Source: an optimization exercise on an open RTL-to-GDS flow (aim: small area and a short achievable clock period). Production flows keep margins and buffers that such runs may drop.
Where RTL was checked, it was by simulation tests only, not by an equivalence proof against the original.
The series may have gaps, and a smaller design here may also do less where the tests do not look.
Only the layout flow was run in runs 9 to 13; the RTL was not checked for function there.

[design.v]
`default_nettype none
module fpu_s0 (
    input  logic [4:0] ea,
    input  logic [4:0] eb,
    output logic [4:0] d,
    output logic       e_gt,
    output logic       e_eq
);
    logic [4:0] dab, dba;
    gt5 uecmp(.x(ea), .y(eb), .gt(e_gt));
    sub5 uda(.x(ea), .y(~eb), .s(dab));
    sub5 udb(.x(eb), .y(~ea), .s(dba));
    assign e_eq = ea == eb;
    assign d = e_gt ? dab : dba;
endmodule
module fpu_s1 (
    input  logic [15:0] a,
    input  logic [15:0] b,
    input  logic        sub,
    input  logic [4:0]  d,
    input  logic        e_gt,
    input  logic        e_eq,
    output logic [14:0] sum,
    output logic        gsel,
    output logic [5:0]  xe,
    output logic [11:0] m0,
    output logic [12:0] m1,
    output logic        c8,
    output logic        st
);
    logic c_sub;
    logic [9:0] ma, mb, msx, mg;
    logic [12:0] sh;
    logic stx, eff_sub;
    logic [14:0] ext_g, ext_s, sum_p, sum_m;
    assign ma = a[9:0];
    assign mb = b[9:0];
    assign msx = e_gt ? mb : ma;
    assign mg  = e_gt ? ma : mb;
    assign sh  = {1'b1, msx, 2'b00} >> d;
    always_comb begin
        stx = d > 5'd10;
        for (int j = 0; j < 8; j++)
            if (msx[j] && d > j + 2) stx = 1'b1;
    end
    assign ext_g = {2'b01, mg, 3'b000};
    assign ext_s = {1'b0, sh, stx};
    add15 uadd(.x(ext_g), .y(ext_s), .s(sum_p));
    abs15 usub(.x(ext_g), .y(ext_s), .s(sum_m), .c(c_sub));
    assign eff_sub = a[15] ^ b[15] ^ sub;
    assign sum = eff_sub ? sum_m : sum_p;
    assign gsel = e_gt | (e_eq & ~c_sub);
    assign xe = {1'b0, a[14:10]} + {1'b0, b[14:10]};
    logic [21:0] r0, r1;
    logic [8:0] lo;
    mul_tree mt(.a(ma), .b(mb), .r0, .r1);
    assign lo = {1'b0, r0[7:0]} + {1'b0, r1[7:0]};
    assign c8 = lo[8];
    assign st = |lo[7:0];
    assign m0 = r0[19:8];
    assign m1 = r1[20:8];
endmodule
module fpu_s2 (
    input  logic [15:0] a,
    input  logic [15:0] b,
    input  logic        op_mul,
    input  logic        op_sub,
    input  logic [14:0] sum,
    input  logic        gsel,
    input  logic [5:0]  xe,
    input  logic [11:0] m0,
    input  logic [12:0] m1,
    input  logic        c8,
    input  logic        st,
    output logic [15:0] y
);
    logic sa, sb, sbx;
    logic [4:0] ea, eb, eg;
    logic a_e1, b_e1, a_nan, b_nan, a_inf, b_inf, a_0, b_0;
    logic sg;
    assign sa = a[15];
    assign sb = b[15];
    assign sbx = sb ^ op_sub;
    assign ea = a[14:10];
    assign eb = b[14:10];
    assign a_e1 = &ea;
    assign b_e1 = &eb;
    assign a_nan = a_e1 & (|a[9:0]);
    assign b_nan = b_e1 & (|b[9:0]);
    assign a_inf = a_e1 & ~(|a[9:0]);
    assign b_inf = b_e1 & ~(|b[9:0]);
    assign a_0 = ~(|ea);
    assign b_0 = ~(|eb);
    logic [3:0] nsh;
    logic [14:0] w;
    logic [5:0] exp_a;
    logic ru_a, ovf_a, unf_a, cancel;
    assign eg = gsel ? ea : eb;
    assign sg = gsel ? sa : sbx;
    always_comb begin
        nsh = 4'd12;
        for (int i = 2; i <= 14; i++)
            if (sum[i]) nsh = 4'(14 - i);
    end
    assign w = sum << nsh;
    assign exp_a = {1'b0, eg} + 6'd1 - {2'b00, nsh};
    assign ru_a = w[3] & (w[4] | w[2] | w[1] | w[0]);
    assign ovf_a = sum[14] & (eg == 5'd30);
    assign unf_a = {1'b0, nsh} > eg;
    assign cancel = sum == 15'd0;
    logic [13:0] prod;
    logic p21, rb, pn8, pn12, ru_m, carry_m, quirk, ovf_m, unf_m;
    logic [9:0] m;
    logic [4:0] e_m, xe14, xe15;
    add14 uprod(.x({2'b01, m0}), .y({1'b0, m1}), .ci(c8), .s(prod));
    assign p21 = prod[13];
    assign m    = p21 ? prod[12:3] : prod[11:2];
    assign rb   = p21 ? prod[2] : prod[1];
    assign pn8  = p21 ? prod[1] : prod[0];
    assign pn12 = p21 ? prod[5] : prod[4];
    assign ru_m = rb & (pn8 | st | pn12);
    assign carry_m = ru_m & (&m);
    assign xe14 = 5'(xe - 6'd14);
    assign xe15 = 5'(xe - 6'd15);
    assign e_m = p21 ? xe14 : xe15;
    assign quirk = carry_m & (p21 ? xe >= 6'd29 : xe >= 6'd30);
    assign ovf_m = ~quirk & (p21 ? xe >= 6'd45 : xe >= 6'd46);
    assign unf_m = p21 ? (xe < 6'd14) | ((xe == 6'd14) & ~carry_m)
                       : (xe < 6'd15) | ((xe == 6'd15) & ~carry_m);
    logic [14:0] pre, r15;
    logic ru, sgn, ovf, unf;
    assign pre = op_mul ? {e_m, m} : {exp_a[4:0], w[13:4]};
    assign ru  = op_mul ? ru_m : ru_a;
    inc15 uinc(.x(pre), .ci(ru), .s(r15));
    assign sgn = op_mul ? sa ^ sb : sg;
    assign ovf = op_mul ? ovf_m : ovf_a;
    assign unf = op_mul ? unf_m : unf_a;
    logic nan_r, inf_r, sel_a, sel_b, regular, sel_inf, sel_r, sel_q, sgn_r;
    logic [14:0] mag;
    assign nan_r = a_nan | b_nan | (~op_mul & a_inf & b_inf & (sa ^ sbx));
    assign inf_r = ~nan_r & (a_inf | b_inf);
    assign sel_a = ~op_mul & ~a_0 & b_0 & ~nan_r & ~inf_r;
    assign sel_b = ~op_mul & a_0 & ~b_0 & ~nan_r & ~inf_r;
    assign regular = ~nan_r & ~inf_r & ~a_0 & ~b_0 & (op_mul | ~cancel);
    assign sel_inf = inf_r | (regular & ovf);
    assign sel_q = regular & op_mul & quirk;
    assign sel_r = regular & ~ovf & ~unf & ~(op_mul & quirk);
    assign mag = ({15{nan_r}} & 15'h7FFF)
               | ({15{sel_inf}} & 15'h7C00)
               | ({15{sel_q}} & 15'h3C00)
               | ({15{sel_a}} & a[14:0])
               | ({15{sel_b}} & b[14:0])
               | ({15{sel_r}} & r15);
    assign sgn_r = nan_r
                 | (inf_r & (op_mul ? sa ^ sb : (a_inf ? sa : sbx)))
                 | (sel_a & (sa ^ op_sub))
                 | (sel_b & sbx)
                 | (regular & sgn);
    assign y = {sgn_r, mag};
endmodule
module mul_tree (input logic [9:0] a, input logic [9:0] b, output logic [21:0] r0, output logic [21:0] r1);
    logic pp_0_0, pp_0_1, pp_0_2, pp_0_3, pp_0_4, pp_0_5, pp_0_6, pp_0_7, pp_0_8, pp_0_9, pp_1_0, pp_1_1, pp_1_2, pp_1_3, pp_1_4, pp_1_5, pp_1_6, pp_1_7, pp_1_8, pp_1_9, pp_2_0, pp_2_1, pp_2_2, pp_2_3, pp_2_4, pp_2_5, pp_2_6, pp_2_7, pp_2_8, pp_2_9, pp_3_0, pp_3_1, pp_3_2, pp_3_3, pp_3_4, pp_3_5, pp_3_6, pp_3_7, pp_3_8, pp_3_9, pp_4_0, pp_4_1, pp_4_2, pp_4_3, pp_4_4, pp_4_5, pp_4_6, pp_4_7, pp_4_8, pp_4_9, pp_5_0, pp_5_1, pp_5_2, pp_5_3, pp_5_4, pp_5_5, pp_5_6, pp_5_7, pp_5_8, pp_5_9, pp_6_0, pp_6_1, pp_6_2, pp_6_3, pp_6_4, pp_6_5, pp_6_6, pp_6_7, pp_6_8, pp_6_9, pp_7_0, pp_7_1, pp_7_2, pp_7_3, pp_7_4, pp_7_5, pp_7_6, pp_7_7, pp_7_8, pp_7_9, pp_8_0, pp_8_1, pp_8_2, pp_8_3, pp_8_4, pp_8_5, pp_8_6, pp_8_7, pp_8_8, pp_8_9, pp_9_0, pp_9_1, pp_9_2, pp_9_3, pp_9_4, pp_9_5, pp_9_6, pp_9_7, pp_9_8, pp_9_9, t1, t2, t3, t4, t5, t6, t7, t8, t9, t10, t11, t12, t13, t14, t15, t16, t17, t18, t19, t20, t21, t22, t23, t24, t25, t26, t27, t28, t29, t30, t31, t32, t33, t34, t35, t36, t37, t38, t39, t40, t41, t42, t43, t44, t45, t46, t47, t48, t49, t50, t51, t52, t53, t54, t55, t56, t57, t58, t59, t60, t61, t62, t63, t64, t65, t66, t67, t68, t69, t70, t71, t72, t73, t74, t75, t76, t77, t78, t79, t80, t81, t82, t83, t84, t85, t86, t87, t88, t89, t90, t91, t92, t93, t94, t95, t96, t97, t98, t99, t100, t101, t102, t103, t104, t105, t106, t107, t108, t109, t110, t111, t112, t113, t114, t115, t116, t117, t118, t119, t120, t121, t122, t123, t124, t125, t126, t127, t128, t129, t130, t131, t132, t133, t134, t135, t136, t137, t138, t139, t140, t141, t142, t143, t144, t145, t146, t147, t148, t149, t150, t151, t152, t153, t154, t155, t156, t157, t158, t159, t160, t161, t162, t163, t164, t165, t166, t167, t168, t169, t170, t171, t172, t173, t174, t175, t176, t177, t178, t179, t180;
    assign pp_0_0 = a[0] & b[0];
    assign pp_0_1 = a[0] & b[1];
    assign pp_0_2 = a[0] & b[2];
    assign pp_0_3 = a[0] & b[3];
    assign pp_0_4 = a[0] & b[4];
    assign pp_0_5 = a[0] & b[5];
    assign pp_0_6 = a[0] & b[6];
    assign pp_0_7 = a[0] & b[7];
    assign pp_0_8 = a[0] & b[8];
    assign pp_0_9 = a[0] & b[9];
    assign pp_1_0 = a[1] & b[0];
    assign pp_1_1 = a[1] & b[1];
    assign pp_1_2 = a[1] & b[2];
    assign pp_1_3 = a[1] & b[3];
    assign pp_1_4 = a[1] & b[4];
    assign pp_1_5 = a[1] & b[5];
    assign pp_1_6 = a[1] & b[6];
    assign pp_1_7 = a[1] & b[7];
    assign pp_1_8 = a[1] & b[8];
    assign pp_1_9 = a[1] & b[9];
    assign pp_2_0 = a[2] & b[0];
    assign pp_2_1 = a[2] & b[1];
    assign pp_2_2 = a[2] & b[2];
    assign pp_2_3 = a[2] & b[3];
    assign pp_2_4 = a[2] & b[4];
    assign pp_2_5 = a[2] & b[5];
    assign pp_2_6 = a[2] & b[6];
    assign pp_2_7 = a[2] & b[7];
    assign pp_2_8 = a[2] & b[8];
    assign pp_2_9 = a[2] & b[9];
    assign pp_3_0 = a[3] & b[0];
    assign pp_3_1 = a[3] & b[1];
    assign pp_3_2 = a[3] & b[2];
    assign pp_3_3 = a[3] & b[3];
    assign pp_3_4 = a[3] & b[4];
    assign pp_3_5 = a[3] & b[5];
    assign pp_3_6 = a[3] & b[6];
    assign pp_3_7 = a[3] & b[7];
    assign pp_3_8 = a[3] & b[8];
    assign pp_3_9 = a[3] & b[9];
    assign pp_4_0 = a[4] & b[0];
    assign pp_4_1 = a[4] & b[1];
    assign pp_4_2 = a[4] & b[2];
    assign pp_4_3 = a[4] & b[3];
    assign pp_4_4 = a[4] & b[4];
    assign pp_4_5 = a[4] & b[5];
    assign pp_4_6 = a[4] & b[6];
    assign pp_4_7 = a[4] & b[7];
    assign pp_4_8 = a[4] & b[8];
    assign pp_4_9 = a[4] & b[9];
    assign pp_5_0 = a[5] & b[0];
    assign pp_5_1 = a[5] & b[1];
    assign pp_5_2 = a[5] & b[2];
    assign pp_5_3 = a[5] & b[3];
    assign pp_5_4 = a[5] & b[4];
    assign pp_5_5 = a[5] & b[5];
    assign pp_5_6 = a[5] & b[6];
    assign pp_5_7 = a[5] & b[7];
    assign pp_5_8 = a[5] & b[8];
    assign pp_5_9 = a[5] & b[9];
    assign pp_6_0 = a[6] & b[0];
    assign pp_6_1 = a[6] & b[1];
    assign pp_6_2 = a[6] & b[2];
    assign pp_6_3 = a[6] & b[3];
    assign pp_6_4 = a[6] & b[4];
    assign pp_6_5 = a[6] & b[5];
    assign pp_6_6 = a[6] & b[6];
    assign pp_6_7 = a[6] & b[7];
    assign pp_6_8 = a[6] & b[8];
    assign pp_6_9 = a[6] & b[9];
    assign pp_7_0 = a[7] & b[0];
    assign pp_7_1 = a[7] & b[1];
    assign pp_7_2 = a[7] & b[2];
    assign pp_7_3 = a[7] & b[3];
    assign pp_7_4 = a[7] & b[4];
    assign pp_7_5 = a[7] & b[5];
    assign pp_7_6 = a[7] & b[6];
    assign pp_7_7 = a[7] & b[7];
    assign pp_7_8 = a[7] & b[8];
    assign pp_7_9 = a[7] & b[9];
    assign pp_8_0 = a[8] & b[0];
    assign pp_8_1 = a[8] & b[1];
    assign pp_8_2 = a[8] & b[2];
    assign pp_8_3 = a[8] & b[3];
    assign pp_8_4 = a[8] & b[4];
    assign pp_8_5 = a[8] & b[5];
    assign pp_8_6 = a[8] & b[6];
    assign pp_8_7 = a[8] & b[7];
    assign pp_8_8 = a[8] & b[8];
    assign pp_8_9 = a[8] & b[9];
    assign pp_9_0 = a[9] & b[0];
    assign pp_9_1 = a[9] & b[1];
    assign pp_9_2 = a[9] & b[2];
    assign pp_9_3 = a[9] & b[3];
    assign pp_9_4 = a[9] & b[4];
    assign pp_9_5 = a[9] & b[5];
    assign pp_9_6 = a[9] & b[6];
    assign pp_9_7 = a[9] & b[7];
    assign pp_9_8 = a[9] & b[8];
    assign pp_9_9 = a[9] & b[9];
    assign t1 = pp_0_9 ^ pp_1_8;
    assign t2 = pp_0_9 & pp_1_8;
    fa3 u_t3 (.x(a[0]), .y(pp_1_9), .z(pp_2_8), .s(t3), .c(t4));
    assign t5 = pp_3_7 ^ pp_4_6;
    assign t6 = pp_3_7 & pp_4_6;
    fa3 u_t7 (.x(a[1]), .y(pp_2_9), .z(pp_3_8), .s(t7), .c(t8));
    assign t9 = pp_4_7 ^ pp_5_6;
    assign t10 = pp_4_7 & pp_5_6;
    fa3 u_t11 (.x(a[2]), .y(pp_3_9), .z(pp_4_8), .s(t11), .c(t12));
    assign t13 = pp_0_6 ^ pp_1_5;
    assign t14 = pp_0_6 & pp_1_5;
    fa3 u_t15 (.x(pp_0_7), .y(pp_1_6), .z(pp_2_5), .s(t15), .c(t16));
    assign t17 = pp_3_4 ^ pp_4_3;
    assign t18 = pp_3_4 & pp_4_3;
    fa3 u_t19 (.x(pp_0_8), .y(pp_1_7), .z(pp_2_6), .s(t19), .c(t20));
    fa3 u_t21 (.x(pp_3_5), .y(pp_4_4), .z(pp_5_3), .s(t21), .c(t22));
    assign t23 = pp_6_2 ^ pp_7_1;
    assign t24 = pp_6_2 & pp_7_1;
    fa3 u_t25 (.x(pp_2_7), .y(pp_3_6), .z(pp_4_5), .s(t25), .c(t26));
    fa3 u_t27 (.x(pp_5_4), .y(pp_6_3), .z(pp_7_2), .s(t27), .c(t28));
    fa3 u_t29 (.x(pp_8_1), .y(pp_9_0), .z(t1), .s(t29), .c(t30));
    fa3 u_t31 (.x(pp_5_5), .y(pp_6_4), .z(pp_7_3), .s(t31), .c(t32));
    fa3 u_t33 (.x(pp_8_2), .y(pp_9_1), .z(b[0]), .s(t33), .c(t34));
    fa3 u_t35 (.x(t2), .y(t3), .z(t5), .s(t35), .c(t36));
    fa3 u_t37 (.x(pp_6_5), .y(pp_7_4), .z(pp_8_3), .s(t37), .c(t38));
    fa3 u_t39 (.x(pp_9_2), .y(b[1]), .z(t4), .s(t39), .c(t40));
    fa3 u_t41 (.x(t6), .y(t7), .z(t9), .s(t41), .c(t42));
    fa3 u_t43 (.x(pp_5_7), .y(pp_6_6), .z(pp_7_5), .s(t43), .c(t44));
    fa3 u_t45 (.x(pp_8_4), .y(pp_9_3), .z(b[2]), .s(t45), .c(t46));
    fa3 u_t47 (.x(t8), .y(t10), .z(t11), .s(t47), .c(t48));
    fa3 u_t49 (.x(a[3]), .y(pp_4_9), .z(pp_5_8), .s(t49), .c(t50));
    fa3 u_t51 (.x(pp_6_7), .y(pp_7_6), .z(pp_8_5), .s(t51), .c(t52));
    fa3 u_t53 (.x(pp_9_4), .y(b[3]), .z(t12), .s(t53), .c(t54));
    fa3 u_t55 (.x(a[4]), .y(pp_5_9), .z(pp_6_8), .s(t55), .c(t56));
    fa3 u_t57 (.x(pp_7_7), .y(pp_8_6), .z(pp_9_5), .s(t57), .c(t58));
    fa3 u_t59 (.x(a[5]), .y(pp_6_9), .z(pp_7_8), .s(t59), .c(t60));
    assign t61 = pp_0_4 ^ pp_1_3;
    assign t62 = pp_0_4 & pp_1_3;
    fa3 u_t63 (.x(pp_0_5), .y(pp_1_4), .z(pp_2_3), .s(t63), .c(t64));
    assign t65 = pp_3_2 ^ pp_4_1;
    assign t66 = pp_3_2 & pp_4_1;
    fa3 u_t67 (.x(pp_2_4), .y(pp_3_3), .z(pp_4_2), .s(t67), .c(t68));
    fa3 u_t69 (.x(pp_5_1), .y(pp_6_0), .z(t13), .s(t69), .c(t70));
    fa3 u_t71 (.x(pp_5_2), .y(pp_6_1), .z(pp_7_0), .s(t71), .c(t72));
    fa3 u_t73 (.x(t14), .y(t15), .z(t17), .s(t73), .c(t74));
    fa3 u_t75 (.x(pp_8_0), .y(t16), .z(t18), .s(t75), .c(t76));
    fa3 u_t77 (.x(t19), .y(t21), .z(t23), .s(t77), .c(t78));
    fa3 u_t79 (.x(t20), .y(t22), .z(t24), .s(t79), .c(t80));
    fa3 u_t81 (.x(t25), .y(t27), .z(t29), .s(t81), .c(t82));
    fa3 u_t83 (.x(t26), .y(t28), .z(t30), .s(t83), .c(t84));
    fa3 u_t85 (.x(t31), .y(t33), .z(t35), .s(t85), .c(t86));
    fa3 u_t87 (.x(t32), .y(t34), .z(t36), .s(t87), .c(t88));
    fa3 u_t89 (.x(t37), .y(t39), .z(t41), .s(t89), .c(t90));
    fa3 u_t91 (.x(t38), .y(t40), .z(t42), .s(t91), .c(t92));
    fa3 u_t93 (.x(t43), .y(t45), .z(t47), .s(t93), .c(t94));
    fa3 u_t95 (.x(t44), .y(t46), .z(t48), .s(t95), .c(t96));
    fa3 u_t97 (.x(t49), .y(t51), .z(t53), .s(t97), .c(t98));
    fa3 u_t99 (.x(b[4]), .y(t50), .z(t52), .s(t99), .c(t100));
    fa3 u_t101 (.x(t54), .y(t55), .z(t57), .s(t101), .c(t102));
    fa3 u_t103 (.x(pp_8_7), .y(pp_9_6), .z(b[5]), .s(t103), .c(t104));
    fa3 u_t105 (.x(t56), .y(t58), .z(t59), .s(t105), .c(t106));
    fa3 u_t107 (.x(a[6]), .y(pp_7_9), .z(pp_8_8), .s(t107), .c(t108));
    fa3 u_t109 (.x(pp_9_7), .y(b[6]), .z(t60), .s(t109), .c(t110));
    fa3 u_t111 (.x(a[7]), .y(pp_8_9), .z(pp_9_8), .s(t111), .c(t112));
    assign t113 = pp_0_3 ^ pp_1_2;
    assign t114 = pp_0_3 & pp_1_2;
    fa3 u_t115 (.x(pp_2_2), .y(pp_3_1), .z(pp_4_0), .s(t115), .c(t116));
    fa3 u_t117 (.x(pp_5_0), .y(t62), .z(t63), .s(t117), .c(t118));
    fa3 u_t119 (.x(t64), .y(t66), .z(t67), .s(t119), .c(t120));
    fa3 u_t121 (.x(t68), .y(t70), .z(t71), .s(t121), .c(t122));
    fa3 u_t123 (.x(t72), .y(t74), .z(t75), .s(t123), .c(t124));
    fa3 u_t125 (.x(t76), .y(t78), .z(t79), .s(t125), .c(t126));
    fa3 u_t127 (.x(t80), .y(t82), .z(t83), .s(t127), .c(t128));
    fa3 u_t129 (.x(t84), .y(t86), .z(t87), .s(t129), .c(t130));
    fa3 u_t131 (.x(t88), .y(t90), .z(t91), .s(t131), .c(t132));
    fa3 u_t133 (.x(t92), .y(t94), .z(t95), .s(t133), .c(t134));
    fa3 u_t135 (.x(t96), .y(t98), .z(t99), .s(t135), .c(t136));
    fa3 u_t137 (.x(t100), .y(t102), .z(t103), .s(t137), .c(t138));
    fa3 u_t139 (.x(t104), .y(t106), .z(t107), .s(t139), .c(t140));
    fa3 u_t141 (.x(b[7]), .y(t108), .z(t110), .s(t141), .c(t142));
    fa3 u_t143 (.x(a[8]), .y(pp_9_9), .z(b[8]), .s(t143), .c(t144));
    assign t145 = pp_0_2 ^ pp_1_1;
    assign t146 = pp_0_2 & pp_1_1;
    fa3 u_t147 (.x(pp_2_1), .y(pp_3_0), .z(t113), .s(t147), .c(t148));
    fa3 u_t149 (.x(t61), .y(t114), .z(t115), .s(t149), .c(t150));
    fa3 u_t151 (.x(t65), .y(t116), .z(t117), .s(t151), .c(t152));
    fa3 u_t153 (.x(t69), .y(t118), .z(t119), .s(t153), .c(t154));
    fa3 u_t155 (.x(t73), .y(t120), .z(t121), .s(t155), .c(t156));
    fa3 u_t157 (.x(t77), .y(t122), .z(t123), .s(t157), .c(t158));
    fa3 u_t159 (.x(t81), .y(t124), .z(t125), .s(t159), .c(t160));
    fa3 u_t161 (.x(t85), .y(t126), .z(t127), .s(t161), .c(t162));
    fa3 u_t163 (.x(t89), .y(t128), .z(t129), .s(t163), .c(t164));
    fa3 u_t165 (.x(t93), .y(t130), .z(t131), .s(t165), .c(t166));
    fa3 u_t167 (.x(t97), .y(t132), .z(t133), .s(t167), .c(t168));
    fa3 u_t169 (.x(t101), .y(t134), .z(t135), .s(t169), .c(t170));
    fa3 u_t171 (.x(t105), .y(t136), .z(t137), .s(t171), .c(t172));
    fa3 u_t173 (.x(t109), .y(t138), .z(t139), .s(t173), .c(t174));
    fa3 u_t175 (.x(t111), .y(t140), .z(t141), .s(t175), .c(t176));
    fa3 u_t177 (.x(t112), .y(t142), .z(t143), .s(t177), .c(t178));
    fa3 u_t179 (.x(a[9]), .y(b[9]), .z(t144), .s(t179), .c(t180));
    assign r0 = {1'b0, 1'b1, t178, t176, t174, t172, t170, t168, t166, t164, t162, t160, t158, t156, t154, t152, t150, t148, t146, pp_2_0, pp_0_1, pp_0_0};
    assign r1 = {1'b0, t180, t179, t177, t175, t173, t171, t169, t167, t165, t163, t161, t159, t157, t155, t153, t151, t149, t147, t145, pp_1_0, 1'b0};
endmodule
module fa3 (input logic x, y, z, output logic s, c);
    assign s = x ^ y ^ z;
    assign c = (x & y) | (x & z) | (y & z);
endmodule
module gt5 (input logic [4:0] x, input logic [4:0] y, output logic gt);
    logic [4:0] p, g;
    logic G1, P1, G2, P2, G3, P3, G4, P4;
    assign p = ~(x ^ y);
    assign g = x & ~y;
    pg_cell u1 (.gh(g[1]), .ph(p[1]), .gl(g[0]), .pl(p[0]), .go(G1), .po(P1));
    pg_cell u2 (.gh(g[3]), .ph(p[3]), .gl(g[2]), .pl(p[2]), .go(G2), .po(P2));
    pg_cell u3 (.gh(G2), .ph(P2), .gl(G1), .pl(P1), .go(G3), .po(P3));
    pg_g u4 (.gh(g[4]), .ph(p[4]), .gl(G3), .go(G4));
    assign gt = G4;
endmodule
module sub5 (input logic [4:0] x, input logic [4:0] y, output logic [4:0] s);
    logic [4:0] p, g;
    logic G1, P1, G2, P2, G3, P3, G4, P4, G5, P5;
    assign p = x ^ y;
    assign g = x & y;
    logic g0c;
    assign g0c = x[0] | y[0];
    pg_cell u1 (.gh(g[1]), .ph(p[1]), .gl(g0c), .pl(p[0]), .go(G1), .po(P1));
    pg_cell u2 (.gh(g[3]), .ph(p[3]), .gl(g[2]), .pl(p[2]), .go(G2), .po(P2));
    pg_g u3 (.gh(g[2]), .ph(p[2]), .gl(G1), .go(G3));
    pg_cell u4 (.gh(G2), .ph(P2), .gl(G1), .pl(P1), .go(G4), .po(P4));
    pg_g u5 (.gh(g[4]), .ph(p[4]), .gl(G4), .go(G5));
    assign s = p ^ {G4, G3, G1, g0c, 1'b1};
endmodule
module add15 (input logic [14:0] x, input logic [14:0] y, output logic [14:0] s);
    logic [14:0] p, g;
    logic G1, P1, G2, P2, G3, P3, G4, P4, G5, P5, G6, P6, G7, P7, G8, P8, G9, P9, G10, P10, G11, P11, G12, P12, G13, P13, G14, P14, G15, P15, G16, P16, G17, P17, G18, P18, G19, P19, G20, P20, G21, P21, G22, P22, G23, P23, G24, P24, G25, P25, G26, P26, G27, P27, G28, P28;
    assign p = x ^ y;
    assign g = x & y;
    pg_cell u1 (.gh(g[1]), .ph(p[1]), .gl(g[0]), .pl(p[0]), .go(G1), .po(P1));
    pg_cell u2 (.gh(g[3]), .ph(p[3]), .gl(g[2]), .pl(p[2]), .go(G2), .po(P2));
    pg_cell u3 (.gh(g[5]), .ph(p[5]), .gl(g[4]), .pl(p[4]), .go(G3), .po(P3));
    pg_cell u4 (.gh(g[7]), .ph(p[7]), .gl(g[6]), .pl(p[6]), .go(G4), .po(P4));
    pg_cell u5 (.gh(g[9]), .ph(p[9]), .gl(g[8]), .pl(p[8]), .go(G5), .po(P5));
    pg_cell u6 (.gh(g[11]), .ph(p[11]), .gl(g[10]), .pl(p[10]), .go(G6), .po(P6));
    pg_cell u7 (.gh(g[13]), .ph(p[13]), .gl(g[12]), .pl(p[12]), .go(G7), .po(P7));
    pg_g u8 (.gh(g[2]), .ph(p[2]), .gl(G1), .go(G8));
    pg_cell u9 (.gh(G2), .ph(P2), .gl(G1), .pl(P1), .go(G9), .po(P9));
    pg_cell u10 (.gh(g[6]), .ph(p[6]), .gl(G3), .pl(P3), .go(G10), .po(P10));
    pg_cell u11 (.gh(G4), .ph(P4), .gl(G3), .pl(P3), .go(G11), .po(P11));
    pg_cell u12 (.gh(g[10]), .ph(p[10]), .gl(G5), .pl(P5), .go(G12), .po(P12));
    pg_cell u13 (.gh(G6), .ph(P6), .gl(G5), .pl(P5), .go(G13), .po(P13));
    pg_cell u14 (.gh(g[14]), .ph(p[14]), .gl(G7), .pl(P7), .go(G14), .po(P14));
    pg_g u15 (.gh(g[4]), .ph(p[4]), .gl(G9), .go(G15));
    pg_g u16 (.gh(G3), .ph(P3), .gl(G9), .go(G16));
    pg_g u17 (.gh(G10), .ph(P10), .gl(G9), .go(G17));
    pg_cell u18 (.gh(G11), .ph(P11), .gl(G9), .pl(P9), .go(G18), .po(P18));
    pg_cell u19 (.gh(g[12]), .ph(p[12]), .gl(G13), .pl(P13), .go(G19), .po(P19));
    pg_cell u20 (.gh(G7), .ph(P7), .gl(G13), .pl(P13), .go(G20), .po(P20));
    pg_cell u21 (.gh(G14), .ph(P14), .gl(G13), .pl(P13), .go(G21), .po(P21));
    pg_g u22 (.gh(g[8]), .ph(p[8]), .gl(G18), .go(G22));
    pg_g u23 (.gh(G5), .ph(P5), .gl(G18), .go(G23));
    pg_g u24 (.gh(G12), .ph(P12), .gl(G18), .go(G24));
    pg_g u25 (.gh(G13), .ph(P13), .gl(G18), .go(G25));
    pg_g u26 (.gh(G19), .ph(P19), .gl(G18), .go(G26));
    pg_g u27 (.gh(G20), .ph(P20), .gl(G18), .go(G27));
    pg_g u28 (.gh(G21), .ph(P21), .gl(G18), .go(G28));
    assign s = p ^ {G27, G26, G25, G24, G23, G22, G18, G17, G16, G15, G9, G8, G1, g[0], 1'b0};
endmodule
module abs15 (input logic [14:0] x, input logic [14:0] y, output logic [14:0] s, output logic c);
    logic [14:0] p, g, t, t1, cg, cp;
    logic G1, P1, G2, P2, G3, P3, G4, P4, G5, P5, G6, P6, G7, P7, G8, P8, G9, P9, G10, P10, G11, P11, G12, P12, G13, P13, G14, P14, G15, P15, G16, P16, G17, P17, G18, P18, G19, P19, G20, P20, G21, P21, G22, P22, G23, P23, G24, P24, G25, P25, G26, P26, G27, P27, G28, P28;
    assign p = x ^ ~y;
    assign g = x & ~y;
    pg_cell u1 (.gh(g[1]), .ph(p[1]), .gl(g[0]), .pl(p[0]), .go(G1), .po(P1));
    pg_cell u2 (.gh(g[3]), .ph(p[3]), .gl(g[2]), .pl(p[2]), .go(G2), .po(P2));
    pg_cell u3 (.gh(g[5]), .ph(p[5]), .gl(g[4]), .pl(p[4]), .go(G3), .po(P3));
    pg_cell u4 (.gh(g[7]), .ph(p[7]), .gl(g[6]), .pl(p[6]), .go(G4), .po(P4));
    pg_cell u5 (.gh(g[9]), .ph(p[9]), .gl(g[8]), .pl(p[8]), .go(G5), .po(P5));
    pg_cell u6 (.gh(g[11]), .ph(p[11]), .gl(g[10]), .pl(p[10]), .go(G6), .po(P6));
    pg_cell u7 (.gh(g[13]), .ph(p[13]), .gl(g[12]), .pl(p[12]), .go(G7), .po(P7));
    pg_cell u8 (.gh(g[2]), .ph(p[2]), .gl(G1), .pl(P1), .go(G8), .po(P8));
    pg_cell u9 (.gh(G2), .ph(P2), .gl(G1), .pl(P1), .go(G9), .po(P9));
    pg_cell u10 (.gh(g[6]), .ph(p[6]), .gl(G3), .pl(P3), .go(G10), .po(P10));
    pg_cell u11 (.gh(G4), .ph(P4), .gl(G3), .pl(P3), .go(G11), .po(P11));
    pg_cell u12 (.gh(g[10]), .ph(p[10]), .gl(G5), .pl(P5), .go(G12), .po(P12));
    pg_cell u13 (.gh(G6), .ph(P6), .gl(G5), .pl(P5), .go(G13), .po(P13));
    pg_cell u14 (.gh(g[14]), .ph(p[14]), .gl(G7), .pl(P7), .go(G14), .po(P14));
    pg_cell u15 (.gh(g[4]), .ph(p[4]), .gl(G9), .pl(P9), .go(G15), .po(P15));
    pg_cell u16 (.gh(G3), .ph(P3), .gl(G9), .pl(P9), .go(G16), .po(P16));
    pg_cell u17 (.gh(G10), .ph(P10), .gl(G9), .pl(P9), .go(G17), .po(P17));
    pg_cell u18 (.gh(G11), .ph(P11), .gl(G9), .pl(P9), .go(G18), .po(P18));
    pg_cell u19 (.gh(g[12]), .ph(p[12]), .gl(G13), .pl(P13), .go(G19), .po(P19));
    pg_cell u20 (.gh(G7), .ph(P7), .gl(G13), .pl(P13), .go(G20), .po(P20));
    pg_cell u21 (.gh(G14), .ph(P14), .gl(G13), .pl(P13), .go(G21), .po(P21));
    pg_cell u22 (.gh(g[8]), .ph(p[8]), .gl(G18), .pl(P18), .go(G22), .po(P22));
    pg_cell u23 (.gh(G5), .ph(P5), .gl(G18), .pl(P18), .go(G23), .po(P23));
    pg_cell u24 (.gh(G12), .ph(P12), .gl(G18), .pl(P18), .go(G24), .po(P24));
    pg_cell u25 (.gh(G13), .ph(P13), .gl(G18), .pl(P18), .go(G25), .po(P25));
    pg_cell u26 (.gh(G19), .ph(P19), .gl(G18), .pl(P18), .go(G26), .po(P26));
    pg_cell u27 (.gh(G20), .ph(P20), .gl(G18), .pl(P18), .go(G27), .po(P27));
    pg_cell u28 (.gh(G21), .ph(P21), .gl(G18), .pl(P18), .go(G28), .po(P28));
    assign cg = {G27, G26, G25, G24, G23, G22, G18, G17, G16, G15, G9, G8, G1, g[0], 1'b0};
    assign cp = {P27, P26, P25, P24, P23, P22, P18, P17, P16, P15, P9, P8, P1, p[0], 1'b1};
    assign t = p ^ cg;
    assign t1 = p ^ (cg | cp);
    assign c = G28;
    assign s = c ? t1 : ~t;
endmodule
module add14 (input logic [13:0] x, input logic [13:0] y, input logic ci, output logic [13:0] s);
    logic [13:0] p, g;
    logic G1, P1, G2, P2, G3, P3, G4, P4, G5, P5, G6, P6, G7, P7, G8, P8, G9, P9, G10, P10, G11, P11, G12, P12, G13, P13, G14, P14, G15, P15, G16, P16, G17, P17, G18, P18, G19, P19, G20, P20, G21, P21, G22, P22, G23, P23, G24, P24, G25, P25;
    assign p = x ^ y;
    assign g = x & y;
    logic g0c;
    pg_g u_cin (.gh(g[0]), .ph(p[0]), .gl(ci), .go(g0c));
    pg_cell u1 (.gh(g[1]), .ph(p[1]), .gl(g0c), .pl(p[0]), .go(G1), .po(P1));
    pg_cell u2 (.gh(g[3]), .ph(p[3]), .gl(g[2]), .pl(p[2]), .go(G2), .po(P2));
    pg_cell u3 (.gh(g[5]), .ph(p[5]), .gl(g[4]), .pl(p[4]), .go(G3), .po(P3));
    pg_cell u4 (.gh(g[7]), .ph(p[7]), .gl(g[6]), .pl(p[6]), .go(G4), .po(P4));
    pg_cell u5 (.gh(g[9]), .ph(p[9]), .gl(g[8]), .pl(p[8]), .go(G5), .po(P5));
    pg_cell u6 (.gh(g[11]), .ph(p[11]), .gl(g[10]), .pl(p[10]), .go(G6), .po(P6));
    pg_cell u7 (.gh(g[13]), .ph(p[13]), .gl(g[12]), .pl(p[12]), .go(G7), .po(P7));
    pg_g u8 (.gh(g[2]), .ph(p[2]), .gl(G1), .go(G8));
    pg_cell u9 (.gh(G2), .ph(P2), .gl(G1), .pl(P1), .go(G9), .po(P9));
    pg_cell u10 (.gh(g[6]), .ph(p[6]), .gl(G3), .pl(P3), .go(G10), .po(P10));
    pg_cell u11 (.gh(G4), .ph(P4), .gl(G3), .pl(P3), .go(G11), .po(P11));
    pg_cell u12 (.gh(g[10]), .ph(p[10]), .gl(G5), .pl(P5), .go(G12), .po(P12));
    pg_cell u13 (.gh(G6), .ph(P6), .gl(G5), .pl(P5), .go(G13), .po(P13));
    pg_g u14 (.gh(g[4]), .ph(p[4]), .gl(G9), .go(G14));
    pg_g u15 (.gh(G3), .ph(P3), .gl(G9), .go(G15));
    pg_g u16 (.gh(G10), .ph(P10), .gl(G9), .go(G16));
    pg_cell u17 (.gh(G11), .ph(P11), .gl(G9), .pl(P9), .go(G17), .po(P17));
    pg_cell u18 (.gh(g[12]), .ph(p[12]), .gl(G13), .pl(P13), .go(G18), .po(P18));
    pg_cell u19 (.gh(G7), .ph(P7), .gl(G13), .pl(P13), .go(G19), .po(P19));
    pg_g u20 (.gh(g[8]), .ph(p[8]), .gl(G17), .go(G20));
    pg_g u21 (.gh(G5), .ph(P5), .gl(G17), .go(G21));
    pg_g u22 (.gh(G12), .ph(P12), .gl(G17), .go(G22));
    pg_g u23 (.gh(G13), .ph(P13), .gl(G17), .go(G23));
    pg_g u24 (.gh(G18), .ph(P18), .gl(G17), .go(G24));
    pg_g u25 (.gh(G19), .ph(P19), .gl(G17), .go(G25));
    assign s = p ^ {G24, G23, G22, G21, G20, G17, G16, G15, G14, G9, G8, G1, g0c, ci};
endmodule
module inc15 (input logic [14:0] x, input logic ci, output logic [14:0] s);
    logic A1, A2, A3, A4, A5, A6, A7, A8, A9, A10, A11, A12, A13, A14, A15, A16, A17, A18, A19, A20, A21, A22, A23, A24, A25, A26, A27, A28;
    and_cell u1 (.a(x[1]), .b(x[0]), .y(A1));
    and_cell u2 (.a(x[3]), .b(x[2]), .y(A2));
    and_cell u3 (.a(x[5]), .b(x[4]), .y(A3));
    and_cell u4 (.a(x[7]), .b(x[6]), .y(A4));
    and_cell u5 (.a(x[9]), .b(x[8]), .y(A5));
    and_cell u6 (.a(x[11]), .b(x[10]), .y(A6));
    and_cell u7 (.a(x[13]), .b(x[12]), .y(A7));
    and_cell u8 (.a(x[2]), .b(A1), .y(A8));
    and_cell u9 (.a(A2), .b(A1), .y(A9));
    and_cell u10 (.a(x[6]), .b(A3), .y(A10));
    and_cell u11 (.a(A4), .b(A3), .y(A11));
    and_cell u12 (.a(x[10]), .b(A5), .y(A12));
    and_cell u13 (.a(A6), .b(A5), .y(A13));
    and_cell u14 (.a(x[14]), .b(A7), .y(A14));
    and_cell u15 (.a(x[4]), .b(A9), .y(A15));
    and_cell u16 (.a(A3), .b(A9), .y(A16));
    and_cell u17 (.a(A10), .b(A9), .y(A17));
    and_cell u18 (.a(A11), .b(A9), .y(A18));
    and_cell u19 (.a(x[12]), .b(A13), .y(A19));
    and_cell u20 (.a(A7), .b(A13), .y(A20));
    and_cell u21 (.a(A14), .b(A13), .y(A21));
    and_cell u22 (.a(x[8]), .b(A18), .y(A22));
    and_cell u23 (.a(A5), .b(A18), .y(A23));
    and_cell u24 (.a(A12), .b(A18), .y(A24));
    and_cell u25 (.a(A13), .b(A18), .y(A25));
    and_cell u26 (.a(A19), .b(A18), .y(A26));
    and_cell u27 (.a(A20), .b(A18), .y(A27));
    and_cell u28 (.a(A21), .b(A18), .y(A28));
    assign s = x ^ {(A27 & ci), (A26 & ci), (A25 & ci), (A24 & ci), (A23 & ci), (A22 & ci), (A18 & ci), (A17 & ci), (A16 & ci), (A15 & ci), (A9 & ci), (A8 & ci), (A1 & ci), (x[0] & ci), ci};
endmodule
module pg_cell (input logic gh, ph, gl, pl, output logic go, po);
    assign go = gh | (ph & gl);
    assign po = ph & pl;
endmodule
module pg_g (input logic gh, ph, gl, output logic go);
    assign go = gh | (ph & gl);
endmodule
module and_cell (input logic a, b, output logic y);
    assign y = a & b;
endmodule
module input_16(
    input logic clock, reset,
    input logic [9:0] data_in,
    output logic [15:0] num1, num2,
    output logic [15:0] num1_next, num2_next,
    output logic op_mul, op_sub,
    output logic start,
    output logic sub_now
);
    logic count;
    logic is_a, is_b, is_op;
    assign is_a  = data_in[1:0] == 2'b01;
    assign is_b  = data_in[1:0] == 2'b10;
    assign is_op = data_in[1:0] == 2'b11;
    assign sub_now = is_op ? data_in[3] : op_sub;
    assign num1_next[7:0]  = (is_a && !count) ? data_in[9:2] : num1[7:0];
    assign num1_next[15:8] = (is_a &&  count) ? data_in[9:2] : num1[15:8];
    assign num2_next[7:0]  = (is_b && !count) ? data_in[9:2] : num2[7:0];
    assign num2_next[15:8] = (is_b &&  count) ? data_in[9:2] : num2[15:8];
    always_ff @(posedge clock or posedge reset) begin
        if (reset) begin
            num1 <= 'd0;
            num2 <= 'd0;
            start <= 1'b0;
            count <= 1'b0;
        end
        else begin
            num1 <= num1_next;
            num2 <= num2_next;
            if (is_a || is_b) count <= ~count;
            start <= is_op;
        end
    end
    always_ff @(posedge clock) begin
        if (is_op) begin
            op_mul <= data_in[4];
            op_sub <= data_in[3];
        end
    end
endmodule: input_16
module output_16(
    input logic clock, reset,
    input logic [15:0] ans,
    input logic done_calc,
    output logic [9:0] data_out
);
    logic count;
    logic valid;
    logic [7:0] byte_q;
    assign data_out = {byte_q, valid, valid};
    always_ff @(posedge clock or posedge reset) begin
        if (reset) begin
            byte_q <= 'd0;
            valid <= 1'b0;
            count <= 1'b0;
        end
        else begin
            valid <= done_calc | count;
            count <= done_calc;
            byte_q <= done_calc ? ans[15:8] : count ? ans[7:0] : 8'd0;
        end
    end
endmodule: output_16
module top(
    input logic clock, reset,
    input logic [9:0] inp,
    output logic [9:0] out
);
    logic [15:0] a, b, a_next, b_next, y;
    logic op_mul, op_sub, start;
    logic sub_now;
    input_16 in1(.clock, .reset, .data_in(inp), .num1(a), .num2(b),
                 .num1_next(a_next), .num2_next(b_next),
                 .op_mul, .op_sub, .start, .sub_now);
    logic e_gt, e_gt_d, e_ne, e_eq_d;
    logic [4:0] d, d_d;
    fpu_s0 s0(.ea(a_next[14:10]), .eb(b_next[14:10]), .d(d_d), .e_gt(e_gt_d), .e_eq(e_eq_d));
    always_ff @(posedge clock or posedge reset) begin
        if (reset) begin
            d <= 5'd0;
            e_gt <= 1'b0;
            e_ne <= 1'b0;
        end
        else begin
            d <= d_d;
            e_gt <= e_gt_d;
            e_ne <= ~e_eq_d;
        end
    end
    logic [14:0] sum, sum_d;
    logic gsel, gsel_d;
    logic [5:0] xe, xe_d;
    logic [11:0] m0, m0_d;
    logic [12:0] m1, m1_d;
    logic c8, c8_d, st, st_d;
    fpu_s1 s1(.a, .b, .sub(sub_now), .d, .e_gt, .e_eq(~e_ne), .sum(sum_d), .gsel(gsel_d), .xe(xe_d),
              .m0(m0_d), .m1(m1_d), .c8(c8_d), .st(st_d));
    always_ff @(posedge clock) begin
        sum  <= sum_d;
        gsel <= gsel_d;
        xe   <= xe_d;
        m0   <= m0_d;
        m1   <= m1_d;
        c8   <= c8_d;
        st   <= st_d;
    end
    fpu_s2 s2(.a, .b, .op_mul, .op_sub, .sum, .gsel, .xe, .m0, .m1, .c8, .st, .y);
    output_16 out1(.clock, .reset, .ans(y), .done_calc(start), .data_out(out));
endmodule
[run.sh]
#!/bin/bash
# synth_recipe.tcl (not shown) runs the flow's synth.tcl, then flattens the netlist and writes it again
# the make line also repeats each setting of config.mk as NAME=value (left out here)
make -C /OpenROAD-flow-scripts/flow DESIGN_CONFIG=/design/flow/config.mk WORK_HOME=/design/flow/orfs CLKGATE_MAP_FILE= SYNTH_SCRIPT=/design/flow/synth_recipe.tcl finish
[config.mk]
export PLATFORM = sky130hd
export DESIGN_NAME = top
export DESIGN_NICKNAME = top
export VERILOG_FILES = /design/flow/design.v
export SDC_FILE = /design/flow/constraint.sdc
export NUM_CORES = 4
export LEC_CHECK = 0
export CAP_MARGIN = 20
export CORE_MARGIN = 2
export CORE_UTILIZATION = 40
export SETUP_SLACK_MARGIN = 4.0
export SLEW_MARGIN = 20
export SYNTH_HIERARCHICAL = 1
export SYNTH_MINIMUM_KEEP_SIZE = 0
export TNS_END_PERCENT = 5
[constraint.sdc]
create_clock -name core_clock -period 8.0 [get_ports {clock}]
set_input_delay 1.6000 -clock core_clock [delete_from_list [all_inputs] [get_ports {clock}]]
set_output_delay 1.6000 -clock core_clock [all_outputs]
set_load 0.01 [all_outputs]
Figure 1. Path with the least slack (run 1).
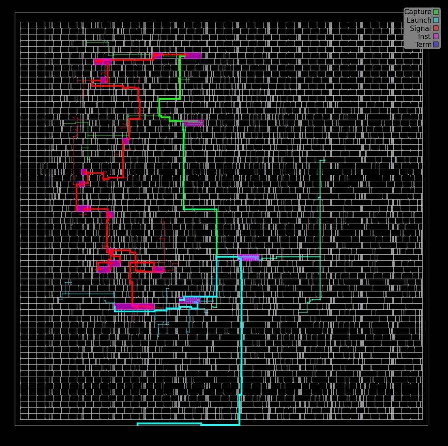
final worst-path setup slack: 4.01 ns
TNS Setup: 0 ns
Finished Layout Cells: 1783
fin util: 44.3%

Figure 2. I/O nets highlighted (run 1).
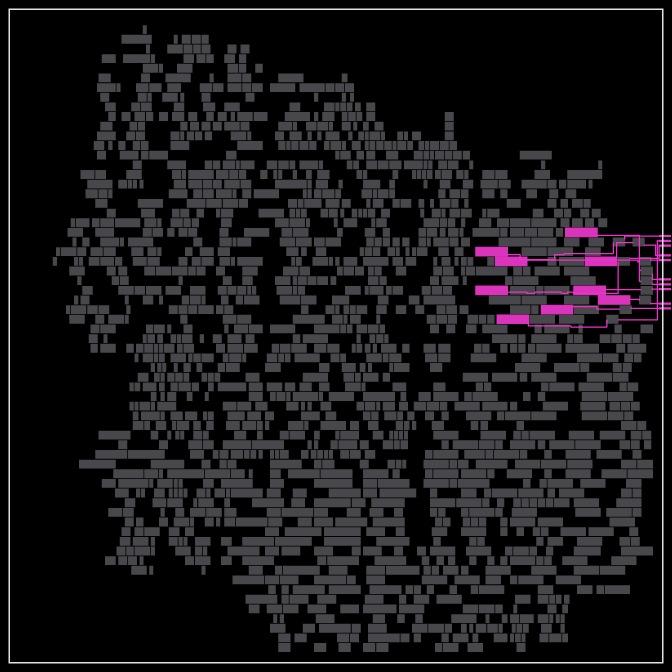
legend:
  out:
    color: magenta
    direction: output
    edge: east
    end_cells: 9
    wire: 289 microns
I/O pin total: 22
IO buf count: 21

Figure 3. Signal wires on met1 (run 1).
Bar = 50 microns. Supply wires on this layer in gray.
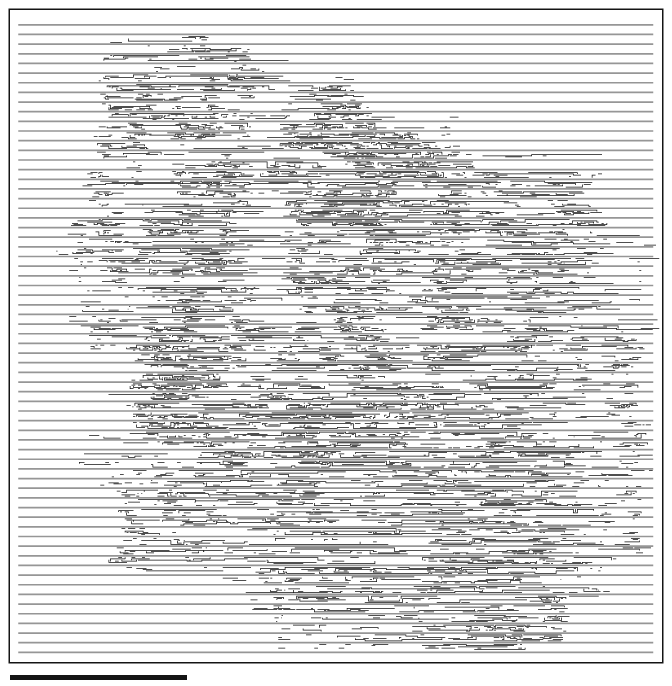
main direction: horizontal
longest straight run: 46.9 microns
wire length on this layer: 15700 microns
met1 usage: 27.7%
Vias: 10100

Figure 4. Where the registers sit (run 1).
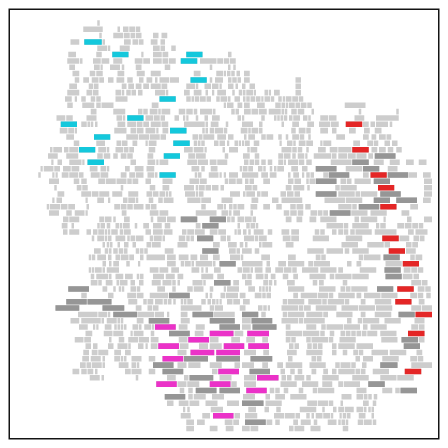
legend:
  m1:
    color: red
    sequential_cells: 13
  sum:
    color: cyan
    sequential_cells: 15
  in1.num2:
    color: magenta
    sequential_cells: 16
    where: south
not colored: 58
sequential share of cell area: 16.8%

==> metrics.md, run 1 <==
| Metric | Value |
|---|---|
| DIE AREA | 33700 sq um |
| Die Ht | 184 microns |
| Final slew viol count | 0 |
| Post-CTS Repair Setup Buffers | 22 |
| Status | finished clean |
| Metal2 WL | 16.3 mm |
| Relative max-transition margin | 46.6% |
| Hold path endpoint | in1.count$_DFFE_PP0P_ |
| Commonest non-fill, non-tap cell in the layout | and2_1 |
| Multi-Input Combinational | 1118 |
| Largest class | multi-input combinational cells |
| Design area | 14000 sq um |
| Seq cells | 102 |
| Crit path to | sum[12]$_DFF_P_ |
| Area of the multi-input gates | 9960 sq um |
| CTS hold repair buffers | 0 |
| Max incr delay on CP | 0.49 ns |
| Period Utilization, post-route | 49.9% |
| Layout cells sized above 1 | 16.8% |
| Placer Congestion | 0.909 |
| Slowest CP cell | dfrtp_4 |
| Most common cell on crit path | and2_1 |
| Cell count along the critical path | 15 |
| Fin nets | 1568 |
| Clock transition at the registers of the reported paths | 0.09 ns |
| Worst Min Path Start | in1.count$_DFFE_PP0P_ |
| Worst-path maximum fanout | 8 |
| Largest net degree at the start of global routing | 35 |
| Final Setup Violations | 0 |
| Crit path DAT | 4.31 ns |
| Cell Area, Synth | 12900 sq um |
| Worst R2R Start | e_gt$_DFF_PP0_ |
| MaxCap Viol Count | 0 |
| Clock skew | 0.0169 ns |
| Final hold vios | 0 |
| Routed wl met3 | 1.08 mm |
| Worst Hold Class | flop to flop |
| Signal inverters | 77 |
| Most Crowded Layer GR | met2 |
| DIE WIDTH | 184 microns |
| Fill count | 3034 |
| Grt met2 use | 35.2% |
| ANT nets after route | 0 |
| Shortest period the worst path allows | 3.99 ns |
| Root Driver | clkbuf_16 |
| Area delta synth->final | 8.54% |
| Tapcell count | 402 |
| Critical path required time | 8.32 ns |
| Non-clk bufs | 68 |
| R2R Setup Slk | 4.01 ns |
| Commonest non-fill, non-tap cells in the layout | and2_1 (171), a21o_1 (99), ha_1 (97), fa_1 (82), inv_1 (71) |
| Core ar. | 31600 sq um |
| Crit path buf inv count | 2 |
| R2R depth | 15 |
| CP Capture Type | flop |
| Metal-1 WL | 15.7 mm |
| Number of antenna diodes | 0 |
| Max layer used | met4 |
| Final HPWL DP | 25.0 mm |
| Clk tree area frac | 2.28% |
| Max Fclk | 251 MHz |
| Gr usage total | 20.4% |
| Syn avg cell area | 9.46 sq um |
| Place WS | 2.97 ns |
| First-pass iteration count of the detailed router | 5 |
| Gr ovfl total | 0 |
| Final hold slack | 0.567 ns |
| Clock buffers | 9 |
| Drt wl/cell | 18.9 microns |
| CTS buffer count | 9 |
| CP Launch Point | e_gt$_DFF_PP0_ |
| Hold depth | 1 |
| Fraction of area in multi-input gates | 71.1% |
| Worst-Skew Late Latency | 0.37 ns |
| Avg Vias per Cell | 5.65 |
| Sequence of cells on the critical path | buf_12 -> mux2i_2 -> mux2_4 -> mux2_4 -> o21ai_1 -> o2bb2ai_1 -> inv_1 -> ha_1 -> and2_1 -> and2_1 -> and2_2 -> and2_1 -> o211a_1 -> a2111oi_1 -> mux2_2 |
| Clock buffer depth | 2 |
| CTS tree | done |
| Startpoint Class | flop |
| CP Class | flop to flop |
| DRC | 0 |
| Least-Margin Pin Slew | 0.802 ns |
| Post-Place Cells | 1731 |
| Initial core utilization | 40.8% |
| H-tree depth | 3 |
| Placed instance area | 13200 sq um |
| Cells after Synth | 1365 |
| Top Family by Delay on Critical Path | multiplexers |
| Final wirelength | 33.7 mm |
| Post-CTS sizing | 46 |
| Initial antenna violation count | 0 |
| Buffering overhead | 4.16% |
| Register Area | 2350 sq um |
| Largest registers | in1.num1: 16 flops, in1.num2: 16 flops, sum: 15 flops |
| Initial DRC count | 879 |
## Run 2: what changed since run 1
--- a/config.mk
+++ b/config.mk
@@ -13,3 +13,2 @@
 export SYNTH_HIERARCHICAL = 1
 export SYNTH_MINIMUM_KEEP_SIZE = 0
-export TNS_END_PERCENT = 5
==> run 2 against run 1 <==
Global-route usage is 0.064 points higher. Worst setup slack better by 0.041 ns. Non-clock buffer count grew 14. Maximum frequency increased by 1.0%. First-iteration DRC count grew 5.5%. Flip-flop and latch count unchanged. Final area is 2.6% higher. Die area stayed put. Clock skew is 0.00057 ns higher. Worst hold slack better by 0.0097 ns. Largest cell class unchanged. Highest routed layer unchanged.
==> metrics.md, run 2 <==
| Metric | Value |
|---|---|
| Crit path DAT | 4.19 ns |
| Seq cells | 102 |
| Fin nets | 1584 |
| Final Setup Violations | 0 |
| Most Crowded Layer GR | met2 |
| Fraction of area in multi-input gates | 71.0% |
| Placer Congestion | 0.909 |
| Final hold slack | 0.577 ns |
| DRC | 0 |
| Final slew viol count | 0 |
| Clock transition at the registers of the reported paths | 0.09 ns |
| Most common cell on crit path | a21o_1 |
| Final HPWL DP | 25.0 mm |
| Crit path buf inv count | 2 |
| Area of the multi-input gates | 10200 sq um |
| Startpoint Class | flop |
| CP Launch Point | m0[0]$_DFF_P_ |
| Routed wl met3 | 1.19 mm |
| Slowest CP cell | dfxtp_2 |
| Grt met2 use | 35.4% |
| Drt wl/cell | 19.0 microns |
| Cell Area, Synth | 12900 sq um |
| Metal-1 WL | 15.9 mm |
| Least-Margin Pin Slew | 0.800 ns |
| Multi-Input Combinational | 1120 |
| Cell count along the critical path | 20 |
| CP Capture Type | flop |
| Clock buffer depth | 2 |
| Cells after Synth | 1365 |
| Worst R2R Start | m0[0]$_DFF_P_ |
| Commonest non-fill, non-tap cell in the layout | and2_1 |
| IO buf count | 21 |
| Max layer used | met4 |
| CTS tree | done |
| Fin util | 45.5% |
| Fill count | 3002 |
| Gr ovfl total | 0 |
| H-tree depth | 3 |
| Critical path required time | 8.24 ns |
| Initial antenna violation count | 0 |
| Core ar. | 31600 sq um |
| Max Fclk | 253 MHz |
| Sequence of cells on the critical path | ha_4 -> a21o_1 -> a21o_1 -> a21o_1 -> a21o_4 -> a21o_4 -> buf_6 -> xor3_2 -> mux2i_2 -> nor2_1 -> a21oi_2 -> o31ai_4 -> and2_4 -> buf_4 -> and2_1 -> and2_4 -> nand2_4 -> xnor2_2 -> a211o_1 -> a22o_1 |
| R2R depth | 20 |
| Post-Place Cells | 1731 |
| MaxCap Viol Count | 0 |
| TNS Setup | 0 ns |
| Placed instance area | 13200 sq um |
| Largest net degree at the start of global routing | 35 |
| DIE WIDTH | 184 microns |
| Worst Hold Class | flop to flop |
| Finished Layout Cells | 1799 |
| Clock buffers | 9 |
| Tapcell count | 402 |
| Post-CTS Repair Setup Buffers | 30 |
| Initial DRC count | 927 |
| Place WS | 2.97 ns |
| Unrepaired setup endpoints after global routing | true |
| CP Class | flop to flop |
| Clk tree area frac | 2.22% |
| Final hold vios | 0 |
| Initial core utilization | 40.8% |
| Syn avg cell area | 9.46 sq um |
| First-pass GRT wire length | 54.6 mm |
| Commonest non-fill, non-tap cells in the layout | and2_1 (165), a21o_1 (98), ha_1 (92), fa_1 (81), inv_1 (71) |
| Metal2 WL | 16.5 mm |
| Max incr delay on CP | 0.34 ns |
| Hold depth | 1 |
| R2R Setup Slk | 4.05 ns |
| Register Area | 2340 sq um |
| Sequential share of cell area | 16.3% |
| Avg Vias per Cell | 5.69 |
| Worst-Skew Late Latency | 0.37 ns |
| Largest class | multi-input combinational cells |
| CTS hold repair buffers | 0 |
| Root Driver | clkbuf_16 |
| First-pass iteration count of the detailed router | 5 |
| Hold path endpoint | out1.valid$_DFF_PP0_ |
| Die Ht | 184 microns |
| Top Family by Delay on Critical Path | compound AO/OA/AOI/OAI gates |
| Post-CTS sizing | 50 |
| Layout cells sized above 1 | 21.0% |
| ANT nets after route | 0 |
| Largest registers | in1.num1: 16 flops, in1.num2: 16 flops, sum: 15 flops |
| Gr usage total | 20.4% |
| Crit path to | out1.byte_q[3]$_DFF_PP0_ |
| Status | finished clean |
| I/O pin total | 22 |
| DIE AREA | 33700 sq um |
| Shortest period the worst path allows | 3.95 ns |
| Number of antenna diodes | 0 |
| Buffering overhead | 4.87% |
| Period Utilization, post-route | 49.4% |
| Relative max-transition margin | 46.7% |
| Worst-path maximum fanout | 5 |
| Worst Min Path Start | out1.count$_DFF_PP0_ |
Figure 5. Signal wires on met1 (run 2).
Bar = 50 microns. Supply wires on this layer in gray.
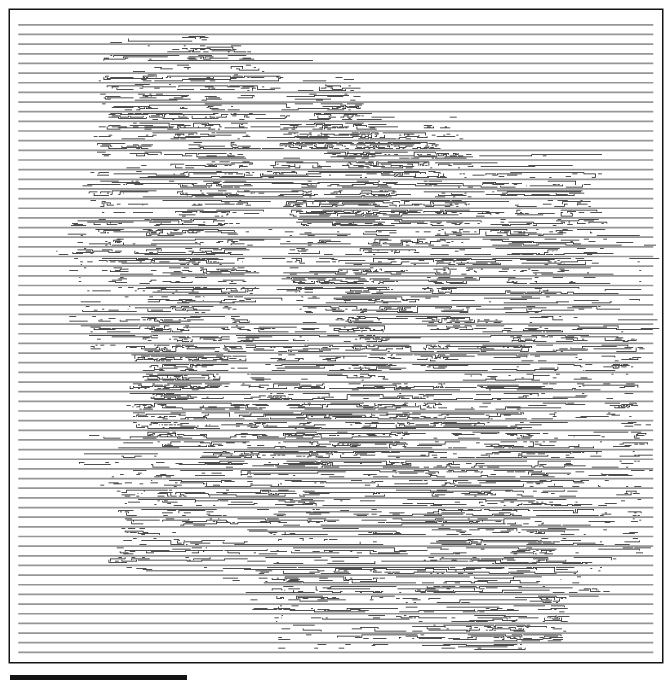
wire length on this layer: 15900 microns
share of all routed wire: 47%
Vias: 10200
met1 usage: 27.7%
final wirelength: 34.2 mm

Figure 6. I/O nets highlighted (run 2).
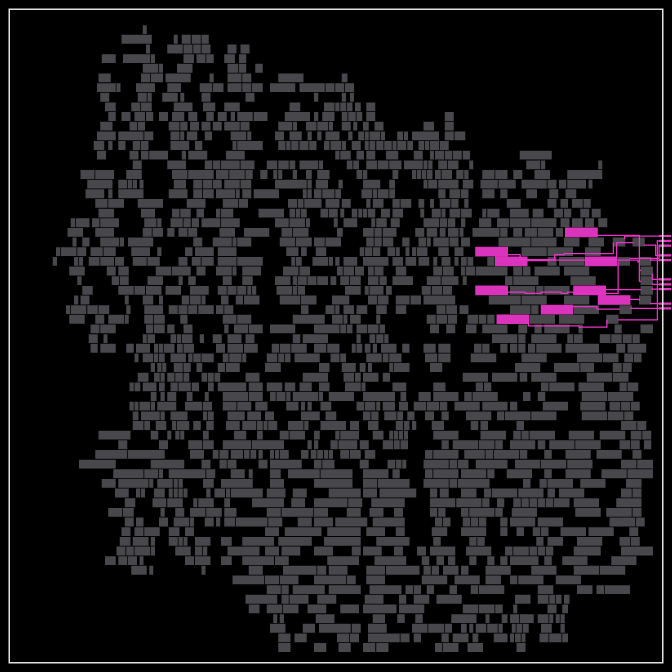
legend:
  out:
    color: magenta
    direction: output
    edge: east
    end_cells: 9
    wire: 290 microns

Figure 7. Cell sizes after repair (run 2).
Bar = 50 microns.
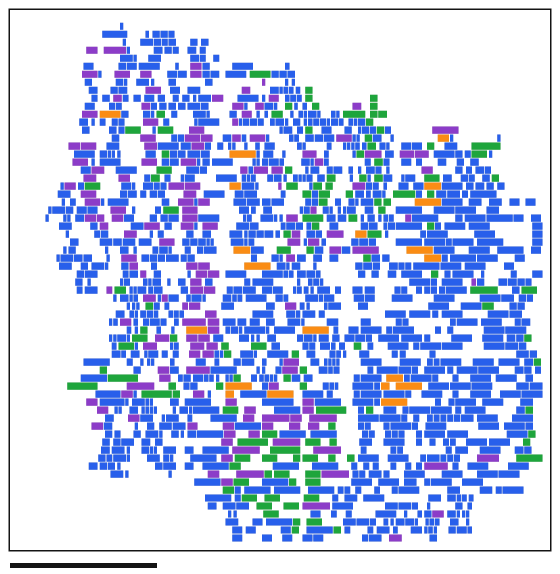
legend:
  x1 and smaller:
    color: blue
    cells: 1104
    share: 79%
    most_used: and2_1
  x2:
    color: purple
    cells: 152
    share: 11%
    most_used: mux2_2
  x6 and larger:
    color: orange
    cells: 20
    share: 1.4%
    most_used: clkbuf_16
  x3 and x4:
    color: green
    cells: 121
    share: 8.7%
    most_used: buf_4
final worst-path setup slack: 4.05 ns
area delta synth->final: 11.4%
design area: 14400 sq um
Non-clk bufs: 82

Figure 8. Clock nets (run 2).
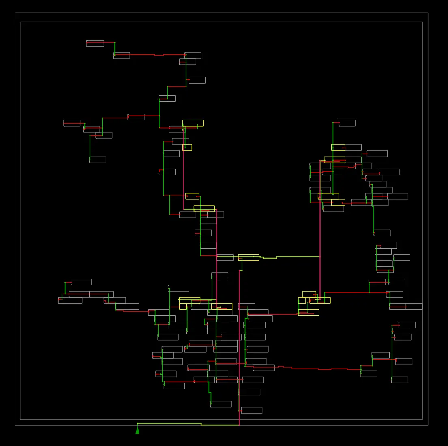
CTS buffer count: 9
CTS sink count: 102
clock skew: 0.0175 ns

## Run 3: what changed since run 2
--- a/config.mk
+++ b/config.mk
@@ -9,5 +9,5 @@
 export CORE_MARGIN = 2
 export CORE_UTILIZATION = 40
-export SETUP_SLACK_MARGIN = 4.0
+export SETUP_SLACK_MARGIN = 3.75
 export SLEW_MARGIN = 20
 export SYNTH_HIERARCHICAL = 1
Figure 9. I/O nets highlighted (run 3).
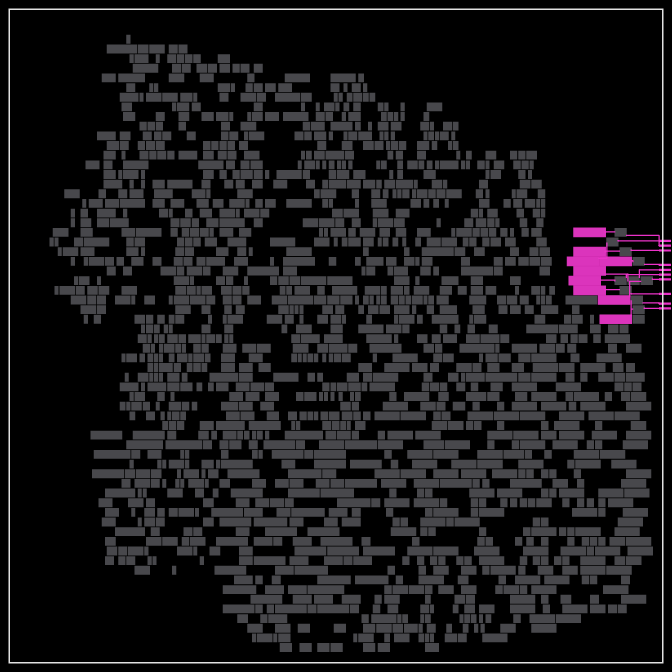
legend:
  out:
    color: magenta
    direction: output
    edge: east
    end_cells: 9
    wire: 125 microns

Figure 10. Path with the least slack (run 3).
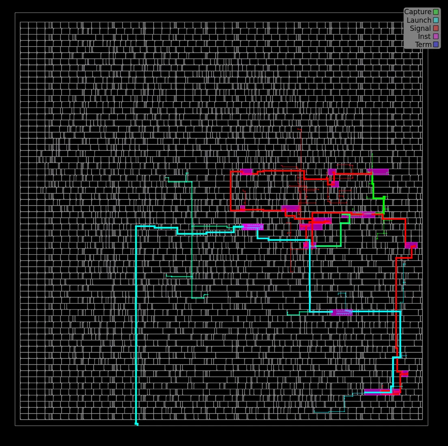
Finished Layout Cells: 1762
final worst-path setup slack: 3.90 ns
shortest period the worst path allows: 4.10 ns
fin util: 43.6%

Figure 11. Cell sizes after repair (run 3).
Bar = 50 microns.
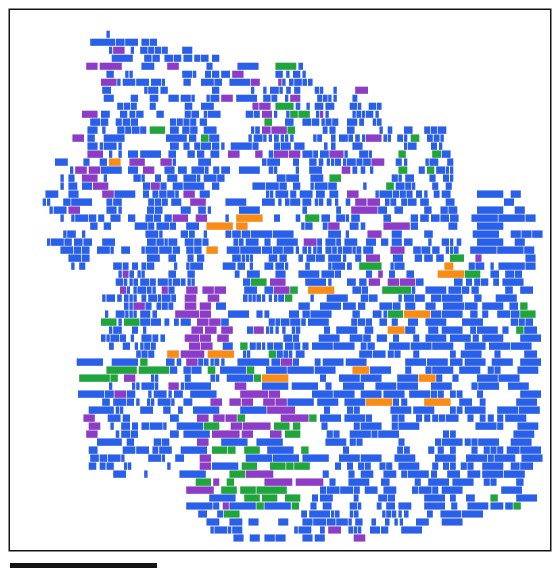
legend:
  x6 and larger:
    color: orange
    cells: 17
    share: 1.3%
    most_used: clkbuf_16
  x2:
    color: purple
    cells: 121
    share: 8.9%
    most_used: mux2_2
  x3 and x4:
    color: green
    cells: 67
    share: 4.9%
    most_used: buf_4
  x1 and smaller:
    color: blue
    cells: 1155
    share: 85%
    most_used: and2_1
design area: 13800 sq um
Non-clk bufs: 49

Figure 12. Clock nets (run 3).
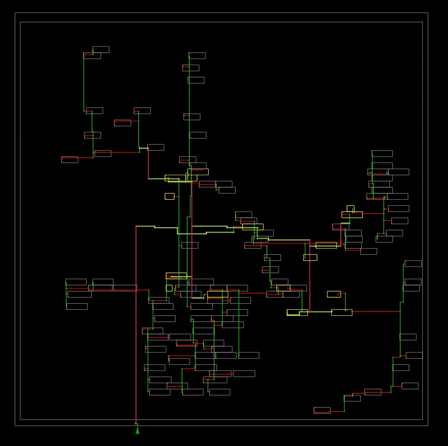
clock skew: 0.0189 ns
Seq cells: 102

==> run 3 against run 2 <==
Clock skew rose by 0.0014 ns. Cell count fell by 2.1%. Critical path type unchanged.
==> metrics.md, run 3 <==
| Metric | Value |
|---|---|
| Status | finished clean |
| Initial antenna violation count | 0 |
| Fraction of area in multi-input gates | 71.9% |
| Vias | 9846 |
| Max incr delay on CP | 0.58 ns |
| Die Ht | 184 microns |
| Cells after Synth | 1365 |
| Max layer used | met4 |
| Worst Min Path Start | out1.count$_DFF_PP0_ |
| Gr ovfl total | 0 |
| Placer Congestion | 0.855 |
| Signal inverters | 77 |
| Final wirelength | 32.8 mm |
| Largest net degree at the start of global routing | 35 |
| Max Fclk | 244 MHz |
| Initial core utilization | 40.8% |
| CTS hold repair buffers | 0 |
| Clock transition at the registers of the reported paths | 0.08 ns |
| Crit path to | out1.byte_q[4]$_DFF_PP0_ |
| DIE WIDTH | 184 microns |
| Post-CTS sizing | 27 |
| Placed instance area | 13200 sq um |
| Gr usage total | 19.9% |
| CTS buffer count | 9 |
| Hold depth | 1 |
| Clock buffers | 9 |
| Initial DRC count | 879 |
| Worst-Skew Late Latency | 0.37 ns |
| Most Crowded Layer GR | met2 |
| CTS tree | done |
| Slowest CP cell | or4_1 |
| Core ar. | 31600 sq um |
| Final hold vios | 0 |
| Post-CTS Repair Setup Buffers | 5 |
| Area delta synth->final | 6.82% |
| MaxCap Viol Count | 0 |
| Area of the multi-input gates | 9920 sq um |
| DRC | 0 |
| Startpoint Class | flop |
| Drt wl/cell | 18.6 microns |
| Fill count | 3063 |
| DIE AREA | 33700 sq um |
| Root Driver | clkbuf_16 |
| Sequential share of cell area | 16.9% |
| Hold path endpoint | out1.valid$_DFF_PP0_ |
| Commonest non-fill, non-tap cells in the layout | and2_1 (174), ha_1 (98), a21o_1 (98), fa_1 (82), inv_1 (71) |
| First-pass iteration count of the detailed router | 5 |
| I/O pin total | 22 |
| CP Class | flop to flop |
| Critical path required time | 8.24 ns |
## Run 4: what changed since run 3
--- a/config.mk
+++ b/config.mk
@@ -13,2 +13,3 @@
 export SYNTH_HIERARCHICAL = 1
 export SYNTH_MINIMUM_KEEP_SIZE = 0
+export TNS_END_PERCENT = 5
Figure 13. Cell sizes after repair (run 4).
Bar = 50 microns.
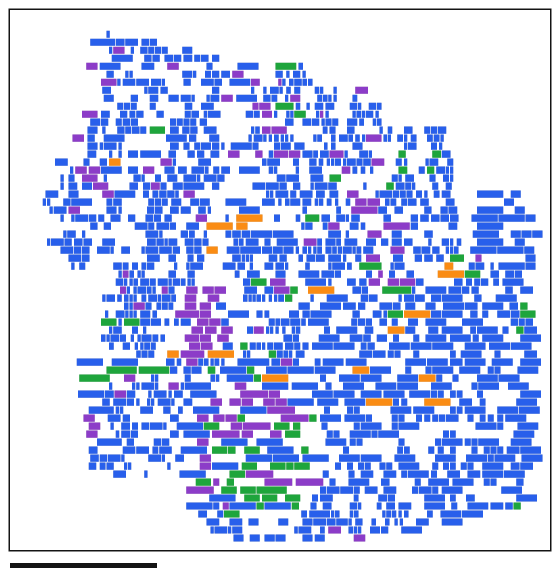
legend:
  x3 and x4:
    color: green
    cells: 59
    share: 4.4%
    most_used: buf_4
  x2:
    color: purple
    cells: 116
    share: 8.6%
    most_used: mux2_2
  x6 and larger:
    color: orange
    cells: 17
    share: 1.3%
    most_used: clkbuf_16
  x1 and smaller:
    color: blue
    cells: 1163
    share: 86%
    most_used: and2_1
Non-clk bufs: 44
area delta synth->final: 6.25%
design area: 13700 sq um

Figure 14. Signal wires on met1 (run 4).
Bar = 50 microns. Supply wires on this layer in gray.
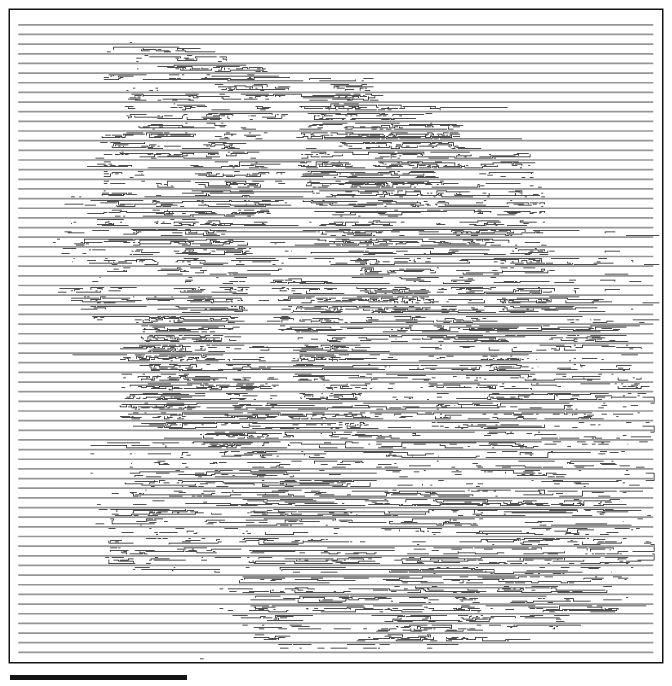
nets with wire on the layer: 1433
share of all routed wire: 46%
main direction: horizontal
longest straight run: 55.2 microns
Vias: 9868
final wirelength: 32.8 mm
met1 usage: 26.2%

Figure 15. Path with the least slack (run 4).
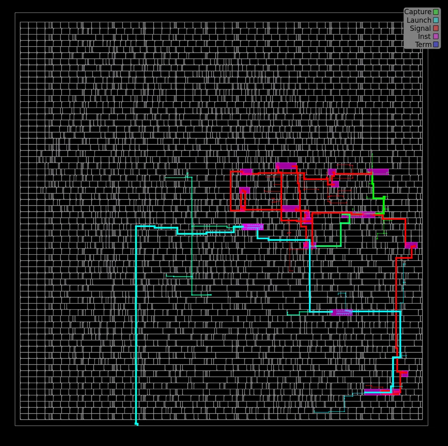
shortest period the worst path allows: 4.14 ns
Finished Layout Cells: 1757
final worst-path setup slack: 3.86 ns
fin util: 43.4%

Figure 16. I/O nets highlighted (run 4).
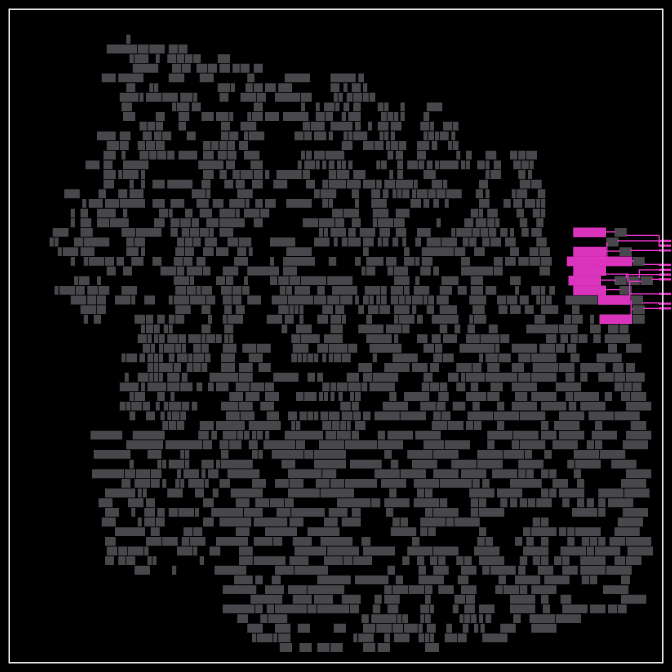
legend:
  out:
    color: magenta
    direction: output
    edge: east
    end_cells: 9
    wire: 125 microns

==> run 4 against run 3 <==
Via count rose by 0.22%. Sequential share of layout area rose by 0.082 points. First-iteration DRC count is 2.5% higher. Critical endpoint unchanged. Cell count down 0.28%. Maximum frequency decreased by 0.97%. Worst hold slack improved by 0.0015 ns. Still clean. Worst setup slack got worse by 0.040 ns. Core utilization decreased by 0.23 points. Synthesized area stayed put. Final area shrank 0.53%.
==> metrics.md, run 4 <==
| Metric | Value |
|---|---|
| Status | finished clean |
| Startpoint Class | flop |
| Final Setup Violations | 0 |
| CP Capture Type | flop |
| Initial antenna violation count | 0 |
| CP Launch Point | m0[0]$_DFF_P_ |
| First-pass GRT wire length | 53.1 mm |
| Clock buffer depth | 2 |
| Post-CTS Repair Setup Buffers | 4 |
| Worst Min Path Start | out1.count$_DFF_PP0_ |
| H-tree depth | 3 |
| Sequence of cells on the critical path | ha_1 -> a21o_1 -> a21o_1 -> a21o_4 -> a21o_4 -> a21o_4 -> xor3_2 -> mux2_2 -> nand4_1 -> nor4_4 -> o211ai_2 -> o21ai_1 -> and4b_4 -> a211o_1 -> a22o_1 |
| IO buf count | 21 |
| Placer Congestion | 0.855 |
| Relative max-transition margin | 37.5% |
| MaxCap Viol Count | 0 |
| Commonest non-fill, non-tap cell in the layout | and2_1 |
| ANT nets after route | 0 |
| Max layer used | met4 |
| Fin nets | 1542 |
| Tapcell count | 402 |
| Clock buffers | 9 |
| Period Utilization, post-route | 51.7% |
| Crit path to | out1.byte_q[4]$_DFF_PP0_ |
| Clk tree area frac | 2.28% |
| Crit path buf inv count | 0 |
| Largest class | multi-input combinational cells |
| I/O pin total | 22 |
| Place WS | 3.00 ns |
| Max incr delay on CP | 0.50 ns |
| Critical path required time | 8.24 ns |
| Post-Place Cells | 1732 |
| Most Crowded Layer GR | met2 |
| Slowest CP cell | xor3_2 |
| CTS sink count | 102 |
| Fill count | 3072 |
| Initial core utilization | 40.8% |
| Largest registers | in1.num1: 16 flops, in1.num2: 16 flops, sum: 15 flops |
| DIE AREA | 33700 sq um |
| Final hold vios | 0 |
| Worst R2R Start | m0[0]$_DFF_P_ |
| Cells after Synth | 1365 |
| Buffering overhead | 2.84% |
| Gr ovfl total | 0 |
| DIE WIDTH | 184 microns |
| R2R depth | 15 |
| Initial DRC count | 901 |
| CTS buffer count | 9 |
| Area of the multi-input gates | 9890 sq um |
| First-pass iteration count of the detailed router | 5 |
| Largest net degree at the start of global routing | 35 |
| Layout cells sized above 1 | 14.2% |
| Core ar. | 31600 sq um |
| Root Driver | clkbuf_16 |
| Seq cells | 102 |
| Signal inverters | 77 |
| Gr usage total | 19.9% |
| DRC | 0 |
| CTS tree | done |
| Final hold slack | 0.539 ns |
| Crit path DAT | 4.38 ns |
| Unrepaired setup endpoints after global routing | true |
| Worst Hold Class | flop to flop |
| Sequential share of cell area | 17.0% |
| CTS hold repair buffers | 0 |
| Max Fclk | 242 MHz |
| Placed instance area | 13200 sq um |
| Hold depth | 1 |
| Die Ht | 184 microns |
| Post-CTS sizing | 26 |
| Cell count along the critical path | 15 |
| Clock transition at the registers of the reported paths | 0.08 ns |
| Hold path endpoint | out1.valid$_DFF_PP0_ |
| Metal2 WL | 15.5 mm |
| CP Class | flop to flop |
| Number of antenna diodes | 0 |
| Avg Vias per Cell | 5.62 |
Figure 17. Clock nets (run 4).
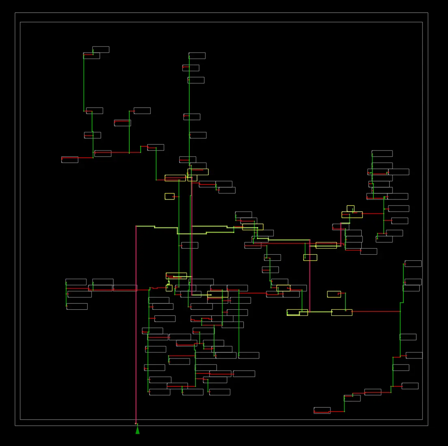

## Run 5: what changed since run 4
--- a/config.mk
+++ b/config.mk
@@ -9,5 +9,5 @@
 export CORE_MARGIN = 2
 export CORE_UTILIZATION = 40
-export SETUP_SLACK_MARGIN = 3.75
+export SETUP_SLACK_MARGIN = 4.25
 export SLEW_MARGIN = 20
 export SYNTH_HIERARCHICAL = 1
Figure 18. Clock nets (run 5).
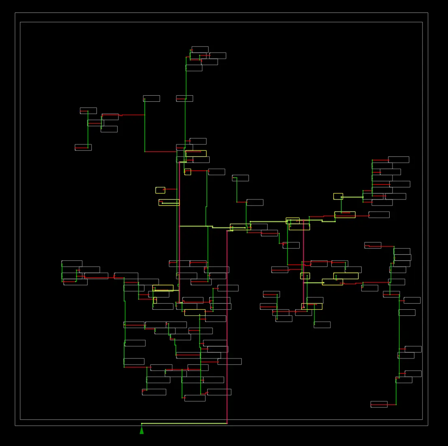
clock buffers: 10
Worst-Skew Late Latency: 0.36 ns
clock skew: 0.0165 ns

Figure 19. Signal wires on met1 (run 5).
Bar = 50 microns. Supply wires on this layer in gray.
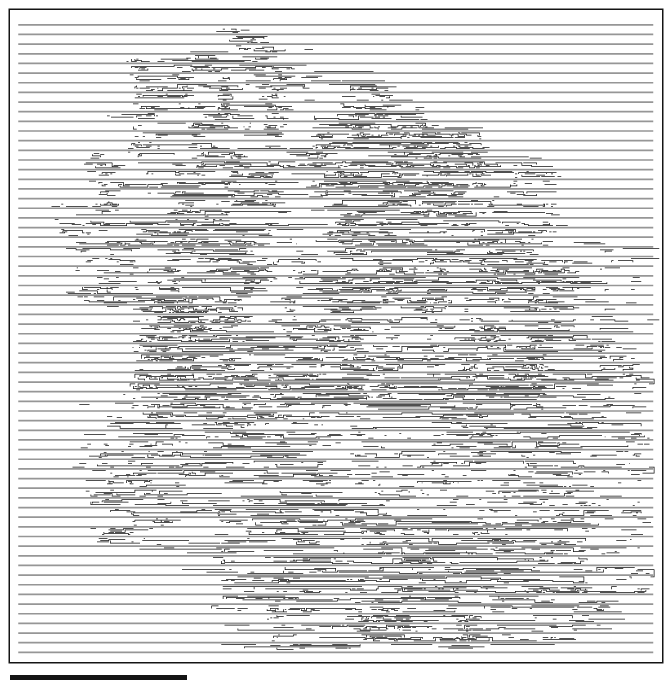
wire length on this layer: 15800 microns
nets with wire on the layer: 1445
met1 usage: 28.6%
final wirelength: 34.2 mm
Vias: 10100

Figure 20. I/O nets highlighted (run 5).
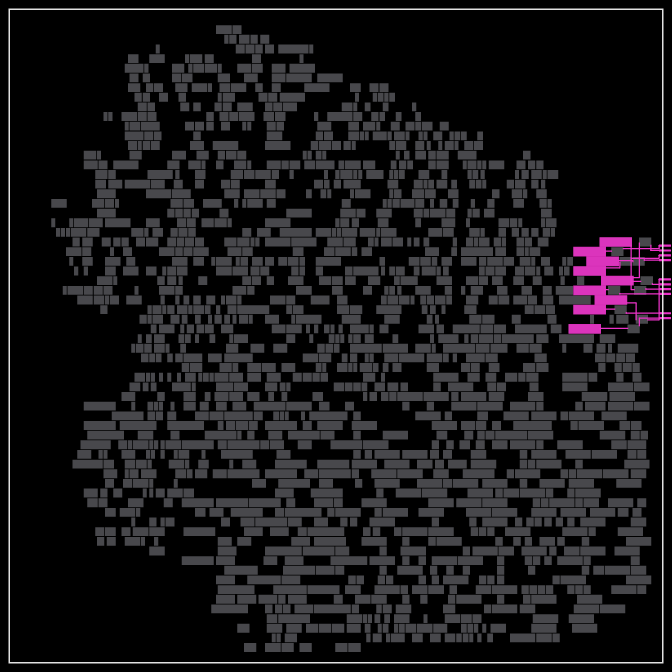
legend:
  out:
    color: magenta
    direction: output
    edge: east
    end_cells: 9
    wire: 144 microns

Figure 21. Cell sizes after repair (run 5).
Bar = 50 microns.
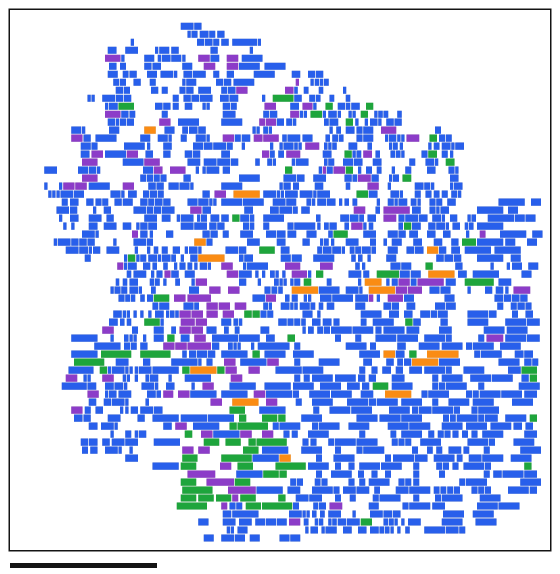
legend:
  x3 and x4:
    color: green
    cells: 77
    share: 5.6%
    most_used: buf_4
  x1 and smaller:
    color: blue
    cells: 1160
    share: 85%
    most_used: and2_1
  x2:
    color: purple
    cells: 113
    share: 8.3%
    most_used: mux2_2
  x6 and larger:
    color: orange
    cells: 16
    share: 1.2%
    most_used: clkbuf_16
area delta synth->final: 7.18%
Non-clk bufs: 54
final worst-path setup slack: 3.98 ns
design area: 13800 sq um

==> run 5 against run 4 <==
Via count rose by 2.5%. Flip-flop and latch count is the same. Cell count up 0.63%. Critical path depth decreased by 1. Non-clock buffer count is 10 higher. Sequential share of layout area about the same. Maximum frequency up 2.9%. Synthesized area did not move. First-iteration DRC count increased by 10%. Wire length up 4.3%. Critical path type unchanged. Largest cell class unchanged. Highest routed layer unchanged.
==> metrics.md, run 5 <==
| Metric | Value |
|---|---|
| Status | finished clean |
| Worst-path maximum fanout | 34 |
| Largest class | multi-input combinational cells |
| Commonest non-fill, non-tap cell in the layout | and2_1 |
| Final HPWL DP | 25.2 mm |
| Avg Vias per Cell | 5.72 |
| Finished Layout Cells | 1768 |
| Slowest CP cell | dfrtp_4 |
| Initial DRC count | 993 |
| Area of the multi-input gates | 9910 sq um |
| Initial antenna violation count | 0 |
| Tapcell count | 402 |
| Top Family by Delay on Critical Path | compound AO/OA/AOI/OAI gates |
| Final Setup Violations | 0 |
| First-pass GRT wire length | 55.4 mm |
| Metal2 WL | 15.8 mm |
| CTS hold repair buffers | 0 |
| Least-Margin Pin Slew | 0.896 ns |
| Period Utilization, post-route | 50.3% |
| Clock buffer depth | 2 |
| Register Area | 2350 sq um |
| Max layer used | met4 |
| ANT nets after route | 0 |
| CTS tree | done |
| Fin util | 43.8% |
| Most Crowded Layer GR | met2 |
| MaxCap Viol Count | 0 |
| Syn avg cell area | 9.46 sq um |
| Shortest period the worst path allows | 4.02 ns |
| R2R Setup Slk | 3.98 ns |
| Crit path to | sum[7]$_DFF_P_ |
| Post-Place Cells | 1732 |
| Sequence of cells on the critical path | mux2_2 -> mux4_2 -> nor2_1 -> a211oi_1 -> inv_1 -> ha_1 -> and2_1 -> and2_1 -> a21o_2 -> a21o_4 -> buf_6 -> o211a_1 -> a2111oi_1 -> mux2_2 |
| Cell count along the critical path | 14 |
| Max Fclk | 249 MHz |
| Fill count | 3035 |
| First-pass iteration count of the detailed router | 5 |
| Buffering overhead | 3.36% |
| Signal inverters | 77 |
| Final hold vios | 0 |
| Cell Area, Synth | 12900 sq um |
| CTS buffer count | 9 |
Figure 22. Where the registers sit (run 5).
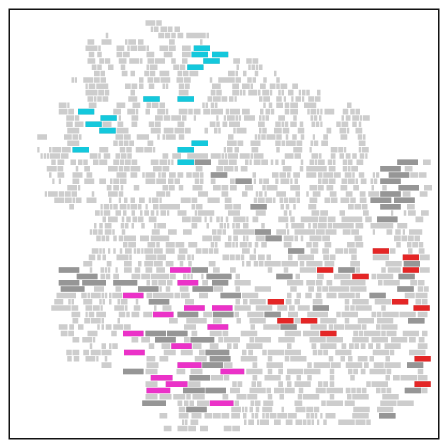

## Run 6: what changed since run 5
--- a/config.mk
+++ b/config.mk
@@ -9,5 +9,6 @@
 export CORE_MARGIN = 2
 export CORE_UTILIZATION = 40
-export SETUP_SLACK_MARGIN = 4.25
+export GPL_ROUTABILITY_DRIVEN = 0
+export SETUP_SLACK_MARGIN = 4.0
 export SLEW_MARGIN = 20
 export SYNTH_HIERARCHICAL = 1
Figure 23. Where the registers sit (run 6).
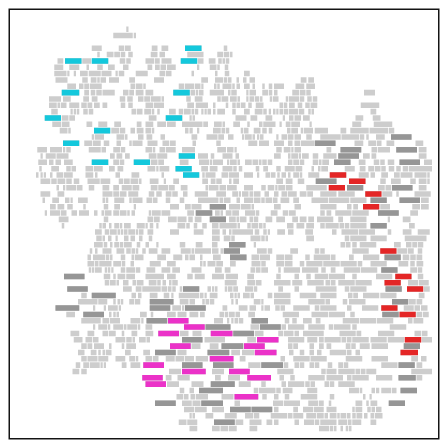
legend:
  sum:
    color: cyan
    sequential_cells: 15
  m1:
    color: red
    sequential_cells: 13
  in1.num2:
    color: magenta
    sequential_cells: 16
    where: south
sequential share of cell area: 16.6%
fin util: 44.9%

Figure 24. Path with the least slack (run 6).
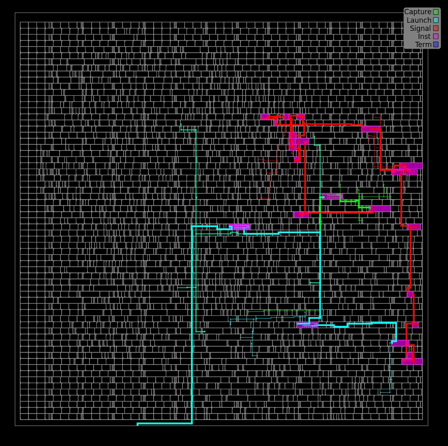
Finished Layout Cells: 1788
shortest period the worst path allows: 4.11 ns
final worst-path setup slack: 3.89 ns

==> run 6 against run 5 <==
Clock skew is 0.0023 ns higher. Register-to-register slack got worse by 0.09 ns. Non-clock buffer count increased by 20. Cell count is 1.1% higher. Worst hold slack better by 0.0037 ns. Synthesized cell count unchanged. Worst setup slack worse by 0.087 ns. Via count is 0.23% lower. Core utilization up 1.2 points.
==> metrics.md, run 6 <==
| Metric | Value |
|---|---|
| Status | finished clean |
| Fill count | 3015 |
| Number of antenna diodes | 0 |
| R2R Setup Slk | 3.89 ns |
| Critical path required time | 8.25 ns |
| Worst R2R Start | m1[0]$_DFF_P_ |
| Core ar. | 31600 sq um |
| Design area | 14200 sq um |
| Syn avg cell area | 9.46 sq um |
| Final slew viol count | 0 |
| IO buf count | 21 |
| Hold path endpoint | gsel$_DFF_P_ |
| Drt wl/cell | 19.1 microns |
| Unrepaired setup endpoints after global routing | true |
| Clk tree area frac | 2.31% |
| CP Class | flop to flop |
| Gr ovfl total | 0 |
| Multi-Input Combinational | 1117 |
| Buffering overhead | 4.71% |
| Commonest non-fill, non-tap cells in the layout | and2_1 (171), a21o_1 (99), ha_1 (97), fa_1 (82), inv_1 (71) |
| Metal2 WL | 16.2 mm |
| Post-CTS Repair Setup Buffers | 25 |
| Post-Place Cells | 1729 |
| Largest registers | in1.num1: 16 flops, in1.num2: 16 flops, sum: 15 flops |
| Hold depth | 2 |
| MaxCap Viol Count | 0 |
| DIE WIDTH | 184 microns |
| Post-CTS sizing | 52 |
| Slowest CP cell | xor3_4 |
| Metal-1 WL | 16.1 mm |
| CTS hold repair buffers | 0 |
| Clock buffers | 9 |
| Placed instance area | 13200 sq um |
| Cell Area, Synth | 12900 sq um |
| R2R depth | 20 |
| Final HPWL DP | 25.0 mm |
| Worst Hold Class | flop to flop |
| Crit path buf inv count | 2 |
| Vias in the first global route | 10000 |
| Gr usage total | 20.3% |
| Reg2Reg Capture Point | out1.byte_q[1]$_DFF_PP0_ |
| Relative max-transition margin | 41.7% |
| Fin nets | 1573 |
| ANT nets after route | 0 |
| Initial antenna violation count | 1 |
| Avg Vias per Cell | 5.64 |
| Largest class | multi-input combinational cells |
| CTS sink count | 102 |
| DIE AREA | 33700 sq um |
| Crit path DAT | 4.36 ns |
| Max Fclk | 243 MHz |
| Signal inverters | 77 |
| Least-Margin Pin Slew | 0.875 ns |
| Place WS | 2.89 ns |
| Most common cell on crit path | a21o_1 |
| CP Capture Type | flop |
| Clock skew | 0.0187 ns |
| CP Launch Point | m1[0]$_DFF_P_ |
| First-pass GRT wire length | 54.2 mm |
| Register Area | 2350 sq um |
| Worst Min Path Start | e_ne$_DFF_PP0_ |
| Max incr delay on CP | 0.39 ns |
| Seq cells | 102 |
| Worst-path maximum fanout | 6 |
| Area of the multi-input gates | 10100 sq um |
| First-pass iteration count of the detailed router | 5 |
| Most Crowded Layer GR | met2 |
| Grt met2 use | 34.4% |
| Final Setup Violations | 0 |
| Initial core utilization | 40.8% |
| Non-clk bufs | 74 |
| Cells after Synth | 1365 |
| CTS tree | done |
| Tapcell count | 402 |
| H-tree depth | 3 |
| Final hold vios | 0 |
| Sequence of cells on the critical path | ha_4 -> a21o_1 -> a21o_1 -> a21o_1 -> a21o_4 -> a21o_4 -> xor3_4 -> buf_8 -> mux2i_4 -> nor2_1 -> a211o_1 -> and2_1 -> and2_4 -> and2_4 -> buf_4 -> and2_4 -> nand2_2 -> xnor2_2 -> a21o_1 -> a22o_1 |
| Area delta synth->final | 10.1% |
| Period Utilization, post-route | 51.4% |
| Clock buffer depth | 2 |
| Root Driver | clkbuf_16 |
| DRC | 0 |
| Clock transition at the registers of the reported paths | 0.09 ns |
| I/O pin total | 22 |
| Die Ht | 184 microns |
| Crit path to | out1.byte_q[1]$_DFF_PP0_ |
| Startpoint Class | flop |
| Fraction of area in multi-input gates | 70.8% |
| Worst-Skew Late Latency | 0.38 ns |
| Final hold slack | 0.550 ns |
| CTS buffer count | 9 |
| Routed wl met3 | 1.27 mm |
| Max layer used | met4 |
| Largest net degree at the start of global routing | 35 |
Figure 25. I/O nets highlighted (run 6).
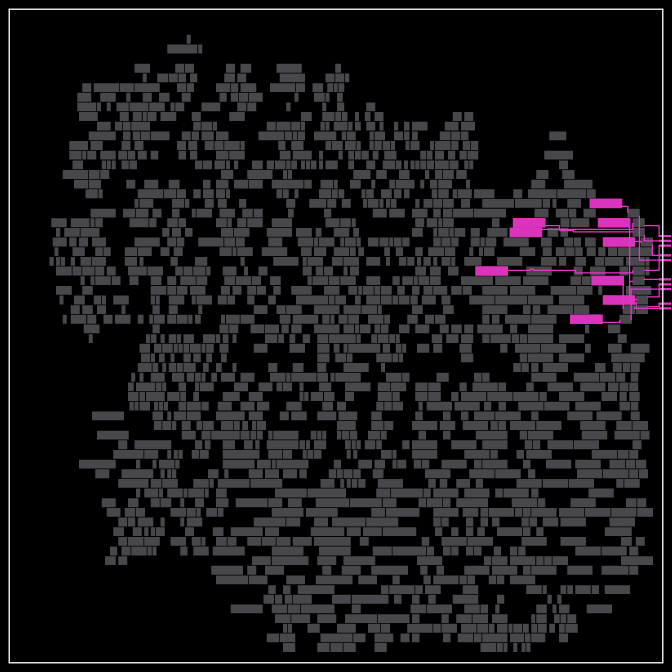
legend:
  out:
    color: magenta
    direction: output
    edge: east
    end_cells: 9
    wire: 229 microns

Figure 26. Signal wires on met1 (run 6).
Bar = 50 microns. Supply wires on this layer in gray.
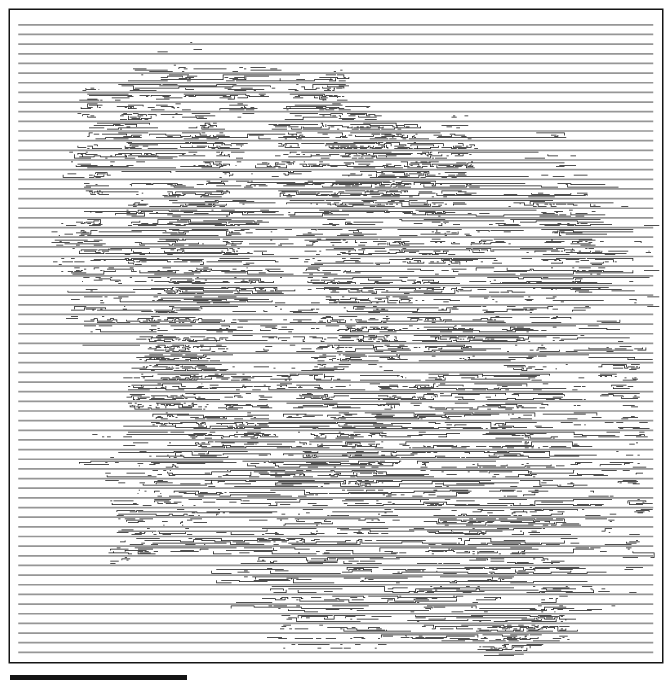
main direction: horizontal
wire length on this layer: 16100 microns
share of all routed wire: 47%
met1 usage: 27.5%
Vias: 10100
final wirelength: 34.1 mm

## Run 7: what changed since run 6
--- a/config.mk
+++ b/config.mk
@@ -9,5 +9,5 @@
 export CORE_MARGIN = 2
 export CORE_UTILIZATION = 40
-export GPL_ROUTABILITY_DRIVEN = 0
+export PLACE_DENSITY = 0.7
 export SETUP_SLACK_MARGIN = 4.0
 export SLEW_MARGIN = 20
Figure 27. Where the registers sit (run 7).
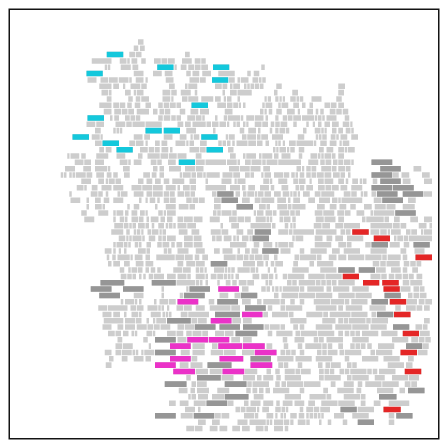
legend:
  in1.num2:
    color: magenta
    sequential_cells: 16
    where: south
  m1:
    color: red
    sequential_cells: 13
  sum:
    color: cyan
    sequential_cells: 15
sequential share of cell area: 16.6%
fin util: 44.7%
Register Area: 2350 sq um

Figure 28. Signal wires on met1 (run 7).
Bar = 50 microns. Supply wires on this layer in gray.
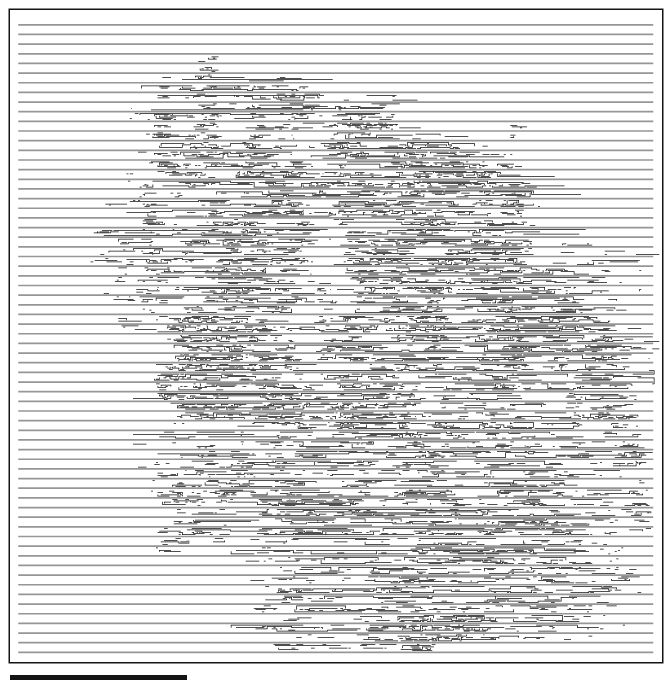
longest straight run: 45.1 microns
main direction: horizontal
met1 usage: 26.6%
Vias: 10400
final wirelength: 33.8 mm

Figure 29. I/O nets highlighted (run 7).
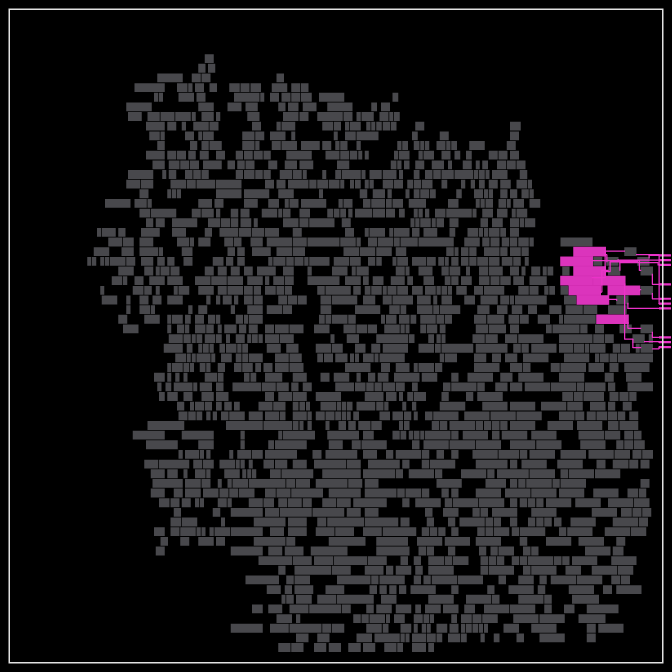
legend:
  out:
    color: magenta
    direction: output
    edge: east
    end_cells: 9
    wire: 172 microns

Figure 30. Clock nets (run 7).
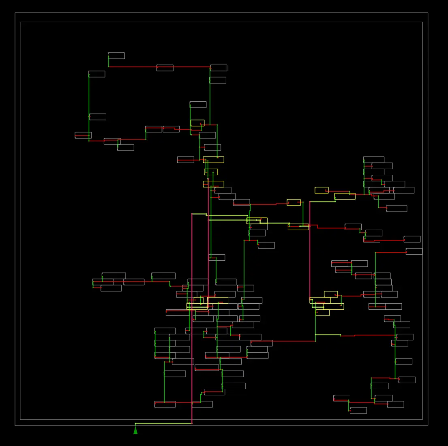
Worst-Skew Late Latency: 0.37 ns
clock buffers: 9

==> run 7 against run 6 <==
Synthesized cell count did not move. Flip-flop and latch count unchanged. Worst hold slack gained 0.0044 ns. Critical path depth down 4. Register-to-register slack lost 0.02 ns. Sequential share of layout area increased by 0.073 points. First-iteration DRC count up 12%. Die area is the same. Wire length decreased by 0.92%. Critical endpoint is now out1.byte_q[2]$_DFF_PP0_. Largest cell class unchanged.
==> metrics.md, run 7 <==
| Metric | Value |
|---|---|
| Max layer used | met4 |
| Commonest non-fill, non-tap cell in the layout | and2_1 |
| CP Capture Type | flop |
| First-pass iteration count of the detailed router | 5 |
| Post-Place Cells | 1729 |
| Fill count | 2923 |
| ANT nets after route | 0 |
| Hold path endpoint | out1.valid$_DFF_PP0_ |
| Final Setup Violations | 0 |
| Gr usage total | 20.1% |
| Most common cell on crit path | a21o_1 |
| Placer Congestion | 0.869 |
| Period Utilization, post-route | 51.7% |
| Final hold vios | 0 |
| Cell Area, Synth | 12900 sq um |
| Final hold slack | 0.555 ns |
| Fin nets | 1569 |
| Status | finished clean |
| Place WS | 2.97 ns |
| Area of the multi-input gates | 10000 sq um |
| Reg2Reg Capture Point | out1.byte_q[2]$_DFF_PP0_ |
| Crit path DAT | 4.37 ns |
| Clock buffer depth | 2 |
| Clock transition at the registers of the reported paths | 0.09 ns |
| Sequence of cells on the critical path | ha_4 -> a21o_1 -> a21o_1 -> a21o_1 -> a21o_4 -> a21o_1 -> xor3_4 -> or4_4 -> o221ai_4 -> nor4_4 -> buf_4 -> buf_6 -> o21ai_4 -> and4b_4 -> a211o_1 -> a22o_1 |
| R2R depth | 16 |
| CTS hold repair buffers | 0 |
| CTS buffer count | 9 |
| Avg Vias per Cell | 5.81 |
| Worst Hold Class | flop to flop |
| Die Ht | 184 microns |
| Drt wl/cell | 19.0 microns |
| Hold depth | 1 |
| Syn avg cell area | 9.46 sq um |
| Commonest non-fill, non-tap cells in the layout | and2_1 (172), a21o_1 (100), ha_1 (97), fa_1 (82), inv_1 (71) |
| CTS sink count | 102 |
| MaxCap Viol Count | 0 |
| Initial core utilization | 40.8% |
| Tapcell count | 402 |
| Max incr delay on CP | 0.58 ns |
| Non-clk bufs | 70 |
| CP Launch Point | m1[0]$_DFF_P_ |
| Finished Layout Cells | 1784 |
| CTS tree | done |
| CP Class | flop to flop |
## Run 8: what changed since run 7
--- a/config.mk
+++ b/config.mk
@@ -9,8 +9,7 @@
 export CORE_MARGIN = 2
 export CORE_UTILIZATION = 40
-export PLACE_DENSITY = 0.7
 export SETUP_SLACK_MARGIN = 4.0
 export SLEW_MARGIN = 20
 export SYNTH_HIERARCHICAL = 1
 export SYNTH_MINIMUM_KEEP_SIZE = 0
-export TNS_END_PERCENT = 5
+export TNS_END_PERCENT = 20
Figure 31. Cell sizes after repair (run 8).
Bar = 50 microns.
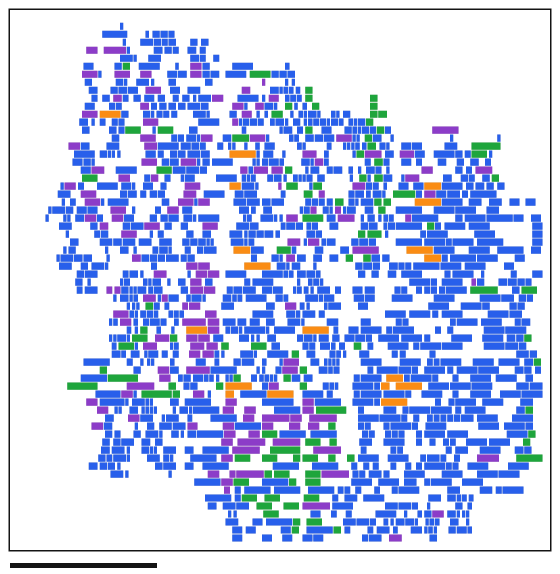
legend:
  x6 and larger:
    color: orange
    cells: 18
    share: 1.3%
    most_used: clkbuf_16
  x1 and smaller:
    color: blue
    cells: 1122
    share: 81%
    most_used: and2_1
  x2:
    color: purple
    cells: 146
    share: 11%
    most_used: mux2_2
  x3 and x4:
    color: green
    cells: 100
    share: 7.2%
    most_used: buf_4
Non-clk bufs: 72
area delta synth->final: 9.84%
final worst-path setup slack: 4.03 ns
design area: 14200 sq um

Figure 32. I/O nets highlighted (run 8).
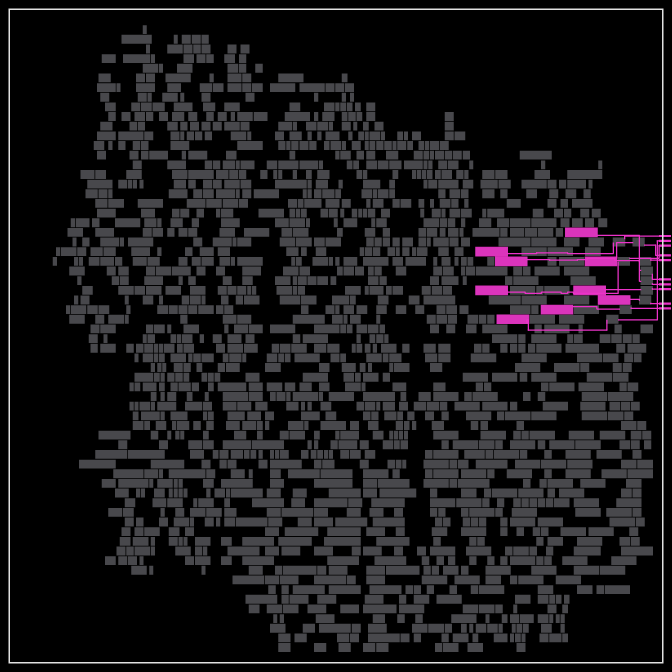
legend:
  out:
    color: magenta
    direction: output
    edge: east
    end_cells: 9
    wire: 291 microns

Figure 33. Where the registers sit (run 8).
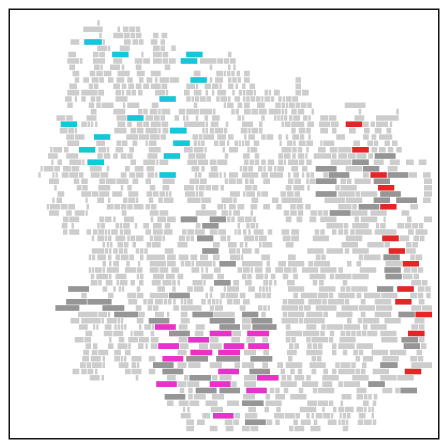
legend:
  m1:
    color: red
    sequential_cells: 13
  in1.num2:
    color: magenta
    sequential_cells: 16
    where: south
  sum:
    color: cyan
    sequential_cells: 15
not colored: 58
Register Area: 2340 sq um
sequential share of cell area: 16.5%
fin util: 44.8%

Figure 34. Clock nets (run 8).
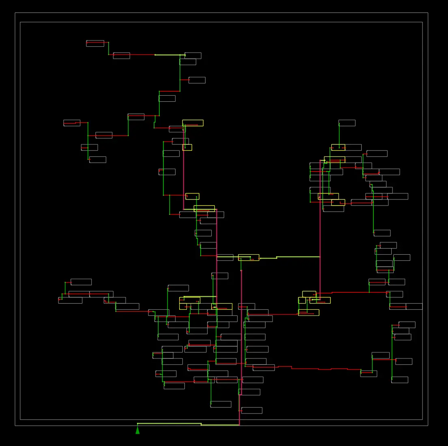
clock skew: 0.0179 ns

==> run 8 against run 7 <==
Wire length rose by 0.13%. Core utilization rose by 0.18 points. Still clean. Die area did not move. Via count fell by 2.6%. Flip-flop and latch count did not move. Synthesized cell count did not move. Register-to-register slack improved by 0.16 ns. Non-clock buffer count rose by 2. Synthesized area did not move.
==> metrics.md, run 8 <==
| Metric | Value |
|---|---|
| Period Utilization, post-route | 49.6% |
| CTS hold repair buffers | 0 |
| CTS tree | done |
| Sequence of cells on the critical path | ha_4 -> a21o_1 -> a21o_1 -> a21o_1 -> a21o_4 -> a21o_4 -> xor3_4 -> or4_1 -> o221ai_4 -> nor4_4 -> o211ai_2 -> o21ai_1 -> and4b_4 -> buf_4 -> a21o_1 -> a22o_1 |
| DIE AREA | 33700 sq um |
| First-pass GRT wire length | 54.6 mm |
| Status | finished clean |
| IO buf count | 21 |
| Largest registers | in1.num1: 16 flops, in1.num2: 16 flops, sum: 15 flops |
| Crit path buf inv count | 1 |
| Vias in the first global route | 10000 |
| Syn avg cell area | 9.46 sq um |
| Worst R2R Start | m0[0]$_DFF_P_ |
| CTS buffer count | 9 |
| Largest net degree at the start of global routing | 35 |
| Shortest period the worst path allows | 3.97 ns |
| Routed wl met3 | 1.06 mm |
| R2R Setup Slk | 4.03 ns |
| Final Setup Violations | 0 |
| Clk tree area frac | 2.25% |
| Fraction of area in multi-input gates | 71.2% |
| Most common cell on crit path | a21o_1 |
| Avg Vias per Cell | 5.64 |
| Worst-path maximum fanout | 11 |
| Cell count along the critical path | 16 |
| Cell Area, Synth | 12900 sq um |
| Clock transition at the registers of the reported paths | 0.09 ns |
| Post-CTS sizing | 49 |
| Hold path endpoint | in1.count$_DFFE_PP0P_ |
| DIE WIDTH | 184 microns |
| Relative max-transition margin | 45.3% |
| Place WS | 2.97 ns |
| Initial core utilization | 40.8% |
| Number of antenna diodes | 0 |
| MaxCap Viol Count | 0 |
| Tapcell count | 402 |
| Critical path required time | 8.28 ns |
| Crit path DAT | 4.25 ns |
| Grt met2 use | 35.4% |
| Metal2 WL | 16.4 mm |
| Most Crowded Layer GR | met2 |
| Cells after Synth | 1365 |
| Final wirelength | 33.9 mm |
| Initial DRC count | 859 |
## Run 9: what changed since run 8
--- a/design.v
+++ b/design.v
@@ -19,8 +19,6 @@
     input  logic        sub,
     input  logic [4:0]  d,
-    input  logic        e_gt,
-    input  logic        e_eq,
+    input  logic        gsel,
     output logic [14:0] sum,
-    output logic        gsel,
     output logic [5:0]  xe,
     output logic [11:0] m0,
@@ -29,26 +27,24 @@
     output logic        st
 );
-    logic c_sub;
-    logic [9:0] ma, mb, msx, mg;
+    logic [9:0] ma, mb, ms, mg;
     logic [12:0] sh;
-    logic stx, eff_sub;
+    logic sticky, eff_sub;
     logic [14:0] ext_g, ext_s, sum_p, sum_m;
     assign ma = a[9:0];
     assign mb = b[9:0];
-    assign msx = e_gt ? mb : ma;
-    assign mg  = e_gt ? ma : mb;
-    assign sh  = {1'b1, msx, 2'b00} >> d;
+    assign mg = gsel ? ma : mb;
+    assign ms = gsel ? mb : ma;
+    assign sh = {1'b1, ms, 2'b00} >> d;
     always_comb begin
-        stx = d > 5'd10;
+        sticky = d > 5'd10;
         for (int j = 0; j < 8; j++)
-            if (msx[j] && d > j + 2) stx = 1'b1;
+            if (ms[j] && d > j + 2) sticky = 1'b1;
     end
     assign ext_g = {2'b01, mg, 3'b000};
-    assign ext_s = {1'b0, sh, stx};
+    assign ext_s = {1'b0, sh, sticky};
     add15 uadd(.x(ext_g), .y(ext_s), .s(sum_p));
-    abs15 usub(.x(ext_g), .y(ext_s), .s(sum_m), .c(c_sub));
+    sub15 usub(.x(ext_g), .y(~ext_s), .s(sum_m));
     assign eff_sub = a[15] ^ b[15] ^ sub;
     assign sum = eff_sub ? sum_m : sum_p;
-    assign gsel = e_gt | (e_eq & ~c_sub);
     assign xe = {1'b0, a[14:10]} + {1'b0, b[14:10]};
     logic [21:0] r0, r1;
@@ -428,10 +424,12 @@
     assign s = p ^ {G27, G26, G25, G24, G23, G22, G18, G17, G16, G15, G9, G8, G1, g[0], 1'b0};
 endmodule
-module abs15 (input logic [14:0] x, input logic [14:0] y, output logic [14:0] s, output logic c);
-    logic [14:0] p, g, t, t1, cg, cp;
+module sub15 (input logic [14:0] x, input logic [14:0] y, output logic [14:0] s);
+    logic [14:0] p, g;
     logic G1, P1, G2, P2, G3, P3, G4, P4, G5, P5, G6, P6, G7, P7, G8, P8, G9, P9, G10, P10, G11, P11, G12, P12, G13, P13, G14, P14, G15, P15, G16, P16, G17, P17, G18, P18, G19, P19, G20, P20, G21, P21, G22, P22, G23, P23, G24, P24, G25, P25, G26, P26, G27, P27, G28, P28;
-    assign p = x ^ ~y;
-    assign g = x & ~y;
-    pg_cell u1 (.gh(g[1]), .ph(p[1]), .gl(g[0]), .pl(p[0]), .go(G1), .po(P1));
+    assign p = x ^ y;
+    assign g = x & y;
+    logic g0c;
+    assign g0c = x[0] | y[0];
+    pg_cell u1 (.gh(g[1]), .ph(p[1]), .gl(g0c), .pl(p[0]), .go(G1), .po(P1));
     pg_cell u2 (.gh(g[3]), .ph(p[3]), .gl(g[2]), .pl(p[2]), .go(G2), .po(P2));
     pg_cell u3 (.gh(g[5]), .ph(p[5]), .gl(g[4]), .pl(p[4]), .go(G3), .po(P3));
@@ -440,5 +438,5 @@
     pg_cell u6 (.gh(g[11]), .ph(p[11]), .gl(g[10]), .pl(p[10]), .go(G6), .po(P6));
     pg_cell u7 (.gh(g[13]), .ph(p[13]), .gl(g[12]), .pl(p[12]), .go(G7), .po(P7));
-    pg_cell u8 (.gh(g[2]), .ph(p[2]), .gl(G1), .pl(P1), .go(G8), .po(P8));
+    pg_g u8 (.gh(g[2]), .ph(p[2]), .gl(G1), .go(G8));
     pg_cell u9 (.gh(G2), .ph(P2), .gl(G1), .pl(P1), .go(G9), .po(P9));
     pg_cell u10 (.gh(g[6]), .ph(p[6]), .gl(G3), .pl(P3), .go(G10), .po(P10));
@@ -447,24 +445,36 @@
     pg_cell u13 (.gh(G6), .ph(P6), .gl(G5), .pl(P5), .go(G13), .po(P13));
     pg_cell u14 (.gh(g[14]), .ph(p[14]), .gl(G7), .pl(P7), .go(G14), .po(P14));
-    pg_cell u15 (.gh(g[4]), .ph(p[4]), .gl(G9), .pl(P9), .go(G15), .po(P15));
-    pg_cell u16 (.gh(G3), .ph(P3), .gl(G9), .pl(P9), .go(G16), .po(P16));
-    pg_cell u17 (.gh(G10), .ph(P10), .gl(G9), .pl(P9), .go(G17), .po(P17));
+    pg_g u15 (.gh(g[4]), .ph(p[4]), .gl(G9), .go(G15));
+    pg_g u16 (.gh(G3), .ph(P3), .gl(G9), .go(G16));
+    pg_g u17 (.gh(G10), .ph(P10), .gl(G9), .go(G17));
     pg_cell u18 (.gh(G11), .ph(P11), .gl(G9), .pl(P9), .go(G18), .po(P18));
     pg_cell u19 (.gh(g[12]), .ph(p[12]), .gl(G13), .pl(P13), .go(G19), .po(P19));
     pg_cell u20 (.gh(G7), .ph(P7), .gl(G13), .pl(P13), .go(G20), .po(P20));
     pg_cell u21 (.gh(G14), .ph(P14), .gl(G13), .pl(P13), .go(G21), .po(P21));
-    pg_cell u22 (.gh(g[8]), .ph(p[8]), .gl(G18), .pl(P18), .go(G22), .po(P22));
-    pg_cell u23 (.gh(G5), .ph(P5), .gl(G18), .pl(P18), .go(G23), .po(P23));
-    pg_cell u24 (.gh(G12), .ph(P12), .gl(G18), .pl(P18), .go(G24), .po(P24));
-    pg_cell u25 (.gh(G13), .ph(P13), .gl(G18), .pl(P18), .go(G25), .po(P25));
-    pg_cell u26 (.gh(G19), .ph(P19), .gl(G18), .pl(P18), .go(G26), .po(P26));
-    pg_cell u27 (.gh(G20), .ph(P20), .gl(G18), .pl(P18), .go(G27), .po(P27));
-    pg_cell u28 (.gh(G21), .ph(P21), .gl(G18), .pl(P18), .go(G28), .po(P28));
-    assign cg = {G27, G26, G25, G24, G23, G22, G18, G17, G16, G15, G9, G8, G1, g[0], 1'b0};
-    assign cp = {P27, P26, P25, P24, P23, P22, P18, P17, P16, P15, P9, P8, P1, p[0], 1'b1};
-    assign t = p ^ cg;
-    assign t1 = p ^ (cg | cp);
-    assign c = G28;
-    assign s = c ? t1 : ~t;
+    pg_g u22 (.gh(g[8]), .ph(p[8]), .gl(G18), .go(G22));
+    pg_g u23 (.gh(G5), .ph(P5), .gl(G18), .go(G23));
+    pg_g u24 (.gh(G12), .ph(P12), .gl(G18), .go(G24));
+    pg_g u25 (.gh(G13), .ph(P13), .gl(G18), .go(G25));
+    pg_g u26 (.gh(G19), .ph(P19), .gl(G18), .go(G26));
+    pg_g u27 (.gh(G20), .ph(P20), .gl(G18), .go(G27));
+    pg_g u28 (.gh(G21), .ph(P21), .gl(G18), .go(G28));
+    assign s = p ^ {G27, G26, G25, G24, G23, G22, G18, G17, G16, G15, G9, G8, G1, g0c, 1'b1};
+endmodule
+module cmp10 (input logic [9:0] x, input logic [9:0] y, output logic gt, output logic eq);
+    logic [9:0] p, g;
+    logic G1, P1, G2, P2, G3, P3, G4, P4, G5, P5, G6, P6, G7, P7, G8, P8, G9, P9;
+    assign p = ~(x ^ y);
+    assign g = x & ~y;
+    pg_cell u1 (.gh(g[1]), .ph(p[1]), .gl(g[0]), .pl(p[0]), .go(G1), .po(P1));
+    pg_cell u2 (.gh(g[3]), .ph(p[3]), .gl(g[2]), .pl(p[2]), .go(G2), .po(P2));
+    pg_cell u3 (.gh(g[5]), .ph(p[5]), .gl(g[4]), .pl(p[4]), .go(G3), .po(P3));
+    pg_cell u4 (.gh(g[7]), .ph(p[7]), .gl(g[6]), .pl(p[6]), .go(G4), .po(P4));
+    pg_cell u5 (.gh(g[9]), .ph(p[9]), .gl(g[8]), .pl(p[8]), .go(G5), .po(P5));
+    pg_cell u6 (.gh(G2), .ph(P2), .gl(G1), .pl(P1), .go(G6), .po(P6));
+    pg_cell u7 (.gh(G4), .ph(P4), .gl(G3), .pl(P3), .go(G7), .po(P7));
+    pg_cell u8 (.gh(G7), .ph(P7), .gl(G6), .pl(P6), .go(G8), .po(P8));
+    pg_cell u9 (.gh(G5), .ph(P5), .gl(G8), .pl(P8), .go(G9), .po(P9));
+    assign gt = G9;
+    assign eq = P9;
 endmodule
 module add14 (input logic [13:0] x, input logic [13:0] y, input logic ci, output logic [13:0] s);
@@ -551,5 +561,6 @@
     output logic op_mul, op_sub,
     output logic start,
-    output logic sub_now
+    output logic sub_now,
+    output logic hi_a, hi_b
 );
     logic count;
@@ -558,4 +569,6 @@
     assign is_b  = data_in[1:0] == 2'b10;
     assign is_op = data_in[1:0] == 2'b11;
+    assign hi_a = is_a && count;
+    assign hi_b = is_b && count;
     assign sub_now = is_op ? data_in[3] : op_sub;
     assign num1_next[7:0]  = (is_a && !count) ? data_in[9:2] : num1[7:0];
@@ -614,11 +627,17 @@
     logic [15:0] a, b, a_next, b_next, y;
     logic op_mul, op_sub, start;
-    logic sub_now;
+    logic sub_now, hi_a, hi_b;
     input_16 in1(.clock, .reset, .data_in(inp), .num1(a), .num2(b),
                  .num1_next(a_next), .num2_next(b_next),
-                 .op_mul, .op_sub, .start, .sub_now);
+                 .op_mul, .op_sub, .start, .sub_now, .hi_a, .hi_b);
     logic e_gt, e_gt_d, e_ne, e_eq_d;
     logic [4:0] d, d_d;
     fpu_s0 s0(.ea(a_next[14:10]), .eb(b_next[14:10]), .d(d_d), .e_gt(e_gt_d), .e_eq(e_eq_d));
+    logic [9:0] mx, my;
+    logic mgt_x, meq_x, m_gt, m_gt_d;
+    assign mx = {inp[3:2], hi_a ? a[7:0] : b[7:0]};
+    assign my = hi_a ? b[9:0] : a[9:0];
+    cmp10 ucm(.x(mx), .y(my), .gt(mgt_x), .eq(meq_x));
+    assign m_gt_d = hi_a ? mgt_x : hi_b ? ~(mgt_x | meq_x) : m_gt;
     always_ff @(posedge clock or posedge reset) begin
         if (reset) begin
@@ -626,4 +645,5 @@
             e_gt <= 1'b0;
             e_ne <= 1'b0;
+            m_gt <= 1'b0;
         end
         else begin
@@ -631,17 +651,18 @@
             e_gt <= e_gt_d;
             e_ne <= ~e_eq_d;
+            m_gt <= m_gt_d;
         end
     end
+    logic gsel;
+    assign gsel = e_gt | (~e_ne & m_gt);
     logic [14:0] sum, sum_d;
-    logic gsel, gsel_d;
     logic [5:0] xe, xe_d;
     logic [11:0] m0, m0_d;
     logic [12:0] m1, m1_d;
     logic c8, c8_d, st, st_d;
-    fpu_s1 s1(.a, .b, .sub(sub_now), .d, .e_gt, .e_eq(~e_ne), .sum(sum_d), .gsel(gsel_d), .xe(xe_d),
+    fpu_s1 s1(.a, .b, .sub(sub_now), .d, .gsel, .sum(sum_d), .xe(xe_d),
               .m0(m0_d), .m1(m1_d), .c8(c8_d), .st(st_d));
     always_ff @(posedge clock) begin
         sum  <= sum_d;
-        gsel <= gsel_d;
         xe   <= xe_d;
         m0   <= m0_d;
--- a/config.mk
+++ b/config.mk
@@ -13,3 +13,3 @@
 export SYNTH_HIERARCHICAL = 1
 export SYNTH_MINIMUM_KEEP_SIZE = 0
-export TNS_END_PERCENT = 20
+export TNS_END_PERCENT = 5
Figure 35. Path with the least slack (run 9).
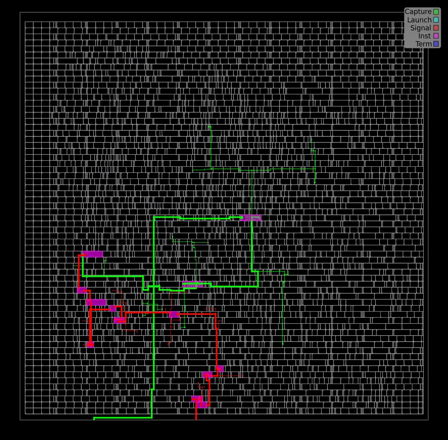
Finished Layout Cells: 1743
final worst-path setup slack: 3.96 ns
shortest period the worst path allows: 4.04 ns
fin util: 43.6%

Figure 36. Where the registers sit (run 9).
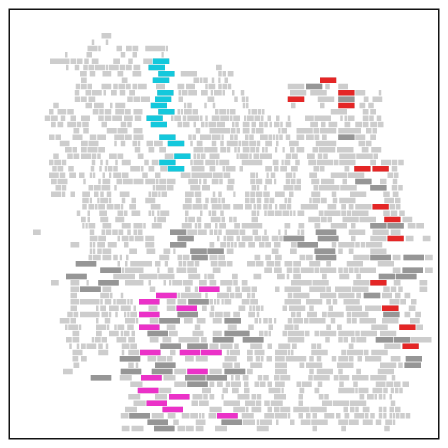
legend:
  sum:
    color: cyan
    sequential_cells: 15
  m1:
    color: red
    sequential_cells: 13
  in1.num2:
    color: magenta
    sequential_cells: 16
Register Area: 2310 sq um
sequential share of cell area: 16.7%

Figure 37. I/O nets highlighted (run 9).
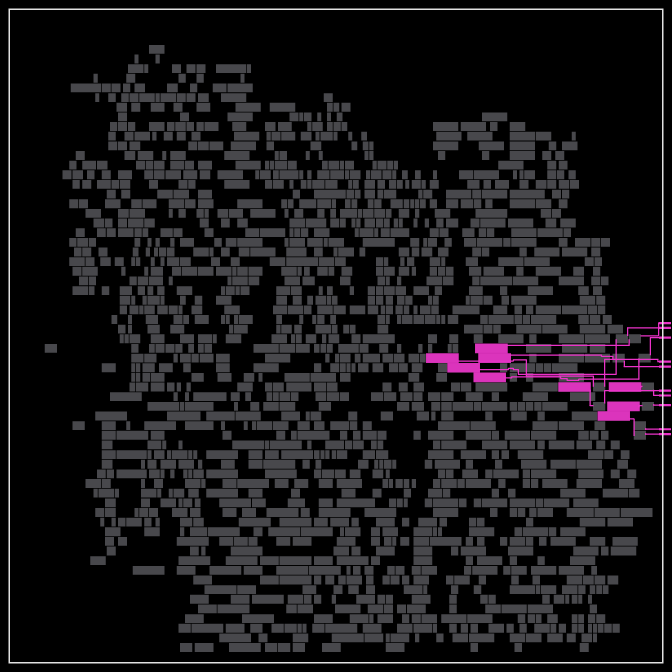
legend:
  out:
    color: magenta
    direction: output
    edge: east
    end_cells: 9
    wire: 321 microns

Figure 38. Clock nets (run 9).
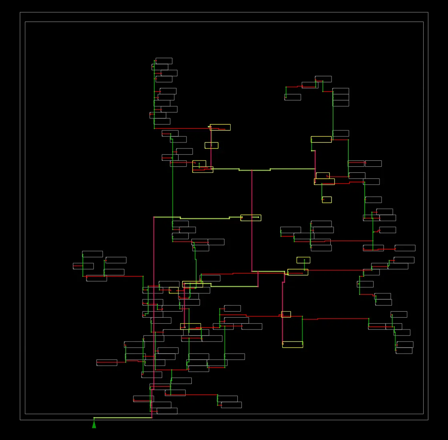
clock skew: 0.0210 ns
Worst-Skew Late Latency: 0.38 ns

==> run 9 against run 8 <==
Register-to-register slack worse by 0.05 ns. Wire length is 2.5% lower. Die area is 0.13% higher. Final area fell by 2.5%. Via count decreased by 3.6%. Global-route usage fell by 0.23 points. Synthesized cell count shrank 2.1%.
==> metrics.md, run 9 <==
| Metric | Value |
|---|---|
| Clk tree area frac | 2.34% |
| Area delta synth->final | 6.95% |
| Initial DRC count | 602 |
| Metal-1 WL | 15.2 mm |
| R2R depth | 12 |
| DIE WIDTH | 184 microns |
| Most Crowded Layer GR | met2 |
| CTS sink count | 102 |
| Sequence of cells on the critical path | clkdlybuf4s50_1 -> inv_1 -> ha_1 -> nand2_4 -> buf_4 -> mux2_2 -> ha_1 -> a21o_1 -> a21o_1 -> xor3_1 -> mux2_2 |
| Final Setup Violations | 0 |
| Clock buffer depth | 2 |
| R2R Setup Slk | 3.98 ns |
| Design area | 13800 sq um |
| Top Family by Delay on Critical Path | buffers and inverters |
| Max layer used | met4 |
| Fill count | 3054 |
| Worst R2R Start | m_gt$_DFFE_PP0P_ |
| Crit path DAT | 4.31 ns |
| Commonest non-fill, non-tap cells in the layout | and2_1 (172), a21o_1 (110), ha_1 (105), fa_1 (82), inv_1 (72) |
| Avg Vias per Cell | 5.58 |
| Vias in the first global route | 9903 |
| CP Launch Point | inp[1] |
| Slowest CP cell | clkdlybuf4s50_1 |
| Post-Place Cells | 1702 |
| First-pass iteration count of the detailed router | 5 |
| Clock transition at the registers of the reported paths | 0.09 ns |
| Post-CTS Repair Setup Buffers | 21 |
| Hold path endpoint | out1.byte_q[5]$_DFF_PP0_ |
| Final hold vios | 0 |
| Placer Congestion | 0.870 |
| I/O pin total | 22 |
| MaxCap Viol Count | 0 |
| ANT nets after route | 0 |
| Root Driver | clkbuf_16 |
| Area of the multi-input gates | 9890 sq um |
| Number of antenna diodes | 0 |
| CP Class | input pin to flop |
| Fraction of area in multi-input gates | 71.5% |
| CTS buffer count | 9 |
| DRC | 0 |
| Least-Margin Pin Slew | 0.954 ns |
| Clock buffers | 9 |
| Drt wl/cell | 18.9 microns |
| Reg2Reg Capture Point | sum[10]$_DFF_P_ |
| Worst Min Path Start | out1.count$_DFF_PP0_ |
| Largest registers | in1.num1: 16 flops, in1.num2: 16 flops, sum: 15 flops |
| Final slew viol count | 0 |
| Final wirelength | 33.0 mm |
| CP Capture Type | flop |
| Relative max-transition margin | 36.4% |
| CTS hold repair buffers | 0 |
| Hold depth | 2 |
| Status | finished clean |
| Layout cells sized above 1 | 15.2% |
| Largest net degree at the start of global routing | 35 |
| Met1 usage | 26.6% |
| Startpoint Class | input pin |
| Final hold slack | 0.591 ns |
| DIE AREA | 33800 sq um |
| Crit path buf inv count | 3 |
| Max incr delay on CP | 0.50 ns |
| Gr usage total | 20.2% |
| Place WS | 3.00 ns |
| Multi-Input Combinational | 1089 |
| Cell Area, Synth | 12900 sq um |
| Tapcell count | 402 |
| Syn avg cell area | 9.67 sq um |
| H-tree depth | 3 |
| Period Utilization, post-route | 50.5% |
| Post-CTS sizing | 22 |
| Routed wl met3 | 1.12 mm |
| Metal2 WL | 16.0 mm |
| Initial antenna violation count | 0 |
| Unrepaired setup endpoints after global routing | true |
| Worst-path maximum fanout | 8 |
| Worst Hold Class | flop to flop |
## Run 10: what changed since run 9
--- a/design.v
+++ b/design.v
@@ -19,7 +19,8 @@
     input  logic        sub,
     input  logic [4:0]  d,
-    input  logic        gsel,
+    input  logic        e_gt,
+    input  logic        e_eq,
     output logic [14:0] sum,
-    output logic [5:0]  xe,
+    output logic        gsel,
     output logic [11:0] m0,
     output logic [12:0] m1,
@@ -27,25 +28,29 @@
     output logic        st
 );
-    logic [9:0] ma, mb, ms, mg;
-    logic [12:0] sh;
-    logic sticky, eff_sub;
+    logic m_gt;
+    logic [9:0] ma, mb, msx, mg, ms_eq;
+    logic [12:0] shx, sh;
+    logic stx, eff_sub;
     logic [14:0] ext_g, ext_s, sum_p, sum_m;
     assign ma = a[9:0];
     assign mb = b[9:0];
-    assign mg = gsel ? ma : mb;
-    assign ms = gsel ? mb : ma;
-    assign sh = {1'b1, ms, 2'b00} >> d;
+    gt10 ucmp(.x(ma), .y(mb), .gt(m_gt));
+    assign gsel = e_gt | (e_eq & m_gt);
+    assign msx = e_gt ? mb : ma;
+    assign shx = {1'b1, msx, 2'b00} >> d;
     always_comb begin
-        sticky = d > 5'd10;
+        stx = d > 5'd10;
         for (int j = 0; j < 8; j++)
-            if (ms[j] && d > j + 2) sticky = 1'b1;
+            if (msx[j] && d > j + 2) stx = 1'b1;
     end
+    assign ms_eq = m_gt ? mb : ma;
+    assign mg = e_eq ? (m_gt ? ma : mb) : (e_gt ? ma : mb);
+    assign sh = e_eq ? {1'b1, ms_eq, 2'b00} : shx;
     assign ext_g = {2'b01, mg, 3'b000};
-    assign ext_s = {1'b0, sh, sticky};
+    assign ext_s = {1'b0, sh, stx};
     add15 uadd(.x(ext_g), .y(ext_s), .s(sum_p));
     sub15 usub(.x(ext_g), .y(~ext_s), .s(sum_m));
     assign eff_sub = a[15] ^ b[15] ^ sub;
     assign sum = eff_sub ? sum_m : sum_p;
-    assign xe = {1'b0, a[14:10]} + {1'b0, b[14:10]};
     logic [21:0] r0, r1;
     logic [8:0] lo;
@@ -64,5 +69,4 @@
     input  logic [14:0] sum,
     input  logic        gsel,
-    input  logic [5:0]  xe,
     input  logic [11:0] m0,
     input  logic [12:0] m1,
@@ -90,6 +94,8 @@
     logic [3:0] nsh;
     logic [14:0] w;
-    logic [5:0] exp_a;
-    logic ru_a, ovf_a, unf_a, cancel;
+    logic [5:0] exp_a, exp_a1;
+    logic [9:0] mt_a, mi_a;
+    logic [14:0] mag_add;
+    logic ru_a, carry_a, ovf_a, unf_a, cancel;
     assign eg = gsel ? ea : eb;
     assign sg = gsel ? sa : sbx;
@@ -100,57 +106,67 @@
     end
     assign w = sum << nsh;
-    assign exp_a = {1'b0, eg} + 6'd1 - {2'b00, nsh};
+    assign exp_a  = {1'b0, eg} + 6'd1 - {2'b00, nsh};
+    assign exp_a1 = {1'b0, eg} + 6'd2 - {2'b00, nsh};
     assign ru_a = w[3] & (w[4] | w[2] | w[1] | w[0]);
+    assign mt_a = w[13:4];
+    inc10 uinca(.x(mt_a), .s(mi_a));
+    assign carry_a = ru_a & (&mt_a);
     assign ovf_a = sum[14] & (eg == 5'd30);
     assign unf_a = {1'b0, nsh} > eg;
     assign cancel = sum == 15'd0;
+    assign mag_add = unf_a ? 15'd0 :
+                     ovf_a ? 15'h7C00 :
+                     carry_a ? {exp_a1[4:0], 10'd0} :
+                     {exp_a[4:0], ru_a ? mi_a : mt_a};
     logic [13:0] prod;
-    logic p21, rb, pn8, pn12, ru_m, carry_m, quirk, ovf_m, unf_m;
-    logic [9:0] m;
-    logic [4:0] e_m, xe14, xe15;
+    logic p21, ru_h, ru_l, carry_h, carry_l;
+    logic [9:0] m_h, m_l, mi_h, mi_l;
+    logic [14:0] mag_h, mag_l, mag_mul;
     add14 uprod(.x({2'b01, m0}), .y({1'b0, m1}), .ci(c8), .s(prod));
     assign p21 = prod[13];
-    assign m    = p21 ? prod[12:3] : prod[11:2];
-    assign rb   = p21 ? prod[2] : prod[1];
-    assign pn8  = p21 ? prod[1] : prod[0];
-    assign pn12 = p21 ? prod[5] : prod[4];
-    assign ru_m = rb & (pn8 | st | pn12);
-    assign carry_m = ru_m & (&m);
+    assign m_h = prod[12:3];
+    assign m_l = prod[11:2];
+    inc10 uinch(.x(m_h), .s(mi_h));
+    inc10 uincl(.x(m_l), .s(mi_l));
+    assign ru_h = prod[2] & (prod[1] | st | prod[5]);
+    assign ru_l = prod[1] & (prod[0] | st | prod[4]);
+    assign carry_h = ru_h & (&m_h);
+    assign carry_l = ru_l & (&m_l);
+    logic [5:0] xe;
+    logic [4:0] xe13, xe14, xe15;
+    logic [14:0] hc, hn, lc, ln;
+    assign xe = {1'b0, ea} + {1'b0, eb};
+    assign xe13 = 5'(xe - 6'd13);
     assign xe14 = 5'(xe - 6'd14);
     assign xe15 = 5'(xe - 6'd15);
-    assign e_m = p21 ? xe14 : xe15;
-    assign quirk = carry_m & (p21 ? xe >= 6'd29 : xe >= 6'd30);
-    assign ovf_m = ~quirk & (p21 ? xe >= 6'd45 : xe >= 6'd46);
-    assign unf_m = p21 ? (xe < 6'd14) | ((xe == 6'd14) & ~carry_m)
-                       : (xe < 6'd15) | ((xe == 6'd15) & ~carry_m);
-    logic [14:0] pre, r15;
-    logic ru, sgn, ovf, unf;
-    assign pre = op_mul ? {e_m, m} : {exp_a[4:0], w[13:4]};
-    assign ru  = op_mul ? ru_m : ru_a;
-    inc15 uinc(.x(pre), .ci(ru), .s(r15));
-    assign sgn = op_mul ? sa ^ sb : sg;
-    assign ovf = op_mul ? ovf_m : ovf_a;
-    assign unf = op_mul ? unf_m : unf_a;
-    logic nan_r, inf_r, sel_a, sel_b, regular, sel_inf, sel_r, sel_q, sgn_r;
+    assign hc = (xe >= 6'd29) ? 15'h3C00 : (xe <= 6'd13) ? 15'd0 : {xe13, 10'd0};
+    assign hn = (xe <= 6'd14) ? 15'd0 : (xe >= 6'd45) ? 15'h7C00 : {xe14, 10'd0};
+    assign lc = (xe >= 6'd30) ? 15'h3C00 : (xe <= 6'd14) ? 15'd0 : {xe14, 10'd0};
+    assign ln = (xe <= 6'd15) ? 15'd0 : (xe >= 6'd46) ? 15'h7C00 : {xe15, 10'd0};
+    logic hn_norm, ln_norm;
+    assign hn_norm = (xe > 6'd14) & (xe < 6'd45);
+    assign ln_norm = (xe > 6'd15) & (xe < 6'd46);
+    assign mag_h = carry_h ? hc : {hn[14:10], hn_norm ? (ru_h ? mi_h : m_h) : 10'd0};
+    assign mag_l = carry_l ? lc : {ln[14:10], ln_norm ? (ru_l ? mi_l : m_l) : 10'd0};
+    assign mag_mul = p21 ? mag_h : mag_l;
+    logic nan_r, inf_r, sel_a, sel_b, zero_r, sgn_r;
     logic [14:0] mag;
     assign nan_r = a_nan | b_nan | (~op_mul & a_inf & b_inf & (sa ^ sbx));
-    assign inf_r = ~nan_r & (a_inf | b_inf);
-    assign sel_a = ~op_mul & ~a_0 & b_0 & ~nan_r & ~inf_r;
-    assign sel_b = ~op_mul & a_0 & ~b_0 & ~nan_r & ~inf_r;
-    assign regular = ~nan_r & ~inf_r & ~a_0 & ~b_0 & (op_mul | ~cancel);
-    assign sel_inf = inf_r | (regular & ovf);
-    assign sel_q = regular & op_mul & quirk;
-    assign sel_r = regular & ~ovf & ~unf & ~(op_mul & quirk);
-    assign mag = ({15{nan_r}} & 15'h7FFF)
-               | ({15{sel_inf}} & 15'h7C00)
-               | ({15{sel_q}} & 15'h3C00)
-               | ({15{sel_a}} & a[14:0])
-               | ({15{sel_b}} & b[14:0])
-               | ({15{sel_r}} & r15);
-    assign sgn_r = nan_r
-                 | (inf_r & (op_mul ? sa ^ sb : (a_inf ? sa : sbx)))
-                 | (sel_a & (sa ^ op_sub))
-                 | (sel_b & sbx)
-                 | (regular & sgn);
+    assign inf_r = a_inf | b_inf;
+    assign sel_a = ~op_mul & ~a_0 & b_0;
+    assign sel_b = ~op_mul & a_0 & ~b_0;
+    assign zero_r = op_mul ? (a_0 | b_0) : ((a_0 & b_0) | cancel);
+    assign mag = nan_r  ? 15'h7FFF :
+                 inf_r  ? 15'h7C00 :
+                 sel_a  ? a[14:0] :
+                 sel_b  ? b[14:0] :
+                 zero_r ? 15'd0 :
+                 op_mul ? mag_mul : mag_add;
+    assign sgn_r = nan_r  ? 1'b1 :
+                   inf_r  ? (op_mul ? sa ^ sb : (a_inf ? sa : sbx)) :
+                   sel_a  ? sa ^ op_sub :
+                   sel_b  ? sbx :
+                   zero_r ? 1'b0 :
+                   op_mul ? sa ^ sb : sg;
     assign y = {sgn_r, mag};
 endmodule
@@ -364,4 +380,20 @@
     assign c = (x & y) | (x & z) | (y & z);
 endmodule
+module gt10 (input logic [9:0] x, input logic [9:0] y, output logic gt);
+    logic [9:0] p, g;
+    logic G1, P1, G2, P2, G3, P3, G4, P4, G5, P5, G6, P6, G7, P7, G8, P8, G9, P9;
+    assign p = ~(x ^ y);
+    assign g = x & ~y;
+    pg_cell u1 (.gh(g[1]), .ph(p[1]), .gl(g[0]), .pl(p[0]), .go(G1), .po(P1));
+    pg_cell u2 (.gh(g[3]), .ph(p[3]), .gl(g[2]), .pl(p[2]), .go(G2), .po(P2));
+    pg_cell u3 (.gh(g[5]), .ph(p[5]), .gl(g[4]), .pl(p[4]), .go(G3), .po(P3));
+    pg_cell u4 (.gh(g[7]), .ph(p[7]), .gl(g[6]), .pl(p[6]), .go(G4), .po(P4));
+    pg_cell u5 (.gh(g[9]), .ph(p[9]), .gl(g[8]), .pl(p[8]), .go(G5), .po(P5));
+    pg_cell u6 (.gh(G2), .ph(P2), .gl(G1), .pl(P1), .go(G6), .po(P6));
+    pg_cell u7 (.gh(G4), .ph(P4), .gl(G3), .pl(P3), .go(G7), .po(P7));
+    pg_cell u8 (.gh(G7), .ph(P7), .gl(G6), .pl(P6), .go(G8), .po(P8));
+    pg_g u9 (.gh(G5), .ph(P5), .gl(G8), .go(G9));
+    assign gt = G9;
+endmodule
 module gt5 (input logic [4:0] x, input logic [4:0] y, output logic gt);
     logic [4:0] p, g;
@@ -461,21 +493,4 @@
     assign s = p ^ {G27, G26, G25, G24, G23, G22, G18, G17, G16, G15, G9, G8, G1, g0c, 1'b1};
 endmodule
-module cmp10 (input logic [9:0] x, input logic [9:0] y, output logic gt, output logic eq);
-    logic [9:0] p, g;
-    logic G1, P1, G2, P2, G3, P3, G4, P4, G5, P5, G6, P6, G7, P7, G8, P8, G9, P9;
-    assign p = ~(x ^ y);
-    assign g = x & ~y;
-    pg_cell u1 (.gh(g[1]), .ph(p[1]), .gl(g[0]), .pl(p[0]), .go(G1), .po(P1));
-    pg_cell u2 (.gh(g[3]), .ph(p[3]), .gl(g[2]), .pl(p[2]), .go(G2), .po(P2));
-    pg_cell u3 (.gh(g[5]), .ph(p[5]), .gl(g[4]), .pl(p[4]), .go(G3), .po(P3));
-    pg_cell u4 (.gh(g[7]), .ph(p[7]), .gl(g[6]), .pl(p[6]), .go(G4), .po(P4));
-    pg_cell u5 (.gh(g[9]), .ph(p[9]), .gl(g[8]), .pl(p[8]), .go(G5), .po(P5));
-    pg_cell u6 (.gh(G2), .ph(P2), .gl(G1), .pl(P1), .go(G6), .po(P6));
-    pg_cell u7 (.gh(G4), .ph(P4), .gl(G3), .pl(P3), .go(G7), .po(P7));
-    pg_cell u8 (.gh(G7), .ph(P7), .gl(G6), .pl(P6), .go(G8), .po(P8));
-    pg_cell u9 (.gh(G5), .ph(P5), .gl(G8), .pl(P8), .go(G9), .po(P9));
-    assign gt = G9;
-    assign eq = P9;
-endmodule
 module add14 (input logic [13:0] x, input logic [13:0] y, input logic ci, output logic [13:0] s);
     logic [13:0] p, g;
@@ -512,6 +527,6 @@
     assign s = p ^ {G24, G23, G22, G21, G20, G17, G16, G15, G14, G9, G8, G1, g0c, ci};
 endmodule
-module inc15 (input logic [14:0] x, input logic ci, output logic [14:0] s);
-    logic A1, A2, A3, A4, A5, A6, A7, A8, A9, A10, A11, A12, A13, A14, A15, A16, A17, A18, A19, A20, A21, A22, A23, A24, A25, A26, A27, A28;
+module inc10 (input logic [9:0] x, output logic [9:0] s);
+    logic A1, A2, A3, A4, A5, A6, A7, A8, A9, A10, A11, A12, A13, A14, A15;
     and_cell u1 (.a(x[1]), .b(x[0]), .y(A1));
     and_cell u2 (.a(x[3]), .b(x[2]), .y(A2));
@@ -519,28 +534,15 @@
     and_cell u4 (.a(x[7]), .b(x[6]), .y(A4));
     and_cell u5 (.a(x[9]), .b(x[8]), .y(A5));
-    and_cell u6 (.a(x[11]), .b(x[10]), .y(A6));
-    and_cell u7 (.a(x[13]), .b(x[12]), .y(A7));
-    and_cell u8 (.a(x[2]), .b(A1), .y(A8));
-    and_cell u9 (.a(A2), .b(A1), .y(A9));
-    and_cell u10 (.a(x[6]), .b(A3), .y(A10));
-    and_cell u11 (.a(A4), .b(A3), .y(A11));
-    and_cell u12 (.a(x[10]), .b(A5), .y(A12));
-    and_cell u13 (.a(A6), .b(A5), .y(A13));
-    and_cell u14 (.a(x[14]), .b(A7), .y(A14));
-    and_cell u15 (.a(x[4]), .b(A9), .y(A15));
-    and_cell u16 (.a(A3), .b(A9), .y(A16));
-    and_cell u17 (.a(A10), .b(A9), .y(A17));
-    and_cell u18 (.a(A11), .b(A9), .y(A18));
-    and_cell u19 (.a(x[12]), .b(A13), .y(A19));
-    and_cell u20 (.a(A7), .b(A13), .y(A20));
-    and_cell u21 (.a(A14), .b(A13), .y(A21));
-    and_cell u22 (.a(x[8]), .b(A18), .y(A22));
-    and_cell u23 (.a(A5), .b(A18), .y(A23));
-    and_cell u24 (.a(A12), .b(A18), .y(A24));
-    and_cell u25 (.a(A13), .b(A18), .y(A25));
-    and_cell u26 (.a(A19), .b(A18), .y(A26));
-    and_cell u27 (.a(A20), .b(A18), .y(A27));
-    and_cell u28 (.a(A21), .b(A18), .y(A28));
-    assign s = x ^ {(A27 & ci), (A26 & ci), (A25 & ci), (A24 & ci), (A23 & ci), (A22 & ci), (A18 & ci), (A17 & ci), (A16 & ci), (A15 & ci), (A9 & ci), (A8 & ci), (A1 & ci), (x[0] & ci), ci};
+    and_cell u6 (.a(x[2]), .b(A1), .y(A6));
+    and_cell u7 (.a(A2), .b(A1), .y(A7));
+    and_cell u8 (.a(x[6]), .b(A3), .y(A8));
+    and_cell u9 (.a(A4), .b(A3), .y(A9));
+    and_cell u10 (.a(x[4]), .b(A7), .y(A10));
+    and_cell u11 (.a(A3), .b(A7), .y(A11));
+    and_cell u12 (.a(A8), .b(A7), .y(A12));
+    and_cell u13 (.a(A9), .b(A7), .y(A13));
+    and_cell u14 (.a(x[8]), .b(A13), .y(A14));
+    and_cell u15 (.a(A5), .b(A13), .y(A15));
+    assign s = x ^ {A14, A13, A12, A11, A10, A7, A6, A1, x[0], 1'b1};
 endmodule
 module pg_cell (input logic gh, ph, gl, pl, output logic go, po);
@@ -561,6 +563,5 @@
     output logic op_mul, op_sub,
     output logic start,
-    output logic sub_now,
-    output logic hi_a, hi_b
+    output logic sub_now
 );
     logic count;
@@ -569,6 +570,4 @@
     assign is_b  = data_in[1:0] == 2'b10;
     assign is_op = data_in[1:0] == 2'b11;
-    assign hi_a = is_a && count;
-    assign hi_b = is_b && count;
     assign sub_now = is_op ? data_in[3] : op_sub;
     assign num1_next[7:0]  = (is_a && !count) ? data_in[9:2] : num1[7:0];
@@ -627,17 +626,11 @@
     logic [15:0] a, b, a_next, b_next, y;
     logic op_mul, op_sub, start;
-    logic sub_now, hi_a, hi_b;
+    logic sub_now;
     input_16 in1(.clock, .reset, .data_in(inp), .num1(a), .num2(b),
                  .num1_next(a_next), .num2_next(b_next),
-                 .op_mul, .op_sub, .start, .sub_now, .hi_a, .hi_b);
+                 .op_mul, .op_sub, .start, .sub_now);
     logic e_gt, e_gt_d, e_ne, e_eq_d;
     logic [4:0] d, d_d;
     fpu_s0 s0(.ea(a_next[14:10]), .eb(b_next[14:10]), .d(d_d), .e_gt(e_gt_d), .e_eq(e_eq_d));
-    logic [9:0] mx, my;
-    logic mgt_x, meq_x, m_gt, m_gt_d;
-    assign mx = {inp[3:2], hi_a ? a[7:0] : b[7:0]};
-    assign my = hi_a ? b[9:0] : a[9:0];
-    cmp10 ucm(.x(mx), .y(my), .gt(mgt_x), .eq(meq_x));
-    assign m_gt_d = hi_a ? mgt_x : hi_b ? ~(mgt_x | meq_x) : m_gt;
     always_ff @(posedge clock or posedge reset) begin
         if (reset) begin
@@ -645,5 +638,4 @@
             e_gt <= 1'b0;
             e_ne <= 1'b0;
-            m_gt <= 1'b0;
         end
         else begin
@@ -651,19 +643,16 @@
             e_gt <= e_gt_d;
             e_ne <= ~e_eq_d;
-            m_gt <= m_gt_d;
         end
     end
-    logic gsel;
-    assign gsel = e_gt | (~e_ne & m_gt);
     logic [14:0] sum, sum_d;
-    logic [5:0] xe, xe_d;
+    logic gsel, gsel_d;
     logic [11:0] m0, m0_d;
     logic [12:0] m1, m1_d;
     logic c8, c8_d, st, st_d;
-    fpu_s1 s1(.a, .b, .sub(sub_now), .d, .gsel, .sum(sum_d), .xe(xe_d),
+    fpu_s1 s1(.a, .b, .sub(sub_now), .d, .e_gt, .e_eq(~e_ne), .sum(sum_d), .gsel(gsel_d),
               .m0(m0_d), .m1(m1_d), .c8(c8_d), .st(st_d));
     always_ff @(posedge clock) begin
         sum  <= sum_d;
-        xe   <= xe_d;
+        gsel <= gsel_d;
         m0   <= m0_d;
         m1   <= m1_d;
@@ -671,5 +660,5 @@
         st   <= st_d;
     end
-    fpu_s2 s2(.a, .b, .op_mul, .op_sub, .sum, .gsel, .xe, .m0, .m1, .c8, .st, .y);
+    fpu_s2 s2(.a, .b, .op_mul, .op_sub, .sum, .gsel, .m0, .m1, .c8, .st, .y);
     output_16 out1(.clock, .reset, .ans(y), .done_calc(start), .data_out(out));
 endmodule
--- a/config.mk
+++ b/config.mk
@@ -9,7 +9,6 @@
 export CORE_MARGIN = 2
 export CORE_UTILIZATION = 40
-export SETUP_SLACK_MARGIN = 4.0
+export SETUP_SLACK_MARGIN = 3.75
 export SLEW_MARGIN = 20
 export SYNTH_HIERARCHICAL = 1
 export SYNTH_MINIMUM_KEEP_SIZE = 0
-export TNS_END_PERCENT = 5
Figure 39. I/O nets highlighted (run 10).
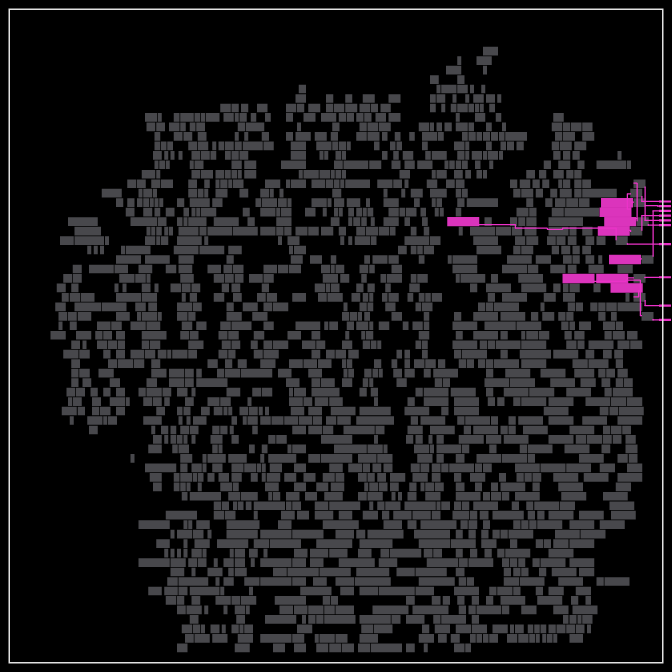
legend:
  out:
    color: magenta
    direction: output
    edge: east
    end_cells: 9
    wire: 173 microns

Figure 40. Where the registers sit (run 10).
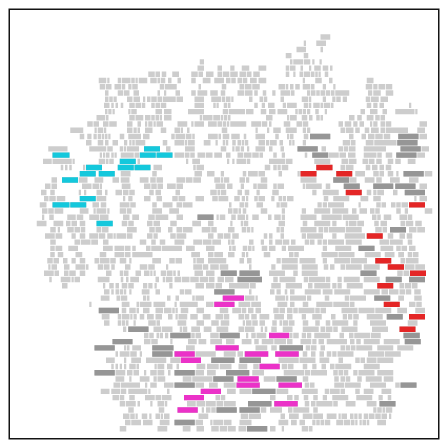
legend:
  in1.num2:
    color: magenta
    sequential_cells: 16
    where: south
  sum:
    color: cyan
    sequential_cells: 15
  m1:
    color: red
    sequential_cells: 13
not colored: 52
fin util: 44.0%
sequential share of cell area: 15.3%
Register Area: 2240 sq um

Figure 41. Cell sizes after repair (run 10).
Bar = 50 microns.
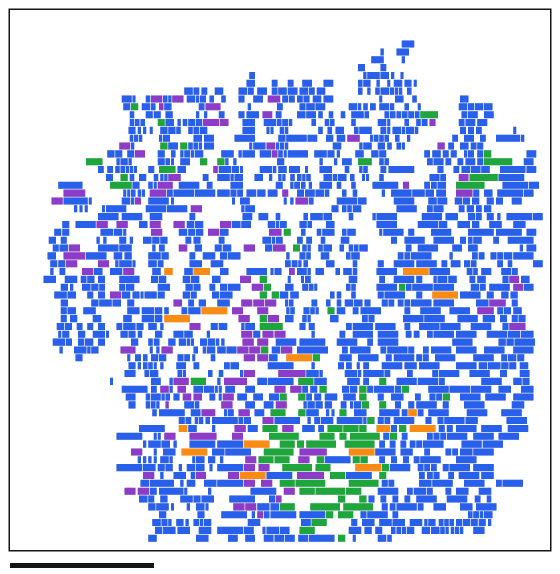
legend:
  x3 and x4:
    color: green
    cells: 85
    share: 5.8%
    most_used: buf_4
  x1 and smaller:
    color: blue
    cells: 1254
    share: 85%
    most_used: and2_1
  x6 and larger:
    color: orange
    cells: 16
    share: 1.1%
    most_used: clkbuf_16
  x2:
    color: purple
    cells: 116
    share: 7.9%
    most_used: mux2_2
Non-clk bufs: 66
final worst-path setup slack: 3.87 ns
area delta synth->final: 8.96%
design area: 14600 sq um

Figure 42. Clock nets (run 10).
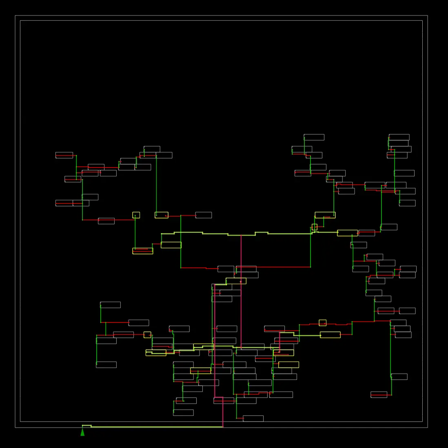
Seq cells: 96
Worst-Skew Late Latency: 0.36 ns
CTS sink count: 96

==> run 10 against run 9 <==
Still clean on timing, DRC and antenna. Register-to-register slack got worse by 0.11 ns. Non-clock buffer count rose by 12. Wire length rose by 9.5%. Worst hold slack got worse by 0.023 ns. Worst setup slack got worse by 0.088 ns. Core utilization rose by 0.37 points. Largest cell class unchanged.
==> metrics.md, run 10 <==
| Metric | Value |
|---|---|
| Top Family by Delay on Critical Path | compound AO/OA/AOI/OAI gates |
| Startpoint Class | flop |
| R2R Setup Slk | 3.87 ns |
| Worst R2R Start | in1.num1[7]$_DFF_PP0_ |
| CP Launch Point | in1.num1[7]$_DFF_PP0_ |
| Tapcell count | 448 |
| Gr ovfl total | 0 |
| Worst Hold Class | flop to flop |
| Area of the multi-input gates | 10600 sq um |
| IO buf count | 21 |
| Buffering overhead | 3.79% |
| Met1 usage | 27.5% |
| Finished Layout Cells | 1919 |
| Commonest non-fill, non-tap cells in the layout | and2_1 (182), ha_1 (108), a21o_1 (96), fa_1 (85), inv_1 (82) |
| Commonest non-fill, non-tap cell in the layout | and2_1 |
| DIE AREA | 35100 sq um |
| I/O pin total | 22 |
| Final Setup Violations | 0 |
| CTS tree | done |
| Drt wl/cell | 18.8 microns |
| Hold depth | 1 |
| Initial DRC count | 845 |
| Crit path to | sum[14]$_DFF_P_ |
| CTS hold repair buffers | 0 |
| Placed instance area | 13800 sq um |
| Crit path buf inv count | 1 |
| Die Ht | 187 microns |
| Crit path DAT | 4.38 ns |
| Ys Warns | 11 |
| Final wirelength | 36.2 mm |
| Clk tree area frac | 2.21% |
| Post-CTS sizing | 31 |
| Fraction of area in multi-input gates | 72.6% |
| Signal inverters | 87 |
| Period Utilization, post-route | 51.6% |
| Post-Place Cells | 1866 |
| Unrepaired setup endpoints after global routing | true |
| Fill count | 3261 |
| Clock buffer depth | 2 |
| Fin nets | 1671 |
| Syn avg cell area | 9.23 sq um |
| Cells after Synth | 1456 |
| Core ar. | 33300 sq um |
| Place WS | 3.18 ns |
| Most Crowded Layer GR | met2 |
| Worst-path maximum fanout | 12 |
| Metal-1 WL | 16.6 mm |
| Max incr delay on CP | 0.56 ns |
| DRC | 0 |
| TNS Setup | 0 ns |
| Routed wl met3 | 1.58 mm |
| Max Fclk | 242 MHz |
| ANT nets after route | 0 |
| CP Class | flop to flop |
| MaxCap Viol Count | 0 |
| CTS buffer count | 9 |
| Largest class | multi-input combinational cells |
| First-pass GRT wire length | 57.9 mm |
| H-tree depth | 3 |
| Final hold slack | 0.568 ns |
| Clock transition at the registers of the reported paths | 0.08 ns |
| Placer Congestion | 0.909 |
| Critical path required time | 8.25 ns |
| Gr usage total | 20.5% |
| Vias | 10900 |
| Shortest period the worst path allows | 4.13 ns |
| Cell Area, Synth | 13400 sq um |
| Final slew viol count | 0 |
| Initial antenna violation count | 0 |
| Final hold vios | 0 |
| Largest net degree at the start of global routing | 34 |
| Number of antenna diodes | 0 |
| Layout cells sized above 1 | 14.8% |
| Relative max-transition margin | 42.7% |
| Post-CTS Repair Setup Buffers | 0 |
| Clock buffers | 11 |
| Slowest CP cell | dfrtp_4 |
| Grt met2 use | 34.4% |
| Max layer used | met4 |
| Status | finished clean |
| Initial core utilization | 40.4% |
| Least-Margin Pin Slew | 0.856 ns |
| Vias in the first global route | 10700 |
| Multi-Input Combinational | 1206 |
| Hold path endpoint | in1.count$_DFFE_PP0P_ |
| Sequence of cells on the critical path | ha_1 -> and2_1 -> and2_1 -> a21o_1 -> a21o_4 -> mux2i_4 -> buf_4 -> mux2_2 -> ha_1 -> a21o_1 -> a21o_1 -> a21o_2 -> a21o_1 -> xor3_1 -> mux2_2 |
| Reg2Reg Capture Point | sum[14]$_DFF_P_ |
| R2R depth | 15 |
| DIE WIDTH | 187 microns |
| Metal2 WL | 16.9 mm |
| CP Capture Type | flop |
## Run 11: what changed since run 10
--- a/config.mk
+++ b/config.mk
@@ -9,5 +9,5 @@
 export CORE_MARGIN = 2
 export CORE_UTILIZATION = 40
-export SETUP_SLACK_MARGIN = 3.75
+export SETUP_SLACK_MARGIN = 4.25
 export SLEW_MARGIN = 20
 export SYNTH_HIERARCHICAL = 1
==> run 11 against run 10 <==
Critical path type unchanged. Largest cell class unchanged. Worst setup slack better by 0.32 ns. Die area unchanged. Maximum frequency up 8.4%.
==> metrics.md, run 11 <==
| Metric | Value |
|---|---|
| Status | finished clean |
| Initial antenna violation count | 0 |
| Clk tree area frac | 1.95% |
| Most Crowded Layer GR | met2 |
| Least-Margin Pin Slew | 0.858 ns |
| MaxCap Viol Count | 0 |
| CTS hold repair buffers | 0 |
| Final hold vios | 0 |
| Slowest CP cell | dfrtp_4 |
| Shortest period the worst path allows | 3.81 ns |
| Top Family by Delay on Critical Path | compound AO/OA/AOI/OAI gates |
| Fraction of area in multi-input gates | 72.7% |
| Post-CTS sizing | 121 |
| DRC | 0 |
| Most common cell on crit path | a21o_1 |
| Final slew viol count | 0 |
| Cells after Synth | 1456 |
| Fin nets | 1695 |
| Period Utilization, post-route | 47.6% |
| Placed instance area | 13800 sq um |
| Relative max-transition margin | 42.8% |
| Final Setup Violations | 0 |
| Ys Warns | 11 |
| DIE WIDTH | 187 microns |
| Final worst-path setup slack | 4.19 ns |
| CP Class | flop to flop |
| CTS buffer count | 9 |
| Avg Vias per Cell | 5.66 |
| Grt met2 use | 35.9% |
| R2R Setup Slk | 4.19 ns |
| H-tree depth | 3 |
| Multi-Input Combinational | 1207 |
| First-pass GRT wire length | 60.1 mm |
| ANT nets after route | 0 |
| Crit path DAT | 4.05 ns |
| Root Driver | clkbuf_16 |
| Buffering overhead | 5.15% |
| Sequential share of cell area | 14.4% |
| R2R depth | 16 |
| Final hold slack | 0.588 ns |
| Clock transition at the registers of the reported paths | 0.07 ns |
| Hold depth | 2 |
| Syn avg cell area | 9.23 sq um |
| Worst R2R Start | in1.num2[1]$_DFF_PP0_ |
| Worst Min Path Start | out1.count$_DFF_PP0_ |
| Core ar. | 33300 sq um |
| Metal2 WL | 17.9 mm |
| Commonest non-fill, non-tap cells in the layout | and2_1 (178), a21o_1 (93), fa_1 (85), ha_1 (84), inv_1 (79) |
| First-pass iteration count of the detailed router | 5 |
| Largest net degree at the start of global routing | 35 |
| Largest registers | in1.num1: 16 flops, in1.num2: 16 flops, sum: 15 flops |
| Finished Layout Cells | 1943 |
| Gr usage total | 21.4% |
| Post-Place Cells | 1867 |
| Fin util | 46.9% |
| Worst Hold Class | flop to flop |
| Critical path required time | 8.24 ns |
| Max Fclk | 263 MHz |
| Layout cells sized above 1 | 21.6% |
| Place WS | 3.45 ns |
| CP Launch Point | in1.num2[1]$_DFF_PP0_ |
| Metal-1 WL | 17.1 mm |
| Signal inverters | 88 |
| Final HPWL DP | 26.8 mm |
| Drt wl/cell | 19.6 microns |
| Initial core utilization | 40.4% |
| Seq cells | 96 |
| Max incr delay on CP | 0.52 ns |
| Vias in the first global route | 11000 |
| Cell Area, Synth | 13400 sq um |
| Number of antenna diodes | 0 |
| Gr ovfl total | 0 |
| Met1 usage | 28.9% |
| Reg2Reg Capture Point | sum[14]$_DFF_P_ |
| Commonest non-fill, non-tap cell in the layout | and2_1 |
| CTS sink count | 96 |
| TNS Setup | 0 ns |
| CTS tree | done |
| Placer Congestion | 0.933 |
| Fill count | 3172 |
| Die Ht | 187 microns |
| Register Area | 2250 sq um |
| Largest class | multi-input combinational cells |
| Crit path to | sum[14]$_DFF_P_ |
| Area of the multi-input gates | 11300 sq um |
| Post-CTS Repair Setup Buffers | 39 |
| I/O pin total | 22 |
| Crit path buf inv count | 2 |
| Unrepaired setup endpoints after global routing | true |
| DIE AREA | 35100 sq um |
| Clock buffer depth | 2 |
Figure 43. I/O nets highlighted (run 11).
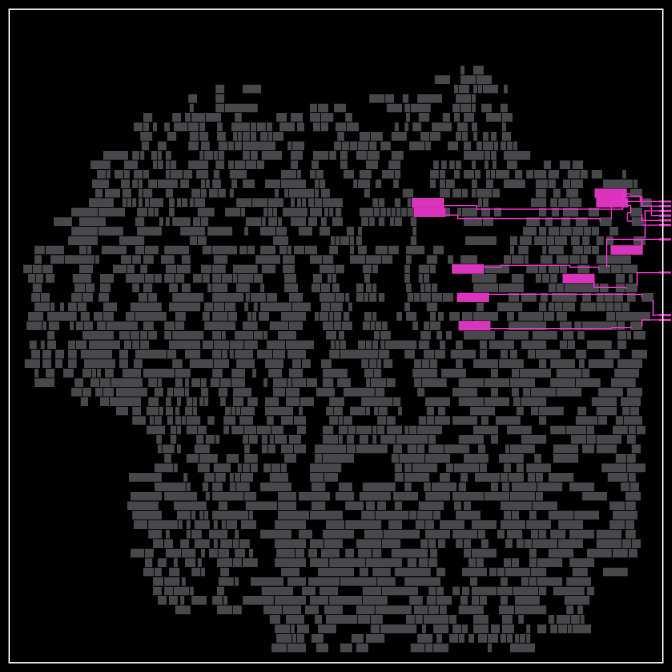
legend:
  out:
    color: magenta
    direction: output
    edge: east
    end_cells: 9
    wire: 361 microns

Figure 44. Clock nets (run 11).
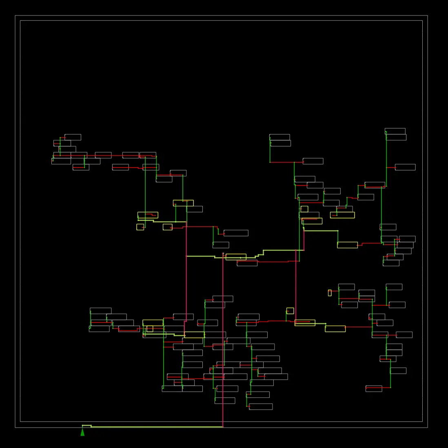
clock skew: 0.00681 ns

Figure 45. Cell sizes after repair (run 11).
Bar = 50 microns.
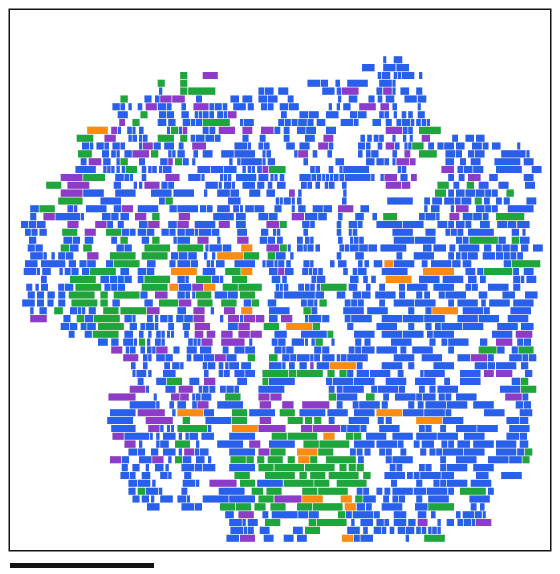
legend:
  x6 and larger:
    color: orange
    cells: 25
    share: 1.7%
    most_used: clkbuf_16
  x1 and smaller:
    color: blue
    cells: 1172
    share: 78%
    most_used: and2_1
  x3 and x4:
    color: green
    cells: 170
    share: 11%
    most_used: buf_4
  x2:
    color: purple
    cells: 128
    share: 8.6%
    most_used: mux2_2
area delta synth->final: 16.2%
Non-clk bufs: 88
design area: 15600 sq um

Figure 46. Signal wires on met1 (run 11).
Bar = 50 microns. Supply wires on this layer in gray.
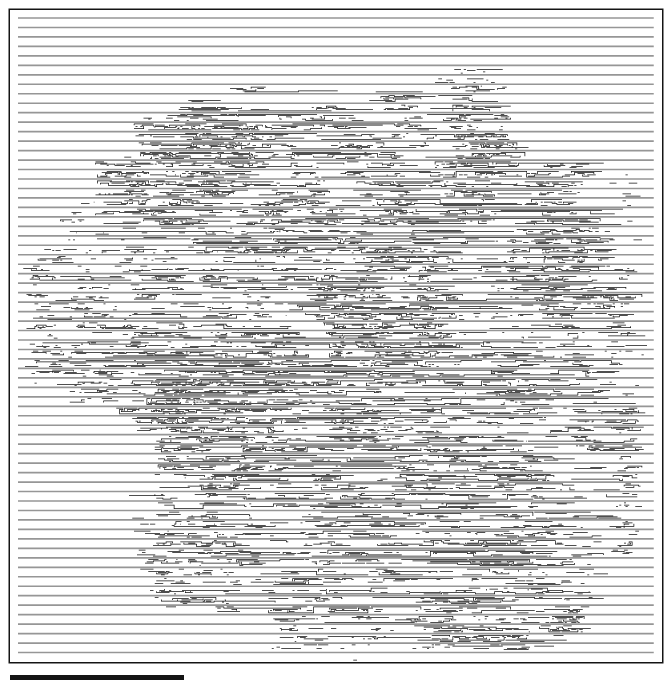
longest straight run: 60.7 microns
wire length on this layer: 17100 microns
main direction: horizontal
nets with wire on the layer: 1585
share of all routed wire: 45%
Vias: 11000
final wirelength: 38.0 mm

## Run 12: what changed since run 11
--- a/config.mk
+++ b/config.mk
@@ -9,5 +9,5 @@
 export CORE_MARGIN = 2
 export CORE_UTILIZATION = 40
-export SETUP_SLACK_MARGIN = 4.25
+export SETUP_SLACK_MARGIN = 4.0
 export SLEW_MARGIN = 20
 export SYNTH_HIERARCHICAL = 1
Figure 47. Clock nets (run 12).
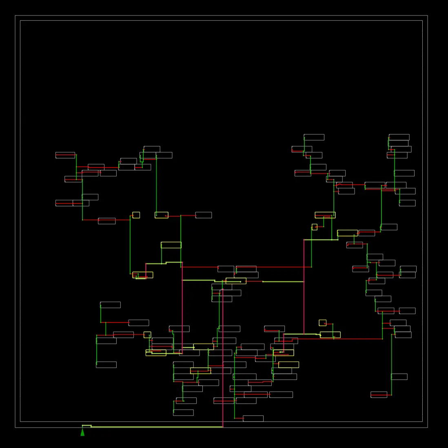
clock buffers: 11
clock skew: 0.0129 ns

Figure 48. Cell sizes after repair (run 12).
Bar = 50 microns.
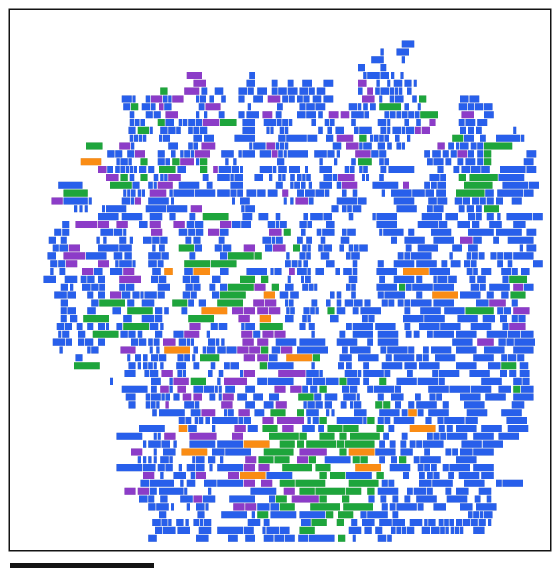
legend:
  x3 and x4:
    color: green
    cells: 121
    share: 8.2%
    most_used: buf_4
  x6 and larger:
    color: orange
    cells: 18
    share: 1.2%
    most_used: clkbuf_16
  x1 and smaller:
    color: blue
    cells: 1203
    share: 81%
    most_used: and2_1
  x2:
    color: purple
    cells: 136
    share: 9.2%
    most_used: mux2_2
area delta synth->final: 12.7%
final worst-path setup slack: 4.08 ns
Non-clk bufs: 73
design area: 15100 sq um

==> run 12 against run 11 <==
Core utilization fell by 1.4 points. Global-route usage fell by 0.52 points. Synthesized cell count did not move. Via count fell by 1.1%. Non-clock buffer count fell by 15. Register-to-register slack got worse by 0.11 ns. Worst hold slack improved by 0.0046 ns. Clock skew rose by 0.0060 ns. First-iteration DRC count fell by 6.6%. Wire length fell by 3.6%. Critical path type unchanged. Critical endpoint is now sum[9]$_DFF_P_.
==> metrics.md, run 12 <==
| Metric | Value |
|---|---|
| DRC | 0 |
| Worst-Skew Late Latency | 0.36 ns |
| Drt wl/cell | 19.0 microns |
| IO buf count | 21 |
| I/O pin total | 22 |
| Post-Place Cells | 1866 |
| Worst R2R Start | in1.num1[1]$_DFF_PP0_ |
| First-pass iteration count of the detailed router | 6 |
| Fin nets | 1678 |
| H-tree depth | 3 |
| Root Driver | clkbuf_16 |
| DIE AREA | 35100 sq um |
| Commonest non-fill, non-tap cells in the layout | and2_1 (182), ha_1 (94), a21o_1 (92), fa_1 (85), inv_1 (82) |
| Most common cell on crit path | a21o_1 |
| Layout cells sized above 1 | 18.6% |
| Avg Vias per Cell | 5.65 |
| Crit path DAT | 4.17 ns |
| Final hold vios | 0 |
| Final hold slack | 0.593 ns |
| CTS tree | done |
| Place WS | 3.18 ns |
| Ys Warns | 11 |
| Placed instance area | 13800 sq um |
| Max Fclk | 255 MHz |
| Reg2Reg Capture Point | sum[9]$_DFF_P_ |
| Tapcell count | 448 |
| Largest net degree at the start of global routing | 34 |
| R2R Setup Slk | 4.08 ns |
| Top Family by Delay on Critical Path | compound AO/OA/AOI/OAI gates |
| Largest registers | in1.num1: 16 flops, in1.num2: 16 flops, sum: 15 flops |
| CP Launch Point | in1.num1[1]$_DFF_PP0_ |
| Grt met2 use | 35.2% |
| Least-Margin Pin Slew | 0.834 ns |
| Largest class | multi-input combinational cells |
| Metal2 WL | 17.2 mm |
| Final HPWL DP | 27.0 mm |
| TNS Setup | 0 ns |
| Status | finished clean |
| First-pass GRT wire length | 58.8 mm |
| Seq cells | 96 |
| Cell Area, Synth | 13400 sq um |
| Number of antenna diodes | 0 |
| Routed wl met3 | 1.34 mm |
| Crit path buf inv count | 1 |
| Placer Congestion | 0.909 |
| Core ar. | 33300 sq um |
| Final Setup Violations | 0 |
| Clock buffer depth | 2 |
| Startpoint Class | flop |
| Max incr delay on CP | 0.53 ns |
| Shortest period the worst path allows | 3.92 ns |
| CTS hold repair buffers | 0 |
Figure 49. I/O nets highlighted (run 12).
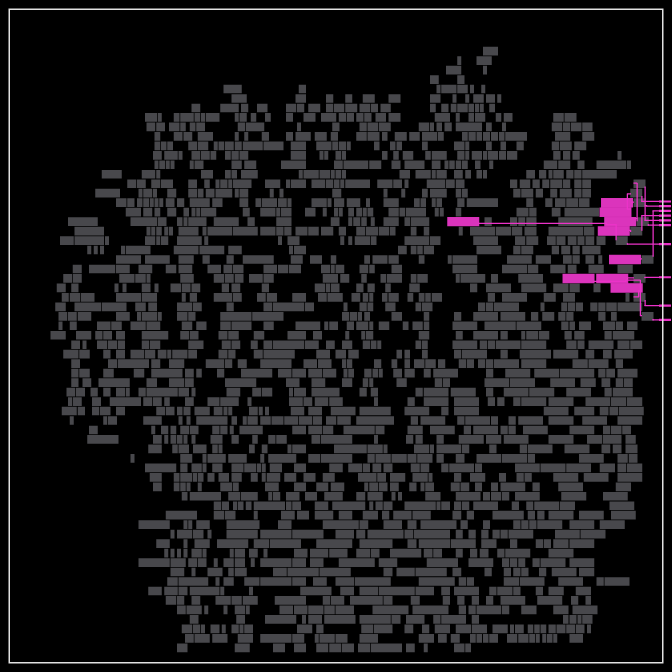
legend:
  out:
    color: magenta
    direction: output
    edge: east
    end_cells: 9
    wire: 173 microns

Figure 50. Signal wires on met1 (run 12).
Bar = 50 microns. Supply wires on this layer in gray.
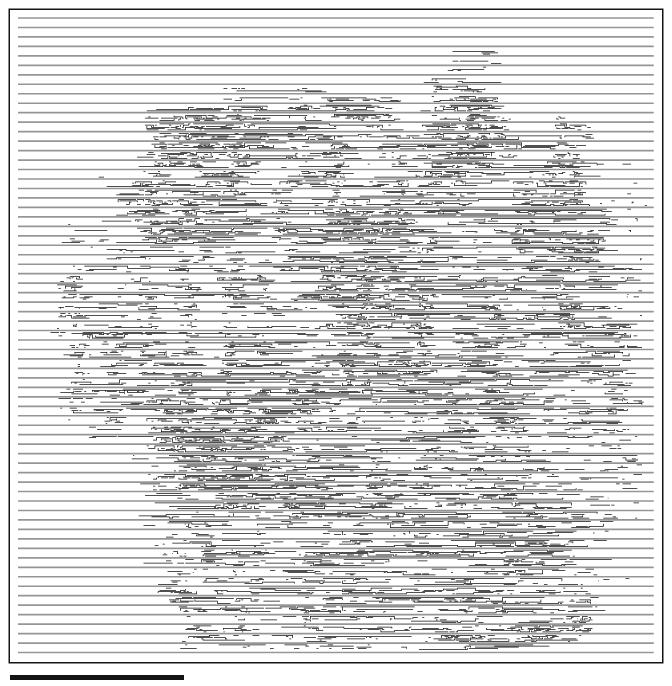
share of all routed wire: 46%
nets with wire on the layer: 1564
main direction: horizontal
longest straight run: 58.0 microns
met1 usage: 27.8%
final wirelength: 36.7 mm

## Run 13: what changed since run 12
--- a/config.mk
+++ b/config.mk
@@ -9,5 +9,5 @@
 export CORE_MARGIN = 2
 export CORE_UTILIZATION = 40
-export SETUP_SLACK_MARGIN = 4.0
+export SETUP_SLACK_MARGIN = 3.5
 export SLEW_MARGIN = 20
 export SYNTH_HIERARCHICAL = 1
==> run 13 against run 12 <==
Still clean. Worst setup slack got worse by 0.39 ns. First-iteration DRC count fell by 6.1%. Flip-flop and latch count unchanged. Register-to-register slack worse by 0.39 ns. Non-clock buffer count is 34 lower. Sequential share of layout area is 0.60 points higher. Critical path type unchanged. Critical endpoint is now sum[14]$_DFF_P_.
==> metrics.md, run 13 <==
| Metric | Value |
|---|---|
| Largest net degree at the start of global routing | 34 |
| Final hold slack | 0.569 ns |
| Worst R2R Start | in1.num2[3]$_DFF_PP0_ |
| Fin nets | 1643 |
| DIE WIDTH | 187 microns |
| Initial DRC count | 743 |
| Vias in the first global route | 10700 |
| Worst Min Path Start | in1.count$_DFFE_PP0P_ |
| Final Setup Violations | 0 |
| Largest class | multi-input combinational cells |
| R2R Setup Slk | 3.69 ns |
| Initial core utilization | 40.4% |
| Top Family by Delay on Critical Path | compound AO/OA/AOI/OAI gates |
| Area of the multi-input gates | 10600 sq um |
| Crit path buf inv count | 2 |
| Max incr delay on CP | 0.60 ns |
| Commonest non-fill, non-tap cells in the layout | and2_1 (182), ha_1 (108), a21o_1 (98), fa_1 (85), inv_1 (82) |
| Final HPWL DP | 27.0 mm |
| Worst-path maximum fanout | 18 |
| MaxCap Viol Count | 0 |
| Clock buffer depth | 2 |
| Period Utilization, post-route | 53.8% |
| Post-Place Cells | 1866 |
| Sequence of cells on the critical path | inv_1 -> ha_1 -> a21o_1 -> a21o_1 -> a21o_1 -> a21o_2 -> mux2_2 -> nand2_1 -> a21boi_0 -> inv_1 -> ha_1 -> and2_1 -> a21o_1 -> a21o_1 -> a21o_1 -> xor3_1 -> mux2_2 |
| Grt met2 use | 34.3% |
| CTS buffer count | 9 |
| Cell Area, Synth | 13400 sq um |
| CTS tree | done |
| DRC | 0 |
| Non-clk bufs | 39 |
| Met1 usage | 27.5% |
| Placer Congestion | 0.909 |
| Final wirelength | 35.4 mm |
| TNS Setup | 0 ns |
| Post-CTS sizing | 15 |
| CP Capture Type | flop |
| Slowest CP cell | dfrtp_2 |
| ANT nets after route | 0 |
| Post-CTS Repair Setup Buffers | 0 |
| Gr ovfl total | 0 |
| Tapcell count | 448 |
| Final hold vios | 0 |
| Crit path to | sum[14]$_DFF_P_ |
| Unrepaired setup endpoints after global routing | true |
| Clock buffers | 11 |
| Commonest non-fill, non-tap cell in the layout | and2_1 |
| Multi-Input Combinational | 1205 |
| Drt wl/cell | 18.7 microns |
| R2R depth | 17 |
| Cells after Synth | 1456 |
| Worst-Skew Late Latency | 0.36 ns |
| Worst Hold Class | flop to flop |
| First-pass iteration count of the detailed router | 5 |
| IO buf count | 21 |
| Status | finished clean |
| Startpoint Class | flop |
| Die Ht | 187 microns |
| Syn avg cell area | 9.23 sq um |
| CP Class | flop to flop |
| Clock transition at the registers of the reported paths | 0.07 ns |
| Final slew viol count | 0 |
| H-tree depth | 3 |
| Metal-1 WL | 16.5 mm |
Figure 51. Path with the least slack (run 13).
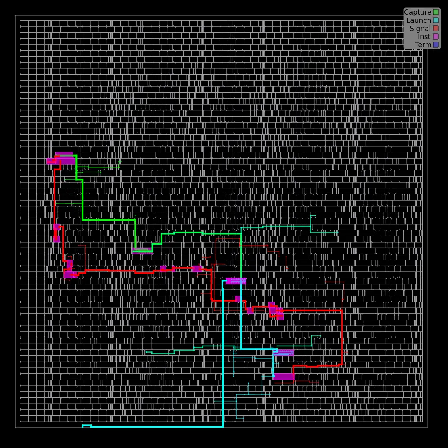
shortest period the worst path allows: 4.31 ns
final worst-path setup slack: 3.69 ns
Finished Layout Cells: 1891
fin util: 43.1%

Figure 52. Clock nets (run 13).
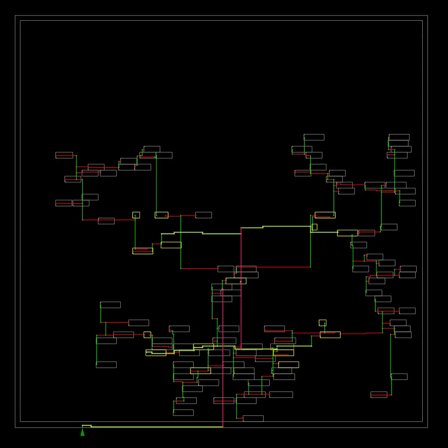
clock skew: 0.0133 ns

Figure 53. Where the registers sit (run 13).
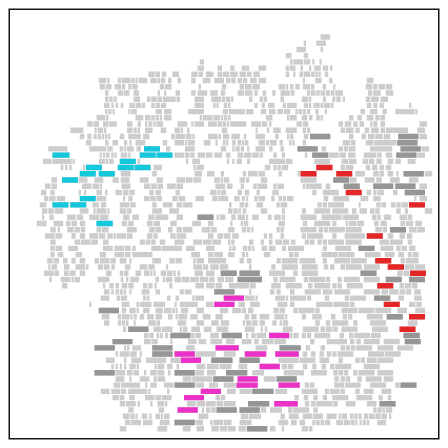
legend:
  in1.num2:
    color: magenta
    sequential_cells: 16
    where: south
  m1:
    color: red
    sequential_cells: 13
  sum:
    color: cyan
    sequential_cells: 15
not colored: 52
Register Area: 2210 sq um
sequential share of cell area: 15.4%

Figure 54. I/O nets highlighted (run 13).
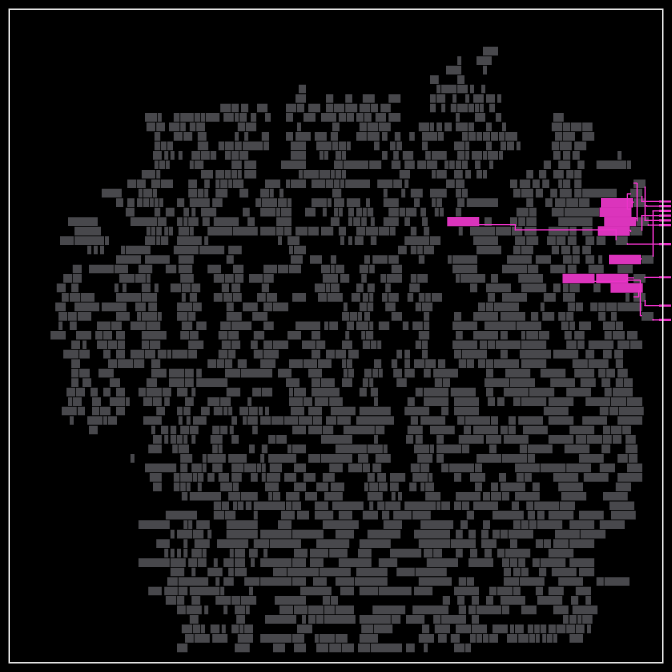
legend:
  out:
    color: magenta
    direction: output
    edge: east
    end_cells: 9
    wire: 172 microns


==> gallery <==
Where the registers sit.
shot_01.png
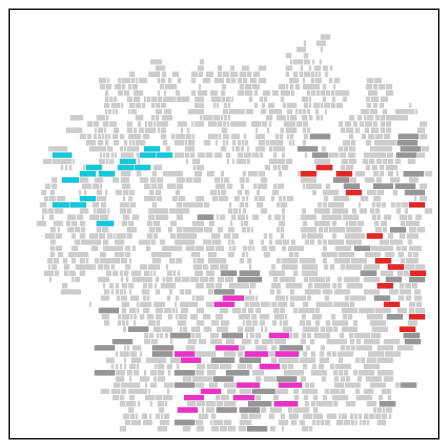
shot_02.png
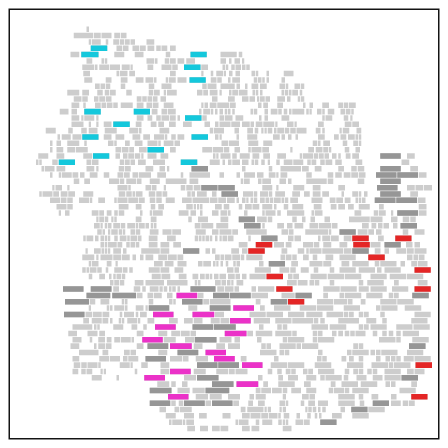
| picture | from |
|---|---|
| shot_01.png | run 12 |
| shot_02.png | run 3 |

Key to shot_02.png:
legend:
  m1:
    color: red
    sequential_cells: 13
  sum:
    color: cyan
    sequential_cells: 15
  in1.num2:
    color: magenta
    sequential_cells: 16
    where: south


==> screenshots <==
Signal wires on met1.
Bar = 50 microns. Supply wires on this layer in gray.
Plate I
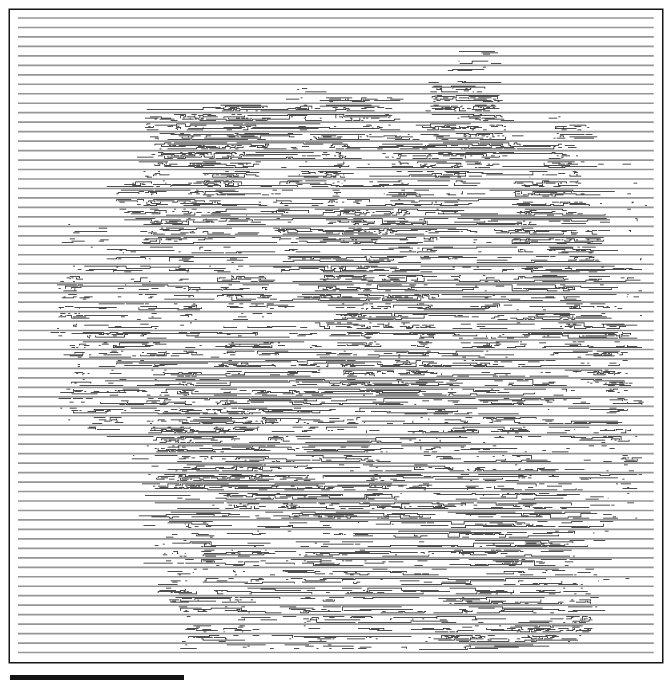
Plate II
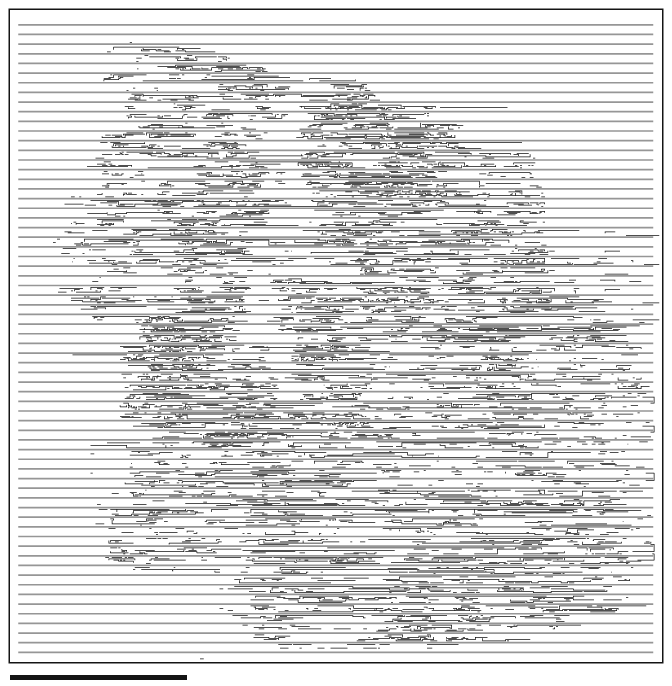
Plate I comes from run 13.
Plate II comes from run 3.

Key to Plate II:
longest straight run: 50.1 microns
share of all routed wire: 45%

-- separate check: timing with driven ports --
No port has a modelled driver above. Below, the same layouts with a new extraction and two added sets of constraints.
Step 1 (the two cells are an assumption about what drives the block):
set clk [get_ports {clock}]
set_driving_cell -lib_cell sky130_fd_sc_hd__clkbuf_16 $clk
set_driving_cell -lib_cell sky130_fd_sc_hd__buf_2 [delete_from_list [all_inputs] $clk]
Step 2 adds t to the input delays and takes it off the output delays; t is the mean of the earliest and latest rising clock arrival at the registers after step 1. Input paths then give back, and output paths get back, about the clock's delay inside the block.
a / b / c = no drivers / after step 1 / after step 2; a / b = the first two.
run | shift t [ns] | setup slack, ns | latest minus earliest clock arrival (ns) | pins driven straight from the clock port
run 1 | 0.403 | 4.011 / 4.011 / 3.748 | 0.017 / 0.017 | 1
run 2 | 0.403 | 4.052 / 4.052 / 3.785 | 0.018 / 0.017 | 1
run 3 | 0.408 | 3.902 / 3.902 / 3.676 | 0.019 / 0.019 | 1
run 4 | 0.408 | 3.862 / 3.862 / 3.678 | 0.020 / 0.019 | 1
run 5 | 0.398 | 3.979 / 3.979 / 3.688 | 0.017 / 0.017 | 1
run 6 | 0.412 | 3.891 / 3.891 / 3.692 | 0.020 / 0.021 | 1
run 7 | 0.408 | 3.868 / 3.868 / 3.670 | 0.021 / 0.020 | 1
run 8 | 0.402 | 4.032 / 4.032 / 3.745 | 0.018 / 0.018 | 1
run 9 | 0.419 | 3.960 / 3.979 / 3.564 | 0.021 / 0.021 | 1
run 10 | 0.397 | 3.872 / 3.872 / 3.644 | 0.012 / 0.012 | 1
run 11 | 0.396 | 4.192 / 4.192 / 4.174 | 0.007 / 0.006 | 1
run 12 | 0.399 | 4.081 / 4.081 / 3.708 | 0.013 / 0.013 | 1
run 13 | 0.395 | 3.695 / 3.695 / 3.645 | 0.013 / 0.014 | 1
After both steps every run listed still meets setup and hold. The setup slack of run 9, which loses most, moves by +0.019 ns with the drivers and by -0.396 ns with both steps.
